Background: an optimization exercise with open tools, aiming at small area, a short achievable clock period and few clock cycles. Do not read the settings as production practice.
Function was checked by simulation only, so behaviour that the tests miss may differ from the original.
Not every run is shown, and edits may drop behaviour that the tests do not exercise.
Power figures rest on the tool's default switching activity, not on a simulated workload.

**Run 1: top view of the die**

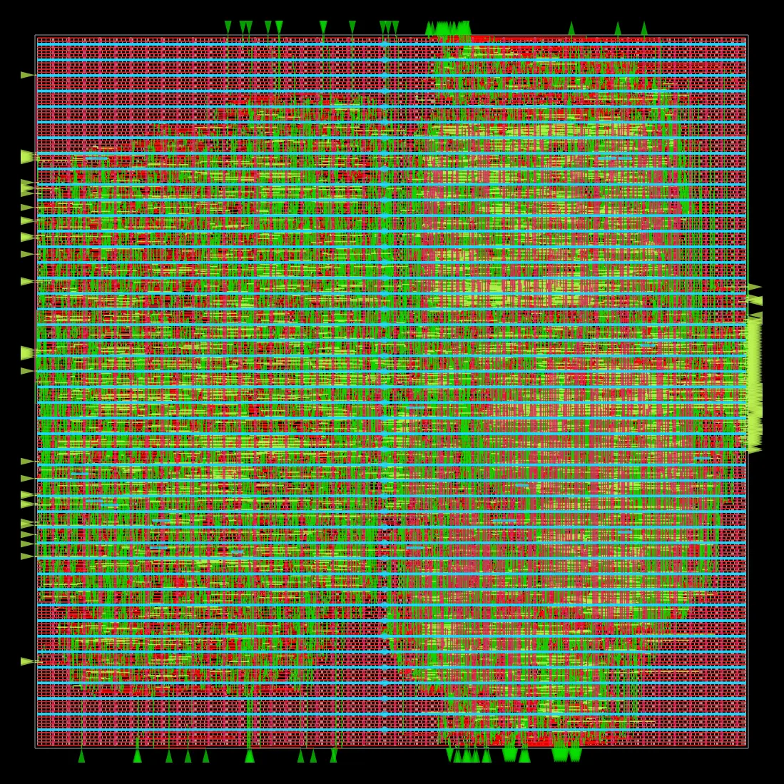
**Run 1: nets reached from selected ports**

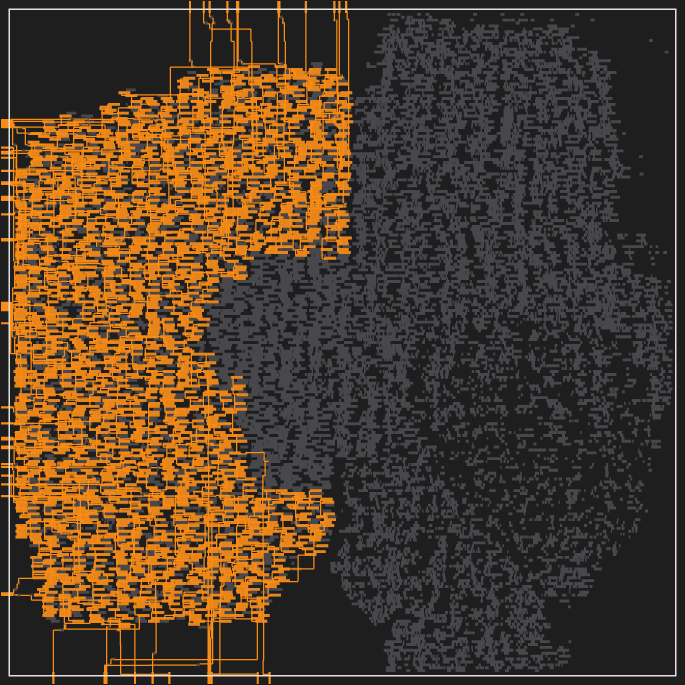
**Run 1: M3 wires**

Cells faint in the background.
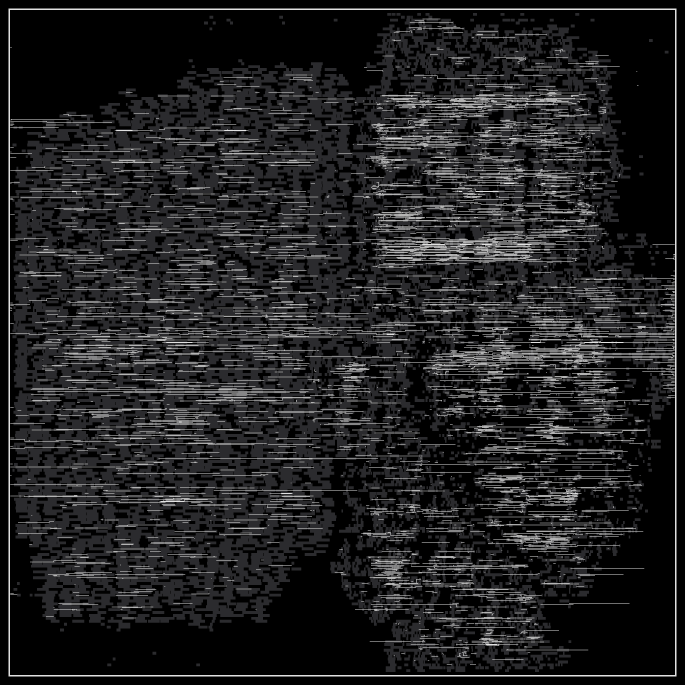
**Run 1: routed metal per tile**

31 x 31 tiles, from black (low) to pale yellow (high), scaled to the fullest tile. Values are wire area over tile area, all layers added.
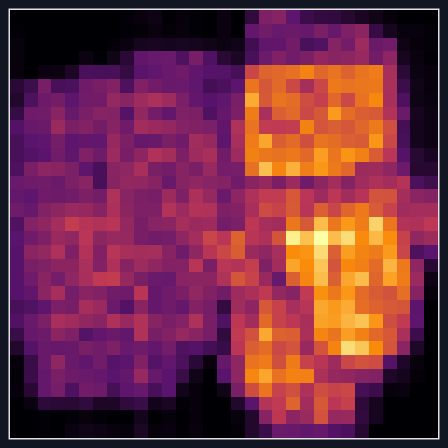
**flow/design.v**
```verilog
module register #(parameter WORD_LEN=32)(
    clk, 
    rst, 
    ld, 
    in, 
    out
    );
    input clk, rst, ld;
    input [WORD_LEN - 1: 0] in;
    output reg [WORD_LEN - 1: 0] out;
    always @(posedge clk or posedge rst) begin
        if (rst)
            out <= 0;
        else if (ld)
            out <= in;
    end
endmodule
module incrementer #(parameter WORD_LEN=32)(
    in, 
    out
    );
    input [WORD_LEN - 1:0] in;
    output [WORD_LEN - 1:0] out;
    assign out = in + 4;
endmodule
module mux2to1 #(parameter WORD_LEN=32) (
    a, 
    b, 
    sel_a, 
    sel_b, 
    out
    );
    input [WORD_LEN - 1:0] a, b;
    input sel_a, sel_b;
    output reg [WORD_LEN - 1:0] out;
    always @(a or b or sel_a or sel_b)
    begin
        out = 0;
        if (sel_a)
            out = a;
        else if (sel_b)
            out = b; 
    end
endmodule
module mux_3_to_1 
    #(parameter WIDTH=32)
(
    in1,
    in2,
    in3,
    sel,
    out
);
    input [WIDTH - 1 : 0] in1;
    input [WIDTH - 1 : 0] in2;
    input [WIDTH - 1 : 0] in3;
    input [1:0] sel;
    output reg [WIDTH - 1 : 0] out;
    always @(*) begin
        out = {WIDTH{1'b0}};
        if (sel == 2'b00)
            out = in1;
        else if (sel == 2'b01)
            out = in2;
        else if (sel == 2'b10)
            out = in3;
    end
endmodule
module IF_Stage(
    clk, 
    rst, 
    freeze, 
    branch_taken,
    branch_addr,
    instruction,
    PC,
    imem_addr,
    imem_rdata
);
    input clk, rst, freeze, branch_taken;
    input [32 - 1:0] branch_addr;
    output [32 - 1:0] instruction;
    output [32 - 1 : 0] PC;
    output [32 - 1 : 0] imem_addr;
    input [32 - 1 : 0] imem_rdata;
    wire [32 - 1 : 0] read_data;
    wire[32 - 1 : 0] pc_in, pc_reg_out, pc_inc_out;
    register #(.WORD_LEN(32)) pc_reg(
        .clk(clk), 
        .rst(rst),
        .ld(~freeze), 
        .in(pc_in), 
        .out(pc_reg_out)
    );
    incrementer #(.WORD_LEN(32)) pc_inc(
        .in(pc_reg_out), 
        .out(pc_inc_out)
    );
    mux2to1 #(.WORD_LEN(32)) pc_mux(
        .a(pc_inc_out), 
        .b(branch_addr), 
        .sel_a(~branch_taken), 
        .sel_b(branch_taken), 
        .out(pc_in)
    );
    assign imem_addr = pc_reg_out;
    assign read_data = imem_rdata;
    assign instruction = read_data;
    assign PC = pc_inc_out;
endmodule
module IF_Stage_Reg (
	input clk, rst, freeze, flush,
	input[32 - 1:0] PC_in, instruction_in,
	output reg[32 - 1:0] PC, instruction
);
	always @(posedge clk, posedge rst) begin
		if (rst)
		begin
			PC <= 32'b0;
			instruction <= 32'b0;
		end
		else begin
			if (freeze) begin
			  	PC <= PC;
				instruction <= instruction;
			end
			else if (flush)
			begin
			  	PC <= 32'b0;
				instruction <= 32'b0;
			end
			else
			begin
			  	PC <= PC_in;
				instruction <= instruction_in;
			end
		end
	end
endmodule
module ControlUnit(
		mode, opcode, s,
		exe_cmd, mem_read, mem_write,
		wb_enable, branch_taken, status_write_enable
		);
	input[2 - 1 : 0] mode;
	input[4 - 1 : 0] opcode;
	input s;
	output reg[4 - 1 : 0] exe_cmd;
	output reg mem_read, mem_write, wb_enable,
			branch_taken, status_write_enable;
	always @(mode, opcode, s) begin
		exe_cmd = 0; mem_read = 0;
		mem_write = 0; wb_enable = 0;
		branch_taken = 0;
		status_write_enable = 0;
		case (mode)
			2'b00 : begin
				case (opcode) 
					4'b1101 : begin
						wb_enable = 1'b1;
						status_write_enable = s;
						exe_cmd = 4'b1101;
					end
					4'b1111 : begin
						wb_enable = 1'b1;
						status_write_enable = s;
						exe_cmd = 4'b1111;
					end
					4'b0100 : begin
						wb_enable = 1'b1;
						status_write_enable = s;
						exe_cmd = 4'b0100;
					end
					4'b0101 : begin
						wb_enable = 1'b1;
						status_write_enable = s;
						exe_cmd = 4'b0101;
					end
					4'b0010 : begin
						wb_enable = 1'b1;
						status_write_enable = s;
						exe_cmd = 4'b0010;
					end		
					4'b0110 : begin
						wb_enable = 1'b1;
						status_write_enable = s;
						exe_cmd = 4'b0110;
					end
					4'b0000 : begin
						wb_enable = 1'b1;
						status_write_enable = s;
						exe_cmd = 4'b0000;
					end
					4'b1100 : begin
						wb_enable = 1'b1;
						status_write_enable = s;
						exe_cmd = 4'b1100;
					end
					4'b0001 : begin
						wb_enable = 1'b1;
						status_write_enable = s;
						exe_cmd = 4'b0001;
					end
					4'b1010 : begin
						wb_enable = 1'b0;
						status_write_enable = 1'b1;
						exe_cmd = 4'b1010;
					end
					4'b1000: begin
						wb_enable = 1'b0;
						status_write_enable = 1'b1;
						exe_cmd = 4'b1000;
					end
				endcase
			end
			2'b01 : begin
				case (s) 
					1'b1: begin
						wb_enable = 1'b1;
						status_write_enable = 1'b1;
						exe_cmd = 4'b0100;
						mem_read = 1'b1;
					end
					1'b0: begin
						wb_enable = 1'b0;
						status_write_enable = 1'b0;
						exe_cmd = 4'b0100;
						mem_write = 1'b1;
					end
				endcase
			end
			2'b10 : begin
				branch_taken = 1'b1;
			end
		endcase
	end
endmodule
module Condition_Check (
    cond,
    stat_reg,
    cond_state
);
    input [4 - 1:0] cond;
    input [4 - 1:0] stat_reg;
    output cond_state;
    wire z, c, n, v;
    assign {z, c, n, v} = stat_reg;
    reg cond_state_reg;
    always @(cond, z, c, n, v) begin
        cond_state_reg = 1'b0;
        case(cond)
            4'b0000 : begin
                cond_state_reg = z;
            end
            4'b0001 : begin
                cond_state_reg = ~z;
            end
            4'b0010 : begin
                cond_state_reg = c;
            end
            4'b0011 : begin
                cond_state_reg = ~c;
            end
            4'b0100 : begin
                cond_state_reg = n;
            end
            4'b0101 : begin
                cond_state_reg = ~n;
            end
            4'b0110 : begin
                cond_state_reg = v;
            end
            4'b0111 : begin
                cond_state_reg = ~v;
            end
            4'b1000 : begin
                cond_state_reg = c & ~z;
            end
            4'b1001 : begin
                cond_state_reg = ~c | z;
            end
            4'b1010 : begin
                cond_state_reg = (n & v) | (~n & ~v);
            end
            4'b1011 : begin
                cond_state_reg = (n & ~v) | (~n & v);
            end
            4'b1100 : begin
                cond_state_reg = ~z & ((n & v) | (~n & ~v));
            end
            4'b1101 : begin
                cond_state_reg = z | (n & ~v) | (~n & ~v);
            end
            4'b1110 : begin
                cond_state_reg = 1'b1;
            end
        endcase
    end
    assign cond_state = cond_state_reg;
endmodule
module RegisterFile (
	clk, 
    rst, 
    src1, 
    src2, 
    dest_wb, 
	result_wb,  
    wb_enable,
	reg1, 
    reg2
);
    input clk, rst;
    input [4 - 1 : 0] src1, src2, dest_wb;
	input[32 - 1:0] result_wb;
    input wb_enable;
	output [32 - 1:0] reg1, reg2;
    reg[32 - 1:0] data[0:16 - 1];
    always @(negedge clk, posedge rst) begin
		if (rst) begin
            data[0] <= 32'd0;
            data[1] <= 32'd1;
            data[2] <= 32'd2;
            data[3] <= 32'd3;
            data[4] <= 32'd4;
            data[5] <= 32'd5;
            data[6] <= 32'd6;
            data[7] <= 32'd7;
            data[8] <= 32'd8;
            data[9] <= 32'd9;
            data[10] <= 32'd10;
            data[11] <= 32'd11;
            data[12] <= 32'd12;
            data[13] <= 32'd13;
            data[14] <= 32'd14;
            data[15] <= 32'd15;
        end
        else if (wb_enable) data[dest_wb] <= result_wb;
	end
    assign reg1 = data[src1];
    assign reg2 = data[src2];
endmodule 
module ID_Stage(
	clk,
	rst,
	PC_in,
	instruction_in,
	hazard,
	status_register_in,	
	wb_dest,
	wb_value,
	wb_enable_WB,
	PC,
	mem_read_out, 
	mem_write_out, 
	wb_enable_out,
	execute_command_out,
	branch_taken_out, 
	status_write_enable_out,
	reg_file_out1, 
	reg_file_out2,
	two_src,
	src1_out, 
	src2_out,
	immediate_out,
	signed_immediate,
	shift_operand,
	dest_reg_out  
);
	input clk;
	input rst;
	input[32 - 1: 0] PC_in;
	input[32 - 1:0] instruction_in;
	input hazard;
	input [3:0] status_register_in;
	input [4 - 1 : 0] wb_dest;
	input [32 - 1 : 0] wb_value;
	input wb_enable_WB;
	output[32 - 1: 0] PC;
	output mem_read_out, mem_write_out, wb_enable_out;
	output [4 - 1:0] execute_command_out;
	output branch_taken_out, status_write_enable_out;
	output [32 - 1:0] reg_file_out1, reg_file_out2;
	output two_src;
	output [4 - 1 : 0] src1_out, src2_out;
	output immediate_out;
	output [23:0] signed_immediate;
	output [12 - 1:0] shift_operand;
	output [4 - 1:0] dest_reg_out;  
	assign PC = PC_in;
	assign src1_out = instruction_in[19:16];
	wire two_src_mem_write_en;
	wire control_unit_mux_enable;
	wire mem_write;
	assign two_src_mem_write_en = mem_write;
	assign two_src = (~instruction_in[25]) | (two_src_mem_write_en);
	wire mem_read, wb_enable, branch_taken, status_write_enable;
	wire [4 - 1:0] execute_command;
	ControlUnit control_unit(
		.mode(instruction_in[27:26]),
		.opcode(instruction_in[24:21]), 
		.s(instruction_in[20]),
		.exe_cmd(execute_command), 
		.mem_read(mem_read), 
		.mem_write(mem_write),
		.wb_enable(wb_enable), 
		.branch_taken(branch_taken),
		.status_write_enable(status_write_enable)
	);
	wire cond_state;
	assign control_unit_mux_enable = ~cond_state | hazard;
	assign mem_read_out = control_unit_mux_enable == 1'b0 ? mem_read : 1'b0;
	assign mem_write_out = control_unit_mux_enable == 1'b0 ? mem_write : 1'b0;
	assign wb_enable_out = control_unit_mux_enable == 1'b0 ? wb_enable : 1'b0;
	assign branch_taken_out = control_unit_mux_enable == 1'b0 ? branch_taken : 1'b0;
	assign status_write_enable_out = control_unit_mux_enable == 1'b0 ? status_write_enable : 1'b0;
	assign execute_command_out = control_unit_mux_enable == 1'b0 ? execute_command : 4'b0;
	wire[4 - 1:0] reg_file_src1, reg_file_src2;
	assign reg_file_src1 = instruction_in[19:16];
	assign reg_file_src2 = mem_write ? instruction_in[15:12] : instruction_in[3:0];
	assign src2_out = reg_file_src2; 
	RegisterFile register_file(
		.clk(clk), 
		.rst(rst),
    	.src1(reg_file_src1), 
		.src2(reg_file_src2),
		.dest_wb(wb_dest),
		.result_wb(wb_value),
    	.wb_enable(wb_enable_WB),
		.reg1(reg_file_out1), .reg2(reg_file_out2)
	);
	Condition_Check condition_check(
		.cond(instruction_in[31:28]),
		.stat_reg(status_register_in),
		.cond_state(cond_state)
    );
	assign shift_operand = instruction_in[11:0];
	assign signed_immediate = instruction_in[23:0];
	assign dest_reg_out = instruction_in[15:12];
	assign immediate_out = instruction_in[25];
endmodule
module ID_Stage_Reg(
	clk, 
	rst, 
	flush, 
	pc_in, 
	mem_read_in, 
	mem_write_in, 
	wb_enable_in,
	branch_taken_in, 
	status_write_enable_in, 
	execute_command_in, 
	val_rn_in, 
	val_rm_in,
	immediate_in, 
	signed_immediate_in, 
	shift_operand_in, 
	dest_reg_in,
	status_register_in, 
	pc_out, 
	mem_read_out, 
	mem_write_out, 
	wb_enable_out,
	branch_taken_out, 
	status_write_enable_out, 
	execute_command_out, 
	val_rn_out,
	val_rm_out,
	immediate_out, 
	signed_immediate_out, 
	shift_operand_out, 
	dest_reg_out,
	status_register_out,
	src1_in,
	src2_in,
	src1_out,
	src2_out,
	freeze
);
	input clk, rst, flush;
	input[32 - 1: 0] pc_in;
	input mem_read_in, mem_write_in, wb_enable_in;
	input branch_taken_in, status_write_enable_in;
	input [4 - 1:0] execute_command_in;
	input [32 - 1:0] val_rn_in, val_rm_in;
	input immediate_in;
	input [23:0] signed_immediate_in;
	input [12 - 1:0] shift_operand_in;
	input [4 - 1:0] dest_reg_in;
	input [3:0] status_register_in;
	input freeze;
	output reg[32 - 1: 0] pc_out;
	output reg mem_read_out, mem_write_out, wb_enable_out;
	output reg branch_taken_out, status_write_enable_out;
	output reg [4 - 1:0] execute_command_out;
	output reg [32 - 1:0] val_rn_out, val_rm_out;
	output reg immediate_out;
	output reg [23:0] signed_immediate_out;
	output reg [12 - 1:0] shift_operand_out;
	output reg [4 - 1:0] dest_reg_out;
	output reg [3:0] status_register_out;	
	input [4 - 1 : 0] src1_in, src2_in;
	output reg [4 - 1 : 0] src1_out, src2_out;
	always @(posedge clk, posedge rst) 
        if (rst) begin
			pc_out <= 32'b0;
			{mem_read_out, mem_write_out, wb_enable_out} <= {3'b0};
			{branch_taken_out, status_write_enable_out} <= {2'b0};
			execute_command_out <= 4'b0;
			{val_rn_out, val_rm_out} <= {32'b0, 32'b0};
			immediate_out <= 1'b0;
			signed_immediate_out <= 24'b0;
			shift_operand_out <= 12'b0;
			dest_reg_out <= 4'b0;
			status_register_out <= 4'b0;
		end
        else
		begin
			if (freeze)
			begin
			end
			else
			if (flush)
			begin
				pc_out <= 32'b0;
				{mem_read_out, mem_write_out, wb_enable_out} <= {3'b0};
				{branch_taken_out, status_write_enable_out} <= {2'b0};
				execute_command_out <= 4'b0;
				{val_rn_out, val_rm_out} <= {32'b0, 32'b0};
				immediate_out <= 1'b0;
				signed_immediate_out <= 24'b0;
				shift_operand_out <= 12'b0;
				dest_reg_out <= 4'b0;
				status_register_out <= 4'b0;
				src1_out <= 4'b0;
				src2_out <= 4'b0;
			end
			else
			begin
			  	pc_out <= pc_in;
				{mem_read_out, mem_write_out, wb_enable_out} <= {mem_read_in, mem_write_in, wb_enable_in};
				{branch_taken_out, status_write_enable_out} <= {branch_taken_in, status_write_enable_in};
				execute_command_out <= execute_command_in;
				{val_rn_out, val_rm_out} <= {val_rn_in, val_rm_in};
				immediate_out <= immediate_in;
				signed_immediate_out <= signed_immediate_in;
				shift_operand_out <= shift_operand_in;
				dest_reg_out <= dest_reg_in;
				status_register_out <= status_register_in;
            	src1_out <= src1_in;
				src2_out <= src2_in;
			end
		end
endmodule
module HazardDetector (
    input [4 - 1:0] src1, src2,
    input [4 - 1:0] exe_wb_dest,
    input [4 - 1:0]mem_wb_dest,
    input two_src, 
    input exe_wb_enable,
    input mem_wb_enable,
    input hazard_ignore,
    input EXE_mem_read_en,
    output reg hazard
);  
    always @(*)
    begin
        hazard = 1'b0;
        if (~hazard_ignore) begin
            if ((src1 == exe_wb_dest) && (exe_wb_enable == 1'b1))
                hazard = 1'b1;
            else
            if ((src1 == mem_wb_dest) && (mem_wb_enable == 1'b1))
                hazard = 1'b1;
            else
            if ((src2 == exe_wb_dest) && (exe_wb_enable == 1'b1) && (two_src == 1'b1))
                hazard = 1'b1;            
            else
            if ((src2 == mem_wb_dest) && (mem_wb_enable == 1'b1) && (two_src == 1'b1))
                hazard = 1'b1;    
            else
                hazard = 1'b0;
        end
        if (hazard_ignore) begin
            if ((src1 == exe_wb_dest) && EXE_mem_read_en)
                hazard = 1'b1;
            else
            if ((src2 == exe_wb_dest) && (two_src == 1'b1) && EXE_mem_read_en)
                hazard = 1'b1;
            else
                hazard = 1'b0;
        end
    end
endmodule
module val2gen(
		input [32 - 1:0] val_rm,
        input [11:0] shift_operand,
        input immediate, is_mem_command,
        output reg [32 - 1:0] val2_out
		);
    reg [2 * (32) - 1 : 0] tmp;
    integer i;
    always @(val_rm, shift_operand, immediate, is_mem_command) begin
        val2_out = 32'b0;
        tmp = 0;
        if (is_mem_command == 1'b0) begin
            if (immediate == 1'b1) begin
                val2_out = {24'b0 ,shift_operand[7 : 0]};
                tmp = {val2_out, val2_out} >> (({{2'b0},shift_operand[11 : 8]}) << 1);
                val2_out = tmp[32 - 1 : 0];
            end 
            else 
            if(immediate == 1'b0 && shift_operand[4] == 0) begin
                case(shift_operand[6:5])
                    2'b00 : begin
                        val2_out = val_rm << shift_operand[11 : 7];
                    end
                    2'b01 : begin
                        val2_out = val_rm >> shift_operand[11 : 7];
                    end
                    2'b10 : begin
                        val2_out = val_rm >>> shift_operand[11 : 7];
                    end
                    2'b11 : begin
                        tmp = {val_rm, val_rm} >> (shift_operand[11 : 7]);
                        val2_out = tmp[32 - 1 : 0];
                    end
                endcase
            end
        end 
        else  
        begin
            val2_out = { {20{shift_operand[11]}} , shift_operand[11 : 0]}; 
        end
    end
endmodule 
module ALU (
    alu_in1, 
    alu_in2,
    alu_command,
    status_register,
    alu_out,
    alu_status_register_out
    );
    input [32 - 1:0] alu_in1, alu_in2;
    input [4 - 1:0] alu_command;
    input [3:0] status_register;
    output reg [32 - 1:0] alu_out;
    output [3:0] alu_status_register_out;
    wire cin;
    assign cin = status_register[1];
    wire z, n; 
    assign z = (alu_out == 32'b0) ? 1'b1 : 1'b0;
    assign n = (alu_out[32 - 1]); 
    reg v, cout; 
    assign alu_status_register_out = {z, cout, n, v};
    always @(*) begin
        cout = 1'b0;
        v = 1'b0;
        case (alu_command)
            4'b1101:
                alu_out = alu_in2;
            4'b1111:
                alu_out = ~alu_in2; 
            4'b0100:
                begin
                    {cout, alu_out} = alu_in1 + alu_in2;
                    v = ((alu_in1[32 - 1] == alu_in2[32 - 1])
                            & (alu_out[32 - 1] != alu_in1[32 - 1]));
                end
            4'b0101:
                begin
                    {cout, alu_out} = alu_in1 + alu_in2 + cin;
                    v = ((alu_in1[32 - 1] == alu_in2[32 - 1]) 
                        & (alu_out[32 - 1] != alu_in1[32 - 1]));
                end
            4'b0010:
                begin
                    {cout, alu_out} = alu_in1 - alu_in2;
                    v = ((alu_in1[32 - 1] == ~alu_in2[32 - 1])
                        & (alu_out[32 - 1] != alu_in1[32 - 1]));
                end
            4'b0110:
                begin
                    {cout, alu_out} = alu_in1 - alu_in2 - 1 + cin;
                    v = ((alu_in1[32 - 1] == alu_in2[32 - 1])
                        & (alu_out[32 - 1] != alu_in1[32 - 1]));
                end
            4'b0000:
                alu_out	 = 	alu_in1 & alu_in2;
            4'b1100:
                alu_out	 = 	alu_in1 | alu_in2;
            4'b0001:
                alu_out	 = 	alu_in1 ^ alu_in2;
            4'b1010:
                begin
                    {cout, alu_out} = {alu_in1[31], {alu_in1}} - {alu_in2[31], {alu_in2}};
                        v = ((alu_in1[32 - 1] == ~alu_in2[32 - 1])
                            & (alu_out[32 - 1] != alu_in1[32 - 1]));
                end
            4'b1000:
                alu_out	 = 	alu_in1 & alu_in2;
            4'b0100:
                alu_out	 = 	alu_in1 + alu_in2;
            4'b0100:
                alu_out	 = 	alu_in1 + alu_in2;
            default:
                alu_out = 32'b0;
        endcase
    end    
endmodule
module EXE_Stage(
	clk, 
	rst,
	pc_in, 
	wb_enable_in, 
	mem_read_in, 
	mem_write_in, 
	status_register_write_enable, 
	branch_taken_in, 
	execute_command_in,
	immediate_in, 
	signed_immediate_24_in, 
	shift_operand_in, 
	val_rn_in, 
	val_rm_in, 
	status_register_in,
	pc_out,
	status_bits, 
	alu_res,
	branch_address,
	alu_res_in_MEM,
	wb_value_WB,
	alu_mux_src_1_sel,
	alu_mux_src_2_sel,
	val_rm_mux_out
);
	input clk, rst;
	input [32 - 1: 0] pc_in;
	input wb_enable_in, mem_read_in, mem_write_in, status_register_write_enable, branch_taken_in;
	input [4 - 1 : 0] execute_command_in;
	input immediate_in;
	input [23:0] signed_immediate_24_in;
	input [12 - 1 : 0] shift_operand_in;
	input [32 - 1: 0] val_rn_in, val_rm_in;
	input [3:0] status_register_in; 
	input [32 - 1 : 0] alu_res_in_MEM;
	input [32 - 1 : 0] wb_value_WB;
	input [1:0] alu_mux_src_1_sel;
	input [1:0] alu_mux_src_2_sel;
	output [32 - 1: 0] pc_out;
	output [3:0] status_bits;
	output [32 - 1 : 0] alu_res;
	output [32 - 1 : 0] branch_address;
	output [32 - 1 : 0] val_rm_mux_out;
	assign pc_out = pc_in;
	wire [32 - 1 : 0] alu_out;
	wire [32 - 1 : 0] val2out;
	wire [32 - 1 : 0] alu_mux_rn_out;
	wire [32 - 1 : 0] alu_mux_rm_out;
	ALU alu(
    	.alu_in1(alu_mux_rn_out), 
		.alu_in2(val2out),
    	.alu_command(execute_command_in),
    	.status_register(status_register_in),
    	.alu_out(alu_out),
    	.alu_status_register_out(status_bits)
    );
	assign alu_res = alu_out;
	wire is_mem_command;
	assign is_mem_command = mem_read_in | mem_write_in;
	mux_3_to_1 #(32) alu_mux_src_1(
		.in1(val_rn_in),
		.in2(alu_res_in_MEM),
		.in3(wb_value_WB),
		.sel(alu_mux_src_1_sel),
		.out(alu_mux_rn_out)
	);
	mux_3_to_1 #(32) alu_mux_src_2(
		.in1(val_rm_in),
		.in2(alu_res_in_MEM),
		.in3(wb_value_WB),
		.sel(alu_mux_src_2_sel),
		.out(alu_mux_rm_out)
	);
	assign val_rm_mux_out = alu_mux_rm_out;
	val2gen v2g(
		.val_rm(alu_mux_rm_out),
        .shift_operand(shift_operand_in),
        .immediate(immediate_in), 
		.is_mem_command(is_mem_command),
        .val2_out(val2out)
		);
	wire [32 - 1 : 0] adder_out;
	wire [32 - 1 : 0] sign_immediate_extended = { {8{signed_immediate_24_in[23]}}, signed_immediate_24_in}; 
	assign adder_out = pc_in + (sign_immediate_extended << 2);	
	assign branch_address = adder_out;
endmodule 
module EXE_Stage_Reg(
	clk,
	rst,
	pc_in,
	wb_enable_in,
	mem_read_in,
	mem_write_in,
	alu_res_in,
	val_rm_in,
	dest_in,
	pc_out,
	wb_enable_out,
	mem_read_out,
	mem_write_out,
	alu_res_out,
	val_rm_out,
	dest_out,
	freeze
);
	input clk, rst;
	input [32 - 1 : 0] pc_in;
	input wb_enable_in, mem_read_in, mem_write_in;
	input [32 - 1 : 0] alu_res_in, val_rm_in;
	input [4 - 1 : 0] dest_in;
	input freeze;
	output reg[32 - 1 : 0] pc_out;
	output reg wb_enable_out, mem_read_out, mem_write_out;
	output reg [32 - 1 : 0] alu_res_out, val_rm_out;
	output reg [4 - 1 : 0] dest_out;
	always @(posedge clk, posedge rst) 
        if (rst)
		begin
            pc_out <= 32'b0;
			{wb_enable_out, mem_read_out, mem_write_out} <= {3'b0};
			{alu_res_out, val_rm_out} <= {32'b0, 32'b0};
			dest_out <= 4'b0;
		end
        else
		begin
			if (freeze)
			begin
			end
			else
			begin
				pc_out <= pc_in;
				{wb_enable_out, mem_read_out, mem_write_out} <= {wb_enable_in, mem_read_in, mem_write_in};
				{alu_res_out, val_rm_out} <= {alu_res_in, val_rm_in};
				dest_out <= dest_in;
			end
		end
endmodule
module StatusRegister(
    clk,
    rst,
    ld,
    in,
    out
);
    input clk;
    input rst;
    input ld;
    input [3:0] in;
    output reg [3:0] out;
    always@(negedge clk, posedge rst) 
	begin
		if (rst) 
            out <= 0;
		else 
        if (ld) 
            out <= in;
	end
endmodule
module cache(
    clk,
    rst,
    address,
    write_data,
    cache_read_en,
    cache_write_en,
    invalidate,
    read_data,
    hit
);
    input clk, rst;
    input [16 : 0] address;
    input [63 : 0] write_data;
    input cache_read_en, cache_write_en, invalidate;
    output [32 - 1 : 0] read_data;
    output hit;
    wire [12 - 1 : 0] tag;
    wire col;
    wire [$clog2(16) - 1 : 0] row;
    assign {tag, row, col} = address;
    reg [32 - 1 : 0] data_0_0 [0 : 16 - 1];
    reg [32 - 1 : 0] data_0_1 [0 : 16 - 1];
    reg [32 - 1 : 0] data_1_0 [0 : 16 - 1];
    reg [32 - 1 : 0] data_1_1 [0 : 16 - 1];
    reg [12 - 1 : 0] tag_0 [0 : 16 - 1];
    reg [12 - 1 : 0] tag_1 [0 : 16 - 1];
    reg [16 - 1 : 0] valid_0;
    reg [16 - 1 : 0] valid_1;
    reg [16 - 1 : 0] lru;
    wire set_0_hit, set_1_hit;
    assign set_0_hit = (tag_0[row] == tag) & valid_0[row];
    assign set_1_hit = (tag_1[row] == tag) & valid_1[row];
    wire [32 - 1 : 0] data_0_out = col ? data_0_1[row] : data_0_0[row];
    wire [32 - 1 : 0] data_1_out = col ? data_1_1[row] : data_1_0[row];
    mux2to1 #(.WORD_LEN(32)) read_data_mux(
        .a(data_0_out),
        .b(data_1_out),
        .sel_a(set_0_hit),
        .sel_b(set_1_hit),
        .out(read_data)
    );
    assign hit = set_0_hit | set_1_hit;
    always @(posedge clk, posedge rst) begin
        if (rst) begin
            valid_0 <= {16{1'b0}};
            valid_1 <= {16{1'b0}};
            lru <= {16{1'b0}};
        end
        else begin
            if (cache_read_en & hit)
                lru[row] <= set_0_hit ? 1'b0: 1'b1;
            if (invalidate & hit) begin
                if (set_0_hit) begin
                    valid_0[row] <= 1'b0;
                    lru[row] <= 1'b1;
                end
                else if (set_1_hit) begin
                    valid_1[row] <= 1'b0;
                    lru[row] <= 1'b0;
                end
            end
            if (cache_write_en) begin
                if (~lru[row])
                    valid_1[row] <= 1'b1;
                else
                    valid_0[row] <= 1'b1;
            end
        end
    end
    always @(posedge clk) begin
        if (cache_write_en) begin
            if (~lru[row]) begin
                data_1_1[row] <= write_data[63 : 32];
                data_1_0[row] <= write_data[31 : 0];
                tag_1[row] <= tag;
            end
            else begin
                data_0_1[row] <= write_data[63 : 32];
                data_0_0[row] <= write_data[31 : 0];
                tag_0[row] <= tag;
            end
        end
    end
endmodule
module cache_controller(
    clk, 
    rst, 
    addr, 
    write_data,
    mem_read_enable, 
    mem_write_enable,
    sram_ready,
    read_data,
    sram_read_data,
    sram_addr,
    sram_write_data,
    sram_write_en,
    sram_read_en,
    ready
);
    input clk, rst;
    input [32 - 1 : 0] addr;
    input [32 - 1 : 0] write_data;
    input mem_read_enable, mem_write_enable;
    input [2 * 32 - 1 : 0] sram_read_data;
    input sram_ready;
    output reg [32 - 1 : 0] sram_addr;
    output reg [32 - 1 : 0] sram_write_data;
    output reg [32 - 1 : 0] read_data;
    output ready;
    output sram_write_en, sram_read_en;
    wire [16 : 0] cache_addr;
    assign cache_addr = addr[17 : 2];
    wire [32 - 1 : 0] cache_read_data;
    wire cache_write_en, cache_read_en, cache_invalidate;
    wire cache_hit;
    cache cache(
        .clk(clk),
        .rst(rst),
        .address(cache_addr),
        .write_data(sram_read_data),
        .cache_read_en(cache_read_en),
        .cache_write_en(cache_write_en),
        .invalidate(cache_invalidate),
        .read_data(cache_read_data),
        .hit(cache_hit)
    );
    reg [2 : 0] ps, ns;
    parameter   IDLE = 3'b000, 
                MISS = 3'b001, 
                WRITE = 3'b010;
    assign sram_write_en = (ps == WRITE);
    assign sram_read_en = (ps == MISS);
    assign ready = (ns == IDLE);
    assign cache_read_en = (ps == IDLE);
    assign cache_write_en = (ps == MISS && sram_ready);
    assign cache_invalidate = (ps == IDLE && ns == WRITE);
    always @(posedge clk, posedge rst) begin
        if (rst)
            ps <= IDLE;
        else
            ps <= ns;
    end
    always @(*)
    begin
        case (ps)
            IDLE: begin
            if (mem_read_enable && ~cache_hit)
                ns = MISS;
            else if (mem_write_enable)
                ns = WRITE;
            else
                ns = IDLE; 
            end
            MISS: begin
                if (sram_ready)
                    ns = IDLE;
                else
                    ns = MISS;
            end
            WRITE: begin
                if (sram_ready)
                    ns = IDLE;
                else
                    ns = WRITE;
            end
            default: ns = IDLE;
        endcase
    end
    always @(*) begin
        read_data = 32'b0;
        if (ps == IDLE && cache_hit)
            read_data = cache_read_data;
        else 
        if (ps == MISS && sram_ready) begin
            read_data = addr[2] ? sram_read_data[63:32] : sram_read_data[31:0];
        end
    end
    always @(*)
    begin
        sram_write_data = 32'b0;
        if (ps == WRITE)
            sram_write_data = write_data;
    end
    always @(*)
    begin
        sram_addr = 32'b0;
        if (ps == MISS || ps == WRITE)
            sram_addr = addr;
    end
endmodule
module MEM_Stage(
	clk,
	rst,
	pc_in,
	mem_write_in,
	mem_read_in,
	alu_res_in,
	val_rm_in,
	data_mem_out,
	pc_out,
	alu_res_out_MEM,
	freeze_MEM,
	dmem_addr,
	dmem_wdata,
	dmem_we,
	dmem_re,
	dmem_rdata,
	dmem_ready
);
	input clk;
	input rst;
	input [32 - 1 : 0] pc_in;
	input mem_write_in;
	input mem_read_in;
	input [32 - 1 : 0] alu_res_in;
	input [32 - 1 : 0] val_rm_in;
	output [32 - 1 : 0] data_mem_out;
	output [32 - 1 : 0] pc_out;
	output freeze_MEM;
	output [32 - 1 : 0] dmem_addr;
	output [32 - 1 : 0] dmem_wdata;
	output dmem_we, dmem_re;
	input [2 * 32 - 1 : 0] dmem_rdata;
	input dmem_ready;
	assign pc_out = pc_in;
	output [32 - 1 : 0] alu_res_out_MEM;
	assign alu_res_out_MEM = alu_res_in;
	wire [32 - 1 : 0] sram_addr;
    wire [32 - 1 : 0] sram_write_data;
    wire sram_write_en;
    wire sram_read_en;
    wire [2 * 32 - 1 : 0] sram_read_data; 
    wire sram_ready;
    assign dmem_addr = sram_addr;
    assign dmem_wdata = sram_write_data;
    assign dmem_we = sram_write_en;
    assign dmem_re = sram_read_en;
    assign sram_read_data = dmem_rdata;
    assign sram_ready = dmem_ready;
	wire cache_ready;
    cache_controller cache_ctrl(
        .clk(clk),
        .rst(rst),
        .addr(alu_res_in), 
        .write_data(val_rm_in),
        .mem_read_enable(mem_read_in), 
        .mem_write_enable(mem_write_in),
        .read_data(data_mem_out),
        .ready(cache_ready),
        .sram_addr(sram_addr),
        .sram_write_data(sram_write_data),
        .sram_write_en(sram_write_en),
        .sram_read_en(sram_read_en),
        .sram_read_data(sram_read_data), 
        .sram_ready(sram_ready)
    );
	assign freeze_MEM = ~cache_ready;
endmodule 
module MEM_Stage_Reg(
	clk,
	rst,
	pc_in,
	wb_enable_in,
	mem_read_in,
	alu_res_in,
	data_mem_in,
	dest_reg_in,
	wb_enable_out,
	mem_read_out,
	alu_res_out,
	data_mem_out,
	dest_reg_out,
	pc_out,
	freeze
);
	input clk;
	input rst;
	input [32 - 1 : 0] pc_in;
	input wb_enable_in;
	input mem_read_in;
	input [32 - 1 : 0] alu_res_in;
	input [32 - 1 : 0] data_mem_in;
	input [4 - 1 : 0] dest_reg_in;
	input freeze;
	output reg wb_enable_out;
	output reg mem_read_out;
	output reg [32 - 1 : 0] alu_res_out;
	output reg [32 - 1 : 0] data_mem_out;
	output reg [4 - 1 : 0] dest_reg_out;
	output reg [32 - 1 : 0] pc_out;
	always @(posedge clk, posedge rst) 
        if (rst)
		begin
			wb_enable_out <= 1'b0;
			mem_read_out <= 1'b0;
			alu_res_out <= 32'b0;
			data_mem_out <= 32'b0;
			dest_reg_out <= 4'b0;
			pc_out <= 32'b0;
		end
        else
		begin
			if (freeze)
			begin
			end
			else
			begin
				wb_enable_out <= wb_enable_in;
				mem_read_out <= mem_read_in;
				alu_res_out <= alu_res_in;
				data_mem_out <= data_mem_in;
				dest_reg_out <= dest_reg_in;
				pc_out <= pc_in;
			end
		end
endmodule
module WB_Stage(
	clk,
	rst,
	pc_in,
	mem_read,
	alu_res_in,
	data_mem_in,
	wb_value,
	pc_out
);
	input clk;
	input rst;
	input [32 - 1 : 0] pc_in;
	input mem_read;
	input [32 - 1 : 0] alu_res_in;
	input [32 - 1 : 0] data_mem_in;
	output [32 - 1 : 0] wb_value;
	output [32 - 1 : 0] pc_out;
	assign pc_out = pc_in;
	mux2to1  #(.WORD_LEN(32)) wb_stage_mux(
		.a(data_mem_in), .sel_a(mem_read),
		.b(alu_res_in), .sel_b(~mem_read),
		.out(wb_value)
	);
endmodule 
module Forwarding 
(
    en_forwarding,
	WB_wb_en, 
    MEM_wb_en,
    MEM_dst, 
    WB_dst, 
    src1_in, 
    src2_in,
    sel_src1, 
    sel_src2,
    ignore_hazard
);
    input en_forwarding;
	input WB_wb_en, MEM_wb_en;
    input [4 - 1:0] MEM_dst, WB_dst, src1_in, src2_in;
    output reg [1:0] sel_src1, sel_src2;
    output reg ignore_hazard;
	always@(*) begin
		sel_src1 = 2'b0;
		sel_src2 = 2'b0;
        ignore_hazard = 1'b0;
        if (en_forwarding && WB_wb_en) begin
            if (WB_dst == src1_in) begin
                sel_src1 = 2'b10;  
                ignore_hazard = 1'b1;
            end
            if (WB_dst == src2_in) begin
                sel_src2 = 2'b10;  
                ignore_hazard = 1'b1;
            end
        end
        if (en_forwarding && MEM_wb_en) begin
            if (MEM_dst == src1_in) begin
                sel_src1 = 2'b01;
                ignore_hazard = 1'b1;
            end
            if (MEM_dst == src2_in) begin
                sel_src2 = 2'b01;
                ignore_hazard = 1'b1;
            end
        end
	end
endmodule
module ARM(
	input clk,
	input rst,
	output [32 - 1 : 0] imem_addr,
	input [32 - 1 : 0] imem_rdata,
	output [32 - 1 : 0] dmem_addr,
	output [32 - 1 : 0] dmem_wdata,
	output dmem_we,
	output dmem_re,
	input [2 * 32 - 1 : 0] dmem_rdata,
	input dmem_ready,
	output wb_en,
	output [4 - 1 : 0] wb_dest,
	output [32 - 1 : 0] wb_value
);
	wire frwrd_mode;
	assign frwrd_mode = 1'b1;
	wire freeze, branch_taken, flush;
	wire[32 - 1:0] 	PC_IF, PC_IF_Reg,
								PC_ID, PC_ID_Reg,
								PC_EXE, PC_EXE_Reg,
								PC_MEM, PC_MEM_Reg,
								PC_WB;
	wire [3:0] actual_status_register_out; 
	wire[32 - 1:0] 	Instruction_IF, Instruction_IF_Reg;
	wire hazard;
	assign freeze = hazard;
	wire branch_taken_ID_Reg;
	assign flush = branch_taken_ID_Reg;
	wire branch_taken_EXE;
	assign branch_taken_EXE = branch_taken_ID_Reg;
	wire [32 - 1 : 0] branch_address_EXE;
	wire freeze_MEM;  
	IF_Stage IF_Stage(
		.clk(clk), 
		.rst(rst),
		.freeze(freeze | freeze_MEM), 
		.branch_taken(branch_taken_EXE),
		.branch_addr(branch_address_EXE),
		.PC(PC_IF),
		.instruction(Instruction_IF),
		.imem_addr(imem_addr),
		.imem_rdata(imem_rdata)
	);
	IF_Stage_Reg IF_Stage_Reg(
		.clk(clk), 
		.rst(rst),
		.freeze(freeze | freeze_MEM), 
		.flush(flush),
		.PC_in(PC_IF), 
		.instruction_in(Instruction_IF),
        .PC(PC_IF_Reg), 
		.instruction(Instruction_IF_Reg)
	);
	wire mem_read_ID, mem_read_ID_Reg;
	wire mem_write_ID, mem_write_ID_Reg;
	wire wb_enable_ID, wb_enable_ID_Reg;
	wire [4 - 1:0] execute_command_ID, execute_command_ID_Reg;
	wire branch_taken_ID; 
	wire status_write_enable_ID, status_write_enable_ID_Reg;
	wire [32 - 1:0] reg_file_1_ID, reg_file_1_ID_Reg;
	wire [32 - 1:0] reg_file_2_ID, reg_file_2_ID_Reg;
	wire immediate_ID, immediate_ID_Reg;
	wire [23:0] signed_immediate_ID, signed_immediate_ID_Reg;
	wire [12 - 1:0] shift_operand_ID, shift_operand_ID_Reg;
	wire [4 - 1:0] dest_reg_ID, dest_reg_ID_Reg;
	wire [3:0] status_register_ID_Reg, status_register_ID;
	wire two_src_ID;
	wire [4 - 1 : 0] src1_ID, src2_ID;
	wire [4 - 1 : 0] dest_reg_EXE_Reg;
	wire wb_enable_MEM_Reg;
	wire [32 - 1 : 0] wb_value_WB;
	wire [4 - 1 : 0] dest_reg_MEM_Reg;
	ID_Stage ID_Stage(
		.clk(clk), 
		.rst(rst), 
		.PC_in(PC_IF_Reg), 
		.hazard(hazard),
		.instruction_in(Instruction_IF_Reg), 
		.PC(PC_ID), 
		.status_register_in(actual_status_register_out),
		.wb_dest(dest_reg_MEM_Reg),
		.wb_value(wb_value_WB),
		.wb_enable_WB(wb_enable_MEM_Reg),
		.mem_read_out(mem_read_ID), 
		.mem_write_out(mem_write_ID), 
		.wb_enable_out(wb_enable_ID),
		.execute_command_out(execute_command_ID),
		.branch_taken_out(branch_taken_ID), 
		.status_write_enable_out(status_write_enable_ID),
		.reg_file_out1(reg_file_1_ID), 
		.reg_file_out2(reg_file_2_ID), 
		.two_src(two_src_ID),
		.src1_out(src1_ID),
		.src2_out(src2_ID),
		.immediate_out(immediate_ID),
		.signed_immediate(signed_immediate_ID), 
		.shift_operand(shift_operand_ID),
		.dest_reg_out(dest_reg_ID)
	);
	wire wb_enable_EXE_Reg;
	wire ignore_hazard_FWD;
	HazardDetector HazardDetector(
		.src1(src1_ID), 
		.src2(src2_ID),
		.exe_wb_dest(dest_reg_ID_Reg), 
		.mem_wb_dest(dest_reg_EXE_Reg),  
		.two_src(two_src_ID), 
		.exe_wb_enable(wb_enable_ID_Reg),  
		.mem_wb_enable(wb_enable_EXE_Reg),  
		.EXE_mem_read_en(mem_read_ID_Reg),
		.hazard(hazard),
		.hazard_ignore(frwrd_mode)
	);
	assign status_register_ID = actual_status_register_out;
	wire [4 - 1 : 0] src1_ID_Reg, src2_ID_Reg;
	ID_Stage_Reg ID_Stage_Reg(
		.clk(clk), 
		.rst(rst), 
		.flush(flush), 
		.pc_in(PC_ID), 
		.mem_read_in(mem_read_ID),
		.mem_write_in(mem_write_ID), 
		.wb_enable_in(wb_enable_ID),
		.branch_taken_in(branch_taken_ID), 
		.status_write_enable_in(status_write_enable_ID), 
		.execute_command_in(execute_command_ID), 
		.val_rn_in(reg_file_1_ID), 
		.val_rm_in(reg_file_2_ID),
		.immediate_in(immediate_ID), 
		.signed_immediate_in(signed_immediate_ID),
		.shift_operand_in(shift_operand_ID), 
		.dest_reg_in(dest_reg_ID),
		.status_register_in(status_register_ID), 
		.pc_out(PC_ID_Reg), 
		.mem_read_out(mem_read_ID_Reg),
		.mem_write_out(mem_write_ID_Reg), 
		.wb_enable_out(wb_enable_ID_Reg),
		.branch_taken_out(branch_taken_ID_Reg), 
		.status_write_enable_out(status_write_enable_ID_Reg), 
		.execute_command_out(execute_command_ID_Reg), 
		.val_rn_out(reg_file_1_ID_Reg), 
		.val_rm_out(reg_file_2_ID_Reg),
		.immediate_out(immediate_ID_Reg), 
		.signed_immediate_out(signed_immediate_ID_Reg),
		.shift_operand_out(shift_operand_ID_Reg), 
		.dest_reg_out(dest_reg_ID_Reg),
		.status_register_out(status_register_ID_Reg),
		.freeze(freeze_MEM),
		.src1_in(src1_ID),
		.src2_in(src2_ID),
		.src1_out(src1_ID_Reg),
		.src2_out(src2_ID_Reg)
	);
	wire [32 - 1 : 0] alu_res_EXE;
	wire [3:0] alu_status_bits;
	wire [32 - 1 : 0] val_rm_mux_out_EXE;
	wire [32 - 1 : 0] alu_res_out_MEM;
	wire [1 : 0] sel_src1_FWD, sel_src2_FWD;
	EXE_Stage EXE_Stage(
		.clk(clk), 
		.rst(rst),
		.pc_in(PC_ID_Reg), 
		.wb_enable_in(wb_enable_ID_Reg), 
		.mem_read_in(mem_read_ID_Reg), 
		.mem_write_in(mem_write_ID_Reg), 
		.status_register_write_enable(status_write_enable_ID_Reg), 
		.branch_taken_in(branch_taken_ID_Reg), 
		.execute_command_in(execute_command_ID_Reg),
		.immediate_in(immediate_ID_Reg), 
		.signed_immediate_24_in(signed_immediate_ID_Reg), 
		.shift_operand_in(shift_operand_ID_Reg), 
		.val_rn_in(reg_file_1_ID_Reg), 
		.val_rm_in(reg_file_2_ID_Reg), 
		.status_register_in(status_register_ID_Reg),
		.pc_out(PC_EXE),
		.status_bits(alu_status_bits), 
		.alu_res(alu_res_EXE),
		.branch_address(branch_address_EXE),
		.alu_res_in_MEM(alu_res_out_MEM),  
		.wb_value_WB(wb_value_WB),
		.alu_mux_src_1_sel(sel_src1_FWD),  
		.alu_mux_src_2_sel(sel_src2_FWD),  
		.val_rm_mux_out(val_rm_mux_out_EXE)
	);
	wire mem_read_EXE_Reg;
	wire mem_write_EXE_Reg;
	wire [32 - 1 : 0] alu_res_EXE_Reg;
	wire [32 - 1 : 0] val_rm_EXE_Reg;
	EXE_Stage_Reg EXE_Stage_Reg(
		.clk(clk),
		.rst(rst),
		.pc_in(PC_EXE),
		.wb_enable_in(wb_enable_ID_Reg),
		.mem_read_in(mem_read_ID_Reg),
		.mem_write_in(mem_write_ID_Reg),
		.alu_res_in(alu_res_EXE),
		.val_rm_in(val_rm_mux_out_EXE),
		.dest_in(dest_reg_ID_Reg),
		.freeze(freeze_MEM),
		.pc_out(PC_EXE_Reg),
		.wb_enable_out(wb_enable_EXE_Reg),
		.mem_read_out(mem_read_EXE_Reg),
		.mem_write_out(mem_write_EXE_Reg),
		.alu_res_out(alu_res_EXE_Reg),
		.val_rm_out(val_rm_EXE_Reg),
		.dest_out(dest_reg_EXE_Reg)
	);
	StatusRegister StatusRegister(
		.clk(clk),
		.rst(rst),
		.ld(status_write_enable_ID_Reg),
		.in(alu_status_bits),
		.out(actual_status_register_out)
	);
	wire [32 - 1 : 0] data_mem_MEM;
	MEM_Stage MEM_Stage(
		.clk(clk),
		.rst(rst),
		.pc_in(PC_EXE_Reg),
		.mem_write_in(mem_write_EXE_Reg),
		.mem_read_in(mem_read_EXE_Reg),
		.alu_res_in(alu_res_EXE_Reg),
		.val_rm_in(val_rm_EXE_Reg),
		.data_mem_out(data_mem_MEM),
		.pc_out(PC_MEM),
		.alu_res_out_MEM(alu_res_out_MEM),
		.freeze_MEM(freeze_MEM),
		.dmem_addr(dmem_addr),
		.dmem_wdata(dmem_wdata),
		.dmem_we(dmem_we),
		.dmem_re(dmem_re),
		.dmem_rdata(dmem_rdata),
		.dmem_ready(dmem_ready)
	);
	wire mem_read_MEM_Reg;
	wire [32 - 1 : 0] alu_res_MEM_Reg;
	wire [32 - 1 : 0] data_mem_MEM_Reg;
	MEM_Stage_Reg MEM_Stage_Reg(
		.clk(clk),
		.rst(rst),
		.pc_in(PC_MEM),
		.wb_enable_in(wb_enable_EXE_Reg),
		.mem_read_in(mem_read_EXE_Reg),
		.alu_res_in(alu_res_EXE_Reg),
		.data_mem_in(data_mem_MEM),
		.dest_reg_in(dest_reg_EXE_Reg),
		.freeze(freeze_MEM),
		.wb_enable_out(wb_enable_MEM_Reg),
		.mem_read_out(mem_read_MEM_Reg),
		.alu_res_out(alu_res_MEM_Reg),
		.data_mem_out(data_mem_MEM_Reg),
		.dest_reg_out(dest_reg_MEM_Reg),
		.pc_out(PC_MEM_Reg)
	);
	WB_Stage WB_Stage(
		.clk(clk),
		.rst(rst),
		.pc_in(PC_MEM_Reg),
		.mem_read(mem_read_MEM_Reg),
		.alu_res_in(alu_res_MEM_Reg),
		.data_mem_in(data_mem_MEM_Reg),
		.wb_value(wb_value_WB),
		.pc_out(PC_WB)
	);
	Forwarding Forwarding ( 
		.en_forwarding(frwrd_mode),
		.WB_wb_en(wb_enable_MEM_Reg), 
		.MEM_wb_en(wb_enable_EXE_Reg),
		.MEM_dst(dest_reg_EXE_Reg), 
		.WB_dst(dest_reg_MEM_Reg), 
		.src1_in(src1_ID_Reg), 
		.src2_in(src2_ID_Reg),
		.sel_src1(sel_src1_FWD), 
		.sel_src2(sel_src2_FWD),
		.ignore_hazard(ignore_hazard_FWD)
	);
	assign wb_en = wb_enable_MEM_Reg;
	assign wb_dest = dest_reg_MEM_Reg;
	assign wb_value = wb_value_WB;
endmodule 
```
**flow/run.sh**
```bash
#!/bin/bash
# synth_recipe.tcl (not shown) runs the flow's synth.tcl, then flattens the netlist and writes it again
# the make line also repeats each setting of config.mk as NAME=value (left out here)
make -C /OpenROAD-flow-scripts/flow DESIGN_CONFIG=/design/flow/config.mk WORK_HOME=/design/flow/orfs CLKGATE_MAP_FILE= SYNTH_SCRIPT=/design/flow/synth_recipe.tcl finish
```
**flow/constraint.sdc**
```tcl
create_clock -name core_clock -period 18.0 [get_ports {clk}]
set_input_delay 3.6000 -clock core_clock [delete_from_list [all_inputs] [get_ports {clk}]]
set_output_delay 3.6000 -clock core_clock [all_outputs]
set_load 0.01 [all_outputs]
```
**flow/config.mk**
```make
export PLATFORM = sky130hd
export DESIGN_NAME = ARM
export DESIGN_NICKNAME = ARM
export VERILOG_FILES = /design/flow/design.v
export SDC_FILE = /design/flow/constraint.sdc
export NUM_CORES = 4
export LEC_CHECK = 0
export CAP_MARGIN = 20
export CORE_MARGIN = 2
export CORE_UTILIZATION = 40
export SETUP_SLACK_MARGIN = 0.5
export SLEW_MARGIN = 20
```
==> out/metrics.csv, run 1 <==
metric,value,unit
run status,timing/DRC/antenna clean,
Power Density,193.8,nW/um2
fill count,33260,
final worst setup slack,0.6345,ns
clk_skew,0.06610,ns
clk slew on worst S/H paths,0.05,ns
clock root cell,sky130_fd_sc_hd__clkbuf_16,
Critical Path RT,9.88,ns
"Non-Filler Cell Area, Final",178700,um2
fraction of power spent switching nets,0.4252,
Synth area leader,sky130_fd_sc_hd__edfxtp_1,
hold path start,ID_Stage.register_file.data[0][30],
number of synthesized flops with an enable pin,2408,
largest cells by area after synthesis,"sky130_fd_sc_hd__edfxtp_1, sky130_fd_sc_hd__mux4_2, sky130_fd_sc_hd__dfrtn_1",
critical setup path kind,reg -> reg,
proportion of synthesized flip-flops having asynchronous set or reset,0.2795,
number of failing setup endpoints in the final timing report,0,
met2 WL post-DR,259.9,mm
Worst Hold Path EP,ID_Stage.register_file.data[0][30],
worst-case reg-to-reg path depth,29,
effective utilization at floorplan,0.4013,
Yosys cell types,108,
type of origin of the critical path,register,
hold-critical path depth,2,
count of maximum capacitance violations,0,
slowest cell on the critical path,sky130_fd_sc_hd__dfrtp_2,
post-synthesis instance area,153200,um2
crit-path most repeated cell,sky130_fd_sc_hd__buf_4,
routed wire length on met3,55.98,mm
sequential fraction of the synthesis area,0.6248,
CP endpoint kind,register,
H-tree depth,5,
CTS tree,yes,
sequential fraction of design power,0.294,
delay of the slowest critical-path stage,0.64,ns
Vias per Instance,6.311,
power share of the clock group,0.208,
total power after layout,34.64,mW
Critical Path AT,9.25,ns
maximum resistive drop on vdd,0.0001943,V
critical register-to-register path endpoint,StatusRegister.out[3],
detailed-routing wirelength on met1,226.9,mm
clock tree buffer depth,4,
reported net switching power,14.73,mW
fraction of layout instances using a drive strength above 1,0.2192,
DRC Markers,0,
number of cells produced by synthesis,11020,
pin count of the biggest net entering global routing,174,
via count of the first global-routing pass,104900,
final setup TNS,0,ns
number of CTS-inserted buffers,354,
most repeated cell in the gate-level netlist after synthesis,sky130_fd_sc_hd__edfxtp_1,
clock network latency to the later pin of the worst-skew pair,0.92,ns
worst setup slack before clock tree synthesis,-0.1284,ns
max-slew violation count,0,
overflow left after global routing,0,
total half-perimeter wirelength after legalization and detailed placement,361.4,mm
TritonRoute pass-1 iters,7,
net total in the final layout,11960,
initial antenna violation count,47,
number of clock sinks,3342,
number of storage elements in the synthesis netlist,3342,
number of buffers added on ports,233,
"Hold Vio Cnt, Final",0,
proportion of power drawn by combinational gates,0.498,
reg-to-reg critical path startpoint,ID_Stage_Reg.signed_immediate_out[7],
leading cell types by count after synthesis,"sky130_fd_sc_hd__edfxtp_1, sky130_fd_sc_hd__nand2_1, sky130_fd_sc_hd__nor2_1, sky130_fd_sc_hd__mux4_2, sky130_fd_sc_hd__a21oi_1",
normalized max-slew margin,0.1985,
endpoint of the most critical setup path,StatusRegister.out[3],
Testbench counts for the RTL of run 1, summed over its fixed seeds: cycles 153,172.
Back to the opening pictures, 'top view of the die':
top-level port count: 234
floorplan die height: 622.9 um
Die Wd: 622.9 um
area of the die: 388000 um2
Layout Cells excl Fill: 17050

Back to the opening pictures, 'nets reached from selected ports':
Key: orange = dmem_rdata [direction input, edge 39 left, 13 bottom, 12 top, end cells 2080, buffers 111, wire 26.3 mm]

Back to the opening pictures, 'M3 wires':
The longest straight run is 267 um. The layer holds 9.6% of the routed length. The layer carries 56.0 mm of wire. 1431 nets have wire on it. The wires run mostly horizontal.

Back to the opening pictures, 'routed metal per tile':
The emptiest ninth of the die: upper left. The fullest tile reaches 0.75. 23% of the tiles are over half the peak.
GRT Overall Usage: 0.2945
total number of vias: 107600
wire length after detailed routing: 584.0 mm
final routed wire length divided by cell count: 34.25 um

==> run 1: critical path: cells and delay by family (launching register included) <==
kind,cells,cell delay (ns)
compound gates,12,3.04
buf+inv,7,1.42
xor+xnor,1,0.17
flops,1,0.64
simple gates,8,2.51
fa+ha+maj,1,0.48
==> run 1: cells in the final DEF, fill, tap and decap left out, drive strengths merged, types with 156 or more instances in the layout <==
cell,count
a22oi,355
o21ai,562
ha,156
edfxtp,2408
nand2,933
dfrtn,484
buf,870
nor2,861
clkdlybuf4s50,225
nand3,194
inv,222
clkbuf,468
mux4,821
a21oi,746
dfrtp,418
==> run 1: logic make-up after synthesis <==
kind of cell               Yosys count  synth area share
AOI/OAI and AO/OA                 2638            0.1129
xor gates and xnor gates           188           0.01075
adders and majority gates          159           0.01313
buffers and inverters              980           0.02470
muxes                             1021            0.1342
and+or+nand+nor                   2691           0.07955
DFF                               3342            0.6248
==> run 1: registers in the layout, summed over array words and instances, names as in the netlist, 176 cells and up <==
register	flops
ID_Stage.register_file.data	512
MEM_Stage.cache_ctrl.cache.data_0_0	512
MEM_Stage.cache_ctrl.cache.data_0_1	512
MEM_Stage.cache_ctrl.cache.data_1_0	512
MEM_Stage.cache_ctrl.cache.data_1_1	512
MEM_Stage.cache_ctrl.cache.tag_0	176
MEM_Stage.cache_ctrl.cache.tag_1	176
==> run 1: what timing repair did <==
action / in CTS / in global routing
gates cloned: 2 / 5
pin swaps: 5 / 37
setup buffers: 5 / 25
gates resized for setup: 28 / 165
endpoints found under the hold margin: 0 / 0
endpoints found under the setup margin: 4 / 4
==> run 1: power groups by stage <==
stage	registers, mW	clock network [mW]	logic, mW
global placement	10.3	0.0112	16.3
floorplan	9.91	0.0112	9.23
CTS	10.2	7.30	16.5
finish	10.2	7.22	17.2
global route	10.3	7.62	18.0
detailed placement	10.3	0.0112	16.4
==> run 1: metal layers <==
| layer | up-vias | global-route usage |
|---|---|---|
| li1 | 44420 | - |
| met1 | 55280 | 0.3964 |
| met2 | 6349 | 0.4485 |
| met3 | 1532 | 0.05639 |
| met4 | 32 | 0.1689 |
| met5 | - | 0 |
==> run 1: final cells by class <==
class	count	area share
multi-input combinational	6699	0.3089
sequential	3342	0.5358
timing repair buffer	1099	0.05215
antenna	20	0.0002800
tap	5038	0.03527
clock buffer	464	0.05467
inverter	178	0.003759
clock inverter	213	0.009170
==> run 2: a larger rewrite; changed files in full <==
==> flow/design.v <==
module ARM(
	input clk,
	input rst,
	output [31:0] imem_addr,
	input  [31:0] imem_rdata,
	output [31:0] dmem_addr,
	output [31:0] dmem_wdata,
	output dmem_we,
	output dmem_re,
	input  [63:0] dmem_rdata,
	input  dmem_ready,
	output reg wb_en,
	output reg [3:0] wb_dest,
	output reg [31:0] wb_value
);
	reg [31:0] pc;
	reg [31:0] ir;
	reg ir_v;
	wire stall;
	wire br_taken;
	wire [31:0] br_target = pc + {{6{ir[23]}}, ir[23:0], 2'b00};
	assign imem_addr = pc;
	always @(posedge clk or posedge rst)
		if (rst) begin
			pc <= 32'd0;
			ir_v <= 1'b0;
		end else if (!stall) begin
			pc <= br_taken ? br_target : pc + 32'd4;
			ir_v <= ~br_taken;
		end
	always @(posedge clk)
		if (!stall) ir <= imem_rdata;
	wire [3:0] cond = ir[31:28];
	wire [1:0] mode = ir[27:26];
	wire       imm  = ir[25];
	wire [3:0] opc  = ir[24:21];
	wire       s    = ir[20];
	wire [3:0] rn   = ir[19:16];
	wire [3:0] rd   = ir[15:12];
	wire is_dp  = (mode == 2'b00);
	wire is_mem = (mode == 2'b01);
	wire is_br  = (mode == 2'b10);
	wire is_ldr = is_mem & s;
	wire is_str = is_mem & ~s;
	wire op_and = (opc == 4'b0000);
	wire op_eor = (opc == 4'b0001);
	wire op_sub = (opc == 4'b0010);
	wire op_add = (opc == 4'b0100);
	wire op_adc = (opc == 4'b0101);
	wire op_sbc = (opc == 4'b0110);
	wire op_tst = (opc == 4'b1000);
	wire op_cmp = (opc == 4'b1010);
	wire op_orr = (opc == 4'b1100);
	wire op_mov = (opc == 4'b1101);
	wire op_mvn = (opc == 4'b1111);
	wire op_valid = op_and | op_eor | op_sub | op_add | op_adc | op_sbc |
	                op_tst | op_cmp | op_orr | op_mov | op_mvn;
	reg [3:0] flags;
	wire fz = flags[3], fc = flags[2], fn = flags[1], fv = flags[0];
	reg cpass;
	always @(*) begin
		case (cond)
			4'h0: cpass = fz;
			4'h1: cpass = ~fz;
			4'h2: cpass = fc;
			4'h3: cpass = ~fc;
			4'h4: cpass = fn;
			4'h5: cpass = ~fn;
			4'h6: cpass = fv;
			4'h7: cpass = ~fv;
			4'h8: cpass = fc & ~fz;
			4'h9: cpass = ~fc | fz;
			4'hA: cpass = ~(fn ^ fv);
			4'hB: cpass = fn ^ fv;
			4'hC: cpass = ~fz & ~(fn ^ fv);
			4'hD: cpass = fz | ~fv;
			4'hE: cpass = 1'b1;
			default: cpass = 1'b0;
		endcase
	end
	wire ok = ir_v & cpass;
	reg [31:0] rf [0:15];
	reg [15:0] rw;
	wire [3:0] ra2 = is_mem ? rd : ir[3:0];
	wire [31:0] a   = rw[rn]  ? rf[rn]  : {28'd0, rn};
	wire [31:0] rmv = rw[ra2] ? rf[ra2] : {28'd0, ra2};
	wire        rf_we;
	wire [31:0] rf_wd;
	always @(posedge clk)
		if (rf_we) rf[rd] <= rf_wd;
	always @(posedge clk or posedge rst)
		if (rst) rw <= 16'd0;
		else if (rf_we) rw[rd] <= 1'b1;
	wire [4:0] sh_n = imm ? {ir[11:8], 1'b0} : ir[11:7];
	wire sh_lsl = ~imm & (ir[6:5] == 2'b00);
	wire sh_lsr = ~imm & (ir[6] ^ ir[5]);
	wire [4:0] rot_n = sh_lsl ? (5'd0 - sh_n) : sh_n;
	wire [31:0] rot_in = imm ? {24'd0, ir[7:0]} : rmv;
	wire [31:0] r0 = rot_n[0] ? {rot_in[0], rot_in[31:1]} : rot_in;
	wire [31:0] r1 = rot_n[1] ? {r0[1:0], r0[31:2]} : r0;
	wire [31:0] r2 = rot_n[2] ? {r1[3:0], r1[31:4]} : r1;
	wire [31:0] r3 = rot_n[3] ? {r2[7:0], r2[31:8]} : r2;
	wire [31:0] r4 = rot_n[4] ? {r3[15:0], r3[31:16]} : r3;
	wire [31:0] sh_mask = sh_lsl ? (32'hFFFFFFFF << sh_n) :
	                      sh_lsr ? (32'hFFFFFFFF >> sh_n) : 32'hFFFFFFFF;
	wire [31:0] b = is_mem ? {{20{ir[11]}}, ir[11:0]} :
	                (~imm & ir[4]) ? 32'd0 : (r4 & sh_mask);
	wire arith = is_mem | (is_dp & (op_add | op_adc | op_sub | op_sbc | op_cmp));
	wire inv   = is_dp & (op_sub | op_sbc | op_cmp);
	wire cin   = is_dp & ((op_adc | op_sbc) ? fn : (op_sub | op_cmp));
	wire [31:0] bx = inv ? ~b : b;
	wire [32:0] sum = {1'b0, a} + {1'b0, bx} + {32'd0, cin};
	wire a32 = is_dp & op_cmp & a[31];
	wire b32 = inv & ~(op_cmp & b[31]);
	wire cout_ar = a32 ^ b32 ^ sum[32];
	wire v_ar = ((a[31] ~^ bx[31]) ^ (is_dp & op_sbc)) & (sum[31] ^ a[31]);
	reg [31:0] logic_res;
	always @(*) begin
		case (opc[3:2])
			2'b00:   logic_res = op_eor ? (a ^ b) : (a & b);    
			2'b10:   logic_res = a & b;                         
			default: logic_res = opc[1] ? ~b : (opc[0] ? b : (a | b));  
		endcase
	end
	wire [31:0] res = arith ? sum[31:0] : logic_res;
	wire [3:0] new_flags = {(res == 32'd0), arith & cout_ar, res[31], arith & v_ar};
	reg busy, m_we, ld_wait;
	reg [31:0] m_addr, m_wdata;
	wire bus_free = ~busy | dmem_ready;
	wire do_ldr = ok & is_ldr;
	wire do_str = ok & is_str;
	wire ld_done = ld_wait & dmem_ready;
	wire issue = ((do_str | (do_ldr & ~ld_wait)) & bus_free);
	assign stall = (do_str & ~bus_free) | (do_ldr & ~ld_done);
	always @(posedge clk or posedge rst)
		if (rst) begin
			busy <= 1'b0;
			ld_wait <= 1'b0;
		end else begin
			if (issue) busy <= 1'b1;
			else if (dmem_ready) busy <= 1'b0;
			if (do_ldr & ~ld_wait & bus_free) ld_wait <= 1'b1;
			else if (dmem_ready) ld_wait <= 1'b0;
		end
	always @(posedge clk)
		if (issue) begin
			m_we <= is_str;
			m_addr <= sum[31:0];
			m_wdata <= rmv;
		end
	assign dmem_addr = m_addr;
	assign dmem_wdata = m_wdata;
	assign dmem_we = busy & m_we;
	assign dmem_re = busy & ~m_we;
	wire [31:0] ld_word = m_addr[2] ? dmem_rdata[63:32] : dmem_rdata[31:0];
	wire dp_we = ok & is_dp & op_valid & ~op_cmp & ~op_tst;
	assign rf_we = dp_we | (do_ldr & ld_done);
	assign rf_wd = is_mem ? ld_word : res;
	wire flags_we = ~stall & ok & ((is_dp & op_valid & (s | op_cmp | op_tst)) | is_ldr);
	always @(posedge clk or posedge rst)
		if (rst) flags <= 4'd0;
		else if (flags_we) flags <= new_flags;
	assign br_taken = ok & is_br;
	always @(posedge clk or posedge rst)
		if (rst) wb_en <= 1'b0;
		else wb_en <= rf_we;
	always @(posedge clk) begin
		wb_dest <= rd;
		wb_value <= rf_wd;
	end
endmodule
==> out/metrics.csv, run 2 <==
metric,value,unit
Hold Buf Count CTS,0,
proportion of power drawn by combinational gates,0.366,
number of synthesized flops with an enable pin,609,
final setup TNS,0,ns
top-level port count,234,
wire length after detailed routing,156.1,mm
TritonRoute pass-1 iters,6,
top fanout value on the critical path,76,
max reg flops,512,
leading cell types by count after synthesis,"sky130_fd_sc_hd__edfxtp_1, sky130_fd_sc_hd__nand2_1, sky130_fd_sc_hd__nor2_1, sky130_fd_sc_hd__a21oi_1, sky130_fd_sc_hd__mux2i_1",
normalized max-slew margin,0.1512,
largest cells by area after synthesis,"sky130_fd_sc_hd__edfxtp_1, sky130_fd_sc_hd__mux4_2, sky130_fd_sc_hd__nand2_1",
antenna diode count,0,
fill count,9420,
delay of the slowest critical-path stage,0.87,ns
reported net switching power,2.229,mW
most flop-heavy register,rf,
pin count of the biggest net entering global routing,77,
met3 global-route usage,0.05099,
floorplan die height,327.0,um
H-tree depth,3,
total half-perimeter wirelength after legalization and detailed placement,103.3,mm
cells resized by post-CTS repair,0,
grt met2 use,0.4306,
number of failing setup endpoints in the final timing report,0,
met1 layer usage reported by global route,0.4018,
clock network latency to the later pin of the worst-skew pair,0.69,ns
"Hold Vio Cnt, Final",0,
maximum resistive drop on vdd,0.00006783,V
Critical Path RT,18.38,ns
sequential fraction of the synthesis area,0.4897,
sequential fraction of design power,0.354,
power share of the clock group,0.280,
most repeated cell in the gate-level netlist after synthesis,sky130_fd_sc_hd__edfxtp_1,
"most common cell after layout, fill and taps aside",sky130_fd_sc_hd__edfxtp_1,
overflow left after global routing,0,
placement row count,118,
buffers inserted during post-CTS setup optimization,0,
clock tree buffer depth,3,
Synth area leader,sky130_fd_sc_hd__edfxtp_1,
max-slew violation count,0,
fraction of power spent switching nets,0.3693,
clock root cell,sky130_fd_sc_hd__clkbuf_16,
Vias per Instance,6.303,
effective utilization at floorplan,0.4032,
Yosys cell types,113,
GRT Overall Usage,0.2852,
clk_skew,0.04385,ns
"Non-Filler Cell Area, Final",48180,um2
CP endpoint kind,register,
number of storage elements in the synthesis netlist,703,
Layout Cells excl Fill,5320,
critical setup path kind,reg -> reg,
Critical Path AT,12.59,ns
initial antenna violation count,9,
post-synthesis instance area,41740,um2
Power Density,125.3,nW/um2
Die Wd,327.0,um
slowest cell on the critical path,sky130_fd_sc_hd__buf_4,
CTS tree,yes,
via count of the first global-routing pass,31270,
total number of vias,33530,
post-placement cell area,45480,um2
proportion of synthesized flip-flops having asynchronous set or reset,0.07681,
count of maximum capacitance violations,0,
number of cells produced by synthesis,3719,
routed wire length on met3,15.25,mm
number of CTS-inserted buffers,79,
number of clock sinks,703,
fraction of layout instances using a drive strength above 1,0.1269,
DRC Markers,0,
area delta synth->final,15.44,%
detailed-routing wirelength on met1,64.48,mm
type of origin of the critical path,register,
run status,timing/DRC/antenna clean,
highest-count cells in the layout ignoring fill and taps,"sky130_fd_sc_hd__edfxtp_1, sky130_fd_sc_hd__nand2_1, sky130_fd_sc_hd__clkdlybuf4s50_1",
top routing layer used,met5,
met2 WL post-DR,69.10,mm
net total in the final layout,4112,
post-detailed-route count of antenna-violating nets,0,
area of the die,106900,um2
clk slew on worst S/H paths,0.06,ns
Testbench counts for the RTL of run 2, summed over its fixed seeds: cycles 143,618.
-- run 2: path summary, 6_finish.rpt --
| check | start | to | slack (ns) | depth (start not counted) |
|---|---|---|---|---|
| max | ir[0] | rf[11][30] | 5.79 | 32 |
| min | pc[31] | pc[31] | 0.47 | 1 |
| min in group asynchronous | rst | rw[6] | 3.47 | 3 |
| max in group asynchronous | rst | ld_wait | 13.99 | 3 |
| min reg2reg | pc[31] | pc[31] | 0.47 | 1 |
| max reg2reg | ir[0] | rf[11][30] | 5.79 | 32 |
-- run 2: cell families after synthesis --
kind of cell / count (synthesis) / share of synthesized area
and+or+nand+nor: 1202 / 0.1319
AOI/OAI and AO/OA: 855 / 0.1432
DFF: 703 / 0.4897
muxes: 365 / 0.1340
buffers and inverters: 361 / 0.03945
adders and majority gates: 137 / 0.04161
xor gates and xnor gates: 95 / 0.01994
other: 1 / 0.00008985
-- run 2: power by group through the flow --
stage / sequential (mW) / combinational, mW / clock, mW
finish: 2.14 / 2.21 / 1.69
global route: 2.15 / 2.34 / 1.78
CTS: 2.14 / 2.16 / 1.71
detailed placement: 2.17 / 2.15 / 0
global placement: 2.17 / 2.14 / 0
floorplan: 2.16 / 1.28 / 0
-- run 2: cell type report --
| class | count | area [um2] | area share |
|---|---|---|---|
| Clock buffer | 103 | 2137 | 0.04436 |
| Clock inverter | 42 | 550.5 | 0.01143 |
| Inverter | 105 | 394.1 | 0.008181 |
| Multi-Input combinational cell | 2656 | 19850 | 0.4121 |
| Sequential cell | 703 | 20450 | 0.4245 |
| Tap cell | 1380 | 1727 | 0.03584 |
| Timing Repair Buffer | 331 | 3063 | 0.06358 |
-- run 2: worst max-delay path, delay by kind of cell (launching register included) --
kind	cells	cell delay, ns
DFF	1	0.57
muxes	2	0.80
buffers and inverters	4	2.64
AOI/OAI and AO/OA	20	6.14
and+or+nand+nor	2	0.30
xor gates and xnor gates	2	0.33
adders and majority gates	2	0.95
-- run 2: per-stage QoR --
step	hold WS (ns)	setup WS [ns]	power, mW	utilization
3_5_place_dp	0.4635	6.221	4.322	0.4394
2_1_floorplan	0.3462	10.15	3.444	-
4_1_cts	0.4711	6.182	6.017	0.4654
5_1_grt	0.4961	5.076	6.271	0.4655
3_3_place_gp	0.4586	6.501	4.315	0.4392
6_report	0.4683	5.785	6.035	0.4655
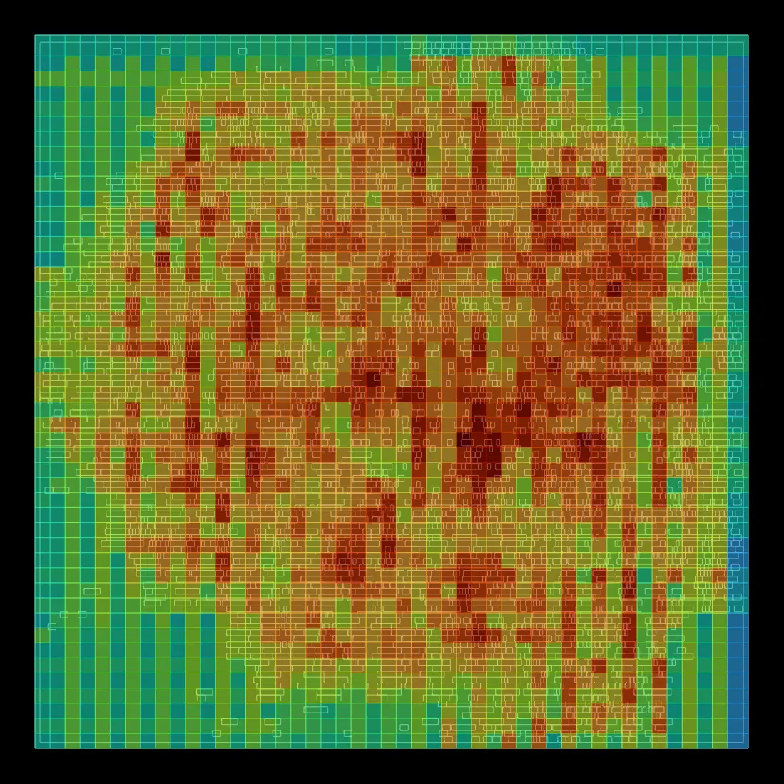
**Above:** run 2 (congestion heat map).
final routed wire length divided by cell count: 29.35 um
Final Core Density: 0.4655
layer with the highest usage after global routing: met2

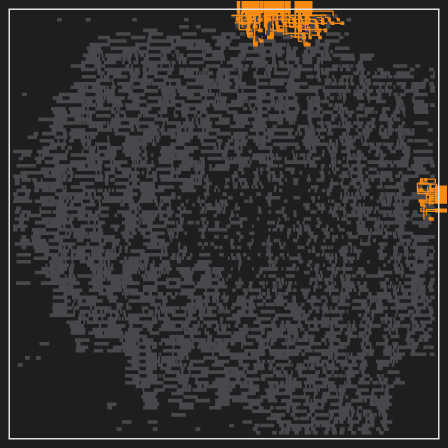
**Above:** run 2 (nets reached from selected ports).
Key: orange = dmem_rdata [direction input, edge 52 top, 12 right, end cells 52, buffers 64, wire 1320 um]
number of buffers added on ports: 231

==> inputs of run 3 (changes only) <==
--- a/flow/design.v
+++ b/flow/design.v
@@ -18,6 +18,14 @@
 	reg ir_v;
+	reg [4:0] rot_n;
+	reg sh_lsl, sh_lsr;
 	wire stall;
-	wire br_taken;
-	wire [31:0] br_target = pc + {{6{ir[23]}}, ir[23:0], 2'b00};
+	wire mispredict;
+	wire [31:0] pc_inc = pc + 32'd4;
+	wire pred_if = (imem_rdata[27:26] == 2'b10) & (imem_rdata[31:28] != 4'hF);
+	wire [31:0] pred_target = pc_inc + {{6{imem_rdata[23]}}, imem_rdata[23:0], 2'b00};
+	wire [31:0] recover = pc - {{6{ir[23]}}, ir[23:0], 2'b00};
 	assign imem_addr = pc;
+	wire [4:0] sh_n_if = imem_rdata[25] ? {imem_rdata[11:8], 1'b0} : imem_rdata[11:7];
+	wire lsl_if = ~imem_rdata[25] & (imem_rdata[6:5] == 2'b00);
+	wire lsr_if = ~imem_rdata[25] & (imem_rdata[6] ^ imem_rdata[5]);
 	always @(posedge clk or posedge rst)
@@ -27,7 +35,12 @@
 		end else if (!stall) begin
-			pc <= br_taken ? br_target : pc + 32'd4;
-			ir_v <= ~br_taken;
+			pc <= mispredict ? recover : (pred_if ? pred_target : pc_inc);
+			ir_v <= ~mispredict;
 		end
 	always @(posedge clk)
-		if (!stall) ir <= imem_rdata;
+		if (!stall) begin
+			ir <= imem_rdata;
+			rot_n <= lsl_if ? (5'd0 - sh_n_if) : sh_n_if;
+			sh_lsl <= lsl_if;
+			sh_lsr <= lsr_if;
+		end
 	wire [3:0] cond = ir[31:28];
@@ -83,5 +96,2 @@
 	reg [15:0] rw;
-	wire [3:0] ra2 = is_mem ? rd : ir[3:0];
-	wire [31:0] a   = rw[rn]  ? rf[rn]  : {28'd0, rn};
-	wire [31:0] rmv = rw[ra2] ? rf[ra2] : {28'd0, ra2};
 	wire        rf_we;
@@ -93,6 +103,13 @@
 		else if (rf_we) rw[rd] <= 1'b1;
-	wire [4:0] sh_n = imm ? {ir[11:8], 1'b0} : ir[11:7];
-	wire sh_lsl = ~imm & (ir[6:5] == 2'b00);
-	wire sh_lsr = ~imm & (ir[6] ^ ir[5]);
-	wire [4:0] rot_n = sh_lsl ? (5'd0 - sh_n) : sh_n;
+	wire [3:0] fi_rn  = imem_rdata[19:16];
+	wire [3:0] fi_ra2 = (imem_rdata[27:26] == 2'b01) ? imem_rdata[15:12] : imem_rdata[3:0];
+	wire [31:0] fi_a = (rf_we & (rd == fi_rn))  ? rf_wd : rw[fi_rn]  ? rf[fi_rn]  : {28'd0, fi_rn};
+	wire [31:0] fi_m = (rf_we & (rd == fi_ra2)) ? rf_wd : rw[fi_ra2] ? rf[fi_ra2] : {28'd0, fi_ra2};
+	reg [31:0] a, rmv;
+	always @(posedge clk)
+		if (!stall) begin
+			a <= fi_a;
+			rmv <= fi_m;
+		end
+	wire [4:0] sh_n = ir[11:7];
 	wire [31:0] rot_in = imm ? {24'd0, ir[7:0]} : rmv;
@@ -126,31 +143,25 @@
 	wire [3:0] new_flags = {(res == 32'd0), arith & cout_ar, res[31], arith & v_ar};
-	reg busy, m_we, ld_wait;
+	reg busy, m_we;
 	reg [31:0] m_addr, m_wdata;
-	wire bus_free = ~busy | dmem_ready;
+	wire [31:0] addr_c = a + {{20{ir[11]}}, ir[11:0]};
 	wire do_ldr = ok & is_ldr;
 	wire do_str = ok & is_str;
-	wire ld_done = ld_wait & dmem_ready;
-	wire issue = ((do_str | (do_ldr & ~ld_wait)) & bus_free);
-	assign stall = (do_str & ~bus_free) | (do_ldr & ~ld_done);
+	wire ld_done = dmem_ready & ~(busy & m_we);
+	assign stall = (do_str & busy) | (do_ldr & ~ld_done);
 	always @(posedge clk or posedge rst)
-		if (rst) begin
-			busy <= 1'b0;
-			ld_wait <= 1'b0;
-		end else begin
-			if (issue) busy <= 1'b1;
-			else if (dmem_ready) busy <= 1'b0;
-			if (do_ldr & ~ld_wait & bus_free) ld_wait <= 1'b1;
-			else if (dmem_ready) ld_wait <= 1'b0;
-		end
+		if (rst) busy <= 1'b0;
+		else if (busy) begin
+			if (dmem_ready) busy <= 1'b0;
+		end else if ((do_ldr | do_str) & ~dmem_ready) busy <= 1'b1;
 	always @(posedge clk)
-		if (issue) begin
+		if (~busy) begin
 			m_we <= is_str;
-			m_addr <= sum[31:0];
+			m_addr <= addr_c;
 			m_wdata <= rmv;
 		end
-	assign dmem_addr = m_addr;
-	assign dmem_wdata = m_wdata;
-	assign dmem_we = busy & m_we;
-	assign dmem_re = busy & ~m_we;
-	wire [31:0] ld_word = m_addr[2] ? dmem_rdata[63:32] : dmem_rdata[31:0];
+	assign dmem_addr = busy ? m_addr : addr_c;
+	assign dmem_wdata = busy ? m_wdata : rmv;
+	assign dmem_we = busy ? m_we : do_str;
+	assign dmem_re = busy ? ~m_we : do_ldr;
+	wire [31:0] ld_word = dmem_addr[2] ? dmem_rdata[63:32] : dmem_rdata[31:0];
 	wire dp_we = ok & is_dp & op_valid & ~op_cmp & ~op_tst;
@@ -162,3 +173,3 @@
 		else if (flags_we) flags <= new_flags;
-	assign br_taken = ok & is_br;
+	assign mispredict = ir_v & is_br & (cond != 4'hF) & ~cpass;
 	always @(posedge clk or posedge rst)
==> out/metrics.csv, run 3 <==
metric,value,unit
sequential fraction of the synthesis area,0.4683,
maximum resistive drop on vdd,0.00007646,V
placement row count,125,
Yosys cell types,86,
number of storage elements in the synthesis netlist,769,
crit-path most repeated cell,sky130_fd_sc_hd__a21oi_1,
number of CTS-inserted buffers,86,
clk_skew,0.03542,ns
Hold Buf Count CTS,0,
area delta synth->final,15.10,%
net total in the final layout,4220,
Critical Path RT,14.40,ns
CP endpoint kind,output pin,
reg-to-reg critical path startpoint,rot_n[0],
final setup TNS,0,ns
worst setup slack before clock tree synthesis,9.690,ns
top-level port count,234,
critical setup path kind,reg -> out,
final worst setup slack,9.047,ns
area of the die,119300,um2
number of buffers added on ports,231,
CTS tree,yes,
"Non-Filler Cell Area, Final",53640,um2
Power Density,125.8,nW/um2
critical register-to-register path endpoint,flags[3],
Final Core Density,0.4628,
Crit path buffers/inverters,1,
proportion of synthesized flip-flops having asynchronous set or reset,0.06892,
reg2reg setup slack,9.71,ns
Worst Hold Path EP,m_wdata[18],
run status,timing/DRC/antenna clean,
post-synthesis instance area,46600,um2
final routed wire length divided by cell count,28.76,um
highest-count cells in the layout ignoring fill and taps,"sky130_fd_sc_hd__edfxtp_1, sky130_fd_sc_hd__mux4_2, sky130_fd_sc_hd__nand2_1",
GRT Overall Usage,0.2615,
clk slew on worst S/H paths,0.06,ns
leading cell types by count after synthesis,"sky130_fd_sc_hd__edfxtp_1, sky130_fd_sc_hd__mux4_2, sky130_fd_sc_hd__nand2_1, sky130_fd_sc_hd__o21ai_0, sky130_fd_sc_hd__nor2_1",
normalized max-slew margin,0.1924,
DRC Markers,0,
clock network latency to the later pin of the worst-skew pair,0.69,ns
slowest cell on the critical path,sky130_fd_sc_hd__clkdlybuf4s50_1,
clock root cell,sky130_fd_sc_hd__clkbuf_16,
top fanout value on the critical path,10,
TritonRoute pass-1 iters,6,
Worst path top cell family by delay,compound AO/OA/AOI/OAI gates,
buffers inserted during post-CTS setup optimization,0,
largest cells by area after synthesis,"sky130_fd_sc_hd__edfxtp_1, sky130_fd_sc_hd__mux4_2, sky130_fd_sc_hd__ha_1",
post-detailed-route count of antenna-violating nets,0,
Testbench counts for the RTL of run 3, summed over its fixed seeds: cycles 125,312.
run 3: changes by cell type in the layout (fill, tap and decap cells not counted), sizes merged, moves of 33 or more:
| cell | change |
|---|---|
| nand2 | -260 |
| mux4 | +210 |
| o21ai | +87 |
| mux2i | -80 |
| inv | +71 |
| a32oi | -63 |
| dfxtp | +60 |
| ha | +58 |
| xor2 | +56 |
| nand3 | -38 |
| a211oi | -37 |
| and2 | -35 |
| mux2 | +33 |
run 3: final cells by class:
cell class | count | area, um2
fill | 10330 | 62250
antenna | 3 | 7.507
multi-input combinational | 2585 | 23440
clock inverter | 51 | 569.3
clock buffer | 111 | 2317
timing repair buffer | 306 | 2907
sequential | 769 | 21830
inverter | 176 | 665.6
tap | 1524 | 1907
run 3: metal layers:
metal | wire [um] | global-route usage | up-vias
met5 | 58 | 0 | -
met4 | 7699 | 0.1210 | 8
met3 | 16400 | 0.06089 | 350
met2 | 71680 | 0.4037 | 1923
met1 | 63050 | 0.3502 | 17130
li1 | - | - | 14950
run 3: cells by family (layout without fill, tap and decap cells):
logic type / Yosys count / after routing / synth area share
muxes: 528 / 528 / 0.2118
xor gates and xnor gates: 169 / 169 / 0.03176
DFF: 769 / 769 / 0.4683
adders and majority gates: 197 / 197 / 0.05370
buffers and inverters: 407 / 644 / 0.03383
other: 1 / 5 / 0.00008047
and+or+nand+nor: 847 / 847 / 0.08387
AOI/OAI and AO/OA: 842 / 842 / 0.1166
run 3: how the worst max path moves through the flow:
| stage | end | cells after the start |
|---|---|---|
| global placement | dmem_addr[31] | 14 |
| finish | dmem_addr[31] | 14 |
| CTS | dmem_addr[31] | 14 |
| global route | dmem_addr[31] | 14 |
| floorplan | a[0] | 5 |
| detailed placement | dmem_addr[31] | 14 |
run 3: report_power, final:
| group | switching [mW] | leakage (nW) | internal [mW] |
|---|---|---|---|
| clock | 0.767 | 1.39 | 1.03 |
| sequential | 0.289 | 7.28 | 2.22 |
| combinational | 1.41 | 10.8 | 1.04 |
| total | 2.46 | 19.4 | 4.29 |
run 3: metrics by stage:
stage               instances  total power, mW
detailed placement       5359            4.941
global placement         5359            4.926
finish                   5525            6.748
floorplan                3761            3.967
global route             5522            7.077
CTS                      5521            6.741
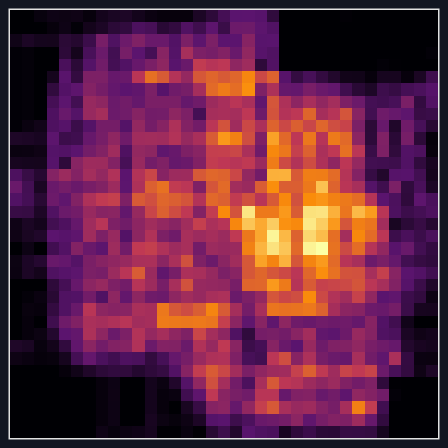
**Above:** run 3 (routed metal per tile).
35 x 35 tiles, from black (low) to pale yellow (high), scaled to the fullest tile. Values are wire area over tile area, all layers added.
16% of the tiles are nearly empty. The densest ninth of the die: center. The emptiest ninth of the die: lower left. 18% of the tiles are over half the peak.

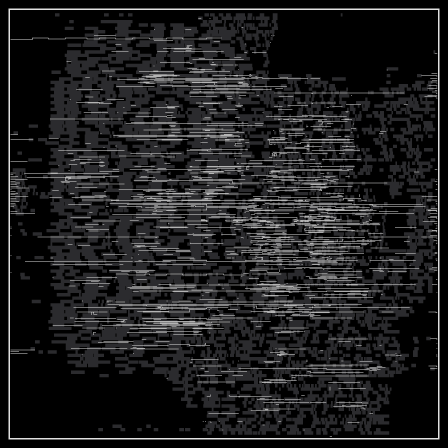
**Above:** run 3 (M3 wires).
Cells faint in the background.
624 nets have wire on it. The layer holds 10% of the routed length. The longest straight run is 205 um.
met3 global-route usage: 0.06089
total number of vias: 34360
wire length after detailed routing: 158.9 mm

==> inputs of run 4 (changes only) <==
--- a/flow/design.v
+++ b/flow/design.v
@@ -105,4 +105,18 @@
 	wire [3:0] fi_ra2 = (imem_rdata[27:26] == 2'b01) ? imem_rdata[15:12] : imem_rdata[3:0];
-	wire [31:0] fi_a = (rf_we & (rd == fi_rn))  ? rf_wd : rw[fi_rn]  ? rf[fi_rn]  : {28'd0, fi_rn};
-	wire [31:0] fi_m = (rf_we & (rd == fi_ra2)) ? rf_wd : rw[fi_ra2] ? rf[fi_ra2] : {28'd0, fi_ra2};
+	wire [15:0] oh_a = 16'd1 << fi_rn;
+	wire [15:0] oh_m = 16'd1 << fi_ra2;
+	reg [31:0] rd_a, rd_m;
+	integer i;
+	always @(*) begin
+		rd_a = 32'd0;
+		rd_m = 32'd0;
+		for (i = 0; i < 16; i = i + 1) begin
+			rd_a = rd_a | ({32{oh_a[i]}} & rf[i]);
+			rd_m = rd_m | ({32{oh_m[i]}} & rf[i]);
+		end
+	end
+	wire wr_a = |(oh_a & rw);
+	wire wr_m = |(oh_m & rw);
+	wire [31:0] fi_a = (rf_we & (rd == fi_rn))  ? rf_wd : wr_a ? rd_a : {28'd0, fi_rn};
+	wire [31:0] fi_m = (rf_we & (rd == fi_ra2)) ? rf_wd : wr_m ? rd_m : {28'd0, fi_ra2};
 	reg [31:0] a, rmv;
==> flow/flow/run.sh (new file) <==
#!/bin/bash
set -euo pipefail
bash standard.sh finish SETUP_SLACK_MARGIN=12 > standard_flow.log 2>&1
==> flow/standard.sh (new file) <==
#!/bin/bash
# synth_recipe.tcl (not shown) runs the flow's synth.tcl, then flattens the netlist and writes it again
# the make line also repeats each setting of config.mk as NAME=value (left out here)
make -C /OpenROAD-flow-scripts/flow DESIGN_CONFIG=/design/flow/config.mk WORK_HOME=/design/flow/orfs CLKGATE_MAP_FILE= SYNTH_SCRIPT=/design/flow/synth_recipe.tcl "${@:-finish}"
removed: flow/run.sh
==> out/metrics.csv, run 4 <==
metric,value,unit
critical register-to-register path endpoint,rf[5][31],
clock root cell,sky130_fd_sc_hd__clkbuf_16,
via count of the first global-routing pass,39740,
clk_skew,0.05800,ns
"Non-Filler Cell Area, Final",57360,um2
compound-cell area share of the yosys netlist,0.2260,
fill count,10210,
clock tree buffer depth,3,
launching instance or port of the critical path,a[1],
CTS tree,yes,
Crit path buffers/inverters,1,
cell depth of the worst setup path,13,
critical setup path kind,reg -> out,
Yosys cell types,103,
normalized max-slew margin,0.2225,
clock network latency to the later pin of the worst-skew pair,0.71,ns
"most common cell after layout, fill and taps aside",sky130_fd_sc_hd__edfxtp_1,
Worst path top cell family by delay,compound AO/OA/AOI/OAI gates,
TritonRoute pass-1 iters,9,
sequential fraction of the synthesis area,0.4735,
number of buffers added on ports,231,
multiplexer share of the synthesized area,0.05730,
final routed wire length divided by cell count,32.28,um
Synth area leader,sky130_fd_sc_hd__edfxtp_1,
Post-Synth XOR/XNOR Area,0.03268,
net total in the final layout,5136,
wire length after detailed routing,207.4,mm
number of clock sinks,769,
slowest cell on the critical path,sky130_fd_sc_hd__edfxtp_1,
number of synthesized flops with an enable pin,616,
clk slew on worst S/H paths,0.06,ns
cells resized by post-CTS repair,460,
final setup TNS,0,ns
dominant combinational cell family by area after synthesis,compound AO/OA/AOI/OAI gates,
reg2reg setup slack,11.94,ns
Hold Buf Count CTS,0,
Die Wd,343.5,um
H-tree depth,3,
highest-count cells in the layout ignoring fill and taps,"sky130_fd_sc_hd__edfxtp_1, sky130_fd_sc_hd__nand2_1, sky130_fd_sc_hd__a21oi_1",
run status,timing/DRC/antenna clean,
delay of the slowest critical-path stage,0.56,ns
effective utilization at floorplan,0.4031,
Power Density,120.8,nW/um2
cell total after placement,6034,
count of maximum capacitance violations,0,
number of failing setup endpoints in the final timing report,0,
total half-perimeter wirelength after legalization and detailed placement,128.0,mm
most repeated cell in the gate-level netlist after synthesis,sky130_fd_sc_hd__edfxtp_1,
buffers inserted during post-CTS setup optimization,138,
type of origin of the critical path,register,
CP endpoint kind,output pin,
Testbench counts for the RTL of run 4, summed over its fixed seeds: cycles 125,312.
run 4: cell types whose count changed in the layout (fill, tap and decap cells not counted), moves of 107 or more:
cell | before | now
sky130_fd_sc_hd__a21oi_1 | 201 | 314
sky130_fd_sc_hd__nand2_1 | 285 | 498
sky130_fd_sc_hd__a22oi_1 | 14 | 161
sky130_fd_sc_hd__buf_4 | 72 | 240
sky130_fd_sc_hd__a221oi_1 | 21 | 128
sky130_fd_sc_hd__mux4_2 | 359 | 37
run 4: worst min path at each step:
stage | endpoint | start | cells after the start
floorplan | wb_dest[3] | ir[15] | 0
global placement | m_addr[26] | m_addr[26] | 2
detailed placement | m_addr[19] | m_addr[19] | 2
CTS | m_addr[19] | m_addr[19] | 2
global route | m_addr[23] | m_addr[23] | 2
finish | m_addr[19] | m_addr[19] | 2
run 4: per-layer routing:
| layer | vias to the layer above | GRT usage | part of all wire |
|---|---|---|---|
| met5 | - | 0 | 0.00025 |
| li1 | 17990 | - | - |
| met4 | 8 | 0.1804 | 0.065 |
| met1 | 20680 | 0.4407 | 0.37 |
| met3 | 783 | 0.09201 | 0.13 |
| met2 | 3363 | 0.5141 | 0.43 |
run 4: where the power goes:
part / switching [mW] / internal, mW / total (mW)
registers: 0.231 / 2.17 / 2.40
logic: 1.59 / 1.16 / 2.75
clock network: 0.770 / 1.01 / 1.78
run 4: area by class of cell:
type	instances	area, um2	share of cell area
Multi-Input combinational cell	3249	24560	0.4282
Sequential cell	769	21830	0.3806
Timing Repair Buffer	572	5545	0.09668
Clock buffer	112	2340	0.04079
Tap cell	1512	1892	0.03298
Inverter	159	643.1	0.01121
Clock inverter	43	505.5	0.008813
Timing Repair inverter	5	35.03	0.0006108
Antenna cell	3	7.507	0.0001309
run 4: logic make-up after synthesis:
kind of cell               after synthesis
buffers and inverters                  435
AOI/OAI and AO/OA                     1498
other                                    1
adders and majority gates              197
xor gates and xnor gates               172
and+or+nand+nor                       1178
muxes                                  200
DFF                                    769
run 4: metrics by stage:
step | setup slack [ns] | util | total power [mW]
3_5_place_dp | 9.330 | 0.4440 | 4.768
5_1_grt | 10.31 | 0.5016 | 7.191
4_1_cts | 10.41 | 0.4891 | 6.740
3_3_place_gp | 9.432 | 0.4439 | 4.751
2_1_floorplan | 11.26 | - | 3.811
6_report | 10.45 | 0.5016 | 6.930
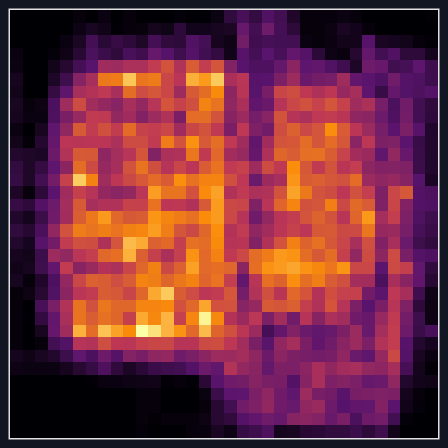
**Above:** run 4 (routed metal per tile).
34 x 34 tiles, from black (low) to pale yellow (high), scaled to the fullest tile. Values are wire area over tile area, all layers added.
13% of the tiles are nearly empty. The densest ninth of the die: center. The mean over all tiles is 0.31. 30% of the tiles are over half the peak. The emptiest ninth of the die: lower left.

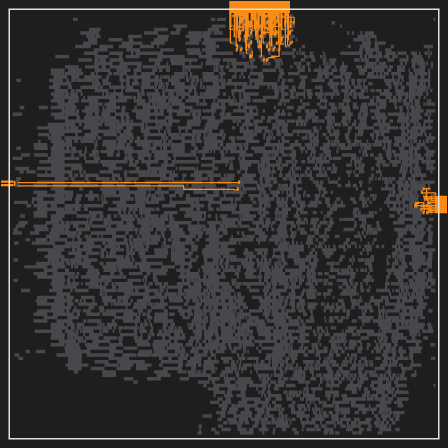
**Above:** run 4 (nets reached from selected ports).
Key: orange = dmem_rdata [direction input, edge 52 top, 10 right, 2 left, end cells 61, buffers 64, wire 1760 um]

==> inputs of run 5 (changes only) <==
--- a/flow/design.v
+++ b/flow/design.v
@@ -162,4 +162,11 @@
 	wire do_str = ok & is_str;
+	reg lb_v;
+	reg [7:0]  lb_tag;
+	reg [63:0] lb_d;
+	wire hit = lb_v & (lb_tag == addr_c[10:3]);
+	wire [31:0] hit_word = addr_c[2] ? lb_d[63:32] : lb_d[31:0];
+	wire ld_bus = do_ldr & ~hit;
 	wire ld_done = dmem_ready & ~(busy & m_we);
-	assign stall = (do_str & busy) | (do_ldr & ~ld_done);
+	wire ld_fill = ld_bus & ld_done;
+	assign stall = (do_str & busy) | (ld_bus & ~ld_done);
 	always @(posedge clk or posedge rst)
@@ -168,3 +175,3 @@
 			if (dmem_ready) busy <= 1'b0;
-		end else if ((do_ldr | do_str) & ~dmem_ready) busy <= 1'b1;
+		end else if ((ld_bus | do_str) & ~dmem_ready) busy <= 1'b1;
 	always @(posedge clk)
@@ -175,2 +182,11 @@
 		end
+	always @(posedge clk or posedge rst)
+		if (rst) lb_v <= 1'b0;
+		else if (do_str & ~busy & hit) lb_v <= 1'b0;
+		else if (ld_fill) lb_v <= 1'b1;
+	always @(posedge clk)
+		if (ld_fill) begin
+			lb_tag <= addr_c[10:3];
+			lb_d <= dmem_rdata;
+		end
 	assign dmem_addr = busy ? m_addr : addr_c;
@@ -178,6 +194,6 @@
 	assign dmem_we = busy ? m_we : do_str;
-	assign dmem_re = busy ? ~m_we : do_ldr;
-	wire [31:0] ld_word = dmem_addr[2] ? dmem_rdata[63:32] : dmem_rdata[31:0];
+	assign dmem_re = busy ? ~m_we : ld_bus;
+	wire [31:0] ld_word = hit ? hit_word : (dmem_addr[2] ? dmem_rdata[63:32] : dmem_rdata[31:0]);
 	wire dp_we = ok & is_dp & op_valid & ~op_cmp & ~op_tst;
-	assign rf_we = dp_we | (do_ldr & ld_done);
+	assign rf_we = dp_we | (do_ldr & (hit | ld_done));
 	assign rf_wd = is_mem ? ld_word : res;
==> out/metrics.csv, run 5 <==
metric,value,unit
max reg flops,512,
placement row count,126,
most repeated cell in the gate-level netlist after synthesis,sky130_fd_sc_hd__edfxtp_1,
Hold Buf Count CTS,0,
initial antenna violation count,7,
Top power group,combinational cells,
max-slew violation count,0,
clock network latency to the later pin of the worst-skew pair,0.71,ns
biggest regs,"rf x512, lb_d x64",
critical register-to-register path endpoint,rmv[30],
"post-synthesis share of cell area spent on full adders, half adders and majority gates",0.05254,
clk slew on worst S/H paths,0.06,ns
Worst Hold Path EP,m_addr[29],
net total in the final layout,4989,
crit-path most repeated cell,sky130_fd_sc_hd__o211ai_1,
final setup TNS,0,ns
compound-cell area share of the yosys netlist,0.2159,
type of origin of the critical path,register,
run status,timing/DRC/antenna clean,
reg2reg setup slack,11.77,ns
sequential fraction of the synthesis area,0.5042,
area of the die,121800,um2
fraction of power spent switching nets,0.3649,
"most common cell after layout, fill and taps aside",sky130_fd_sc_hd__edfxtp_1,
Power Density,130.0,nW/um2
hold path start,m_addr[29],
TritonRoute pass-1 iters,7,
Worst path top cell family by delay,compound AO/OA/AOI/OAI gates,
Yosys cell types,97,
clock tree buffer depth,3,
fraction of layout instances using a drive strength above 1,0.2156,
simple-gate area share of the yosys netlist,0.09432,
effective utilization at floorplan,0.4033,
reported net switching power,2.830,mW
Vias per Instance,6.647,
largest cells by area after synthesis,"sky130_fd_sc_hd__edfxtp_1, sky130_fd_sc_hd__ha_1, sky130_fd_sc_hd__dfxtp_1",
worst setup slack before clock tree synthesis,9.949,ns
post-synthesis instance area,47620,um2
pin count of the biggest net entering global routing,72,
normalized max-slew margin,0.1720,
number of buffers added on ports,231,
Testbench counts for the RTL of run 5, summed over its fixed seeds: cycles 114,659.
## run 5: cell types whose count changed in the layout (fill, tap and decap cells not counted), moves of 17 or more
cell / before / now
sky130_fd_sc_hd__a222oi_1: 27 / 0
sky130_fd_sc_hd__a221oi_1: 128 / 166
sky130_fd_sc_hd__a21oi_1: 314 / 216
sky130_fd_sc_hd__edfxtp_1: 616 / 688
sky130_fd_sc_hd__a211oi_1: 31 / 49
sky130_fd_sc_hd__mux4_2: 37 / 54
sky130_fd_sc_hd__a22o_1: 109 / 154
sky130_fd_sc_hd__nor2b_1: 17 / 36
sky130_fd_sc_hd__o21ai_0: 142 / 109
sky130_fd_sc_hd__a22oi_1: 161 / 238
sky130_fd_sc_hd__nand2_1: 498 / 287
sky130_fd_sc_hd__a21oi_2: 23 / 49
## run 5: worst min-delay path, stage by stage (launching register included)
cell	delay, ns
sky130_fd_sc_hd__dfxtp_1	0.31
sky130_fd_sc_hd__nand2_1	0.06
sky130_fd_sc_hd__o21ai_2	0.05
## run 5: how the worst max path moves through the flow
stage,startpoint,endpoint,slack [ns],cells past startpoint
after floorplan,ir[0],dmem_re,11.33,14
after global placement,imem_rdata[26],rmv[8],9.96,14
after detailed placement,imem_rdata[26],rmv[8],9.95,14
after CTS,ir[0],dmem_addr[30],10.20,17
after global routing,a[1],dmem_addr[30],9.95,17
final,a[1],dmem_addr[30],10.17,17
## run 5: routing by layer
layer  wire length [um]  GRT usage  up-vias
met2              88210     0.4778     3295
met4              12580     0.1664        8
met3              26710    0.09064      778
met1              74170     0.3974    20270
met5                 69   0.002401        -
li1                   -          -    17580
## run 5: kinds of logic after synthesis
family	after synthesis
AO/OA/AOI/OAI	1448
AND/OR/NAND/NOR	960
flip-flops	842
buffers and inverters	422
multiplexers	213
adder cells (fa/ha/maj)	197
XOR/XNOR	193
other	1
## run 5: layout make-up
cell class / count / area [um2]
clock inverters: 52 / 725.7
fillers: 10390 / 58420
repair inverters: 9 / 70.07
well taps: 1536 / 1922
diodes: 4 / 10.01
repair buffers: 576 / 5777
flip-flops and latches: 842 / 24020
clock buffers: 114 / 2412
inverters: 162 / 678.2
multi-input cells: 3013 / 24050
## run 5: repair_timing
action | CTS | global route
setup endpoints to repair | 1007 | 556
cloned | 12 | 14
buffers inserted | 135 | 88
gates resized for setup | 450 | 228
pin swaps | 78 | 117
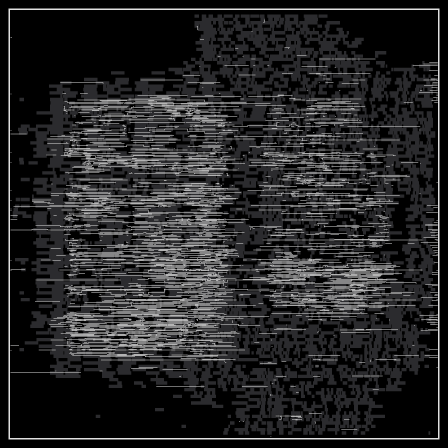
**Above:** run 5 (M3 wires).
Cells faint in the background.
The layer carries 26.7 mm of wire. The layer holds 13% of the routed length.
total number of vias: 41930
met3 global-route usage: 0.09064

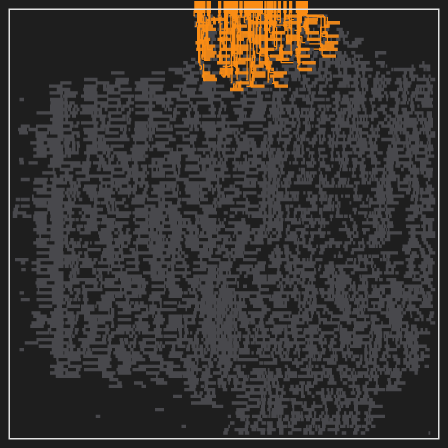
**Above:** run 5 (nets reached from selected ports).

==> inputs of run 6 (changes only) <==
--- a/flow/design.v
+++ b/flow/design.v
@@ -168,12 +168,20 @@
 	wire ld_bus = do_ldr & ~hit;
-	wire ld_done = dmem_ready & ~(busy & m_we);
-	wire ld_fill = ld_bus & ld_done;
-	assign stall = (do_str & busy) | (ld_bus & ~ld_done);
-	always @(posedge clk or posedge rst)
-		if (rst) busy <= 1'b0;
-		else if (busy) begin
-			if (dmem_ready) busy <= 1'b0;
-		end else if ((ld_bus | do_str) & ~dmem_ready) busy <= 1'b1;
-	always @(posedge clk)
-		if (~busy) begin
+	reg ld_wait;
+	wire bus_free = ~busy | dmem_ready;
+	wire ld_done = ld_wait & dmem_ready;
+	wire ld_fill = ld_done;
+	wire issue = (do_str | (ld_bus & ~ld_wait)) & bus_free;
+	assign stall = (do_str & ~bus_free) | (ld_bus & ~ld_done);
+	always @(posedge clk or posedge rst)
+		if (rst) begin
+			busy <= 1'b0;
+			ld_wait <= 1'b0;
+		end else begin
+			if (issue) busy <= 1'b1;
+			else if (dmem_ready) busy <= 1'b0;
+			if (ld_bus & ~ld_wait & bus_free) ld_wait <= 1'b1;
+			else if (dmem_ready) ld_wait <= 1'b0;
+		end
+	always @(posedge clk)
+		if (issue) begin
 			m_we <= is_str;
@@ -184,3 +192,3 @@
 		if (rst) lb_v <= 1'b0;
-		else if (do_str & ~busy & hit) lb_v <= 1'b0;
+		else if (do_str & bus_free & hit) lb_v <= 1'b0;
 		else if (ld_fill) lb_v <= 1'b1;
@@ -191,7 +199,7 @@
 		end
-	assign dmem_addr = busy ? m_addr : addr_c;
-	assign dmem_wdata = busy ? m_wdata : rmv;
-	assign dmem_we = busy ? m_we : do_str;
-	assign dmem_re = busy ? ~m_we : ld_bus;
-	wire [31:0] ld_word = hit ? hit_word : (dmem_addr[2] ? dmem_rdata[63:32] : dmem_rdata[31:0]);
+	assign dmem_addr = m_addr;
+	assign dmem_wdata = m_wdata;
+	assign dmem_we = busy & m_we;
+	assign dmem_re = busy & ~m_we;
+	wire [31:0] ld_word = hit ? hit_word : (m_addr[2] ? dmem_rdata[63:32] : dmem_rdata[31:0]);
 	wire dp_we = ok & is_dp & op_valid & ~op_cmp & ~op_tst;
==> out/metrics.csv, run 6 <==
metric,value,unit
sequential fraction of design power,0.347,
clock root cell,sky130_fd_sc_hd__clkbuf_16,
Critical Path RT,18.53,ns
reg-to-reg critical path startpoint,rmv[8],
number of storage elements in the synthesis netlist,843,
leading cell types by count after synthesis,"sky130_fd_sc_hd__edfxtp_1, sky130_fd_sc_hd__nand2_1, sky130_fd_sc_hd__a21oi_1, sky130_fd_sc_hd__clkbuf_1, sky130_fd_sc_hd__o21ai_0",
maximum resistive drop on vdd,0.00007938,V
Power Density,128.9,nW/um2
clk_skew,0.06483,ns
CP endpoint kind,register,
clock tree buffer depth,3,
post-placement cell area,53260,um2
Synth area leader,sky130_fd_sc_hd__edfxtp_1,
Hold Buf Count CTS,0,
fill count,10700,
total power after layout,7.765,mW
run status,timing/DRC/antenna clean,
initial antenna violation count,17,
number of failing setup endpoints in the final timing report,0,
slowest cell on the critical path,sky130_fd_sc_hd__o41a_1,
Vias per Instance,6.646,
Crit path buffers/inverters,1,
proportion of synthesized flip-flops having asynchronous set or reset,0.06524,
net total in the final layout,5184,
Worst path top cell family by delay,compound AO/OA/AOI/OAI gates,
via count of the first global-routing pass,41230,
Critical Path AT,6.83,ns
number of cells produced by synthesis,4523,
max-slew violation count,0,
area delta synth->final,23.19,%
H-tree depth,3,
cell total after placement,6206,
largest cells by area after synthesis,"sky130_fd_sc_hd__edfxtp_1, sky130_fd_sc_hd__ha_1, sky130_fd_sc_hd__a21oi_1",
final worst setup slack,11.70,ns
hold-critical path depth,1,
critical setup path kind,in -> reg,
effective utilization at floorplan,0.4024,
Layout Cells excl Fill,6602,
DRC Markers,0,
compound-cell area share of the yosys netlist,0.2172,
number of buffers added on ports,231,
overflow left after global routing,0,
number of synthesized flops with an enable pin,752,
count of maximum capacitance violations,0,
worst-case reg-to-reg path depth,20,
simple-gate area share of the yosys netlist,0.1065,
TritonRoute pass-1 iters,10,
floorplan die height,353.7,um
delay of the slowest critical-path stage,0.48,ns
Post-Synth XOR/XNOR Area,0.03354,
normalized max-slew margin,0.3010,
final setup TNS,0,ns
"Non-Filler Cell Area, Final",60250,um2
critical register-to-register path endpoint,flags[3],
dominant combinational cell family by area after synthesis,compound AO/OA/AOI/OAI gates,
Die Wd,353.7,um
total half-perimeter wirelength after legalization and detailed placement,125.4,mm
number of CTS-inserted buffers,92,
number of clock sinks,843,
worst setup slack before clock tree synthesis,8.850,ns
sequential fraction of the synthesis area,0.5046,
Yosys cell types,100,
clk slew on worst S/H paths,0.06,ns
pin count of the biggest net entering global routing,82,
Testbench counts for the RTL of run 6, summed over its fixed seeds: cycles 121,395.
run 6: changes by cell type after synthesis, moves of 38 or more:
cell                       previous run  this run
sky130_fd_sc_hd__a21oi_1            275       366
sky130_fd_sc_hd__o21ai_0            165       219
sky130_fd_sc_hd__a22oi_1            240       198
sky130_fd_sc_hd__a22o_1             154       116
sky130_fd_sc_hd__dfxtp_1            100        36
sky130_fd_sc_hd__edfxtp_1           688       752
sky130_fd_sc_hd__nand2_1            302       426
sky130_fd_sc_hd__a221oi_1           170       129
run 6: cells by family (layout without fill, tap and decap cells):
kind of cell,after synthesis,count (layout)
adder cells (fa/ha/maj),197,197
flip-flops,843,843
AO/OA/AOI/OAI,1541,1541
buffers and inverters,461,898
other,1,15
multiplexers,189,190
AND/OR/NAND/NOR,1107,1109
XOR/XNOR,184,184
run 6: per-layer routing:
layer | GRT usage | up-vias | wire length, um
met5 | 0.005660 | - | 206
met4 | 0.2006 | 14 | 15830
met3 | 0.09830 | 962 | 28020
met2 | 0.4790 | 3477 | 90030
met1 | 0.4065 | 21090 | 76120
li1 | - | 18330 | -
run 6: worst max path at each step:
stage	start	to	slack, ns	cells past startpoint
after floorplan	imem_rdata[0]	pc[30]	11.60	14
after global placement	imem_rdata[26]	rmv[0]	8.95	14
after detailed placement	imem_rdata[26]	rmv[0]	8.85	14
after CTS	imem_rdata[0]	pc[30]	11.83	15
after global routing	imem_rdata[0]	pc[30]	11.66	15
final	imem_rdata[0]	pc[30]	11.70	15
run 6: layout make-up:
cell class	count	area, um2	area share
repair buffers	548	5544	0.09201
clock buffers	107	2399	0.03981
multi-input cells	3223	24060	0.3994
well taps	1625	2033	0.03374
flip-flops and latches	843	24680	0.4096
inverters	177	689.4	0.01144
repair inverters	3	20.02	0.0003323
clock inverters	63	792.0	0.01314
diodes	13	32.53	0.0005399
run 6: power groups by stage:
stage	Clock [mW]	Sequential, mW	Combinational (mW)
after detailed placement	0	2.76	2.51
after global routing	2.10	2.70	3.26
final	2.00	2.70	3.07
after floorplan	0	2.65	1.63
after CTS	2.02	2.69	2.84
after global placement	0	2.76	2.49
run 6: timing repair:
action | in CTS | in global routing
endpoints found under the setup margin | 718 | 416
pin swaps | 65 | 37
cloned | 21 | 5
gates resized for setup | 309 | 154
setup buffers | 127 | 60
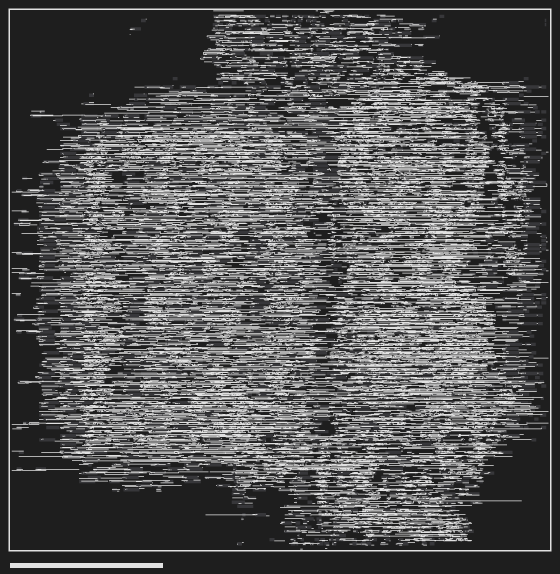
**Above:** run 6 (the metal 1 layer).
Scale bar: 100 um. Cells faint in the background.
The layer holds 36% of the routed length. The longest straight run is 78.7 um. The wires run mostly horizontal. The layer carries 76.1 mm of wire.

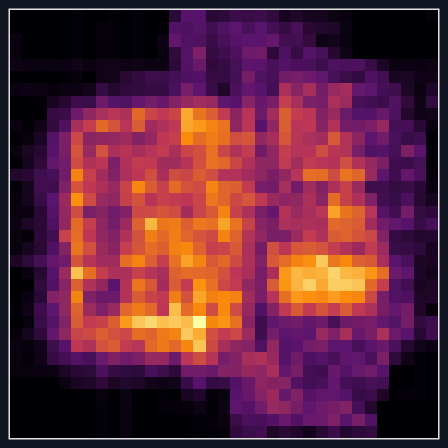
**Above:** run 6 (routed metal per tile).
35 x 35 tiles, from black (low) to pale yellow (high), scaled to the fullest tile. Values are wire area over tile area, all layers added.
wire length after detailed routing: 210.2 mm
GRT Overall Usage: 0.3212
final routed wire length divided by cell count: 31.84 um
total number of vias: 43880

==> inputs of run 7 (changes only) <==
--- a/flow/design.v
+++ b/flow/design.v
@@ -156,3 +156,7 @@
 	wire [31:0] res = arith ? sum[31:0] : logic_res;
-	wire [3:0] new_flags = {(res == 32'd0), arith & cout_ar, res[31], arith & v_ar};
+	wire [31:0] zp = a ^ bx;
+	wire [31:0] zt = {a[30:0] | bx[30:0], cin};
+	wire z_sum = &(zp ~^ zt);
+	wire z_logic = (logic_res == 32'd0);
+	wire [3:0] new_flags = {arith ? z_sum : z_logic, arith & cout_ar, res[31], arith & v_ar};
 	reg busy, m_we;
@@ -162,7 +166,18 @@
 	wire do_str = ok & is_str;
-	reg lb_v;
-	reg [7:0]  lb_tag;
-	reg [63:0] lb_d;
-	wire hit = lb_v & (lb_tag == addr_c[10:3]);
-	wire [31:0] hit_word = addr_c[2] ? lb_d[63:32] : lb_d[31:0];
+	localparam LB = 2;
+	reg [LB-1:0] lb_v;
+	reg [8:0]  lb_tag [0:LB-1];
+	reg [31:0] lb_d   [0:LB-1];
+	reg lb_ptr;
+	reg [LB-1:0] lb_hit;
+	reg [31:0] hit_word;
+	integer j;
+	always @(*) begin
+		hit_word = 32'd0;
+		for (j = 0; j < LB; j = j + 1) begin
+			lb_hit[j] = lb_v[j] & (lb_tag[j] == addr_c[10:2]);
+			hit_word = hit_word | ({32{lb_hit[j]}} & lb_d[j]);
+		end
+	end
+	wire hit = |lb_hit;
 	wire ld_bus = do_ldr & ~hit;
@@ -191,9 +206,17 @@
 	always @(posedge clk or posedge rst)
-		if (rst) lb_v <= 1'b0;
-		else if (do_str & bus_free & hit) lb_v <= 1'b0;
-		else if (ld_fill) lb_v <= 1'b1;
-	always @(posedge clk)
-		if (ld_fill) begin
-			lb_tag <= addr_c[10:3];
-			lb_d <= dmem_rdata;
+		if (rst) begin
+			lb_v <= {LB{1'b0}};
+			lb_ptr <= 1'b0;
+		end else if (do_str & bus_free) begin
+			lb_v <= lb_v & ~lb_hit;
+		end else if (ld_fill) begin
+			lb_v[lb_ptr] <= 1'b1;
+			lb_ptr <= ~lb_ptr;
+		end
+	always @(posedge clk)
+		for (j = 0; j < LB; j = j + 1) begin
+			if (ld_fill & (lb_ptr == j)) begin
+				lb_tag[j] <= addr_c[10:2];
+				lb_d[j] <= m_addr[2] ? dmem_rdata[63:32] : dmem_rdata[31:0];
+			end
 		end
==> out/metrics.csv, run 7 <==
metric,value,unit
biggest regs,"rf x512, lb_d x64",
top-level port count,234,
DRC Markers,0,
layer with the highest usage after global routing,met2,
top fanout value on the critical path,6,
number of failing setup endpoints in the final timing report,0,
total half-perimeter wirelength after legalization and detailed placement,129.1,mm
final setup TNS,0,ns
leading cell types by count after synthesis,"sky130_fd_sc_hd__edfxtp_1, sky130_fd_sc_hd__nand2_1, sky130_fd_sc_hd__a21oi_1, sky130_fd_sc_hd__nor2_1, sky130_fd_sc_hd__clkbuf_1",
"most common cell after layout, fill and taps aside",sky130_fd_sc_hd__edfxtp_1,
highest-count cells in the layout ignoring fill and taps,"sky130_fd_sc_hd__edfxtp_1, sky130_fd_sc_hd__nand2_1, sky130_fd_sc_hd__a21oi_1",
area of the die,127400,um2
worst setup slack before clock tree synthesis,9.323,ns
Vias per Instance,6.570,
sequential fraction of the synthesis area,0.5023,
delay of the slowest critical-path stage,0.40,ns
via count of the first global-routing pass,40360,
Critical Path AT,6.60,ns
clk slew on worst S/H paths,0.06,ns
number of storage elements in the synthesis netlist,855,
proportion of netlist area held by the largest area contributor,0.4592,
max-slew violation count,0,
run status,timing/DRC/antenna clean,
area delta synth->final,20.57,%
type of origin of the critical path,input pin,
post-detailed-route count of antenna-violating nets,0,
most repeated cell in the gate-level netlist after synthesis,sky130_fd_sc_hd__edfxtp_1,
CP endpoint kind,register,
effective utilization at floorplan,0.4030,
fraction of layout instances using a drive strength above 1,0.1550,
clk_skew,0.04244,ns
fill count,11140,
count of maximum capacitance violations,0,
post-placement cell area,54200,um2
critical setup path kind,in -> reg,
maximum resistive drop on vdd,0.00009455,V
Hold Buf Count CTS,0,
proportion of synthesized flip-flops having asynchronous set or reset,0.06667,
H-tree depth,3,
initial antenna violation count,15,
final routed wire length divided by cell count,32.13,um
normalized max-slew margin,0.1802,
Die Wd,356.9,um
Yosys cell types,103,
number of CTS-inserted buffers,93,
Power Density,133.4,nW/um2
clock root cell,sky130_fd_sc_hd__clkbuf_16,
"Non-Filler Cell Area, Final",60080,um2
final worst setup slack,12.00,ns
post-synthesis instance area,49830,um2
Layout Cells excl Fill,6570,
total power after layout,8.015,mW
Critical Path RT,18.60,ns
CTS tree,yes,
max reg flops,512,
number of clock sinks,855,
cell total after placement,6236,
clock tree buffer depth,3,
pin count of the biggest net entering global routing,161,
placement row count,129,
post-route worst hold slack,0.4699,ns
largest cells by area after synthesis,"sky130_fd_sc_hd__edfxtp_1, sky130_fd_sc_hd__ha_1, sky130_fd_sc_hd__a21oi_1",
clock network latency to the later pin of the worst-skew pair,0.74,ns
Synth area leader,sky130_fd_sc_hd__edfxtp_1,
TritonRoute pass-1 iters,9,
Testbench counts for the RTL of run 7, summed over its fixed seeds: cycles 112,813.
run 7: cell types whose count changed after synthesis, sizes merged, moves of 25 or more:
cell	before	now
inv	174	202
nor2	212	251
o21ai	222	194
and2	62	25
nand2	426	369
ha	192	224
o211ai	68	32
mux2i	110	85
run 7: cell type report:
cell class                 instances  share of cell area
sequential                       855              0.4166
clock buffer                     112             0.04093
clock inverter                    61             0.01102
inverter                         205             0.01364
tap                             1637             0.03409
timing repair buffer             487             0.08408
timing repair inverter             2           0.0002083
multi-input combinational       3207              0.3992
antenna                            4           0.0001666
run 7: final timing paths:
path / start / to / slack (ns) / cells after the start
max: imem_rdata[3] / pc[28] / 12.00 / 13
min: pc[31] / pc[31] / 0.47 / 1
max reg2reg: rmv[11] / rmv[31] / 12.03 / 20
min reg2reg: pc[31] / pc[31] / 0.47 / 1
max in group asynchronous: rst / flags[2] / 13.85 / 3
min in group asynchronous: rst / wb_en / 3.42 / 3
run 7: report_power, final:
group	switching, mW	internal [mW]
clock	0.839	1.13
combinational	1.95	1.30
sequential	0.270	2.53
run 7: timing repair:
| action | in CTS | in global routing |
|---|---|---|
| pin swaps | 26 | 29 |
| setup endpoints to repair | 1021 | 396 |
| gates cloned | 20 | 0 |
| resized for setup | 207 | 99 |
| setup buffers | 103 | 34 |
run 7: cells by family (layout without fill, tap and decap cells):
family	count (synthesis)	count (layout)	share of synthesized area
AOI/OAI and AO/OA	1503	1503	0.2097
and+or+nand+nor	1062	1065	0.09999
DFF	855	855	0.5023
buffers and inverters	486	867	0.03925
adders and majority gates	229	229	0.05826
xor gates and xnor gates	222	222	0.04209
muxes	184	186	0.04834
other	1	6	0.00007526
run 7: critical path: cells and delay by family:
family | cells | cell delay [ns]
multiplexers | 1 | 0.11
AND/OR/NAND/NOR | 1 | 0.09
AO/OA/AOI/OAI | 9 | 2.02
buffers and inverters | 1 | 0.40
adder cells (fa/ha/maj) | 1 | 0.36
run 7: layer usage:
metal | part of all wire | up-vias | routed length, um
met5 | 0.00045 | - | 94
met1 | 0.37 | 20920 | 78510
met4 | 0.072 | 14 | 15130
li1 | - | 18200 | -
met2 | 0.43 | 3214 | 90610
met3 | 0.13 | 820 | 26760
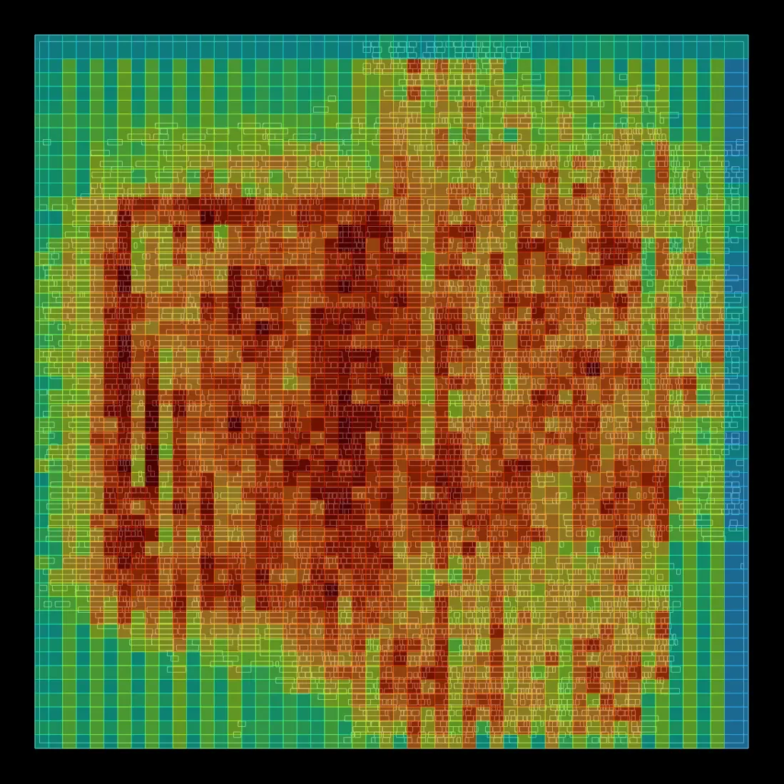
**Above:** run 7 (congestion heat map).
met3 global-route usage: 0.1003
met1 layer usage reported by global route: 0.4098
Final Core Density: 0.4859
grt met2 use: 0.4795
GRT Overall Usage: 0.3215

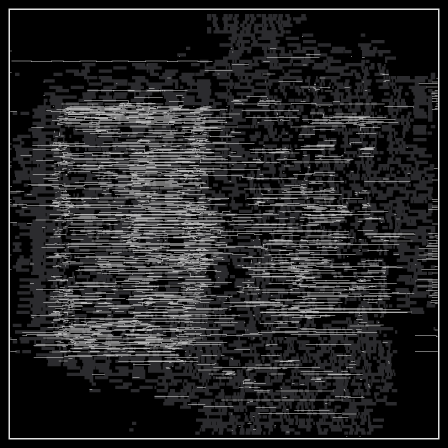
**Above:** run 7 (M3 wires).
Cells faint in the background.
797 nets have wire on it. The longest straight run is 141 um. The layer holds 13% of the routed length. The wires run mostly horizontal.
total number of vias: 43170
wire length after detailed routing: 211.1 mm

==> inputs of run 8 (changes only) <==
==> flow/flow/run.sh (replaced) <==
#!/bin/bash
set -euo pipefail
bash standard.sh finish SETUP_SLACK_MARGIN=12 CORE_UTILIZATION=55 PLACE_DENSITY=0.7 > standard_flow.log 2>&1
==> out/metrics.csv, run 8 <==
metric,value,unit
max-slew violation count,0,
GRT Overall Usage,0.4101,
sequential fraction of the synthesis area,0.5023,
net total in the final layout,5142,
clock tree buffer depth,3,
leading cell types by count after synthesis,"sky130_fd_sc_hd__edfxtp_1, sky130_fd_sc_hd__nand2_1, sky130_fd_sc_hd__a21oi_1, sky130_fd_sc_hd__nor2_1, sky130_fd_sc_hd__clkbuf_1",
via count of the first global-routing pass,40520,
area delta synth->final,18.26,%
Hold Buf Count CTS,0,
number of synthesized flops with an enable pin,762,
Yosys cell types,103,
synthesis warning total,3,
RSZ-0062 raised after global routing,true,
floorplan die height,305.0,um
pin count of the biggest net entering global routing,82,
TritonRoute pass-1 iters,7,
number of storage elements in the synthesis netlist,855,
total power after layout,7.942,mW
post-detailed-route count of antenna-violating nets,0,
"Hold Vio Cnt, Final",0,
Vias per Instance,7.154,
initial antenna violation count,10,
critical setup path kind,reg -> reg,
highest-count cells in the layout ignoring fill and taps,"sky130_fd_sc_hd__edfxtp_1, sky130_fd_sc_hd__nand2_1, sky130_fd_sc_hd__a21oi_1",
Worst path top cell family by delay,compound AO/OA/AOI/OAI gates,
number of clock sinks,855,
wire length of the first global-routing pass,279.2,mm
Power Density,134.8,nW/um2
largest cells by area after synthesis,"sky130_fd_sc_hd__edfxtp_1, sky130_fd_sc_hd__ha_1, sky130_fd_sc_hd__a21oi_1",
count of maximum capacitance violations,0,
cell total after placement,5772,
Leak,21.71,nW
delay of the slowest critical-path stage,0.81,ns
Synth Area per Inst,10.97,um2
number of failing setup endpoints in the final timing report,0,
most repeated cell in the gate-level netlist after synthesis,sky130_fd_sc_hd__edfxtp_1,
core outline area,89870,um2
kind of path behind the tightest hold check,reg -> reg,
final setup TNS,0,ns
effective utilization at floorplan,0.5544,
Critical Path AT,6.43,ns
overflow left after global routing,0,
top fanout value on the critical path,19,
worst setup slack before clock tree synthesis,9.841,ns
DRC Markers,0,
total half-perimeter wirelength after legalization and detailed placement,121.7,mm
clk slew on worst S/H paths,0.07,ns
normalized max-slew margin,0.2585,
final worst setup slack,12.01,ns
Tmin final,5.986,ns
upper clock frequency limit,167.0,MHz
number of buffers added on ports,231,
part of the cycle the worst path needs,0.3326,
DRC violation total after the first TritonRoute iteration,7735,
Final Core Density,0.6557,
post-synthesis instance area,49830,um2
final routed wire length divided by cell count,32.53,um
number of CTS-inserted buffers,89,
CP endpoint kind,register,
max reg flops,512,
type of origin of the critical path,register,
number of cells produced by synthesis,4542,
GPL Wtd Cong,1.012,
H-tree depth,3,
clock network latency to the later pin of the worst-skew pair,0.72,ns
"most common cell after layout, fill and taps aside",sky130_fd_sc_hd__edfxtp_1,
Post-synth top flop,sky130_fd_sc_hd__edfxtp_1,
most flop-heavy register,rf,
Slew @ Worst Pin,1.112,ns
clock root cell,sky130_fd_sc_hd__clkbuf_16,
run status,timing/DRC/antenna clean,
sequence of cells on the critical path,mux4_2 -> nand2_1 -> mux4_2 -> a211o_1 -> a21boi_4 -> xor2_2 -> inv_1 -> ha_1 -> a211oi_2 -> o21a_1 -> o21ai_1 -> a31oi_2 -> o21ai_4 -> a21oi_4 -> o21ai_1 -> a311o_1 -> a21oi_2 -> a31oi_2 -> buf_6 -> mux2_1,
proportion of netlist area held by the largest area contributor,0.4592,
top-level port count,234,
maximum resistive drop on vdd,0.0001488,V
clk_skew,0.04798,ns
Crit path buffers/inverters,2,
CTS tree,yes,
Critical Path RT,18.44,ns
biggest regs,"rf x512, lb_d x64",
Synth area leader,sky130_fd_sc_hd__edfxtp_1,
Die Wd,305.0,um
slowest cell on the critical path,sky130_fd_sc_hd__edfxtp_1,
proportion of synthesized flip-flops having asynchronous set or reset,0.06667,
fraction of layout instances using a drive strength above 1,0.1462,
==> run 8: metal layers <==
layer  global-route usage  up-vias  part of all wire
li1                     -    18110                 -
met1               0.5291    20790              0.36
met2               0.6043     3635              0.43
met3               0.1295      911              0.14
met4               0.2491        6             0.071
met5                    0        -           0.00021
==> run 8: kinds of logic after synthesis <==
group | synth area share
AO/OA/AOI/OAI | 0.2097
XOR/XNOR | 0.04209
adder cells (fa/ha/maj) | 0.05826
buffers and inverters | 0.03925
flip-flops | 0.5023
multiplexers | 0.04834
other | 0.00007526
AND/OR/NAND/NOR | 0.09999
==> run 8: path summary, 6_finish.rpt <==
kind,start,end,cells after the start,slack (ns)
setup / recovery,rmv[26],rmv[29],20,12.01
hold / removal,pc[31],pc[31],1,0.48
setup reg to reg,rmv[26],rmv[29],20,12.01
max in group asynchronous,rst,lb_v[0],3,13.88
hold reg to reg,pc[31],pc[31],1,0.48
min in group asynchronous,rst,wb_en,3,3.45
==> run 8: area by class of cell <==
cell class | instances | area, um2
Antenna cell | 8 | 20.02
Inverter | 205 | 809.5
Clock inverter | 49 | 709.4
Sequential cell | 855 | 25030
Fill cell | 6857 | 30950
Timing Repair inverter | 1 | 5.005
Tap cell | 1176 | 1471
Multi-Input combinational cell | 3207 | 23920
Clock buffer | 118 | 2429
Timing Repair Buffer | 455 | 4531
==> run 8: through the flow <==
step / instance area [um2] / hold slack [ns]
after floorplan: 49920 / 0.3462
after global placement: 53590 / 0.4645
after detailed placement: 53590 / 0.4649
after CTS: 57900 / 0.4809
after global routing: 58910 / 0.5125
final: 58930 / 0.4784
==> run 8: timing repair <==
| action | 4_1_cts | 5_1_grt |
|---|---|---|
| gates resized for setup | 164 | 125 |
| pin swaps | 20 | 24 |
| cloned | 8 | 4 |
| setup buffers | 52 | 63 |
| endpoints found under the setup margin | 979 | 919 |
==> run 8: report_power, final <==
| group | total [mW] | switching (mW) | internal (mW) |
|---|---|---|---|
| clock network | 1.98 | 0.840 | 1.14 |
| logic | 3.14 | 1.88 | 1.26 |
| registers | 2.82 | 0.294 | 2.53 |
| total | 7.94 | 3.02 | 4.92 |
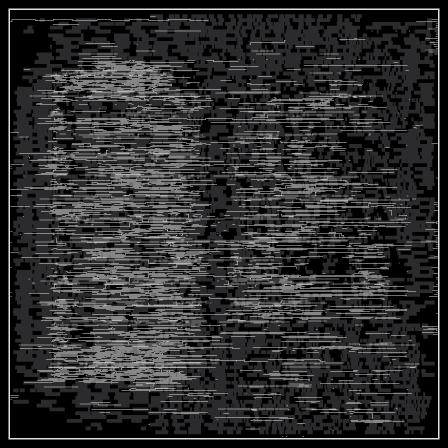
**Above:** run 8 (M3 wires).
Cells faint in the background.
wire length after detailed routing: 197.6 mm
total number of vias: 43450
met3 global-route usage: 0.1295

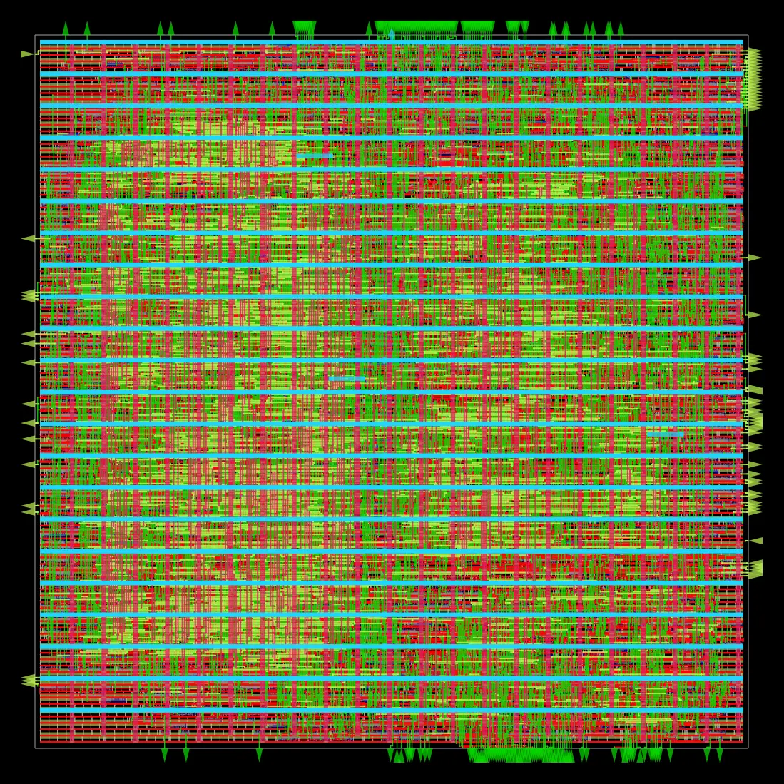
**Above:** run 8 (top view of the die).
area of the die: 93020 um2
Layout Cells excl Fill: 6074
placement row count: 110
Non-Filler Cell Area, Final: 58930 um2

==> inputs of run 9 (changes only) <==
==> flow/flow/run.sh (replaced) <==
#!/bin/bash
set -euo pipefail
bash standard.sh finish SETUP_SLACK_MARGIN=12 CORE_UTILIZATION=55 PLACE_DENSITY=0.7 \
  "BUFFER_PORTS_ARGS=-buffer_cell sky130_fd_sc_hd__buf_1" CTS_CLUSTER_SIZE=30 \
  > standard_flow.log 2>&1
==> out/metrics.csv, run 9 <==
metric,value,unit
run status,timing/DRC/antenna clean,
number of clock sinks,855,
DRC violation total after the first TritonRoute iteration,7800,
post-placement cell area,52150,um2
Crit path buffers/inverters,3,
Synth Area per Inst,10.97,um2
via count of the first global-routing pass,40520,
clk_skew,0.05341,ns
upper clock frequency limit,163.4,MHz
most repeated cell in the gate-level netlist after synthesis,sky130_fd_sc_hd__edfxtp_1,
Critical Path RT,18.50,ns
H-tree depth,3,
final worst setup slack,11.88,ns
reported net switching power,3.034,mW
biggest regs,"rf x512, lb_d x64",
"most common cell after layout, fill and taps aside",sky130_fd_sc_hd__edfxtp_1,
Tmin final,6.121,ns
Synth area leader,sky130_fd_sc_hd__edfxtp_1,
proportion of netlist area held by the largest area contributor,0.4592,
hold path start,pc[31],
clock tree buffer depth,3,
CTS tree,yes,
Critical Path AT,6.62,ns
final setup TNS,0,ns
area of the die,93020,um2
sequence of cells on the critical path,buf_2 -> nand2_1 -> nor3_2 -> buf_6 -> a22o_1 -> a221oi_1 -> nand3_1 -> nor2_4 -> buf_6 -> a31oi_1 -> nor2_1 -> a21oi_1,
fraction of layout instances using a drive strength above 1,0.1440,
initial antenna violation count,8,
most flop-heavy register,rf,
worst setup slack before clock tree synthesis,10.07,ns
crit-path most repeated cell,sky130_fd_sc_hd__buf_6,
pin count of the biggest net entering global routing,65,
sequential fraction of design power,0.362,
delay of the slowest critical-path stage,0.62,ns
maximum resistive drop on vdd,0.00009949,V
reg2reg setup slack,12.02,ns
max-slew violation count,0,
total power after layout,7.790,mW
Die Wd,305.0,um
reg-to-reg critical path startpoint,rmv[8],
wire length of the first global-routing pass,277.0,mm
core outline area,89870,um2
kind of path behind the tightest hold check,reg -> reg,
Hold Buf Count CTS,0,
normalized max-slew margin,0.2385,
total half-perimeter wirelength after legalization and detailed placement,122.4,mm
GPL Wtd Cong,1.014,
top fanout value on the critical path,33,
Yosys cell types,103,
number of CTS-inserted buffers,91,
TritonRoute pass-1 iters,10,
CP endpoint kind,register,
proportion of synthesized flip-flops having asynchronous set or reset,0.06667,
number of cells produced by synthesis,4542,
DRC Markers,0,
post-synthesis instance area,49830,um2
number of synthesized flops with an enable pin,762,
effective utilization at floorplan,0.5544,
number of failing setup endpoints in the final timing report,0,
count of maximum capacitance violations,0,
highest-count cells in the layout ignoring fill and taps,"sky130_fd_sc_hd__edfxtp_1, sky130_fd_sc_hd__nand2_1, sky130_fd_sc_hd__a21oi_1",
post-detailed-route count of antenna-violating nets,0,
post-route worst hold slack,0.4810,ns
cell total after placement,5771,
Power Density,135.8,nW/um2
sequential fraction of the synthesis area,0.5023,
number of buffers added on ports,231,
area delta synth->final,15.14,%
slowest cell on the critical path,sky130_fd_sc_hd__a31oi_1,
type of origin of the critical path,input pin,
critical setup path kind,in -> reg,
overflow left after global routing,0,
Slew @ Worst Pin,1.142,ns
number of storage elements in the synthesis netlist,855,
placement row count,110,
launching instance or port of the critical path,imem_rdata[19],
proportion of power drawn by combinational gates,0.388,
internal power contribution,4.757,mW
clock root cell,sky130_fd_sc_hd__clkbuf_16,
RSZ-0062 raised after global routing,true,
leading cell types by count after synthesis,"sky130_fd_sc_hd__edfxtp_1, sky130_fd_sc_hd__nand2_1, sky130_fd_sc_hd__a21oi_1, sky130_fd_sc_hd__nor2_1, sky130_fd_sc_hd__clkbuf_1",
clock network latency to the later pin of the worst-skew pair,0.72,ns
largest cells by area after synthesis,"sky130_fd_sc_hd__edfxtp_1, sky130_fd_sc_hd__ha_1, sky130_fd_sc_hd__a21oi_1",
max reg flops,512,
"Non-Filler Cell Area, Final",57370,um2
synthesis warning total,3,
clk slew on worst S/H paths,0.06,ns
fraction of power spent switching nets,0.3894,
top-level port count,234,
Worst path top cell family by delay,compound AO/OA/AOI/OAI gates,
Vias per Instance,7.176,
part of the cycle the worst path needs,0.3401,
net total in the final layout,5133,
"Hold Vio Cnt, Final",0,
power share of the clock group,0.250,
Post-synth top flop,sky130_fd_sc_hd__edfxtp_1,
Leak,20.97,nW
[run 9: cell types whose count changed in the layout (fill, tap and decap cells not counted), sizes merged, moves of 4 or more]
cell	previous run	this run
dlygate4sd2	6	0
buf	221	428
bufinv	12	8
clkbuf	121	126
clkinvlp	14	18
clkdlybuf4s50	209	0
dlymetal6s2s	9	0
clkinv	29	44
[run 9: final timing paths]
| check | to | depth (start not counted) |
|---|---|---|
| min in group asynchronous | rw[4] | 3 |
| max in group asynchronous | lb_ptr | 3 |
| hold / removal | pc[31] | 1 |
| hold reg to reg | pc[31] | 1 |
| setup reg to reg | rmv[29] | 19 |
| setup / recovery | a[4] | 12 |
[run 9: cell type report]
class | instances | area, um2
Antenna cell | 9 | 22.52
Clock buffer | 109 | 2435
Clock inverter | 62 | 696.9
Fill cell | 7082 | 32500
Inverter | 205 | 810.8
Multi-Input combinational cell | 3204 | 23810
Sequential cell | 855 | 25030
Tap cell | 1176 | 1471
Timing Repair Buffer | 446 | 3080
Timing Repair inverter | 2 | 12.51
[run 9: cells by family (layout without fill, tap and decap cells)]
kind of cell | after synthesis | in the layout | synth area share
XOR/XNOR | 222 | 222 | 0.04209
flip-flops | 855 | 855 | 0.5023
multiplexers | 184 | 184 | 0.04834
AO/OA/AOI/OAI | 1503 | 1503 | 0.2097
AND/OR/NAND/NOR | 1062 | 1064 | 0.09999
other | 1 | 11 | 0.00007526
buffers and inverters | 486 | 824 | 0.03925
adder cells (fa/ha/maj) | 229 | 229 | 0.05826
[run 9: power groups by stage]
| stage | clock (mW) | sequential (mW) | combinational [mW] |
|---|---|---|---|
| 2_1_floorplan | 0 | 2.73 | 1.84 |
| 3_3_place_gp | 0 | 2.87 | 2.64 |
| 3_5_place_dp | 0 | 2.87 | 2.66 |
| 4_1_cts | 1.96 | 2.81 | 2.79 |
| 5_1_grt | 2.03 | 2.82 | 3.22 |
| 6_report | 1.95 | 2.82 | 3.02 |
[run 9: metal layers]
layer | vias up | track usage | wire [um]
met4 | 10 | 0.2582 | 16390
met1 | 20660 | 0.5240 | 69980
met3 | 1050 | 0.1190 | 29020
met5 | - | 0.008786 | 165
li1 | 18090 | - | -
met2 | 3733 | 0.5959 | 83710
[run 9: what timing repair did]
| action | CTS | global route |
|---|---|---|
| endpoints found under the setup margin | 949 | 365 |
| gates resized for setup | 119 | 106 |
| pin swaps | 12 | 29 |
| cloned | 3 | 13 |
| buffers inserted | 35 | 66 |
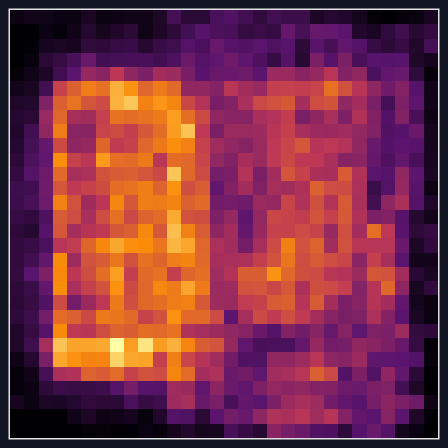
**Above:** run 9 (routed metal per tile).
30 x 30 tiles, from black (low) to pale yellow (high), scaled to the fullest tile. Values are wire area over tile area, all layers added.
wire length after detailed routing: 199.3 mm
total number of vias: 43540
GRT Overall Usage: 0.4052
final routed wire length divided by cell count: 32.84 um

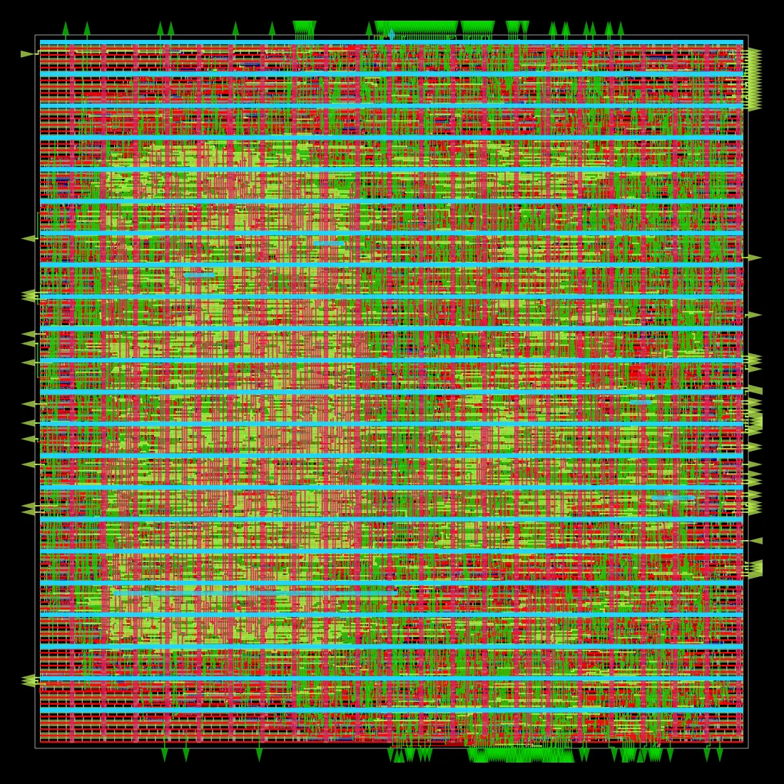
**Above:** run 9 (top view of the die).
Layout Cells excl Fill: 6068
Final Core Density: 0.6384
floorplan die height: 305.0 um

==> inputs of run 10 (changes only) <==
==> flow/flow/run.sh (replaced) <==
#!/bin/bash
set -euo pipefail
bash standard.sh finish SETUP_SLACK_MARGIN=12 CORE_UTILIZATION=55 PLACE_DENSITY=0.7 \
  "BUFFER_PORTS_ARGS=-buffer_cell sky130_fd_sc_hd__buf_1" SLEW_MARGIN=10 CAP_MARGIN=10 \
  > standard_flow.log 2>&1
==> out/metrics.csv, run 10 <==
metric,value,unit
run status,timing/DRC/antenna clean,
normalized max-slew margin,0.2385,
max reg flops,512,
compound-cell area share of the yosys netlist,0.2097,
type of origin of the critical path,input pin,
DRC violation total after the first TritonRoute iteration,7800,
Slew @ Worst Pin,1.142,ns
Post-Synth XOR/XNOR Area,0.04209,
number of CTS-inserted buffers,91,
Vias per Instance,7.176,
part of the cycle the worst path needs,0.3401,
proportion of netlist area held by the largest area contributor,0.4592,
number of cells produced by synthesis,4542,
floorplan die height,305.0,um
GRT Overall Usage,0.4052,
reg-to-reg critical path startpoint,rmv[8],
critical register-to-register path endpoint,rmv[29],
number of clock sinks,855,
clock tree buffer depth,3,
number of buffers added on ports,231,
total half-perimeter wirelength after legalization and detailed placement,122.4,mm
dominant combinational cell family by area after synthesis,compound AO/OA/AOI/OAI gates,
final setup TNS,0,ns
area delta synth->final,15.14,%
CP endpoint kind,register,
sequential fraction of the synthesis area,0.5023,
fraction of layout instances using a drive strength above 1,0.1440,
wire length after detailed routing,199.3,mm
post-placement cell area,52150,um2
clk slew on worst S/H paths,0.06,ns
Post-synth top flop,sky130_fd_sc_hd__edfxtp_1,
Critical Path RT,18.50,ns
GPL Wtd Cong,1.014,
overflow left after global routing,0,
number of storage elements in the synthesis netlist,855,
synthesis warning total,3,
pin count of the biggest net entering global routing,65,
kind of path behind the tightest hold check,reg -> reg,
top-level port count,234,
Synth Area per Inst,10.97,um2
number of synthesized flops with an enable pin,762,
clock root cell,sky130_fd_sc_hd__clkbuf_16,
hold-critical path depth,1,
effective utilization at floorplan,0.5544,
Layout Cells excl Fill,6068,
max-slew violation count,0,
proportion of synthesized flip-flops having asynchronous set or reset,0.06667,
via count of the first global-routing pass,40520,
"Hold Vio Cnt, Final",0,
Critical Path AT,6.62,ns
net total in the final layout,5133,
worst-case reg-to-reg path depth,19,
Yosys cell types,103,
CTS tree,yes,
TritonRoute pass-1 iters,10,
Worst Hold Path EP,pc[31],
biggest regs,"rf x512, lb_d x64",
initial antenna violation count,8,
largest cells by area after synthesis,"sky130_fd_sc_hd__edfxtp_1, sky130_fd_sc_hd__ha_1, sky130_fd_sc_hd__a21oi_1",
number of failing setup endpoints in the final timing report,0,
RSZ-0062 raised after global routing,true,
"post-synthesis share of cell area spent on full adders, half adders and majority gates",0.05826,
Hold Buf Count CTS,0,
core outline area,89870,um2
post-synthesis instance area,49830,um2
top fanout value on the critical path,33,
upper clock frequency limit,163.4,MHz
leading cell types by count after synthesis,"sky130_fd_sc_hd__edfxtp_1, sky130_fd_sc_hd__nand2_1, sky130_fd_sc_hd__a21oi_1, sky130_fd_sc_hd__nor2_1, sky130_fd_sc_hd__clkbuf_1",
Tmin final,6.121,ns
cell total after placement,5771,
clk_skew,0.05341,ns
clock network latency to the later pin of the worst-skew pair,0.72,ns
reg2reg setup slack,12.02,ns
count of maximum capacitance violations,0,
critical setup path kind,in -> reg,
Die Wd,305.0,um
maximum resistive drop on vdd,0.00009949,V
Power Density,135.8,nW/um2
area of the die,93020,um2
multiplexer share of the synthesized area,0.04834,
highest-count cells in the layout ignoring fill and taps,"sky130_fd_sc_hd__edfxtp_1, sky130_fd_sc_hd__nand2_1, sky130_fd_sc_hd__a21oi_1",
H-tree depth,3,
total number of vias,43540,
placement row count,110,
most repeated cell in the gate-level netlist after synthesis,sky130_fd_sc_hd__edfxtp_1,
wire length of the first global-routing pass,277.0,mm
Leak,20.97,nW
DRC Markers,0,
[run 10: power breakdown]
part / internal [mW] / leakage (nW) / total [mW] / switching, mW
combinational: 1.13 / 11.3 / 3.02 / 1.89
sequential: 2.53 / 8.13 / 2.82 / 0.292
clock: 1.10 / 1.51 / 1.95 / 0.849
[run 10: per-stage QoR]
stage / worst slack, ns / utilization / hold WS [ns]
after global routing: 11.89 / 0.6381 / 0.5077
final: 11.88 / 0.6384 / 0.4810
after global placement: 10.16 / 0.5802 / 0.4673
after CTS: 12.00 / 0.6244 / 0.4871
after floorplan: 11.80 / - / 0.3462
after detailed placement: 10.07 / 0.5802 / 0.4743
[run 10: routing by layer]
layer,GRT usage,part of all wire,vias to the layer above
met2,0.5959,0.42,3733
li1,-,-,18090
met4,0.2582,0.082,10
met1,0.5240,0.35,20660
met3,0.1190,0.15,1050
met5,0.008786,0.00083,-
[run 10: cell type report]
class	instances	area (um2)
clock inverter	62	696.9
timing repair inverter	2	12.51
clock buffer	109	2435
multi-input combinational	3204	23810
antenna	9	22.52
fill	7082	32500
tap	1176	1471
sequential	855	25030
timing repair buffer	446	3080
inverter	205	810.8
[run 10: repair_timing]
item,4_1_cts,5_1_grt
gates resized for setup,119,106
cloned,3,13
pin swaps,12,29
setup endpoints to repair,949,365
setup buffers,35,66
[run 10: how the worst max path moves through the flow]
| stage | from | to | slack (ns) | cells after the start |
|---|---|---|---|---|
| final | imem_rdata[19] | a[4] | 11.88 | 12 |
| after global placement | imem_rdata[27] | rmv[3] | 10.16 | 13 |
| after floorplan | imem_rdata[0] | pc[28] | 11.80 | 13 |
| after CTS | ir[25] | rf[2][30] | 12.00 | 21 |
| after global routing | rot_n[0] | rmv[29] | 11.89 | 22 |
| after detailed placement | imem_rdata[27] | rmv[1] | 10.07 | 13 |
[run 10: critical path: stages]
cell	delay [ns]
sky130_fd_sc_hd__buf_2	0.29
sky130_fd_sc_hd__nand2_1	0.29
sky130_fd_sc_hd__nor3_2	0.25
sky130_fd_sc_hd__buf_6	0.48
sky130_fd_sc_hd__a22o_1	0.21
sky130_fd_sc_hd__a221oi_1	0.05
sky130_fd_sc_hd__nand3_1	0.16
sky130_fd_sc_hd__nor2_4	0.05
sky130_fd_sc_hd__buf_6	0.23
sky130_fd_sc_hd__a31oi_1	0.62
sky130_fd_sc_hd__nor2_1	0.12
sky130_fd_sc_hd__a21oi_1	0.21
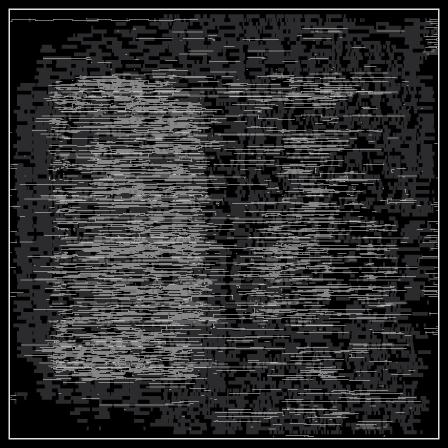
**Above:** run 10 (M3 wires).
Cells faint in the background.
The longest straight run is 151 um. The layer holds 15% of the routed length.
met3 global-route usage: 0.1190

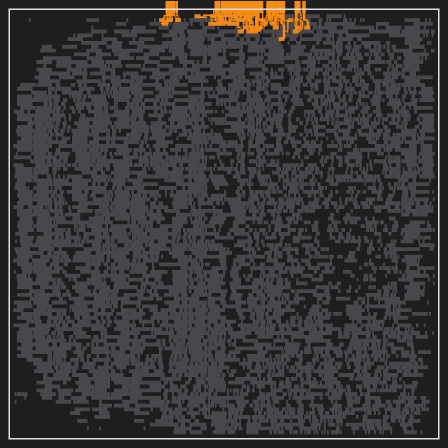
**Above:** run 10 (nets reached from selected ports).
Key: orange = dmem_rdata [direction input, edge top, end cells 32, buffers 64, wire 884 um]

==> inputs of run 11 (changes only) <==
==> flow/flow/run.sh (replaced) <==
#!/bin/bash
set -euo pipefail
bash standard.sh finish SETUP_SLACK_MARGIN=12 CORE_UTILIZATION=65 PLACE_DENSITY=0.78 \
  "BUFFER_PORTS_ARGS=-buffer_cell sky130_fd_sc_hd__buf_1" \
  > standard_flow.log 2>&1
==> out/metrics.csv, run 11 <==
metric,value,unit
most repeated cell in the gate-level netlist after synthesis,sky130_fd_sc_hd__edfxtp_1,
count of maximum capacitance violations,0,
Critical Path AT,6.60,ns
highest-count cells in the layout ignoring fill and taps,"sky130_fd_sc_hd__edfxtp_1, sky130_fd_sc_hd__nand2_1, sky130_fd_sc_hd__a21oi_1",
"Non-Filler Cell Area, Final",56820,um2
Worst path top cell family by delay,buffers and inverters,
Die Wd,280.9,um
pin count of the biggest net entering global routing,161,
max reg flops,512,
type of origin of the critical path,input pin,
run status,timing/DRC/antenna clean,
total half-perimeter wirelength after legalization and detailed placement,117.1,mm
DRC Markers,0,
net total in the final layout,5109,
number of buffers added on ports,231,
synthesis warning total,3,
post-synthesis instance area,49830,um2
kind of path behind the tightest hold check,reg -> reg,
TritonRoute pass-1 iters,9,
sequential fraction of the synthesis area,0.5023,
overflow left after global routing,0,
DRC violation total after the first TritonRoute iteration,8642,
max-slew violation count,0,
post-detailed-route count of antenna-violating nets,0,
number of clock sinks,855,
Yosys cell types,103,
number of failing setup endpoints in the final timing report,0,
effective utilization at floorplan,0.6561,
total area of sequential cells,25030,um2
"most common cell after layout, fill and taps aside",sky130_fd_sc_hd__edfxtp_1,
placement row count,101,
dominant combinational cell family by area after synthesis,compound AO/OA/AOI/OAI gates,
post-placement cell area,51920,um2
floorplan die height,280.9,um
top fanout value on the critical path,33,
normalized max-slew margin,0.08568,
"Hold Vio Cnt, Final",0,
proportion of netlist area held by the largest area contributor,0.4592,
Synth Area per Inst,10.97,um2
number of CTS-inserted buffers,87,
fraction of layout instances using a drive strength above 1,0.1376,
top-level port count,234,
CTS tree,yes,
clock root cell,sky130_fd_sc_hd__clkbuf_16,
Tmin final,6.096,ns
Post-Synth XOR/XNOR Area,0.04209,
Power Density,136.3,nW/um2
area of the die,78890,um2
"post-synthesis share of cell area spent on full adders, half adders and majority gates",0.05826,
==> run 11: cell counts after synthesis <==
Identical to the previous run, type by type.
==> run 11: repair_timing <==
action                     in CTS  in global routing
hold buffers                    0                  0
gates cloned                    4                  5
setup endpoints to repair     918                857
setup buffers                  48                 45
resized for setup             115                 96
pin swaps                      16                 27
==> run 11: final timing paths <==
path                            endpoint           start  cells past startpoint  slack (ns)
worst max-delay path               a[12]  imem_rdata[17]                     11       11.90
worst min register to register    pc[31]          pc[31]                      1        0.47
worst min-delay path              pc[31]          pc[31]                      1        0.47
max in group asynchronous       flags[0]             rst                      3       14.19
worst max register to register     a[31]        rot_n[0]                     23       12.02
min in group asynchronous         pc[19]             rst                      3        3.17
==> run 11: layer usage <==
layer,share of wire,GRT usage,up-vias
met3,0.15,0.1644,1223
li1,-,-,18060
met1,0.33,0.5815,20600
met4,0.089,0.3181,14
met5,0.0010,0.007505,-
met2,0.42,0.6893,4052
==> run 11: metrics by stage <==
step | utilization | hold WS (ns) | setup slack, ns | power [mW] | cells
2_1_floorplan | - | 0.3462 | 11.80 | 4.574 | 4543
3_3_place_gp | 0.6836 | 0.4611 | 10.24 | 5.427 | 5620
3_5_place_dp | 0.6836 | 0.4666 | 10.15 | 5.477 | 5620
4_1_cts | 0.7367 | 0.4801 | 11.96 | 7.501 | 5834
5_1_grt | 0.7476 | 0.5077 | 11.90 | 8.002 | 5884
6_report | 0.7481 | 0.4683 | 11.90 | 7.745 | 5898
==> run 11: layout make-up <==
| type | instances | area share |
|---|---|---|
| antenna | 14 | 0.0006166 |
| clock buffer | 111 | 0.04078 |
| clock inverter | 51 | 0.01425 |
| inverter | 205 | 0.01431 |
| multi-input combinational | 3204 | 0.4180 |
| sequential | 855 | 0.4405 |
| tap | 1030 | 0.02268 |
| timing repair buffer | 426 | 0.04860 |
| timing repair inverter | 2 | 0.0002202 |
==> run 11: power by group <==
part           leakage, nW  switching, mW  internal [mW]  total (mW)
logic                 11.1           1.85           1.11        2.96
registers             8.13          0.295           2.53        2.82
clock network         1.50          0.824           1.14        1.97
total                 20.8           2.97           4.78        7.75
==> run 11: cell families after synthesis <==
family | Yosys count
AOI/OAI and AO/OA | 1503
and+or+nand+nor | 1062
DFF | 855
buffers and inverters | 486
adders and majority gates | 229
xor gates and xnor gates | 222
muxes | 184
other | 1
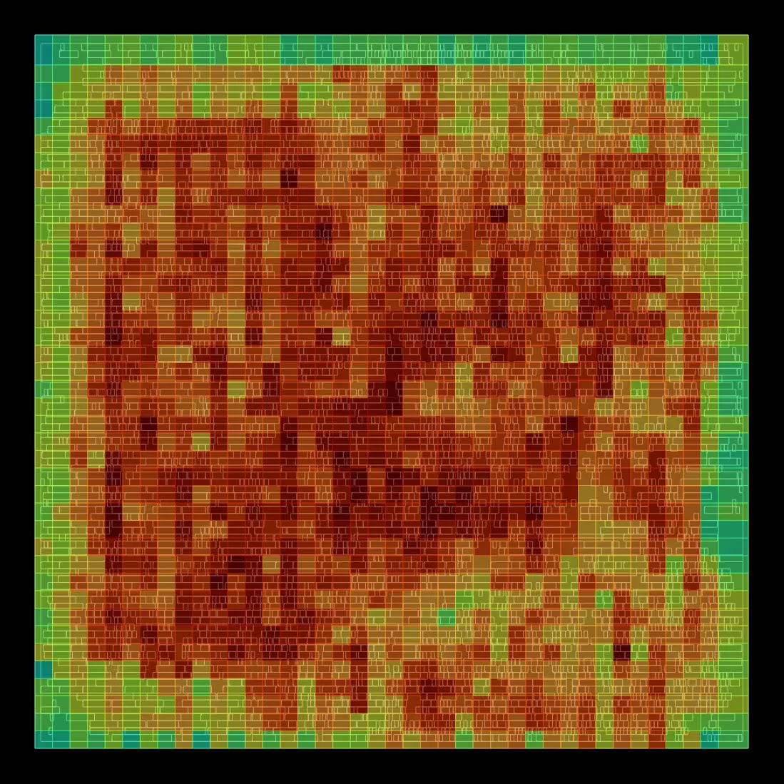
**Above:** run 11 (congestion heat map).
met1 layer usage reported by global route: 0.5815
GRT Overall Usage: 0.4683
final routed wire length divided by cell count: 32.13 um

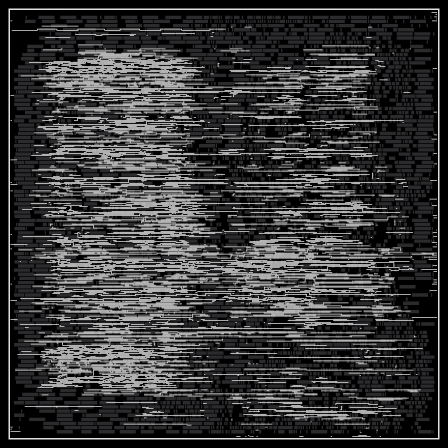
**Above:** run 11 (M3 wires).
Cells faint in the background.
met3 global-route usage: 0.1644
total number of vias: 43940
wire length after detailed routing: 189.5 mm

==> inputs of run 12 (changes only) <==
==> flow/flow/run.sh (replaced) <==
#!/bin/bash
set -euo pipefail
bash standard.sh finish SETUP_SLACK_MARGIN=12 CORE_UTILIZATION=70 PLACE_DENSITY=0.82 \
  "BUFFER_PORTS_ARGS=-buffer_cell sky130_fd_sc_hd__buf_1" \
  > standard_flow.log 2>&1
==> out/metrics.csv, run 12 <==
metric,value,unit
H-tree depth,3,
kind of path behind the tightest hold check,reg -> reg,
Critical Path AT,6.60,ns
wire length of the first global-routing pass,273.9,mm
number of synthesized flops with an enable pin,762,
top-level port count,234,
overflow left after global routing,0,
sequence of cells on the critical path,ha_1 -> inv_1 -> fa_1 -> nand2b_1 -> a21o_1 -> a32oi_2 -> a21oi_1 -> xnor3_1 -> nor2b_1 -> a22oi_2 -> buf_4 -> a211oi_4 -> o21a_4 -> and3_4 -> buf_4,
area delta synth->final,13.63,%
pin count of the biggest net entering global routing,91,
clk_skew,0.04673,ns
clock network latency to the later pin of the worst-skew pair,0.68,ns
total half-perimeter wirelength after legalization and detailed placement,118.5,mm
count of maximum capacitance violations,0,
detailed-routing wirelength on met1,60.91,mm
"Non-Filler Cell Area, Final",56620,um2
crit-path most repeated cell,sky130_fd_sc_hd__buf_4,
Critical Path RT,18.31,ns
synthesis warning total,3,
Tmin final,6.289,ns
most flop-heavy register,rf,
proportion of netlist area held by the largest area contributor,0.4592,
reg-to-reg critical path startpoint,ir[0],
top routing layer used,met5,
highest-count cells in the layout ignoring fill and taps,"sky130_fd_sc_hd__edfxtp_1, sky130_fd_sc_hd__nand2_1, sky130_fd_sc_hd__a21oi_1",
core outline area,70270,um2
worst-case reg-to-reg path depth,15,
Vias per Instance,7.831,
post-route worst hold slack,0.4927,ns
total power after layout,7.690,mW
run status,timing/DRC/antenna clean,
slowest cell on the critical path,sky130_fd_sc_hd__a211oi_4,
"Hold Vio Cnt, Final",0,
Power Density,135.8,nW/um2
placement row count,97,
number of storage elements in the synthesis netlist,855,
most repeated cell in the gate-level netlist after synthesis,sky130_fd_sc_hd__edfxtp_1,
top fanout value on the critical path,31,
cell depth of the worst setup path,15,
sequential fraction of the synthesis area,0.5023,
normalized max-slew margin,0.1737,
cells resized by post-CTS repair,107,
clock root cell,sky130_fd_sc_hd__clkbuf_16,
met2 WL post-DR,79.78,mm
final routed wire length divided by cell count,33.42,um
Hold Buf Count CTS,0,
post-detailed-route count of antenna-violating nets,0,
clk slew on worst S/H paths,0.06,ns
area of the die,73330,um2
net total in the final layout,5113,
Post-synth top flop,sky130_fd_sc_hd__edfxtp_1,
buffers inserted during post-CTS setup optimization,50,
effective utilization at floorplan,0.7091,
routed wire length on met3,33.38,mm
number of clock sinks,855,
floorplan die height,270.8,um
reg2reg setup slack,11.71,ns
Layout Cells excl Fill,5802,
max reg flops,512,
Synth Area per Inst,10.97,um2
Worst path top cell family by delay,compound AO/OA/AOI/OAI gates,
number of failing setup endpoints in the final timing report,0,
biggest regs,"rf x512, lb_d x64",
upper clock frequency limit,159.0,MHz
worst setup slack before clock tree synthesis,10.32,ns
TritonRoute pass-1 iters,11,
post-placement cell area,51810,um2
proportion of synthesized flip-flops having asynchronous set or reset,0.06667,
number of CTS-inserted buffers,85,
via count of the first global-routing pass,42030,
Synth area leader,sky130_fd_sc_hd__edfxtp_1,
CTS tree,yes,
fraction of layout instances using a drive strength above 1,0.1415,
GPL Wtd Cong,1.049,
leading cell types by count after synthesis,"sky130_fd_sc_hd__edfxtp_1, sky130_fd_sc_hd__nand2_1, sky130_fd_sc_hd__a21oi_1, sky130_fd_sc_hd__nor2_1, sky130_fd_sc_hd__clkbuf_1",
number of buffers added on ports,231,
Yosys cell types,103,
CP endpoint kind,register,
clock tree buffer depth,3,
Die Wd,270.8,um
DRC Markers,0,
Leak,20.74,nW
max-slew violation count,0,
type of origin of the critical path,register,
Crit path buffers/inverters,3,
run 12: worst register-to-register path, stage by stage (launching register included):
cell and delay, ns:
sky130_fd_sc_hd__edfxtp_1 0.73, sky130_fd_sc_hd__ha_1 0.31, sky130_fd_sc_hd__inv_1 0.08, sky130_fd_sc_hd__fa_1 0.44
sky130_fd_sc_hd__nand2b_1 0.21, sky130_fd_sc_hd__a21o_1 0.21, sky130_fd_sc_hd__a32oi_2 0.48, sky130_fd_sc_hd__a21oi_1 0.30
sky130_fd_sc_hd__xnor3_1 0.30, sky130_fd_sc_hd__nor2b_1 0.17, sky130_fd_sc_hd__a22oi_2 0.09, sky130_fd_sc_hd__buf_4 0.26
sky130_fd_sc_hd__a211oi_4 0.87, sky130_fd_sc_hd__o21a_4 0.42, sky130_fd_sc_hd__and3_4 0.54, sky130_fd_sc_hd__buf_4 0.50
run 12: worst min path at each step:
| stage | cells after the start | end | slack, ns |
|---|---|---|---|
| after floorplan | 0 | wb_dest[3] | 0.35 |
| after global placement | 1 | pc[31] | 0.46 |
| after detailed placement | 1 | pc[31] | 0.48 |
| after CTS | 1 | pc[31] | 0.50 |
| after global routing | 1 | pc[31] | 0.52 |
| final | 1 | pc[31] | 0.49 |
run 12: final cells by class:
class                           instances  area [um2]
Clock buffer                          115        2360
Sequential cell                       855       25030
Tap cell                              940        1176
Fill cell                            4092       13650
Inverter                              205       804.5
Timing Repair Buffer                  431        2804
Antenna cell                            6       15.01
Clock inverter                         43       484.2
Timing Repair inverter                  2       12.51
Multi-Input combinational cell       3205       23940
run 12: cells by family (layout without fill, tap and decap cells):
kind of cell,Yosys count,in the layout,share of synthesized area
buffers and inverters,486,796,0.03925
AND/OR/NAND/NOR,1062,1064,0.09999
AO/OA/AOI/OAI,1503,1503,0.2097
XOR/XNOR,222,222,0.04209
flip-flops,855,855,0.5023
multiplexers,184,185,0.04834
other,1,8,0.00007526
adder cells (fa/ha/maj),229,229,0.05826
run 12: routing by layer:
layer,global-route usage,up-vias
li1,-,18030
met1,0.6224,21050
met2,0.7251,4798
met3,0.1977,1538
met4,0.3745,22
met5,0.003947,-
run 12: power by group:
part / switching [mW] / total (mW) / internal [mW]
clock network: 0.801 / 1.82 / 1.02
logic: 1.91 / 3.05 / 1.14
registers: 0.293 / 2.82 / 2.53
total: 3.01 / 7.69 / 4.68
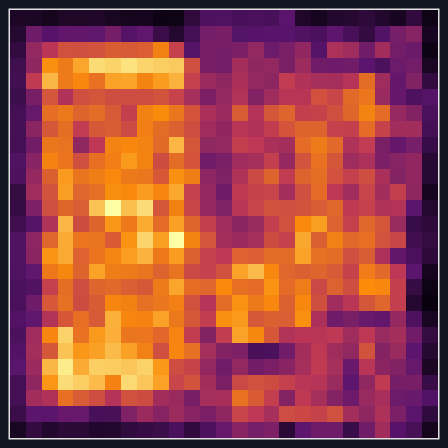
**Above:** run 12 (routed metal per tile).
27 x 27 tiles, from black (low) to pale yellow (high), scaled to the fullest tile. Values are wire area over tile area, all layers added.
51% of the tiles are over half the peak. The fullest tile reaches 1.1. The mean over all tiles is 0.51.
wire length after detailed routing: 193.9 mm
total number of vias: 45430
GRT Overall Usage: 0.5066

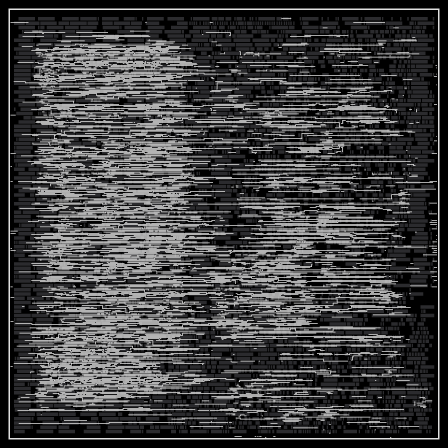
**Above:** run 12 (M3 wires).
Cells faint in the background.
The layer holds 17% of the routed length. The wires run mostly horizontal. The longest straight run is 134 um. 1093 nets have wire on it.
met3 global-route usage: 0.1977

==> inputs of run 13 (changes only) <==
==> flow/flow/run.sh (replaced) <==
#!/bin/bash
set -euo pipefail
bash standard.sh finish SETUP_SLACK_MARGIN=11.75 CORE_UTILIZATION=65 PLACE_DENSITY=0.78 \
  "BUFFER_PORTS_ARGS=-buffer_cell sky130_fd_sc_hd__buf_1" \
  > standard_flow.log 2>&1
==> out/metrics.csv, run 13 <==
metric,value,unit
RSZ-0062 raised after global routing,true,
via count of the first global-routing pass,40140,
area delta synth->final,11.96,%
total half-perimeter wirelength after legalization and detailed placement,118.0,mm
CTS tree,yes,
effective utilization at floorplan,0.6561,
sequence of cells on the critical path,buf_1 -> nand2b_4 -> mux2i_4 -> nand2b_2 -> nor2_2 -> clkbuf_8 -> a22oi_1 -> nand2_1 -> a2111oi_0 -> o2111ai_1 -> o21ai_0 -> mux2i_1,
fraction of layout instances using a drive strength above 1,0.1189,
Layout Cells excl Fill,5825,
Hold Buf Count CTS,0,
number of failing setup endpoints in the final timing report,0,
floorplan die height,280.9,um
clock network latency to the later pin of the worst-skew pair,0.71,ns
max reg flops,512,
Critical Path RT,18.42,ns
GPL Wtd Cong,1.045,
pin count of the biggest net entering global routing,65,
highest-count cells in the layout ignoring fill and taps,"sky130_fd_sc_hd__edfxtp_1, sky130_fd_sc_hd__nand2_1, sky130_fd_sc_hd__a21oi_1",
core outline area,75950,um2
normalized max-slew margin,0.2904,
clock tree buffer depth,3,
placement row count,101,
"Non-Filler Cell Area, Final",55790,um2
slowest cell on the critical path,sky130_fd_sc_hd__a2111oi_0,
largest cells by area after synthesis,"sky130_fd_sc_hd__edfxtp_1, sky130_fd_sc_hd__ha_1, sky130_fd_sc_hd__a21oi_1",
Die Wd,280.9,um
kind of path behind the tightest hold check,reg -> reg,
number of synthesized flops with an enable pin,762,
"Hold Vio Cnt, Final",0,
Final Core Density,0.7345,
type of origin of the critical path,input pin,
post-route worst hold slack,0.4814,ns
critical setup path kind,in -> reg,
Yosys cell types,103,
clock root cell,sky130_fd_sc_hd__clkbuf_16,
clk_skew,0.07470,ns
net total in the final layout,5047,
upper clock frequency limit,160.7,MHz
area of the die,78890,um2
proportion of synthesized flip-flops having asynchronous set or reset,0.06667,
number of storage elements in the synthesis netlist,855,
number of CTS-inserted buffers,86,
count of maximum capacitance violations,0,
run status,timing/DRC/antenna clean,
"most common cell after layout, fill and taps aside",sky130_fd_sc_hd__edfxtp_1,
most flop-heavy register,rf,
Tmin final,6.223,ns
top-level port count,234,
Synth Area per Inst,10.97,um2
Power Density,136.0,nW/um2
Vias per Instance,7.395,
post-placement cell area,51880,um2
final routed wire length divided by cell count,31.93,um
clk slew on worst S/H paths,0.07,ns
wire length of the first global-routing pass,265.9,mm
total area of sequential cells,25030,um2
Synth area leader,sky130_fd_sc_hd__edfxtp_1,
delay of the slowest critical-path stage,0.64,ns
Slew @ Worst Pin,1.064,ns
H-tree depth,3,
number of cells produced by synthesis,4542,
proportion of netlist area held by the largest area contributor,0.4592,
final setup TNS,0,ns
max-slew violation count,0,
top fanout value on the critical path,26,
CP endpoint kind,register,
number of buffers added on ports,231,
Leak,20.33,nW
cell total after placement,5620,
GRT Overall Usage,0.4623,
post-synthesis instance area,49830,um2
initial antenna violation count,8,
Post-synth top flop,sky130_fd_sc_hd__edfxtp_1,
maximum resistive drop on vdd,0.0001044,V
DRC violation total after the first TritonRoute iteration,8075,
multi-input combinational cell area,23550,um2
leading cell types by count after synthesis,"sky130_fd_sc_hd__edfxtp_1, sky130_fd_sc_hd__nand2_1, sky130_fd_sc_hd__a21oi_1, sky130_fd_sc_hd__nor2_1, sky130_fd_sc_hd__clkbuf_1",
fill count,5266,
part of the cycle the worst path needs,0.3457,
overflow left after global routing,0,
number of clock sinks,855,
synthesis warning total,3,
TritonRoute pass-1 iters,10,
DRC Markers,0,
biggest regs,"rf x512, lb_d x64",
Critical Path AT,6.65,ns
sequential fraction of the synthesis area,0.5023,
post-detailed-route count of antenna-violating nets,0,
most repeated cell in the gate-level netlist after synthesis,sky130_fd_sc_hd__edfxtp_1,
-- run 13: path summary, 6_finish.rpt --
| check | slack (ns) | start | depth (start not counted) | to |
|---|---|---|---|---|
| setup / recovery | 11.78 | imem_rdata[27] | 12 | rmv[3] |
| hold / removal | 0.48 | pc[31] | 1 | pc[31] |
| setup reg to reg | 11.78 | rmv[13] | 20 | rmv[29] |
| hold reg to reg | 0.48 | pc[31] | 1 | pc[31] |
| max in group asynchronous | 14.01 | rst | 3 | lb_ptr |
| min in group asynchronous | 2.89 | rst | 2 | rw[6] |
-- run 13: timing repair --
action                                 in CTS  in global routing
pin swaps                                   5                  9
endpoints found under the hold margin       0                  0
buffers inserted                           18                 20
gates resized for setup                    62                 72
setup endpoints to repair                 405                361
gates cloned                                2                  1
-- run 13: cell families (layout without fill, tap and decap cells) --
kind of cell	Yosys count	count (layout)	share of synthesized area
XOR/XNOR	222	222	0.04209
flip-flops	855	855	0.5023
other	1	5	0.00007526
multiplexers	184	185	0.04834
buffers and inverters	486	733	0.03925
AND/OR/NAND/NOR	1062	1063	0.09999
adder cells (fa/ha/maj)	229	229	0.05826
AO/OA/AOI/OAI	1503	1503	0.2097
-- run 13: metrics by stage --
stage | power, mW | setup WS (ns)
floorplan | 4.572 | 11.78
global placement | 5.443 | 10.28
finish | 7.589 | 11.78
global route | 7.850 | 11.63
CTS | 7.418 | 11.74
detailed placement | 5.484 | 10.19
-- run 13: critical path: cells and delay by family --
kind            cells  cell delay, ns
buf+inv             2            0.47
compound gates      4            1.21
simple gates        4            0.86
mux                 2            0.47
-- run 13: per-layer routing --
layer | global-route usage | up-vias | part of all wire
met5 | 0 | - | 0.00032
met4 | 0.3078 | 8 | 0.089
met3 | 0.1654 | 1150 | 0.15
li1 | - | 17910 | -
met1 | 0.5763 | 20140 | 0.33
met2 | 0.6792 | 3870 | 0.42
-- run 13: cell type report --
type	instances	share of cell area
repair inverters	1	0.00008971
well taps	1030	0.02310
diodes	3	0.0001346
repair buffers	366	0.03663
flip-flops and latches	855	0.4487
clock buffers	118	0.04342
inverters	205	0.01435
clock inverters	43	0.01146
multi-input cells	3204	0.4222
-- run 13: report_power, final --
part	internal [mW]	switching [mW]	total, mW
clock network	1.10	0.812	1.91
registers	2.53	0.302	2.83
logic	1.05	1.80	2.85
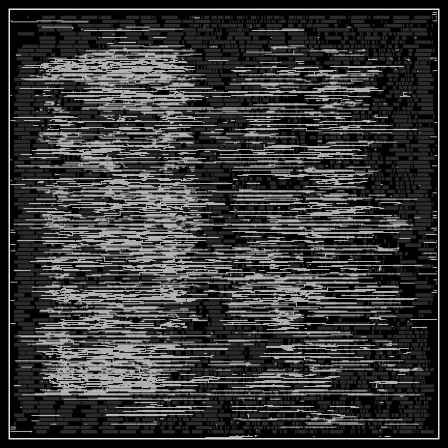
**Above:** run 13 (M3 wires).
Cells faint in the background.
wire length after detailed routing: 186.0 mm
met3 global-route usage: 0.1654
total number of vias: 43080

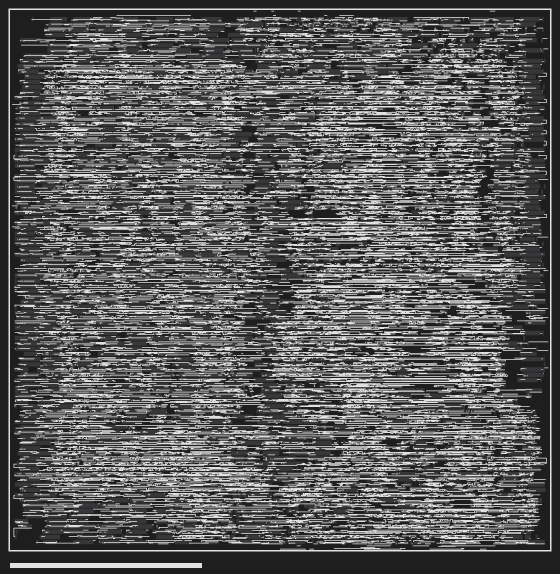
**Above:** run 13 (the metal 1 layer).
Scale bar: 100 um. Cells faint in the background.
The longest straight run is 63.0 um. 4724 nets have wire on it. The layer holds 33% of the routed length. The wires run mostly horizontal. The layer carries 62.2 mm of wire.

==> inputs of run 14 (changes only) <==
==> flow/flow/run.sh (replaced) <==
#!/bin/bash
set -euo pipefail
bash standard.sh finish SETUP_SLACK_MARGIN=12 CORE_UTILIZATION=60 PLACE_DENSITY=0.74 \
  "BUFFER_PORTS_ARGS=-buffer_cell sky130_fd_sc_hd__buf_1" \
  > standard_flow.log 2>&1
==> out/metrics.csv, run 14 <==
metric,value,unit
proportion of netlist area held by the largest area contributor,0.4592,
initial antenna violation count,7,
number of failing setup endpoints in the final timing report,0,
max reg flops,512,
post-route worst hold slack,0.4762,ns
clk_skew,0.05261,ns
Post-synth top flop,sky130_fd_sc_hd__edfxtp_1,
clock tree buffer depth,3,
top-level port count,234,
Final Core Density,0.6893,
slowest cell on the critical path,sky130_fd_sc_hd__a31oi_1,
hold-critical path depth,1,
fill count,6138,
GPL Wtd Cong,1.022,
number of clock sinks,855,
DRC Markers,0,
clk slew on worst S/H paths,0.06,ns
normalized max-slew margin,0.2595,
top fanout value on the critical path,32,
highest-count cells in the layout ignoring fill and taps,"sky130_fd_sc_hd__edfxtp_1, sky130_fd_sc_hd__nand2_1, sky130_fd_sc_hd__a21oi_1",
core outline area,82110,um2
run status,timing/DRC/antenna clean,
critical setup path kind,in -> reg,
sequential fraction of the synthesis area,0.5023,
Critical Path AT,6.61,ns
wire length of the first global-routing pass,277.2,mm
Yosys cell types,103,
area delta synth->final,13.59,%
"Hold Vio Cnt, Final",0,
total power after layout,7.684,mW
CP endpoint kind,register,
upper clock frequency limit,164.9,MHz
pin count of the biggest net entering global routing,66,
type of origin of the critical path,input pin,
sequence of cells on the critical path,buf_2 -> nand2_1 -> nor3_2 -> buf_4 -> a22o_1 -> a221oi_1 -> nand3_1 -> nor2_2 -> clkbuf_8 -> a31oi_1 -> nor2_1 -> a21oi_1,
Die Wd,292.2,um
reg2reg setup slack,11.97,ns
Vias per Instance,7.329,
reg-to-reg critical path startpoint,rmv[4],
number of cells produced by synthesis,4542,
placement row count,105,
post-synthesis instance area,49830,um2
Synth area leader,sky130_fd_sc_hd__edfxtp_1,
Synth Area per Inst,10.97,um2
clock root cell,sky130_fd_sc_hd__clkbuf_16,
number of storage elements in the synthesis netlist,855,
Tmin final,6.065,ns
## run 14: cell types whose count changed in the layout (fill, tap and decap cells not counted), sizes merged, moves of 2 or more
cell	change
diode	+3
clkinvlp	+5
inv	+3
clkinv	-2
buf	+54
## run 14: worst max-delay path by stage
stage,start,endpoint,depth (start not counted)
finish,imem_rdata[19],a[5],12
global route,rot_n[2],rmv[31],24
CTS,rot_n[0],rmv[29],21
detailed placement,imem_rdata[27],rmv[3],13
global placement,imem_rdata[27],rmv[3],13
floorplan,imem_rdata[0],pc[28],13
## run 14: what timing repair did
action / 4_1_cts / 5_1_grt
resized for setup: 108 / 84
setup buffers: 55 / 35
endpoints found under the setup margin: 948 / 821
pin swaps: 13 / 22
cloned: 5 / 4
## run 14: worst max-delay path, delay by kind of cell
family                 cells  cell delay, ns
AOI/OAI and AO/OA          4            1.00
buffers and inverters      3            1.06
and+or+nand+nor            5            0.92
## run 14: cell type report
cell class                 instances  area (um2)  area share
sequential                       855       25030      0.4422
multi-input combinational       3206       23770      0.4200
timing repair buffer             424        2644     0.04671
clock buffer                     114        2338     0.04132
tap                             1070        1339     0.02365
inverter                         205       798.3     0.01410
clock inverter                    50       660.6     0.01167
antenna                            6       15.01   0.0002653
timing repair inverter             1       5.005  0.00008842
## run 14: per-layer routing
metal | up-vias | GRT usage | wire length [um] | part of all wire
met3 | 1100 | 0.1485 | 28470 | 0.15
met5 | - | 0.003403 | 28 | 0.00014
li1 | 18030 | - | - | -
met2 | 3816 | 0.6492 | 81800 | 0.42
met4 | 4 | 0.2929 | 16960 | 0.087
met1 | 20530 | 0.5657 | 67550 | 0.35
## run 14: power by group
part	leakage (nW)	internal (mW)	switching (mW)
registers	8.13	2.53	0.291
logic	11.1	1.10	1.87
clock network	1.44	1.09	0.818
total	20.7	4.71	2.97
## run 14: logic make-up after synthesis
logic type	share of synthesized area
AO/OA/AOI/OAI	0.2097
adder cells (fa/ha/maj)	0.05826
buffers and inverters	0.03925
other	0.00007526
AND/OR/NAND/NOR	0.09999
XOR/XNOR	0.04209
flip-flops	0.5023
multiplexers	0.04834
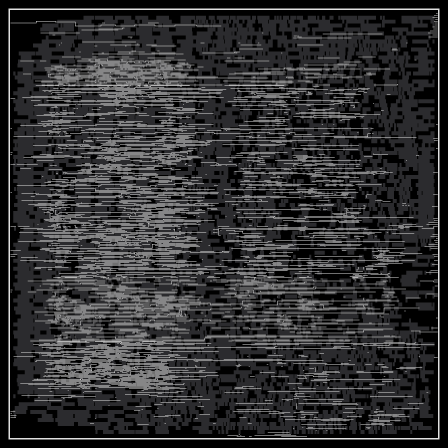
**Above:** run 14 (M3 wires).
Cells faint in the background.
total number of vias: 43470
met3 global-route usage: 0.1485
wire length after detailed routing: 194.8 mm

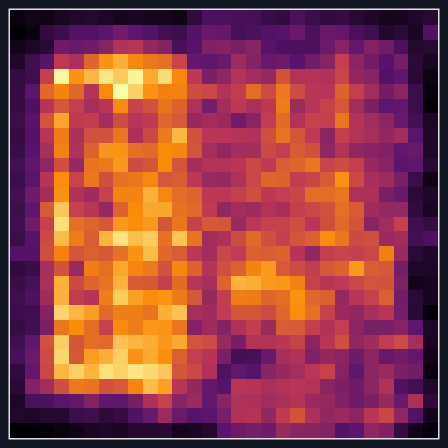
**Above:** run 14 (routed metal per tile).
29 x 29 tiles, from black (low) to pale yellow (high), scaled to the fullest tile. Values are wire area over tile area, all layers added.
The mean over all tiles is 0.42. The emptiest ninth of the die: upper right. The fullest tile reaches 0.94. 42% of the tiles are over half the peak. 0.80% of the tiles are nearly empty.

==> inputs of run 15 (changes only) <==
==> flow/flow/run.sh (replaced) <==
#!/bin/bash
set -euo pipefail
bash standard.sh finish SETUP_SLACK_MARGIN=12.25 CORE_UTILIZATION=65 PLACE_DENSITY=0.78 \
  "BUFFER_PORTS_ARGS=-buffer_cell sky130_fd_sc_hd__buf_1" \
  > standard_flow.log 2>&1
==> out/metrics.csv, run 15 <==
metric,value,unit
run status,timing/DRC/antenna clean,
sequential fraction of design power,0.351,
post-synthesis instance area,49830,um2
number of buffers added on ports,231,
Leak,21.72,nW
area of the die,78890,um2
number of storage elements in the synthesis netlist,855,
clock root cell,sky130_fd_sc_hd__clkbuf_16,
final routed wire length divided by cell count,33.95,um
total half-perimeter wirelength after legalization and detailed placement,120.6,mm
Hold Buf Count CTS,0,
core outline area,75950,um2
fraction of layout instances using a drive strength above 1,0.1789,
largest cells by area after synthesis,"sky130_fd_sc_hd__edfxtp_1, sky130_fd_sc_hd__ha_1, sky130_fd_sc_hd__a21oi_1",
Die Wd,280.9,um
DRC violation total after the first TritonRoute iteration,9521,
post-route worst hold slack,0.4839,ns
Slew @ Worst Pin,1.230,ns
proportion of power drawn by combinational gates,0.401,
Post-synth top flop,sky130_fd_sc_hd__edfxtp_1,
internal power contribution,4.922,mW
CTS tree,yes,
Synth area leader,sky130_fd_sc_hd__edfxtp_1,
proportion of synthesized flip-flops having asynchronous set or reset,0.06667,
"Hold Vio Cnt, Final",0,
max reg flops,512,
highest-count cells in the layout ignoring fill and taps,"sky130_fd_sc_hd__edfxtp_1, sky130_fd_sc_hd__nand2_1, sky130_fd_sc_hd__a21oi_1",
Tmin final,6.009,ns
number of failing setup endpoints in the final timing report,0,
critical setup path kind,in -> reg,
hold path start,pc[31],
count of maximum capacitance violations,0,
total area of sequential cells,25030,um2
clk_skew,0.05436,ns
most repeated cell in the gate-level netlist after synthesis,sky130_fd_sc_hd__edfxtp_1,
Critical Path RT,18.49,ns
maximum resistive drop on vdd,0.00009833,V
floorplan die height,280.9,um
launching instance or port of the critical path,imem_rdata[27],
Top power group,combinational cells,
reg2reg setup slack,12.22,ns
effective utilization at floorplan,0.6561,
multi-input combinational cell area,24570,um2
"most common cell after layout, fill and taps aside",sky130_fd_sc_hd__edfxtp_1,
number of synthesized flops with an enable pin,762,
net total in the final layout,5228,
normalized max-slew margin,0.1767,
top fanout value on the critical path,9,
Vias per Instance,7.638,
CP endpoint kind,register,
type of origin of the critical path,input pin,
Yosys cell types,103,
Power Clock,1.99,mW
synthesis warning total,3,
power share of the clock group,0.248,
kind of path behind the tightest hold check,reg -> reg,
clock network latency to the later pin of the worst-skew pair,0.71,ns
proportion of netlist area held by the largest area contributor,0.4592,
biggest regs,"rf x512, lb_d x64",
wire length of the first global-routing pass,281.0,mm
overflow left after global routing,0,
final setup TNS,0,ns
reg-to-reg critical path startpoint,a[1],
GRT Overall Usage,0.4930,
number of CTS-inserted buffers,87,
Critical Path AT,6.50,ns
placement row count,101,
area delta synth->final,18.38,%
most flop-heavy register,rf,
H-tree depth,3,
top-level port count,234,
number of cells produced by synthesis,4542,
Power Density,136.3,nW/um2
upper clock frequency limit,166.4,MHz
DRC Markers,0,
via count of the first global-routing pass,41800,
sequential fraction of the synthesis area,0.5023,
GPL Wtd Cong,1.030,
clock tree buffer depth,3,
fill count,4825,
initial antenna violation count,16,
fraction of power spent switching nets,0.3880,
RSZ-0062 raised after global routing,true,
power in combinational cells,3.23,mW
reported net switching power,3.120,mW
TritonRoute pass-1 iters,12,
number of clock sinks,855,
part of the cycle the worst path needs,0.3338,
leading cell types by count after synthesis,"sky130_fd_sc_hd__edfxtp_1, sky130_fd_sc_hd__nand2_1, sky130_fd_sc_hd__a21oi_1, sky130_fd_sc_hd__nor2_1, sky130_fd_sc_hd__clkbuf_1",
clk slew on worst S/H paths,0.06,ns
post-detailed-route count of antenna-violating nets,0,
pin count of the biggest net entering global routing,79,
Synth Area per Inst,10.97,um2
sequential-cell power consumption,2.82,mW
max-slew violation count,0,
## run 15: worst paths after layout
kind,depth (start not counted),endpoint
hold reg to reg,1,pc[31]
min in group asynchronous,3,rw[4]
hold / removal,1,pc[31]
max in group asynchronous,3,ld_wait
setup reg to reg,14,rf[4][24]
setup / recovery,14,rmv[10]
## run 15: layer usage
metal	global-route usage	routed length (um)	vias up
li1	-	-	18300
met1	0.6013	65850	21440
met2	0.7210	85770	4688
met3	0.1835	33000	1489
met4	0.3555	19360	14
met5	0	177	-
## run 15: logic make-up (layout without fill, tap and decap cells)
kind of cell    count (synthesis)  count (layout)  share of synthesized area
compound gates               1503            1504                     0.2097
xor+xnor                      222             222                    0.04209
fa+ha+maj                     229             229                    0.05826
buf+inv                       486             911                    0.03925
flops                         855             855                     0.5023
mux                           184             185                    0.04834
other cells                     1              11                 0.00007526
simple gates                 1062            1067                    0.09999
## run 15: final cells by class
type                       count  share of cell area
tap                         1030             0.02185
timing repair inverter         3           0.0003394
inverter                     205             0.01381
antenna                        9           0.0003818
clock buffer                 124             0.04166
clock inverter                40             0.01182
multi-input combinational   3209              0.4166
sequential                   855              0.4243
timing repair buffer         539             0.06917
## run 15: timing repair
action	CTS	global route
gates resized for setup	168	237
setup buffers	101	101
endpoints found under the setup margin	1115	775
pin swaps	33	41
cloned	17	6
## run 15: worst max-delay path: stages
cell                       delay, ns
sky130_fd_sc_hd__buf_6          0.10
sky130_fd_sc_hd__nand2b_4       0.24
sky130_fd_sc_hd__mux2i_4        0.27
sky130_fd_sc_hd__buf_12         0.16
sky130_fd_sc_hd__buf_4          0.14
sky130_fd_sc_hd__or3_4          0.49
sky130_fd_sc_hd__a21oi_1        0.29
sky130_fd_sc_hd__a21oi_2        0.05
sky130_fd_sc_hd__nand4_1        0.15
sky130_fd_sc_hd__buf_6          0.14
sky130_fd_sc_hd__buf_4          0.18
sky130_fd_sc_hd__or2_4          0.34
sky130_fd_sc_hd__nand3_1        0.14
sky130_fd_sc_hd__o21ai_0        0.17
## run 15: stage by stage
stage	worst slack, ns	instances	cell area, um2	util	total power [mW]
finish	11.99	6014	58980	0.7766	8.042
detailed placement	10.16	5616	51960	0.6841	5.501
global route	12.05	6005	58960	0.7763	8.263
global placement	10.25	5616	51960	0.6841	5.462
floorplan	11.81	4543	50140	-	4.592
CTS	12.11	5898	56960	0.7500	7.622
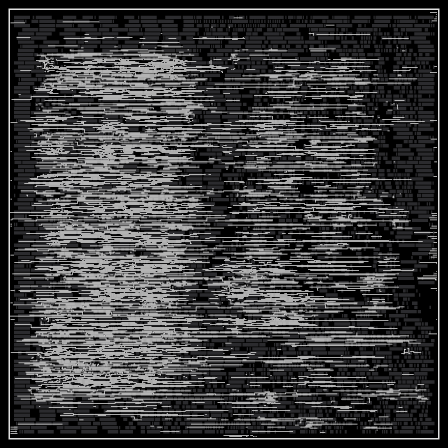
**Above:** run 15 (M3 wires).
Cells faint in the background.
The wires run mostly horizontal. The longest straight run is 131 um. The layer carries 33.0 mm of wire.
met3 global-route usage: 0.1835
total number of vias: 45930

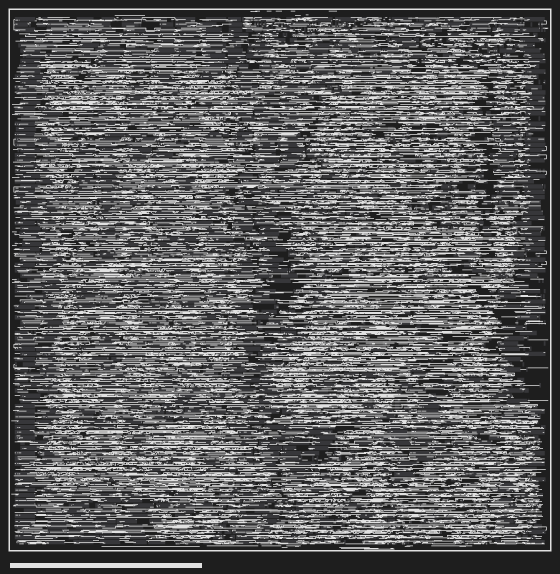
**Above:** run 15 (the metal 1 layer).
Scale bar: 100 um. Cells faint in the background.
The wires run mostly horizontal. The layer holds 32% of the routed length. The layer carries 65.8 mm of wire.
met1 layer usage reported by global route: 0.6013
wire length after detailed routing: 204.2 mm


## Gallery

M3 wires.
Cells faint in the background.
(a)
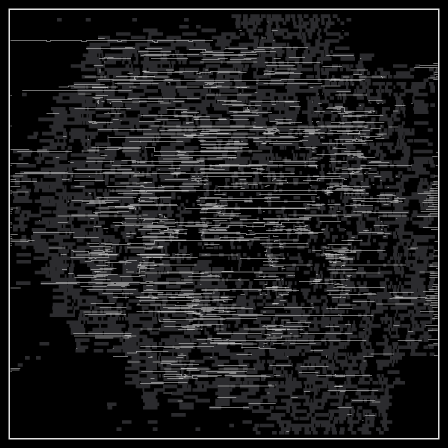
(b)
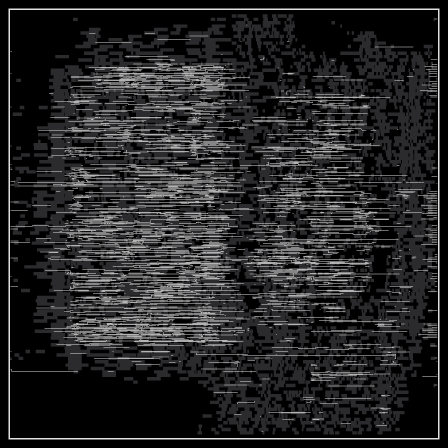
(c)
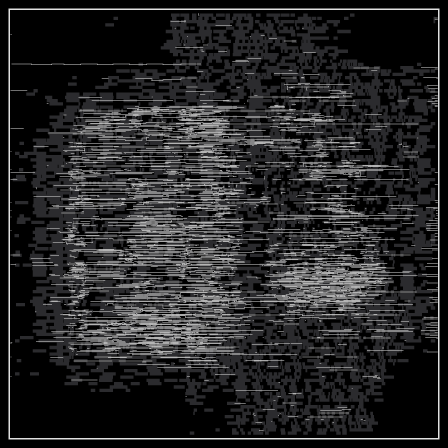
Run 6 is (c).
Run 4 is (b).
Run 2 is (a).

Key to (c):
The layer holds 13% of the routed length. The layer carries 28.0 mm of wire. 860 nets have wire on it. The longest straight run is 117 um. The wires run mostly horizontal.


## Gallery

The metal 1 layer.
Plate I
Scale bar: 100 um. Cells faint in the background.
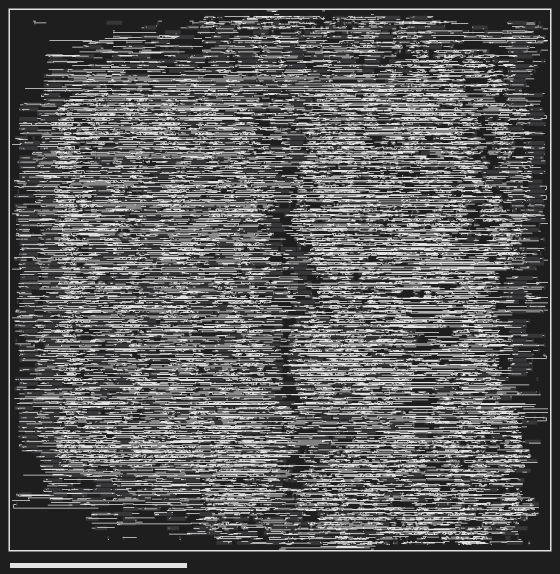
Plate II
Scale bar: 200 um. Cells faint in the background.
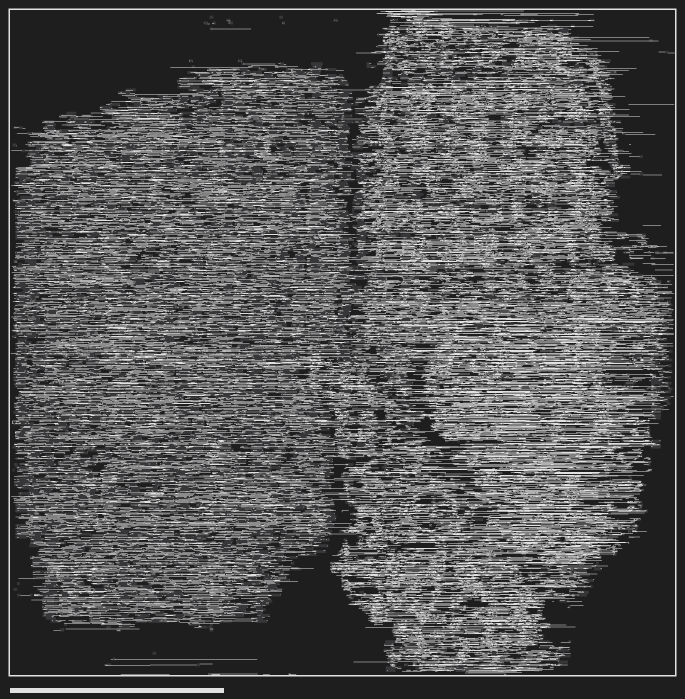
| picture | from |
|---|---|
| Plate I | run 10 |
| Plate II | run 1 |
The one with the largest die is Plate II.

Key to Plate I:
The wires run mostly horizontal. The longest straight run is 81.4 um. 4764 nets have wire on it. The layer holds 35% of the routed length. The layer carries 70.0 mm of wire.

## re-timing with driven ports
Ports are ideal in the flow. The routed layouts listed here were re-timed in OpenROAD. Step 1, drivers: a clkbuf_16 drives clk and a buf_2 each remaining input, both assumed. Step 2 adds t to the input delays and takes it off the output delays; t is the mean of the earliest and latest rising clock arrival at the registers after step 1. Input paths then give back, and output paths get back, about the clock's delay inside the block. Three values: ideal ports, drivers, drivers and shift; two values: the first two.
run	t, ns	setup WS [ns]	clock arrival spread, ns	worst register clock-pin slew, ns	worst slew at a driven data input, ns
run 2	0.741	5.785 / 5.785 / 5.785	0.044 / 0.044	0.07 / 0.07	0.06
run 3	0.750	9.047 / 8.966 / 9.706	0.036 / 0.035	0.07 / 0.07	0.07
run 4	0.749	10.446 / 10.373 / 11.109	0.058 / 0.058	0.07 / 0.07	0.11
run 5	0.758	10.167 / 10.095 / 10.852	0.058 / 0.057	0.08 / 0.08	0.10
run 6	0.764	11.700 / 11.701 / 10.938	0.065 / 0.065	0.07 / 0.07	0.12
run 7	0.795	11.996 / 12.033 / 11.247	0.047 / 0.047	0.07 / 0.07	0.08
run 8	0.769	12.013 / 12.013 / 11.301	0.050 / 0.050	0.08 / 0.08	0.05
run 9	0.758	11.878 / 11.920 / 11.161	0.054 / 0.053	0.07 / 0.07	0.06
run 10	0.758	11.878 / 11.920 / 11.161	0.054 / 0.053	0.07 / 0.07	0.06
run 11	0.744	11.904 / 11.951 / 11.207	0.037 / 0.037	0.09 / 0.09	0.06
run 12	0.732	11.711 / 11.711 / 11.014	0.047 / 0.047	0.07 / 0.07	0.08
run 13	0.749	11.777 / 11.785 / 11.076	0.077 / 0.078	0.07 / 0.07	0.06
run 14	0.756	11.935 / 11.966 / 11.223	0.056 / 0.055	0.07 / 0.07	0.05
run 15	0.758	11.991 / 12.020 / 11.261	0.055 / 0.055	0.07 / 0.07	0.06
After both steps every run listed still meets setup and hold. The setup slack of run 6, which loses most, moves by +0.001 ns with the drivers and by -0.762 ns with both steps.
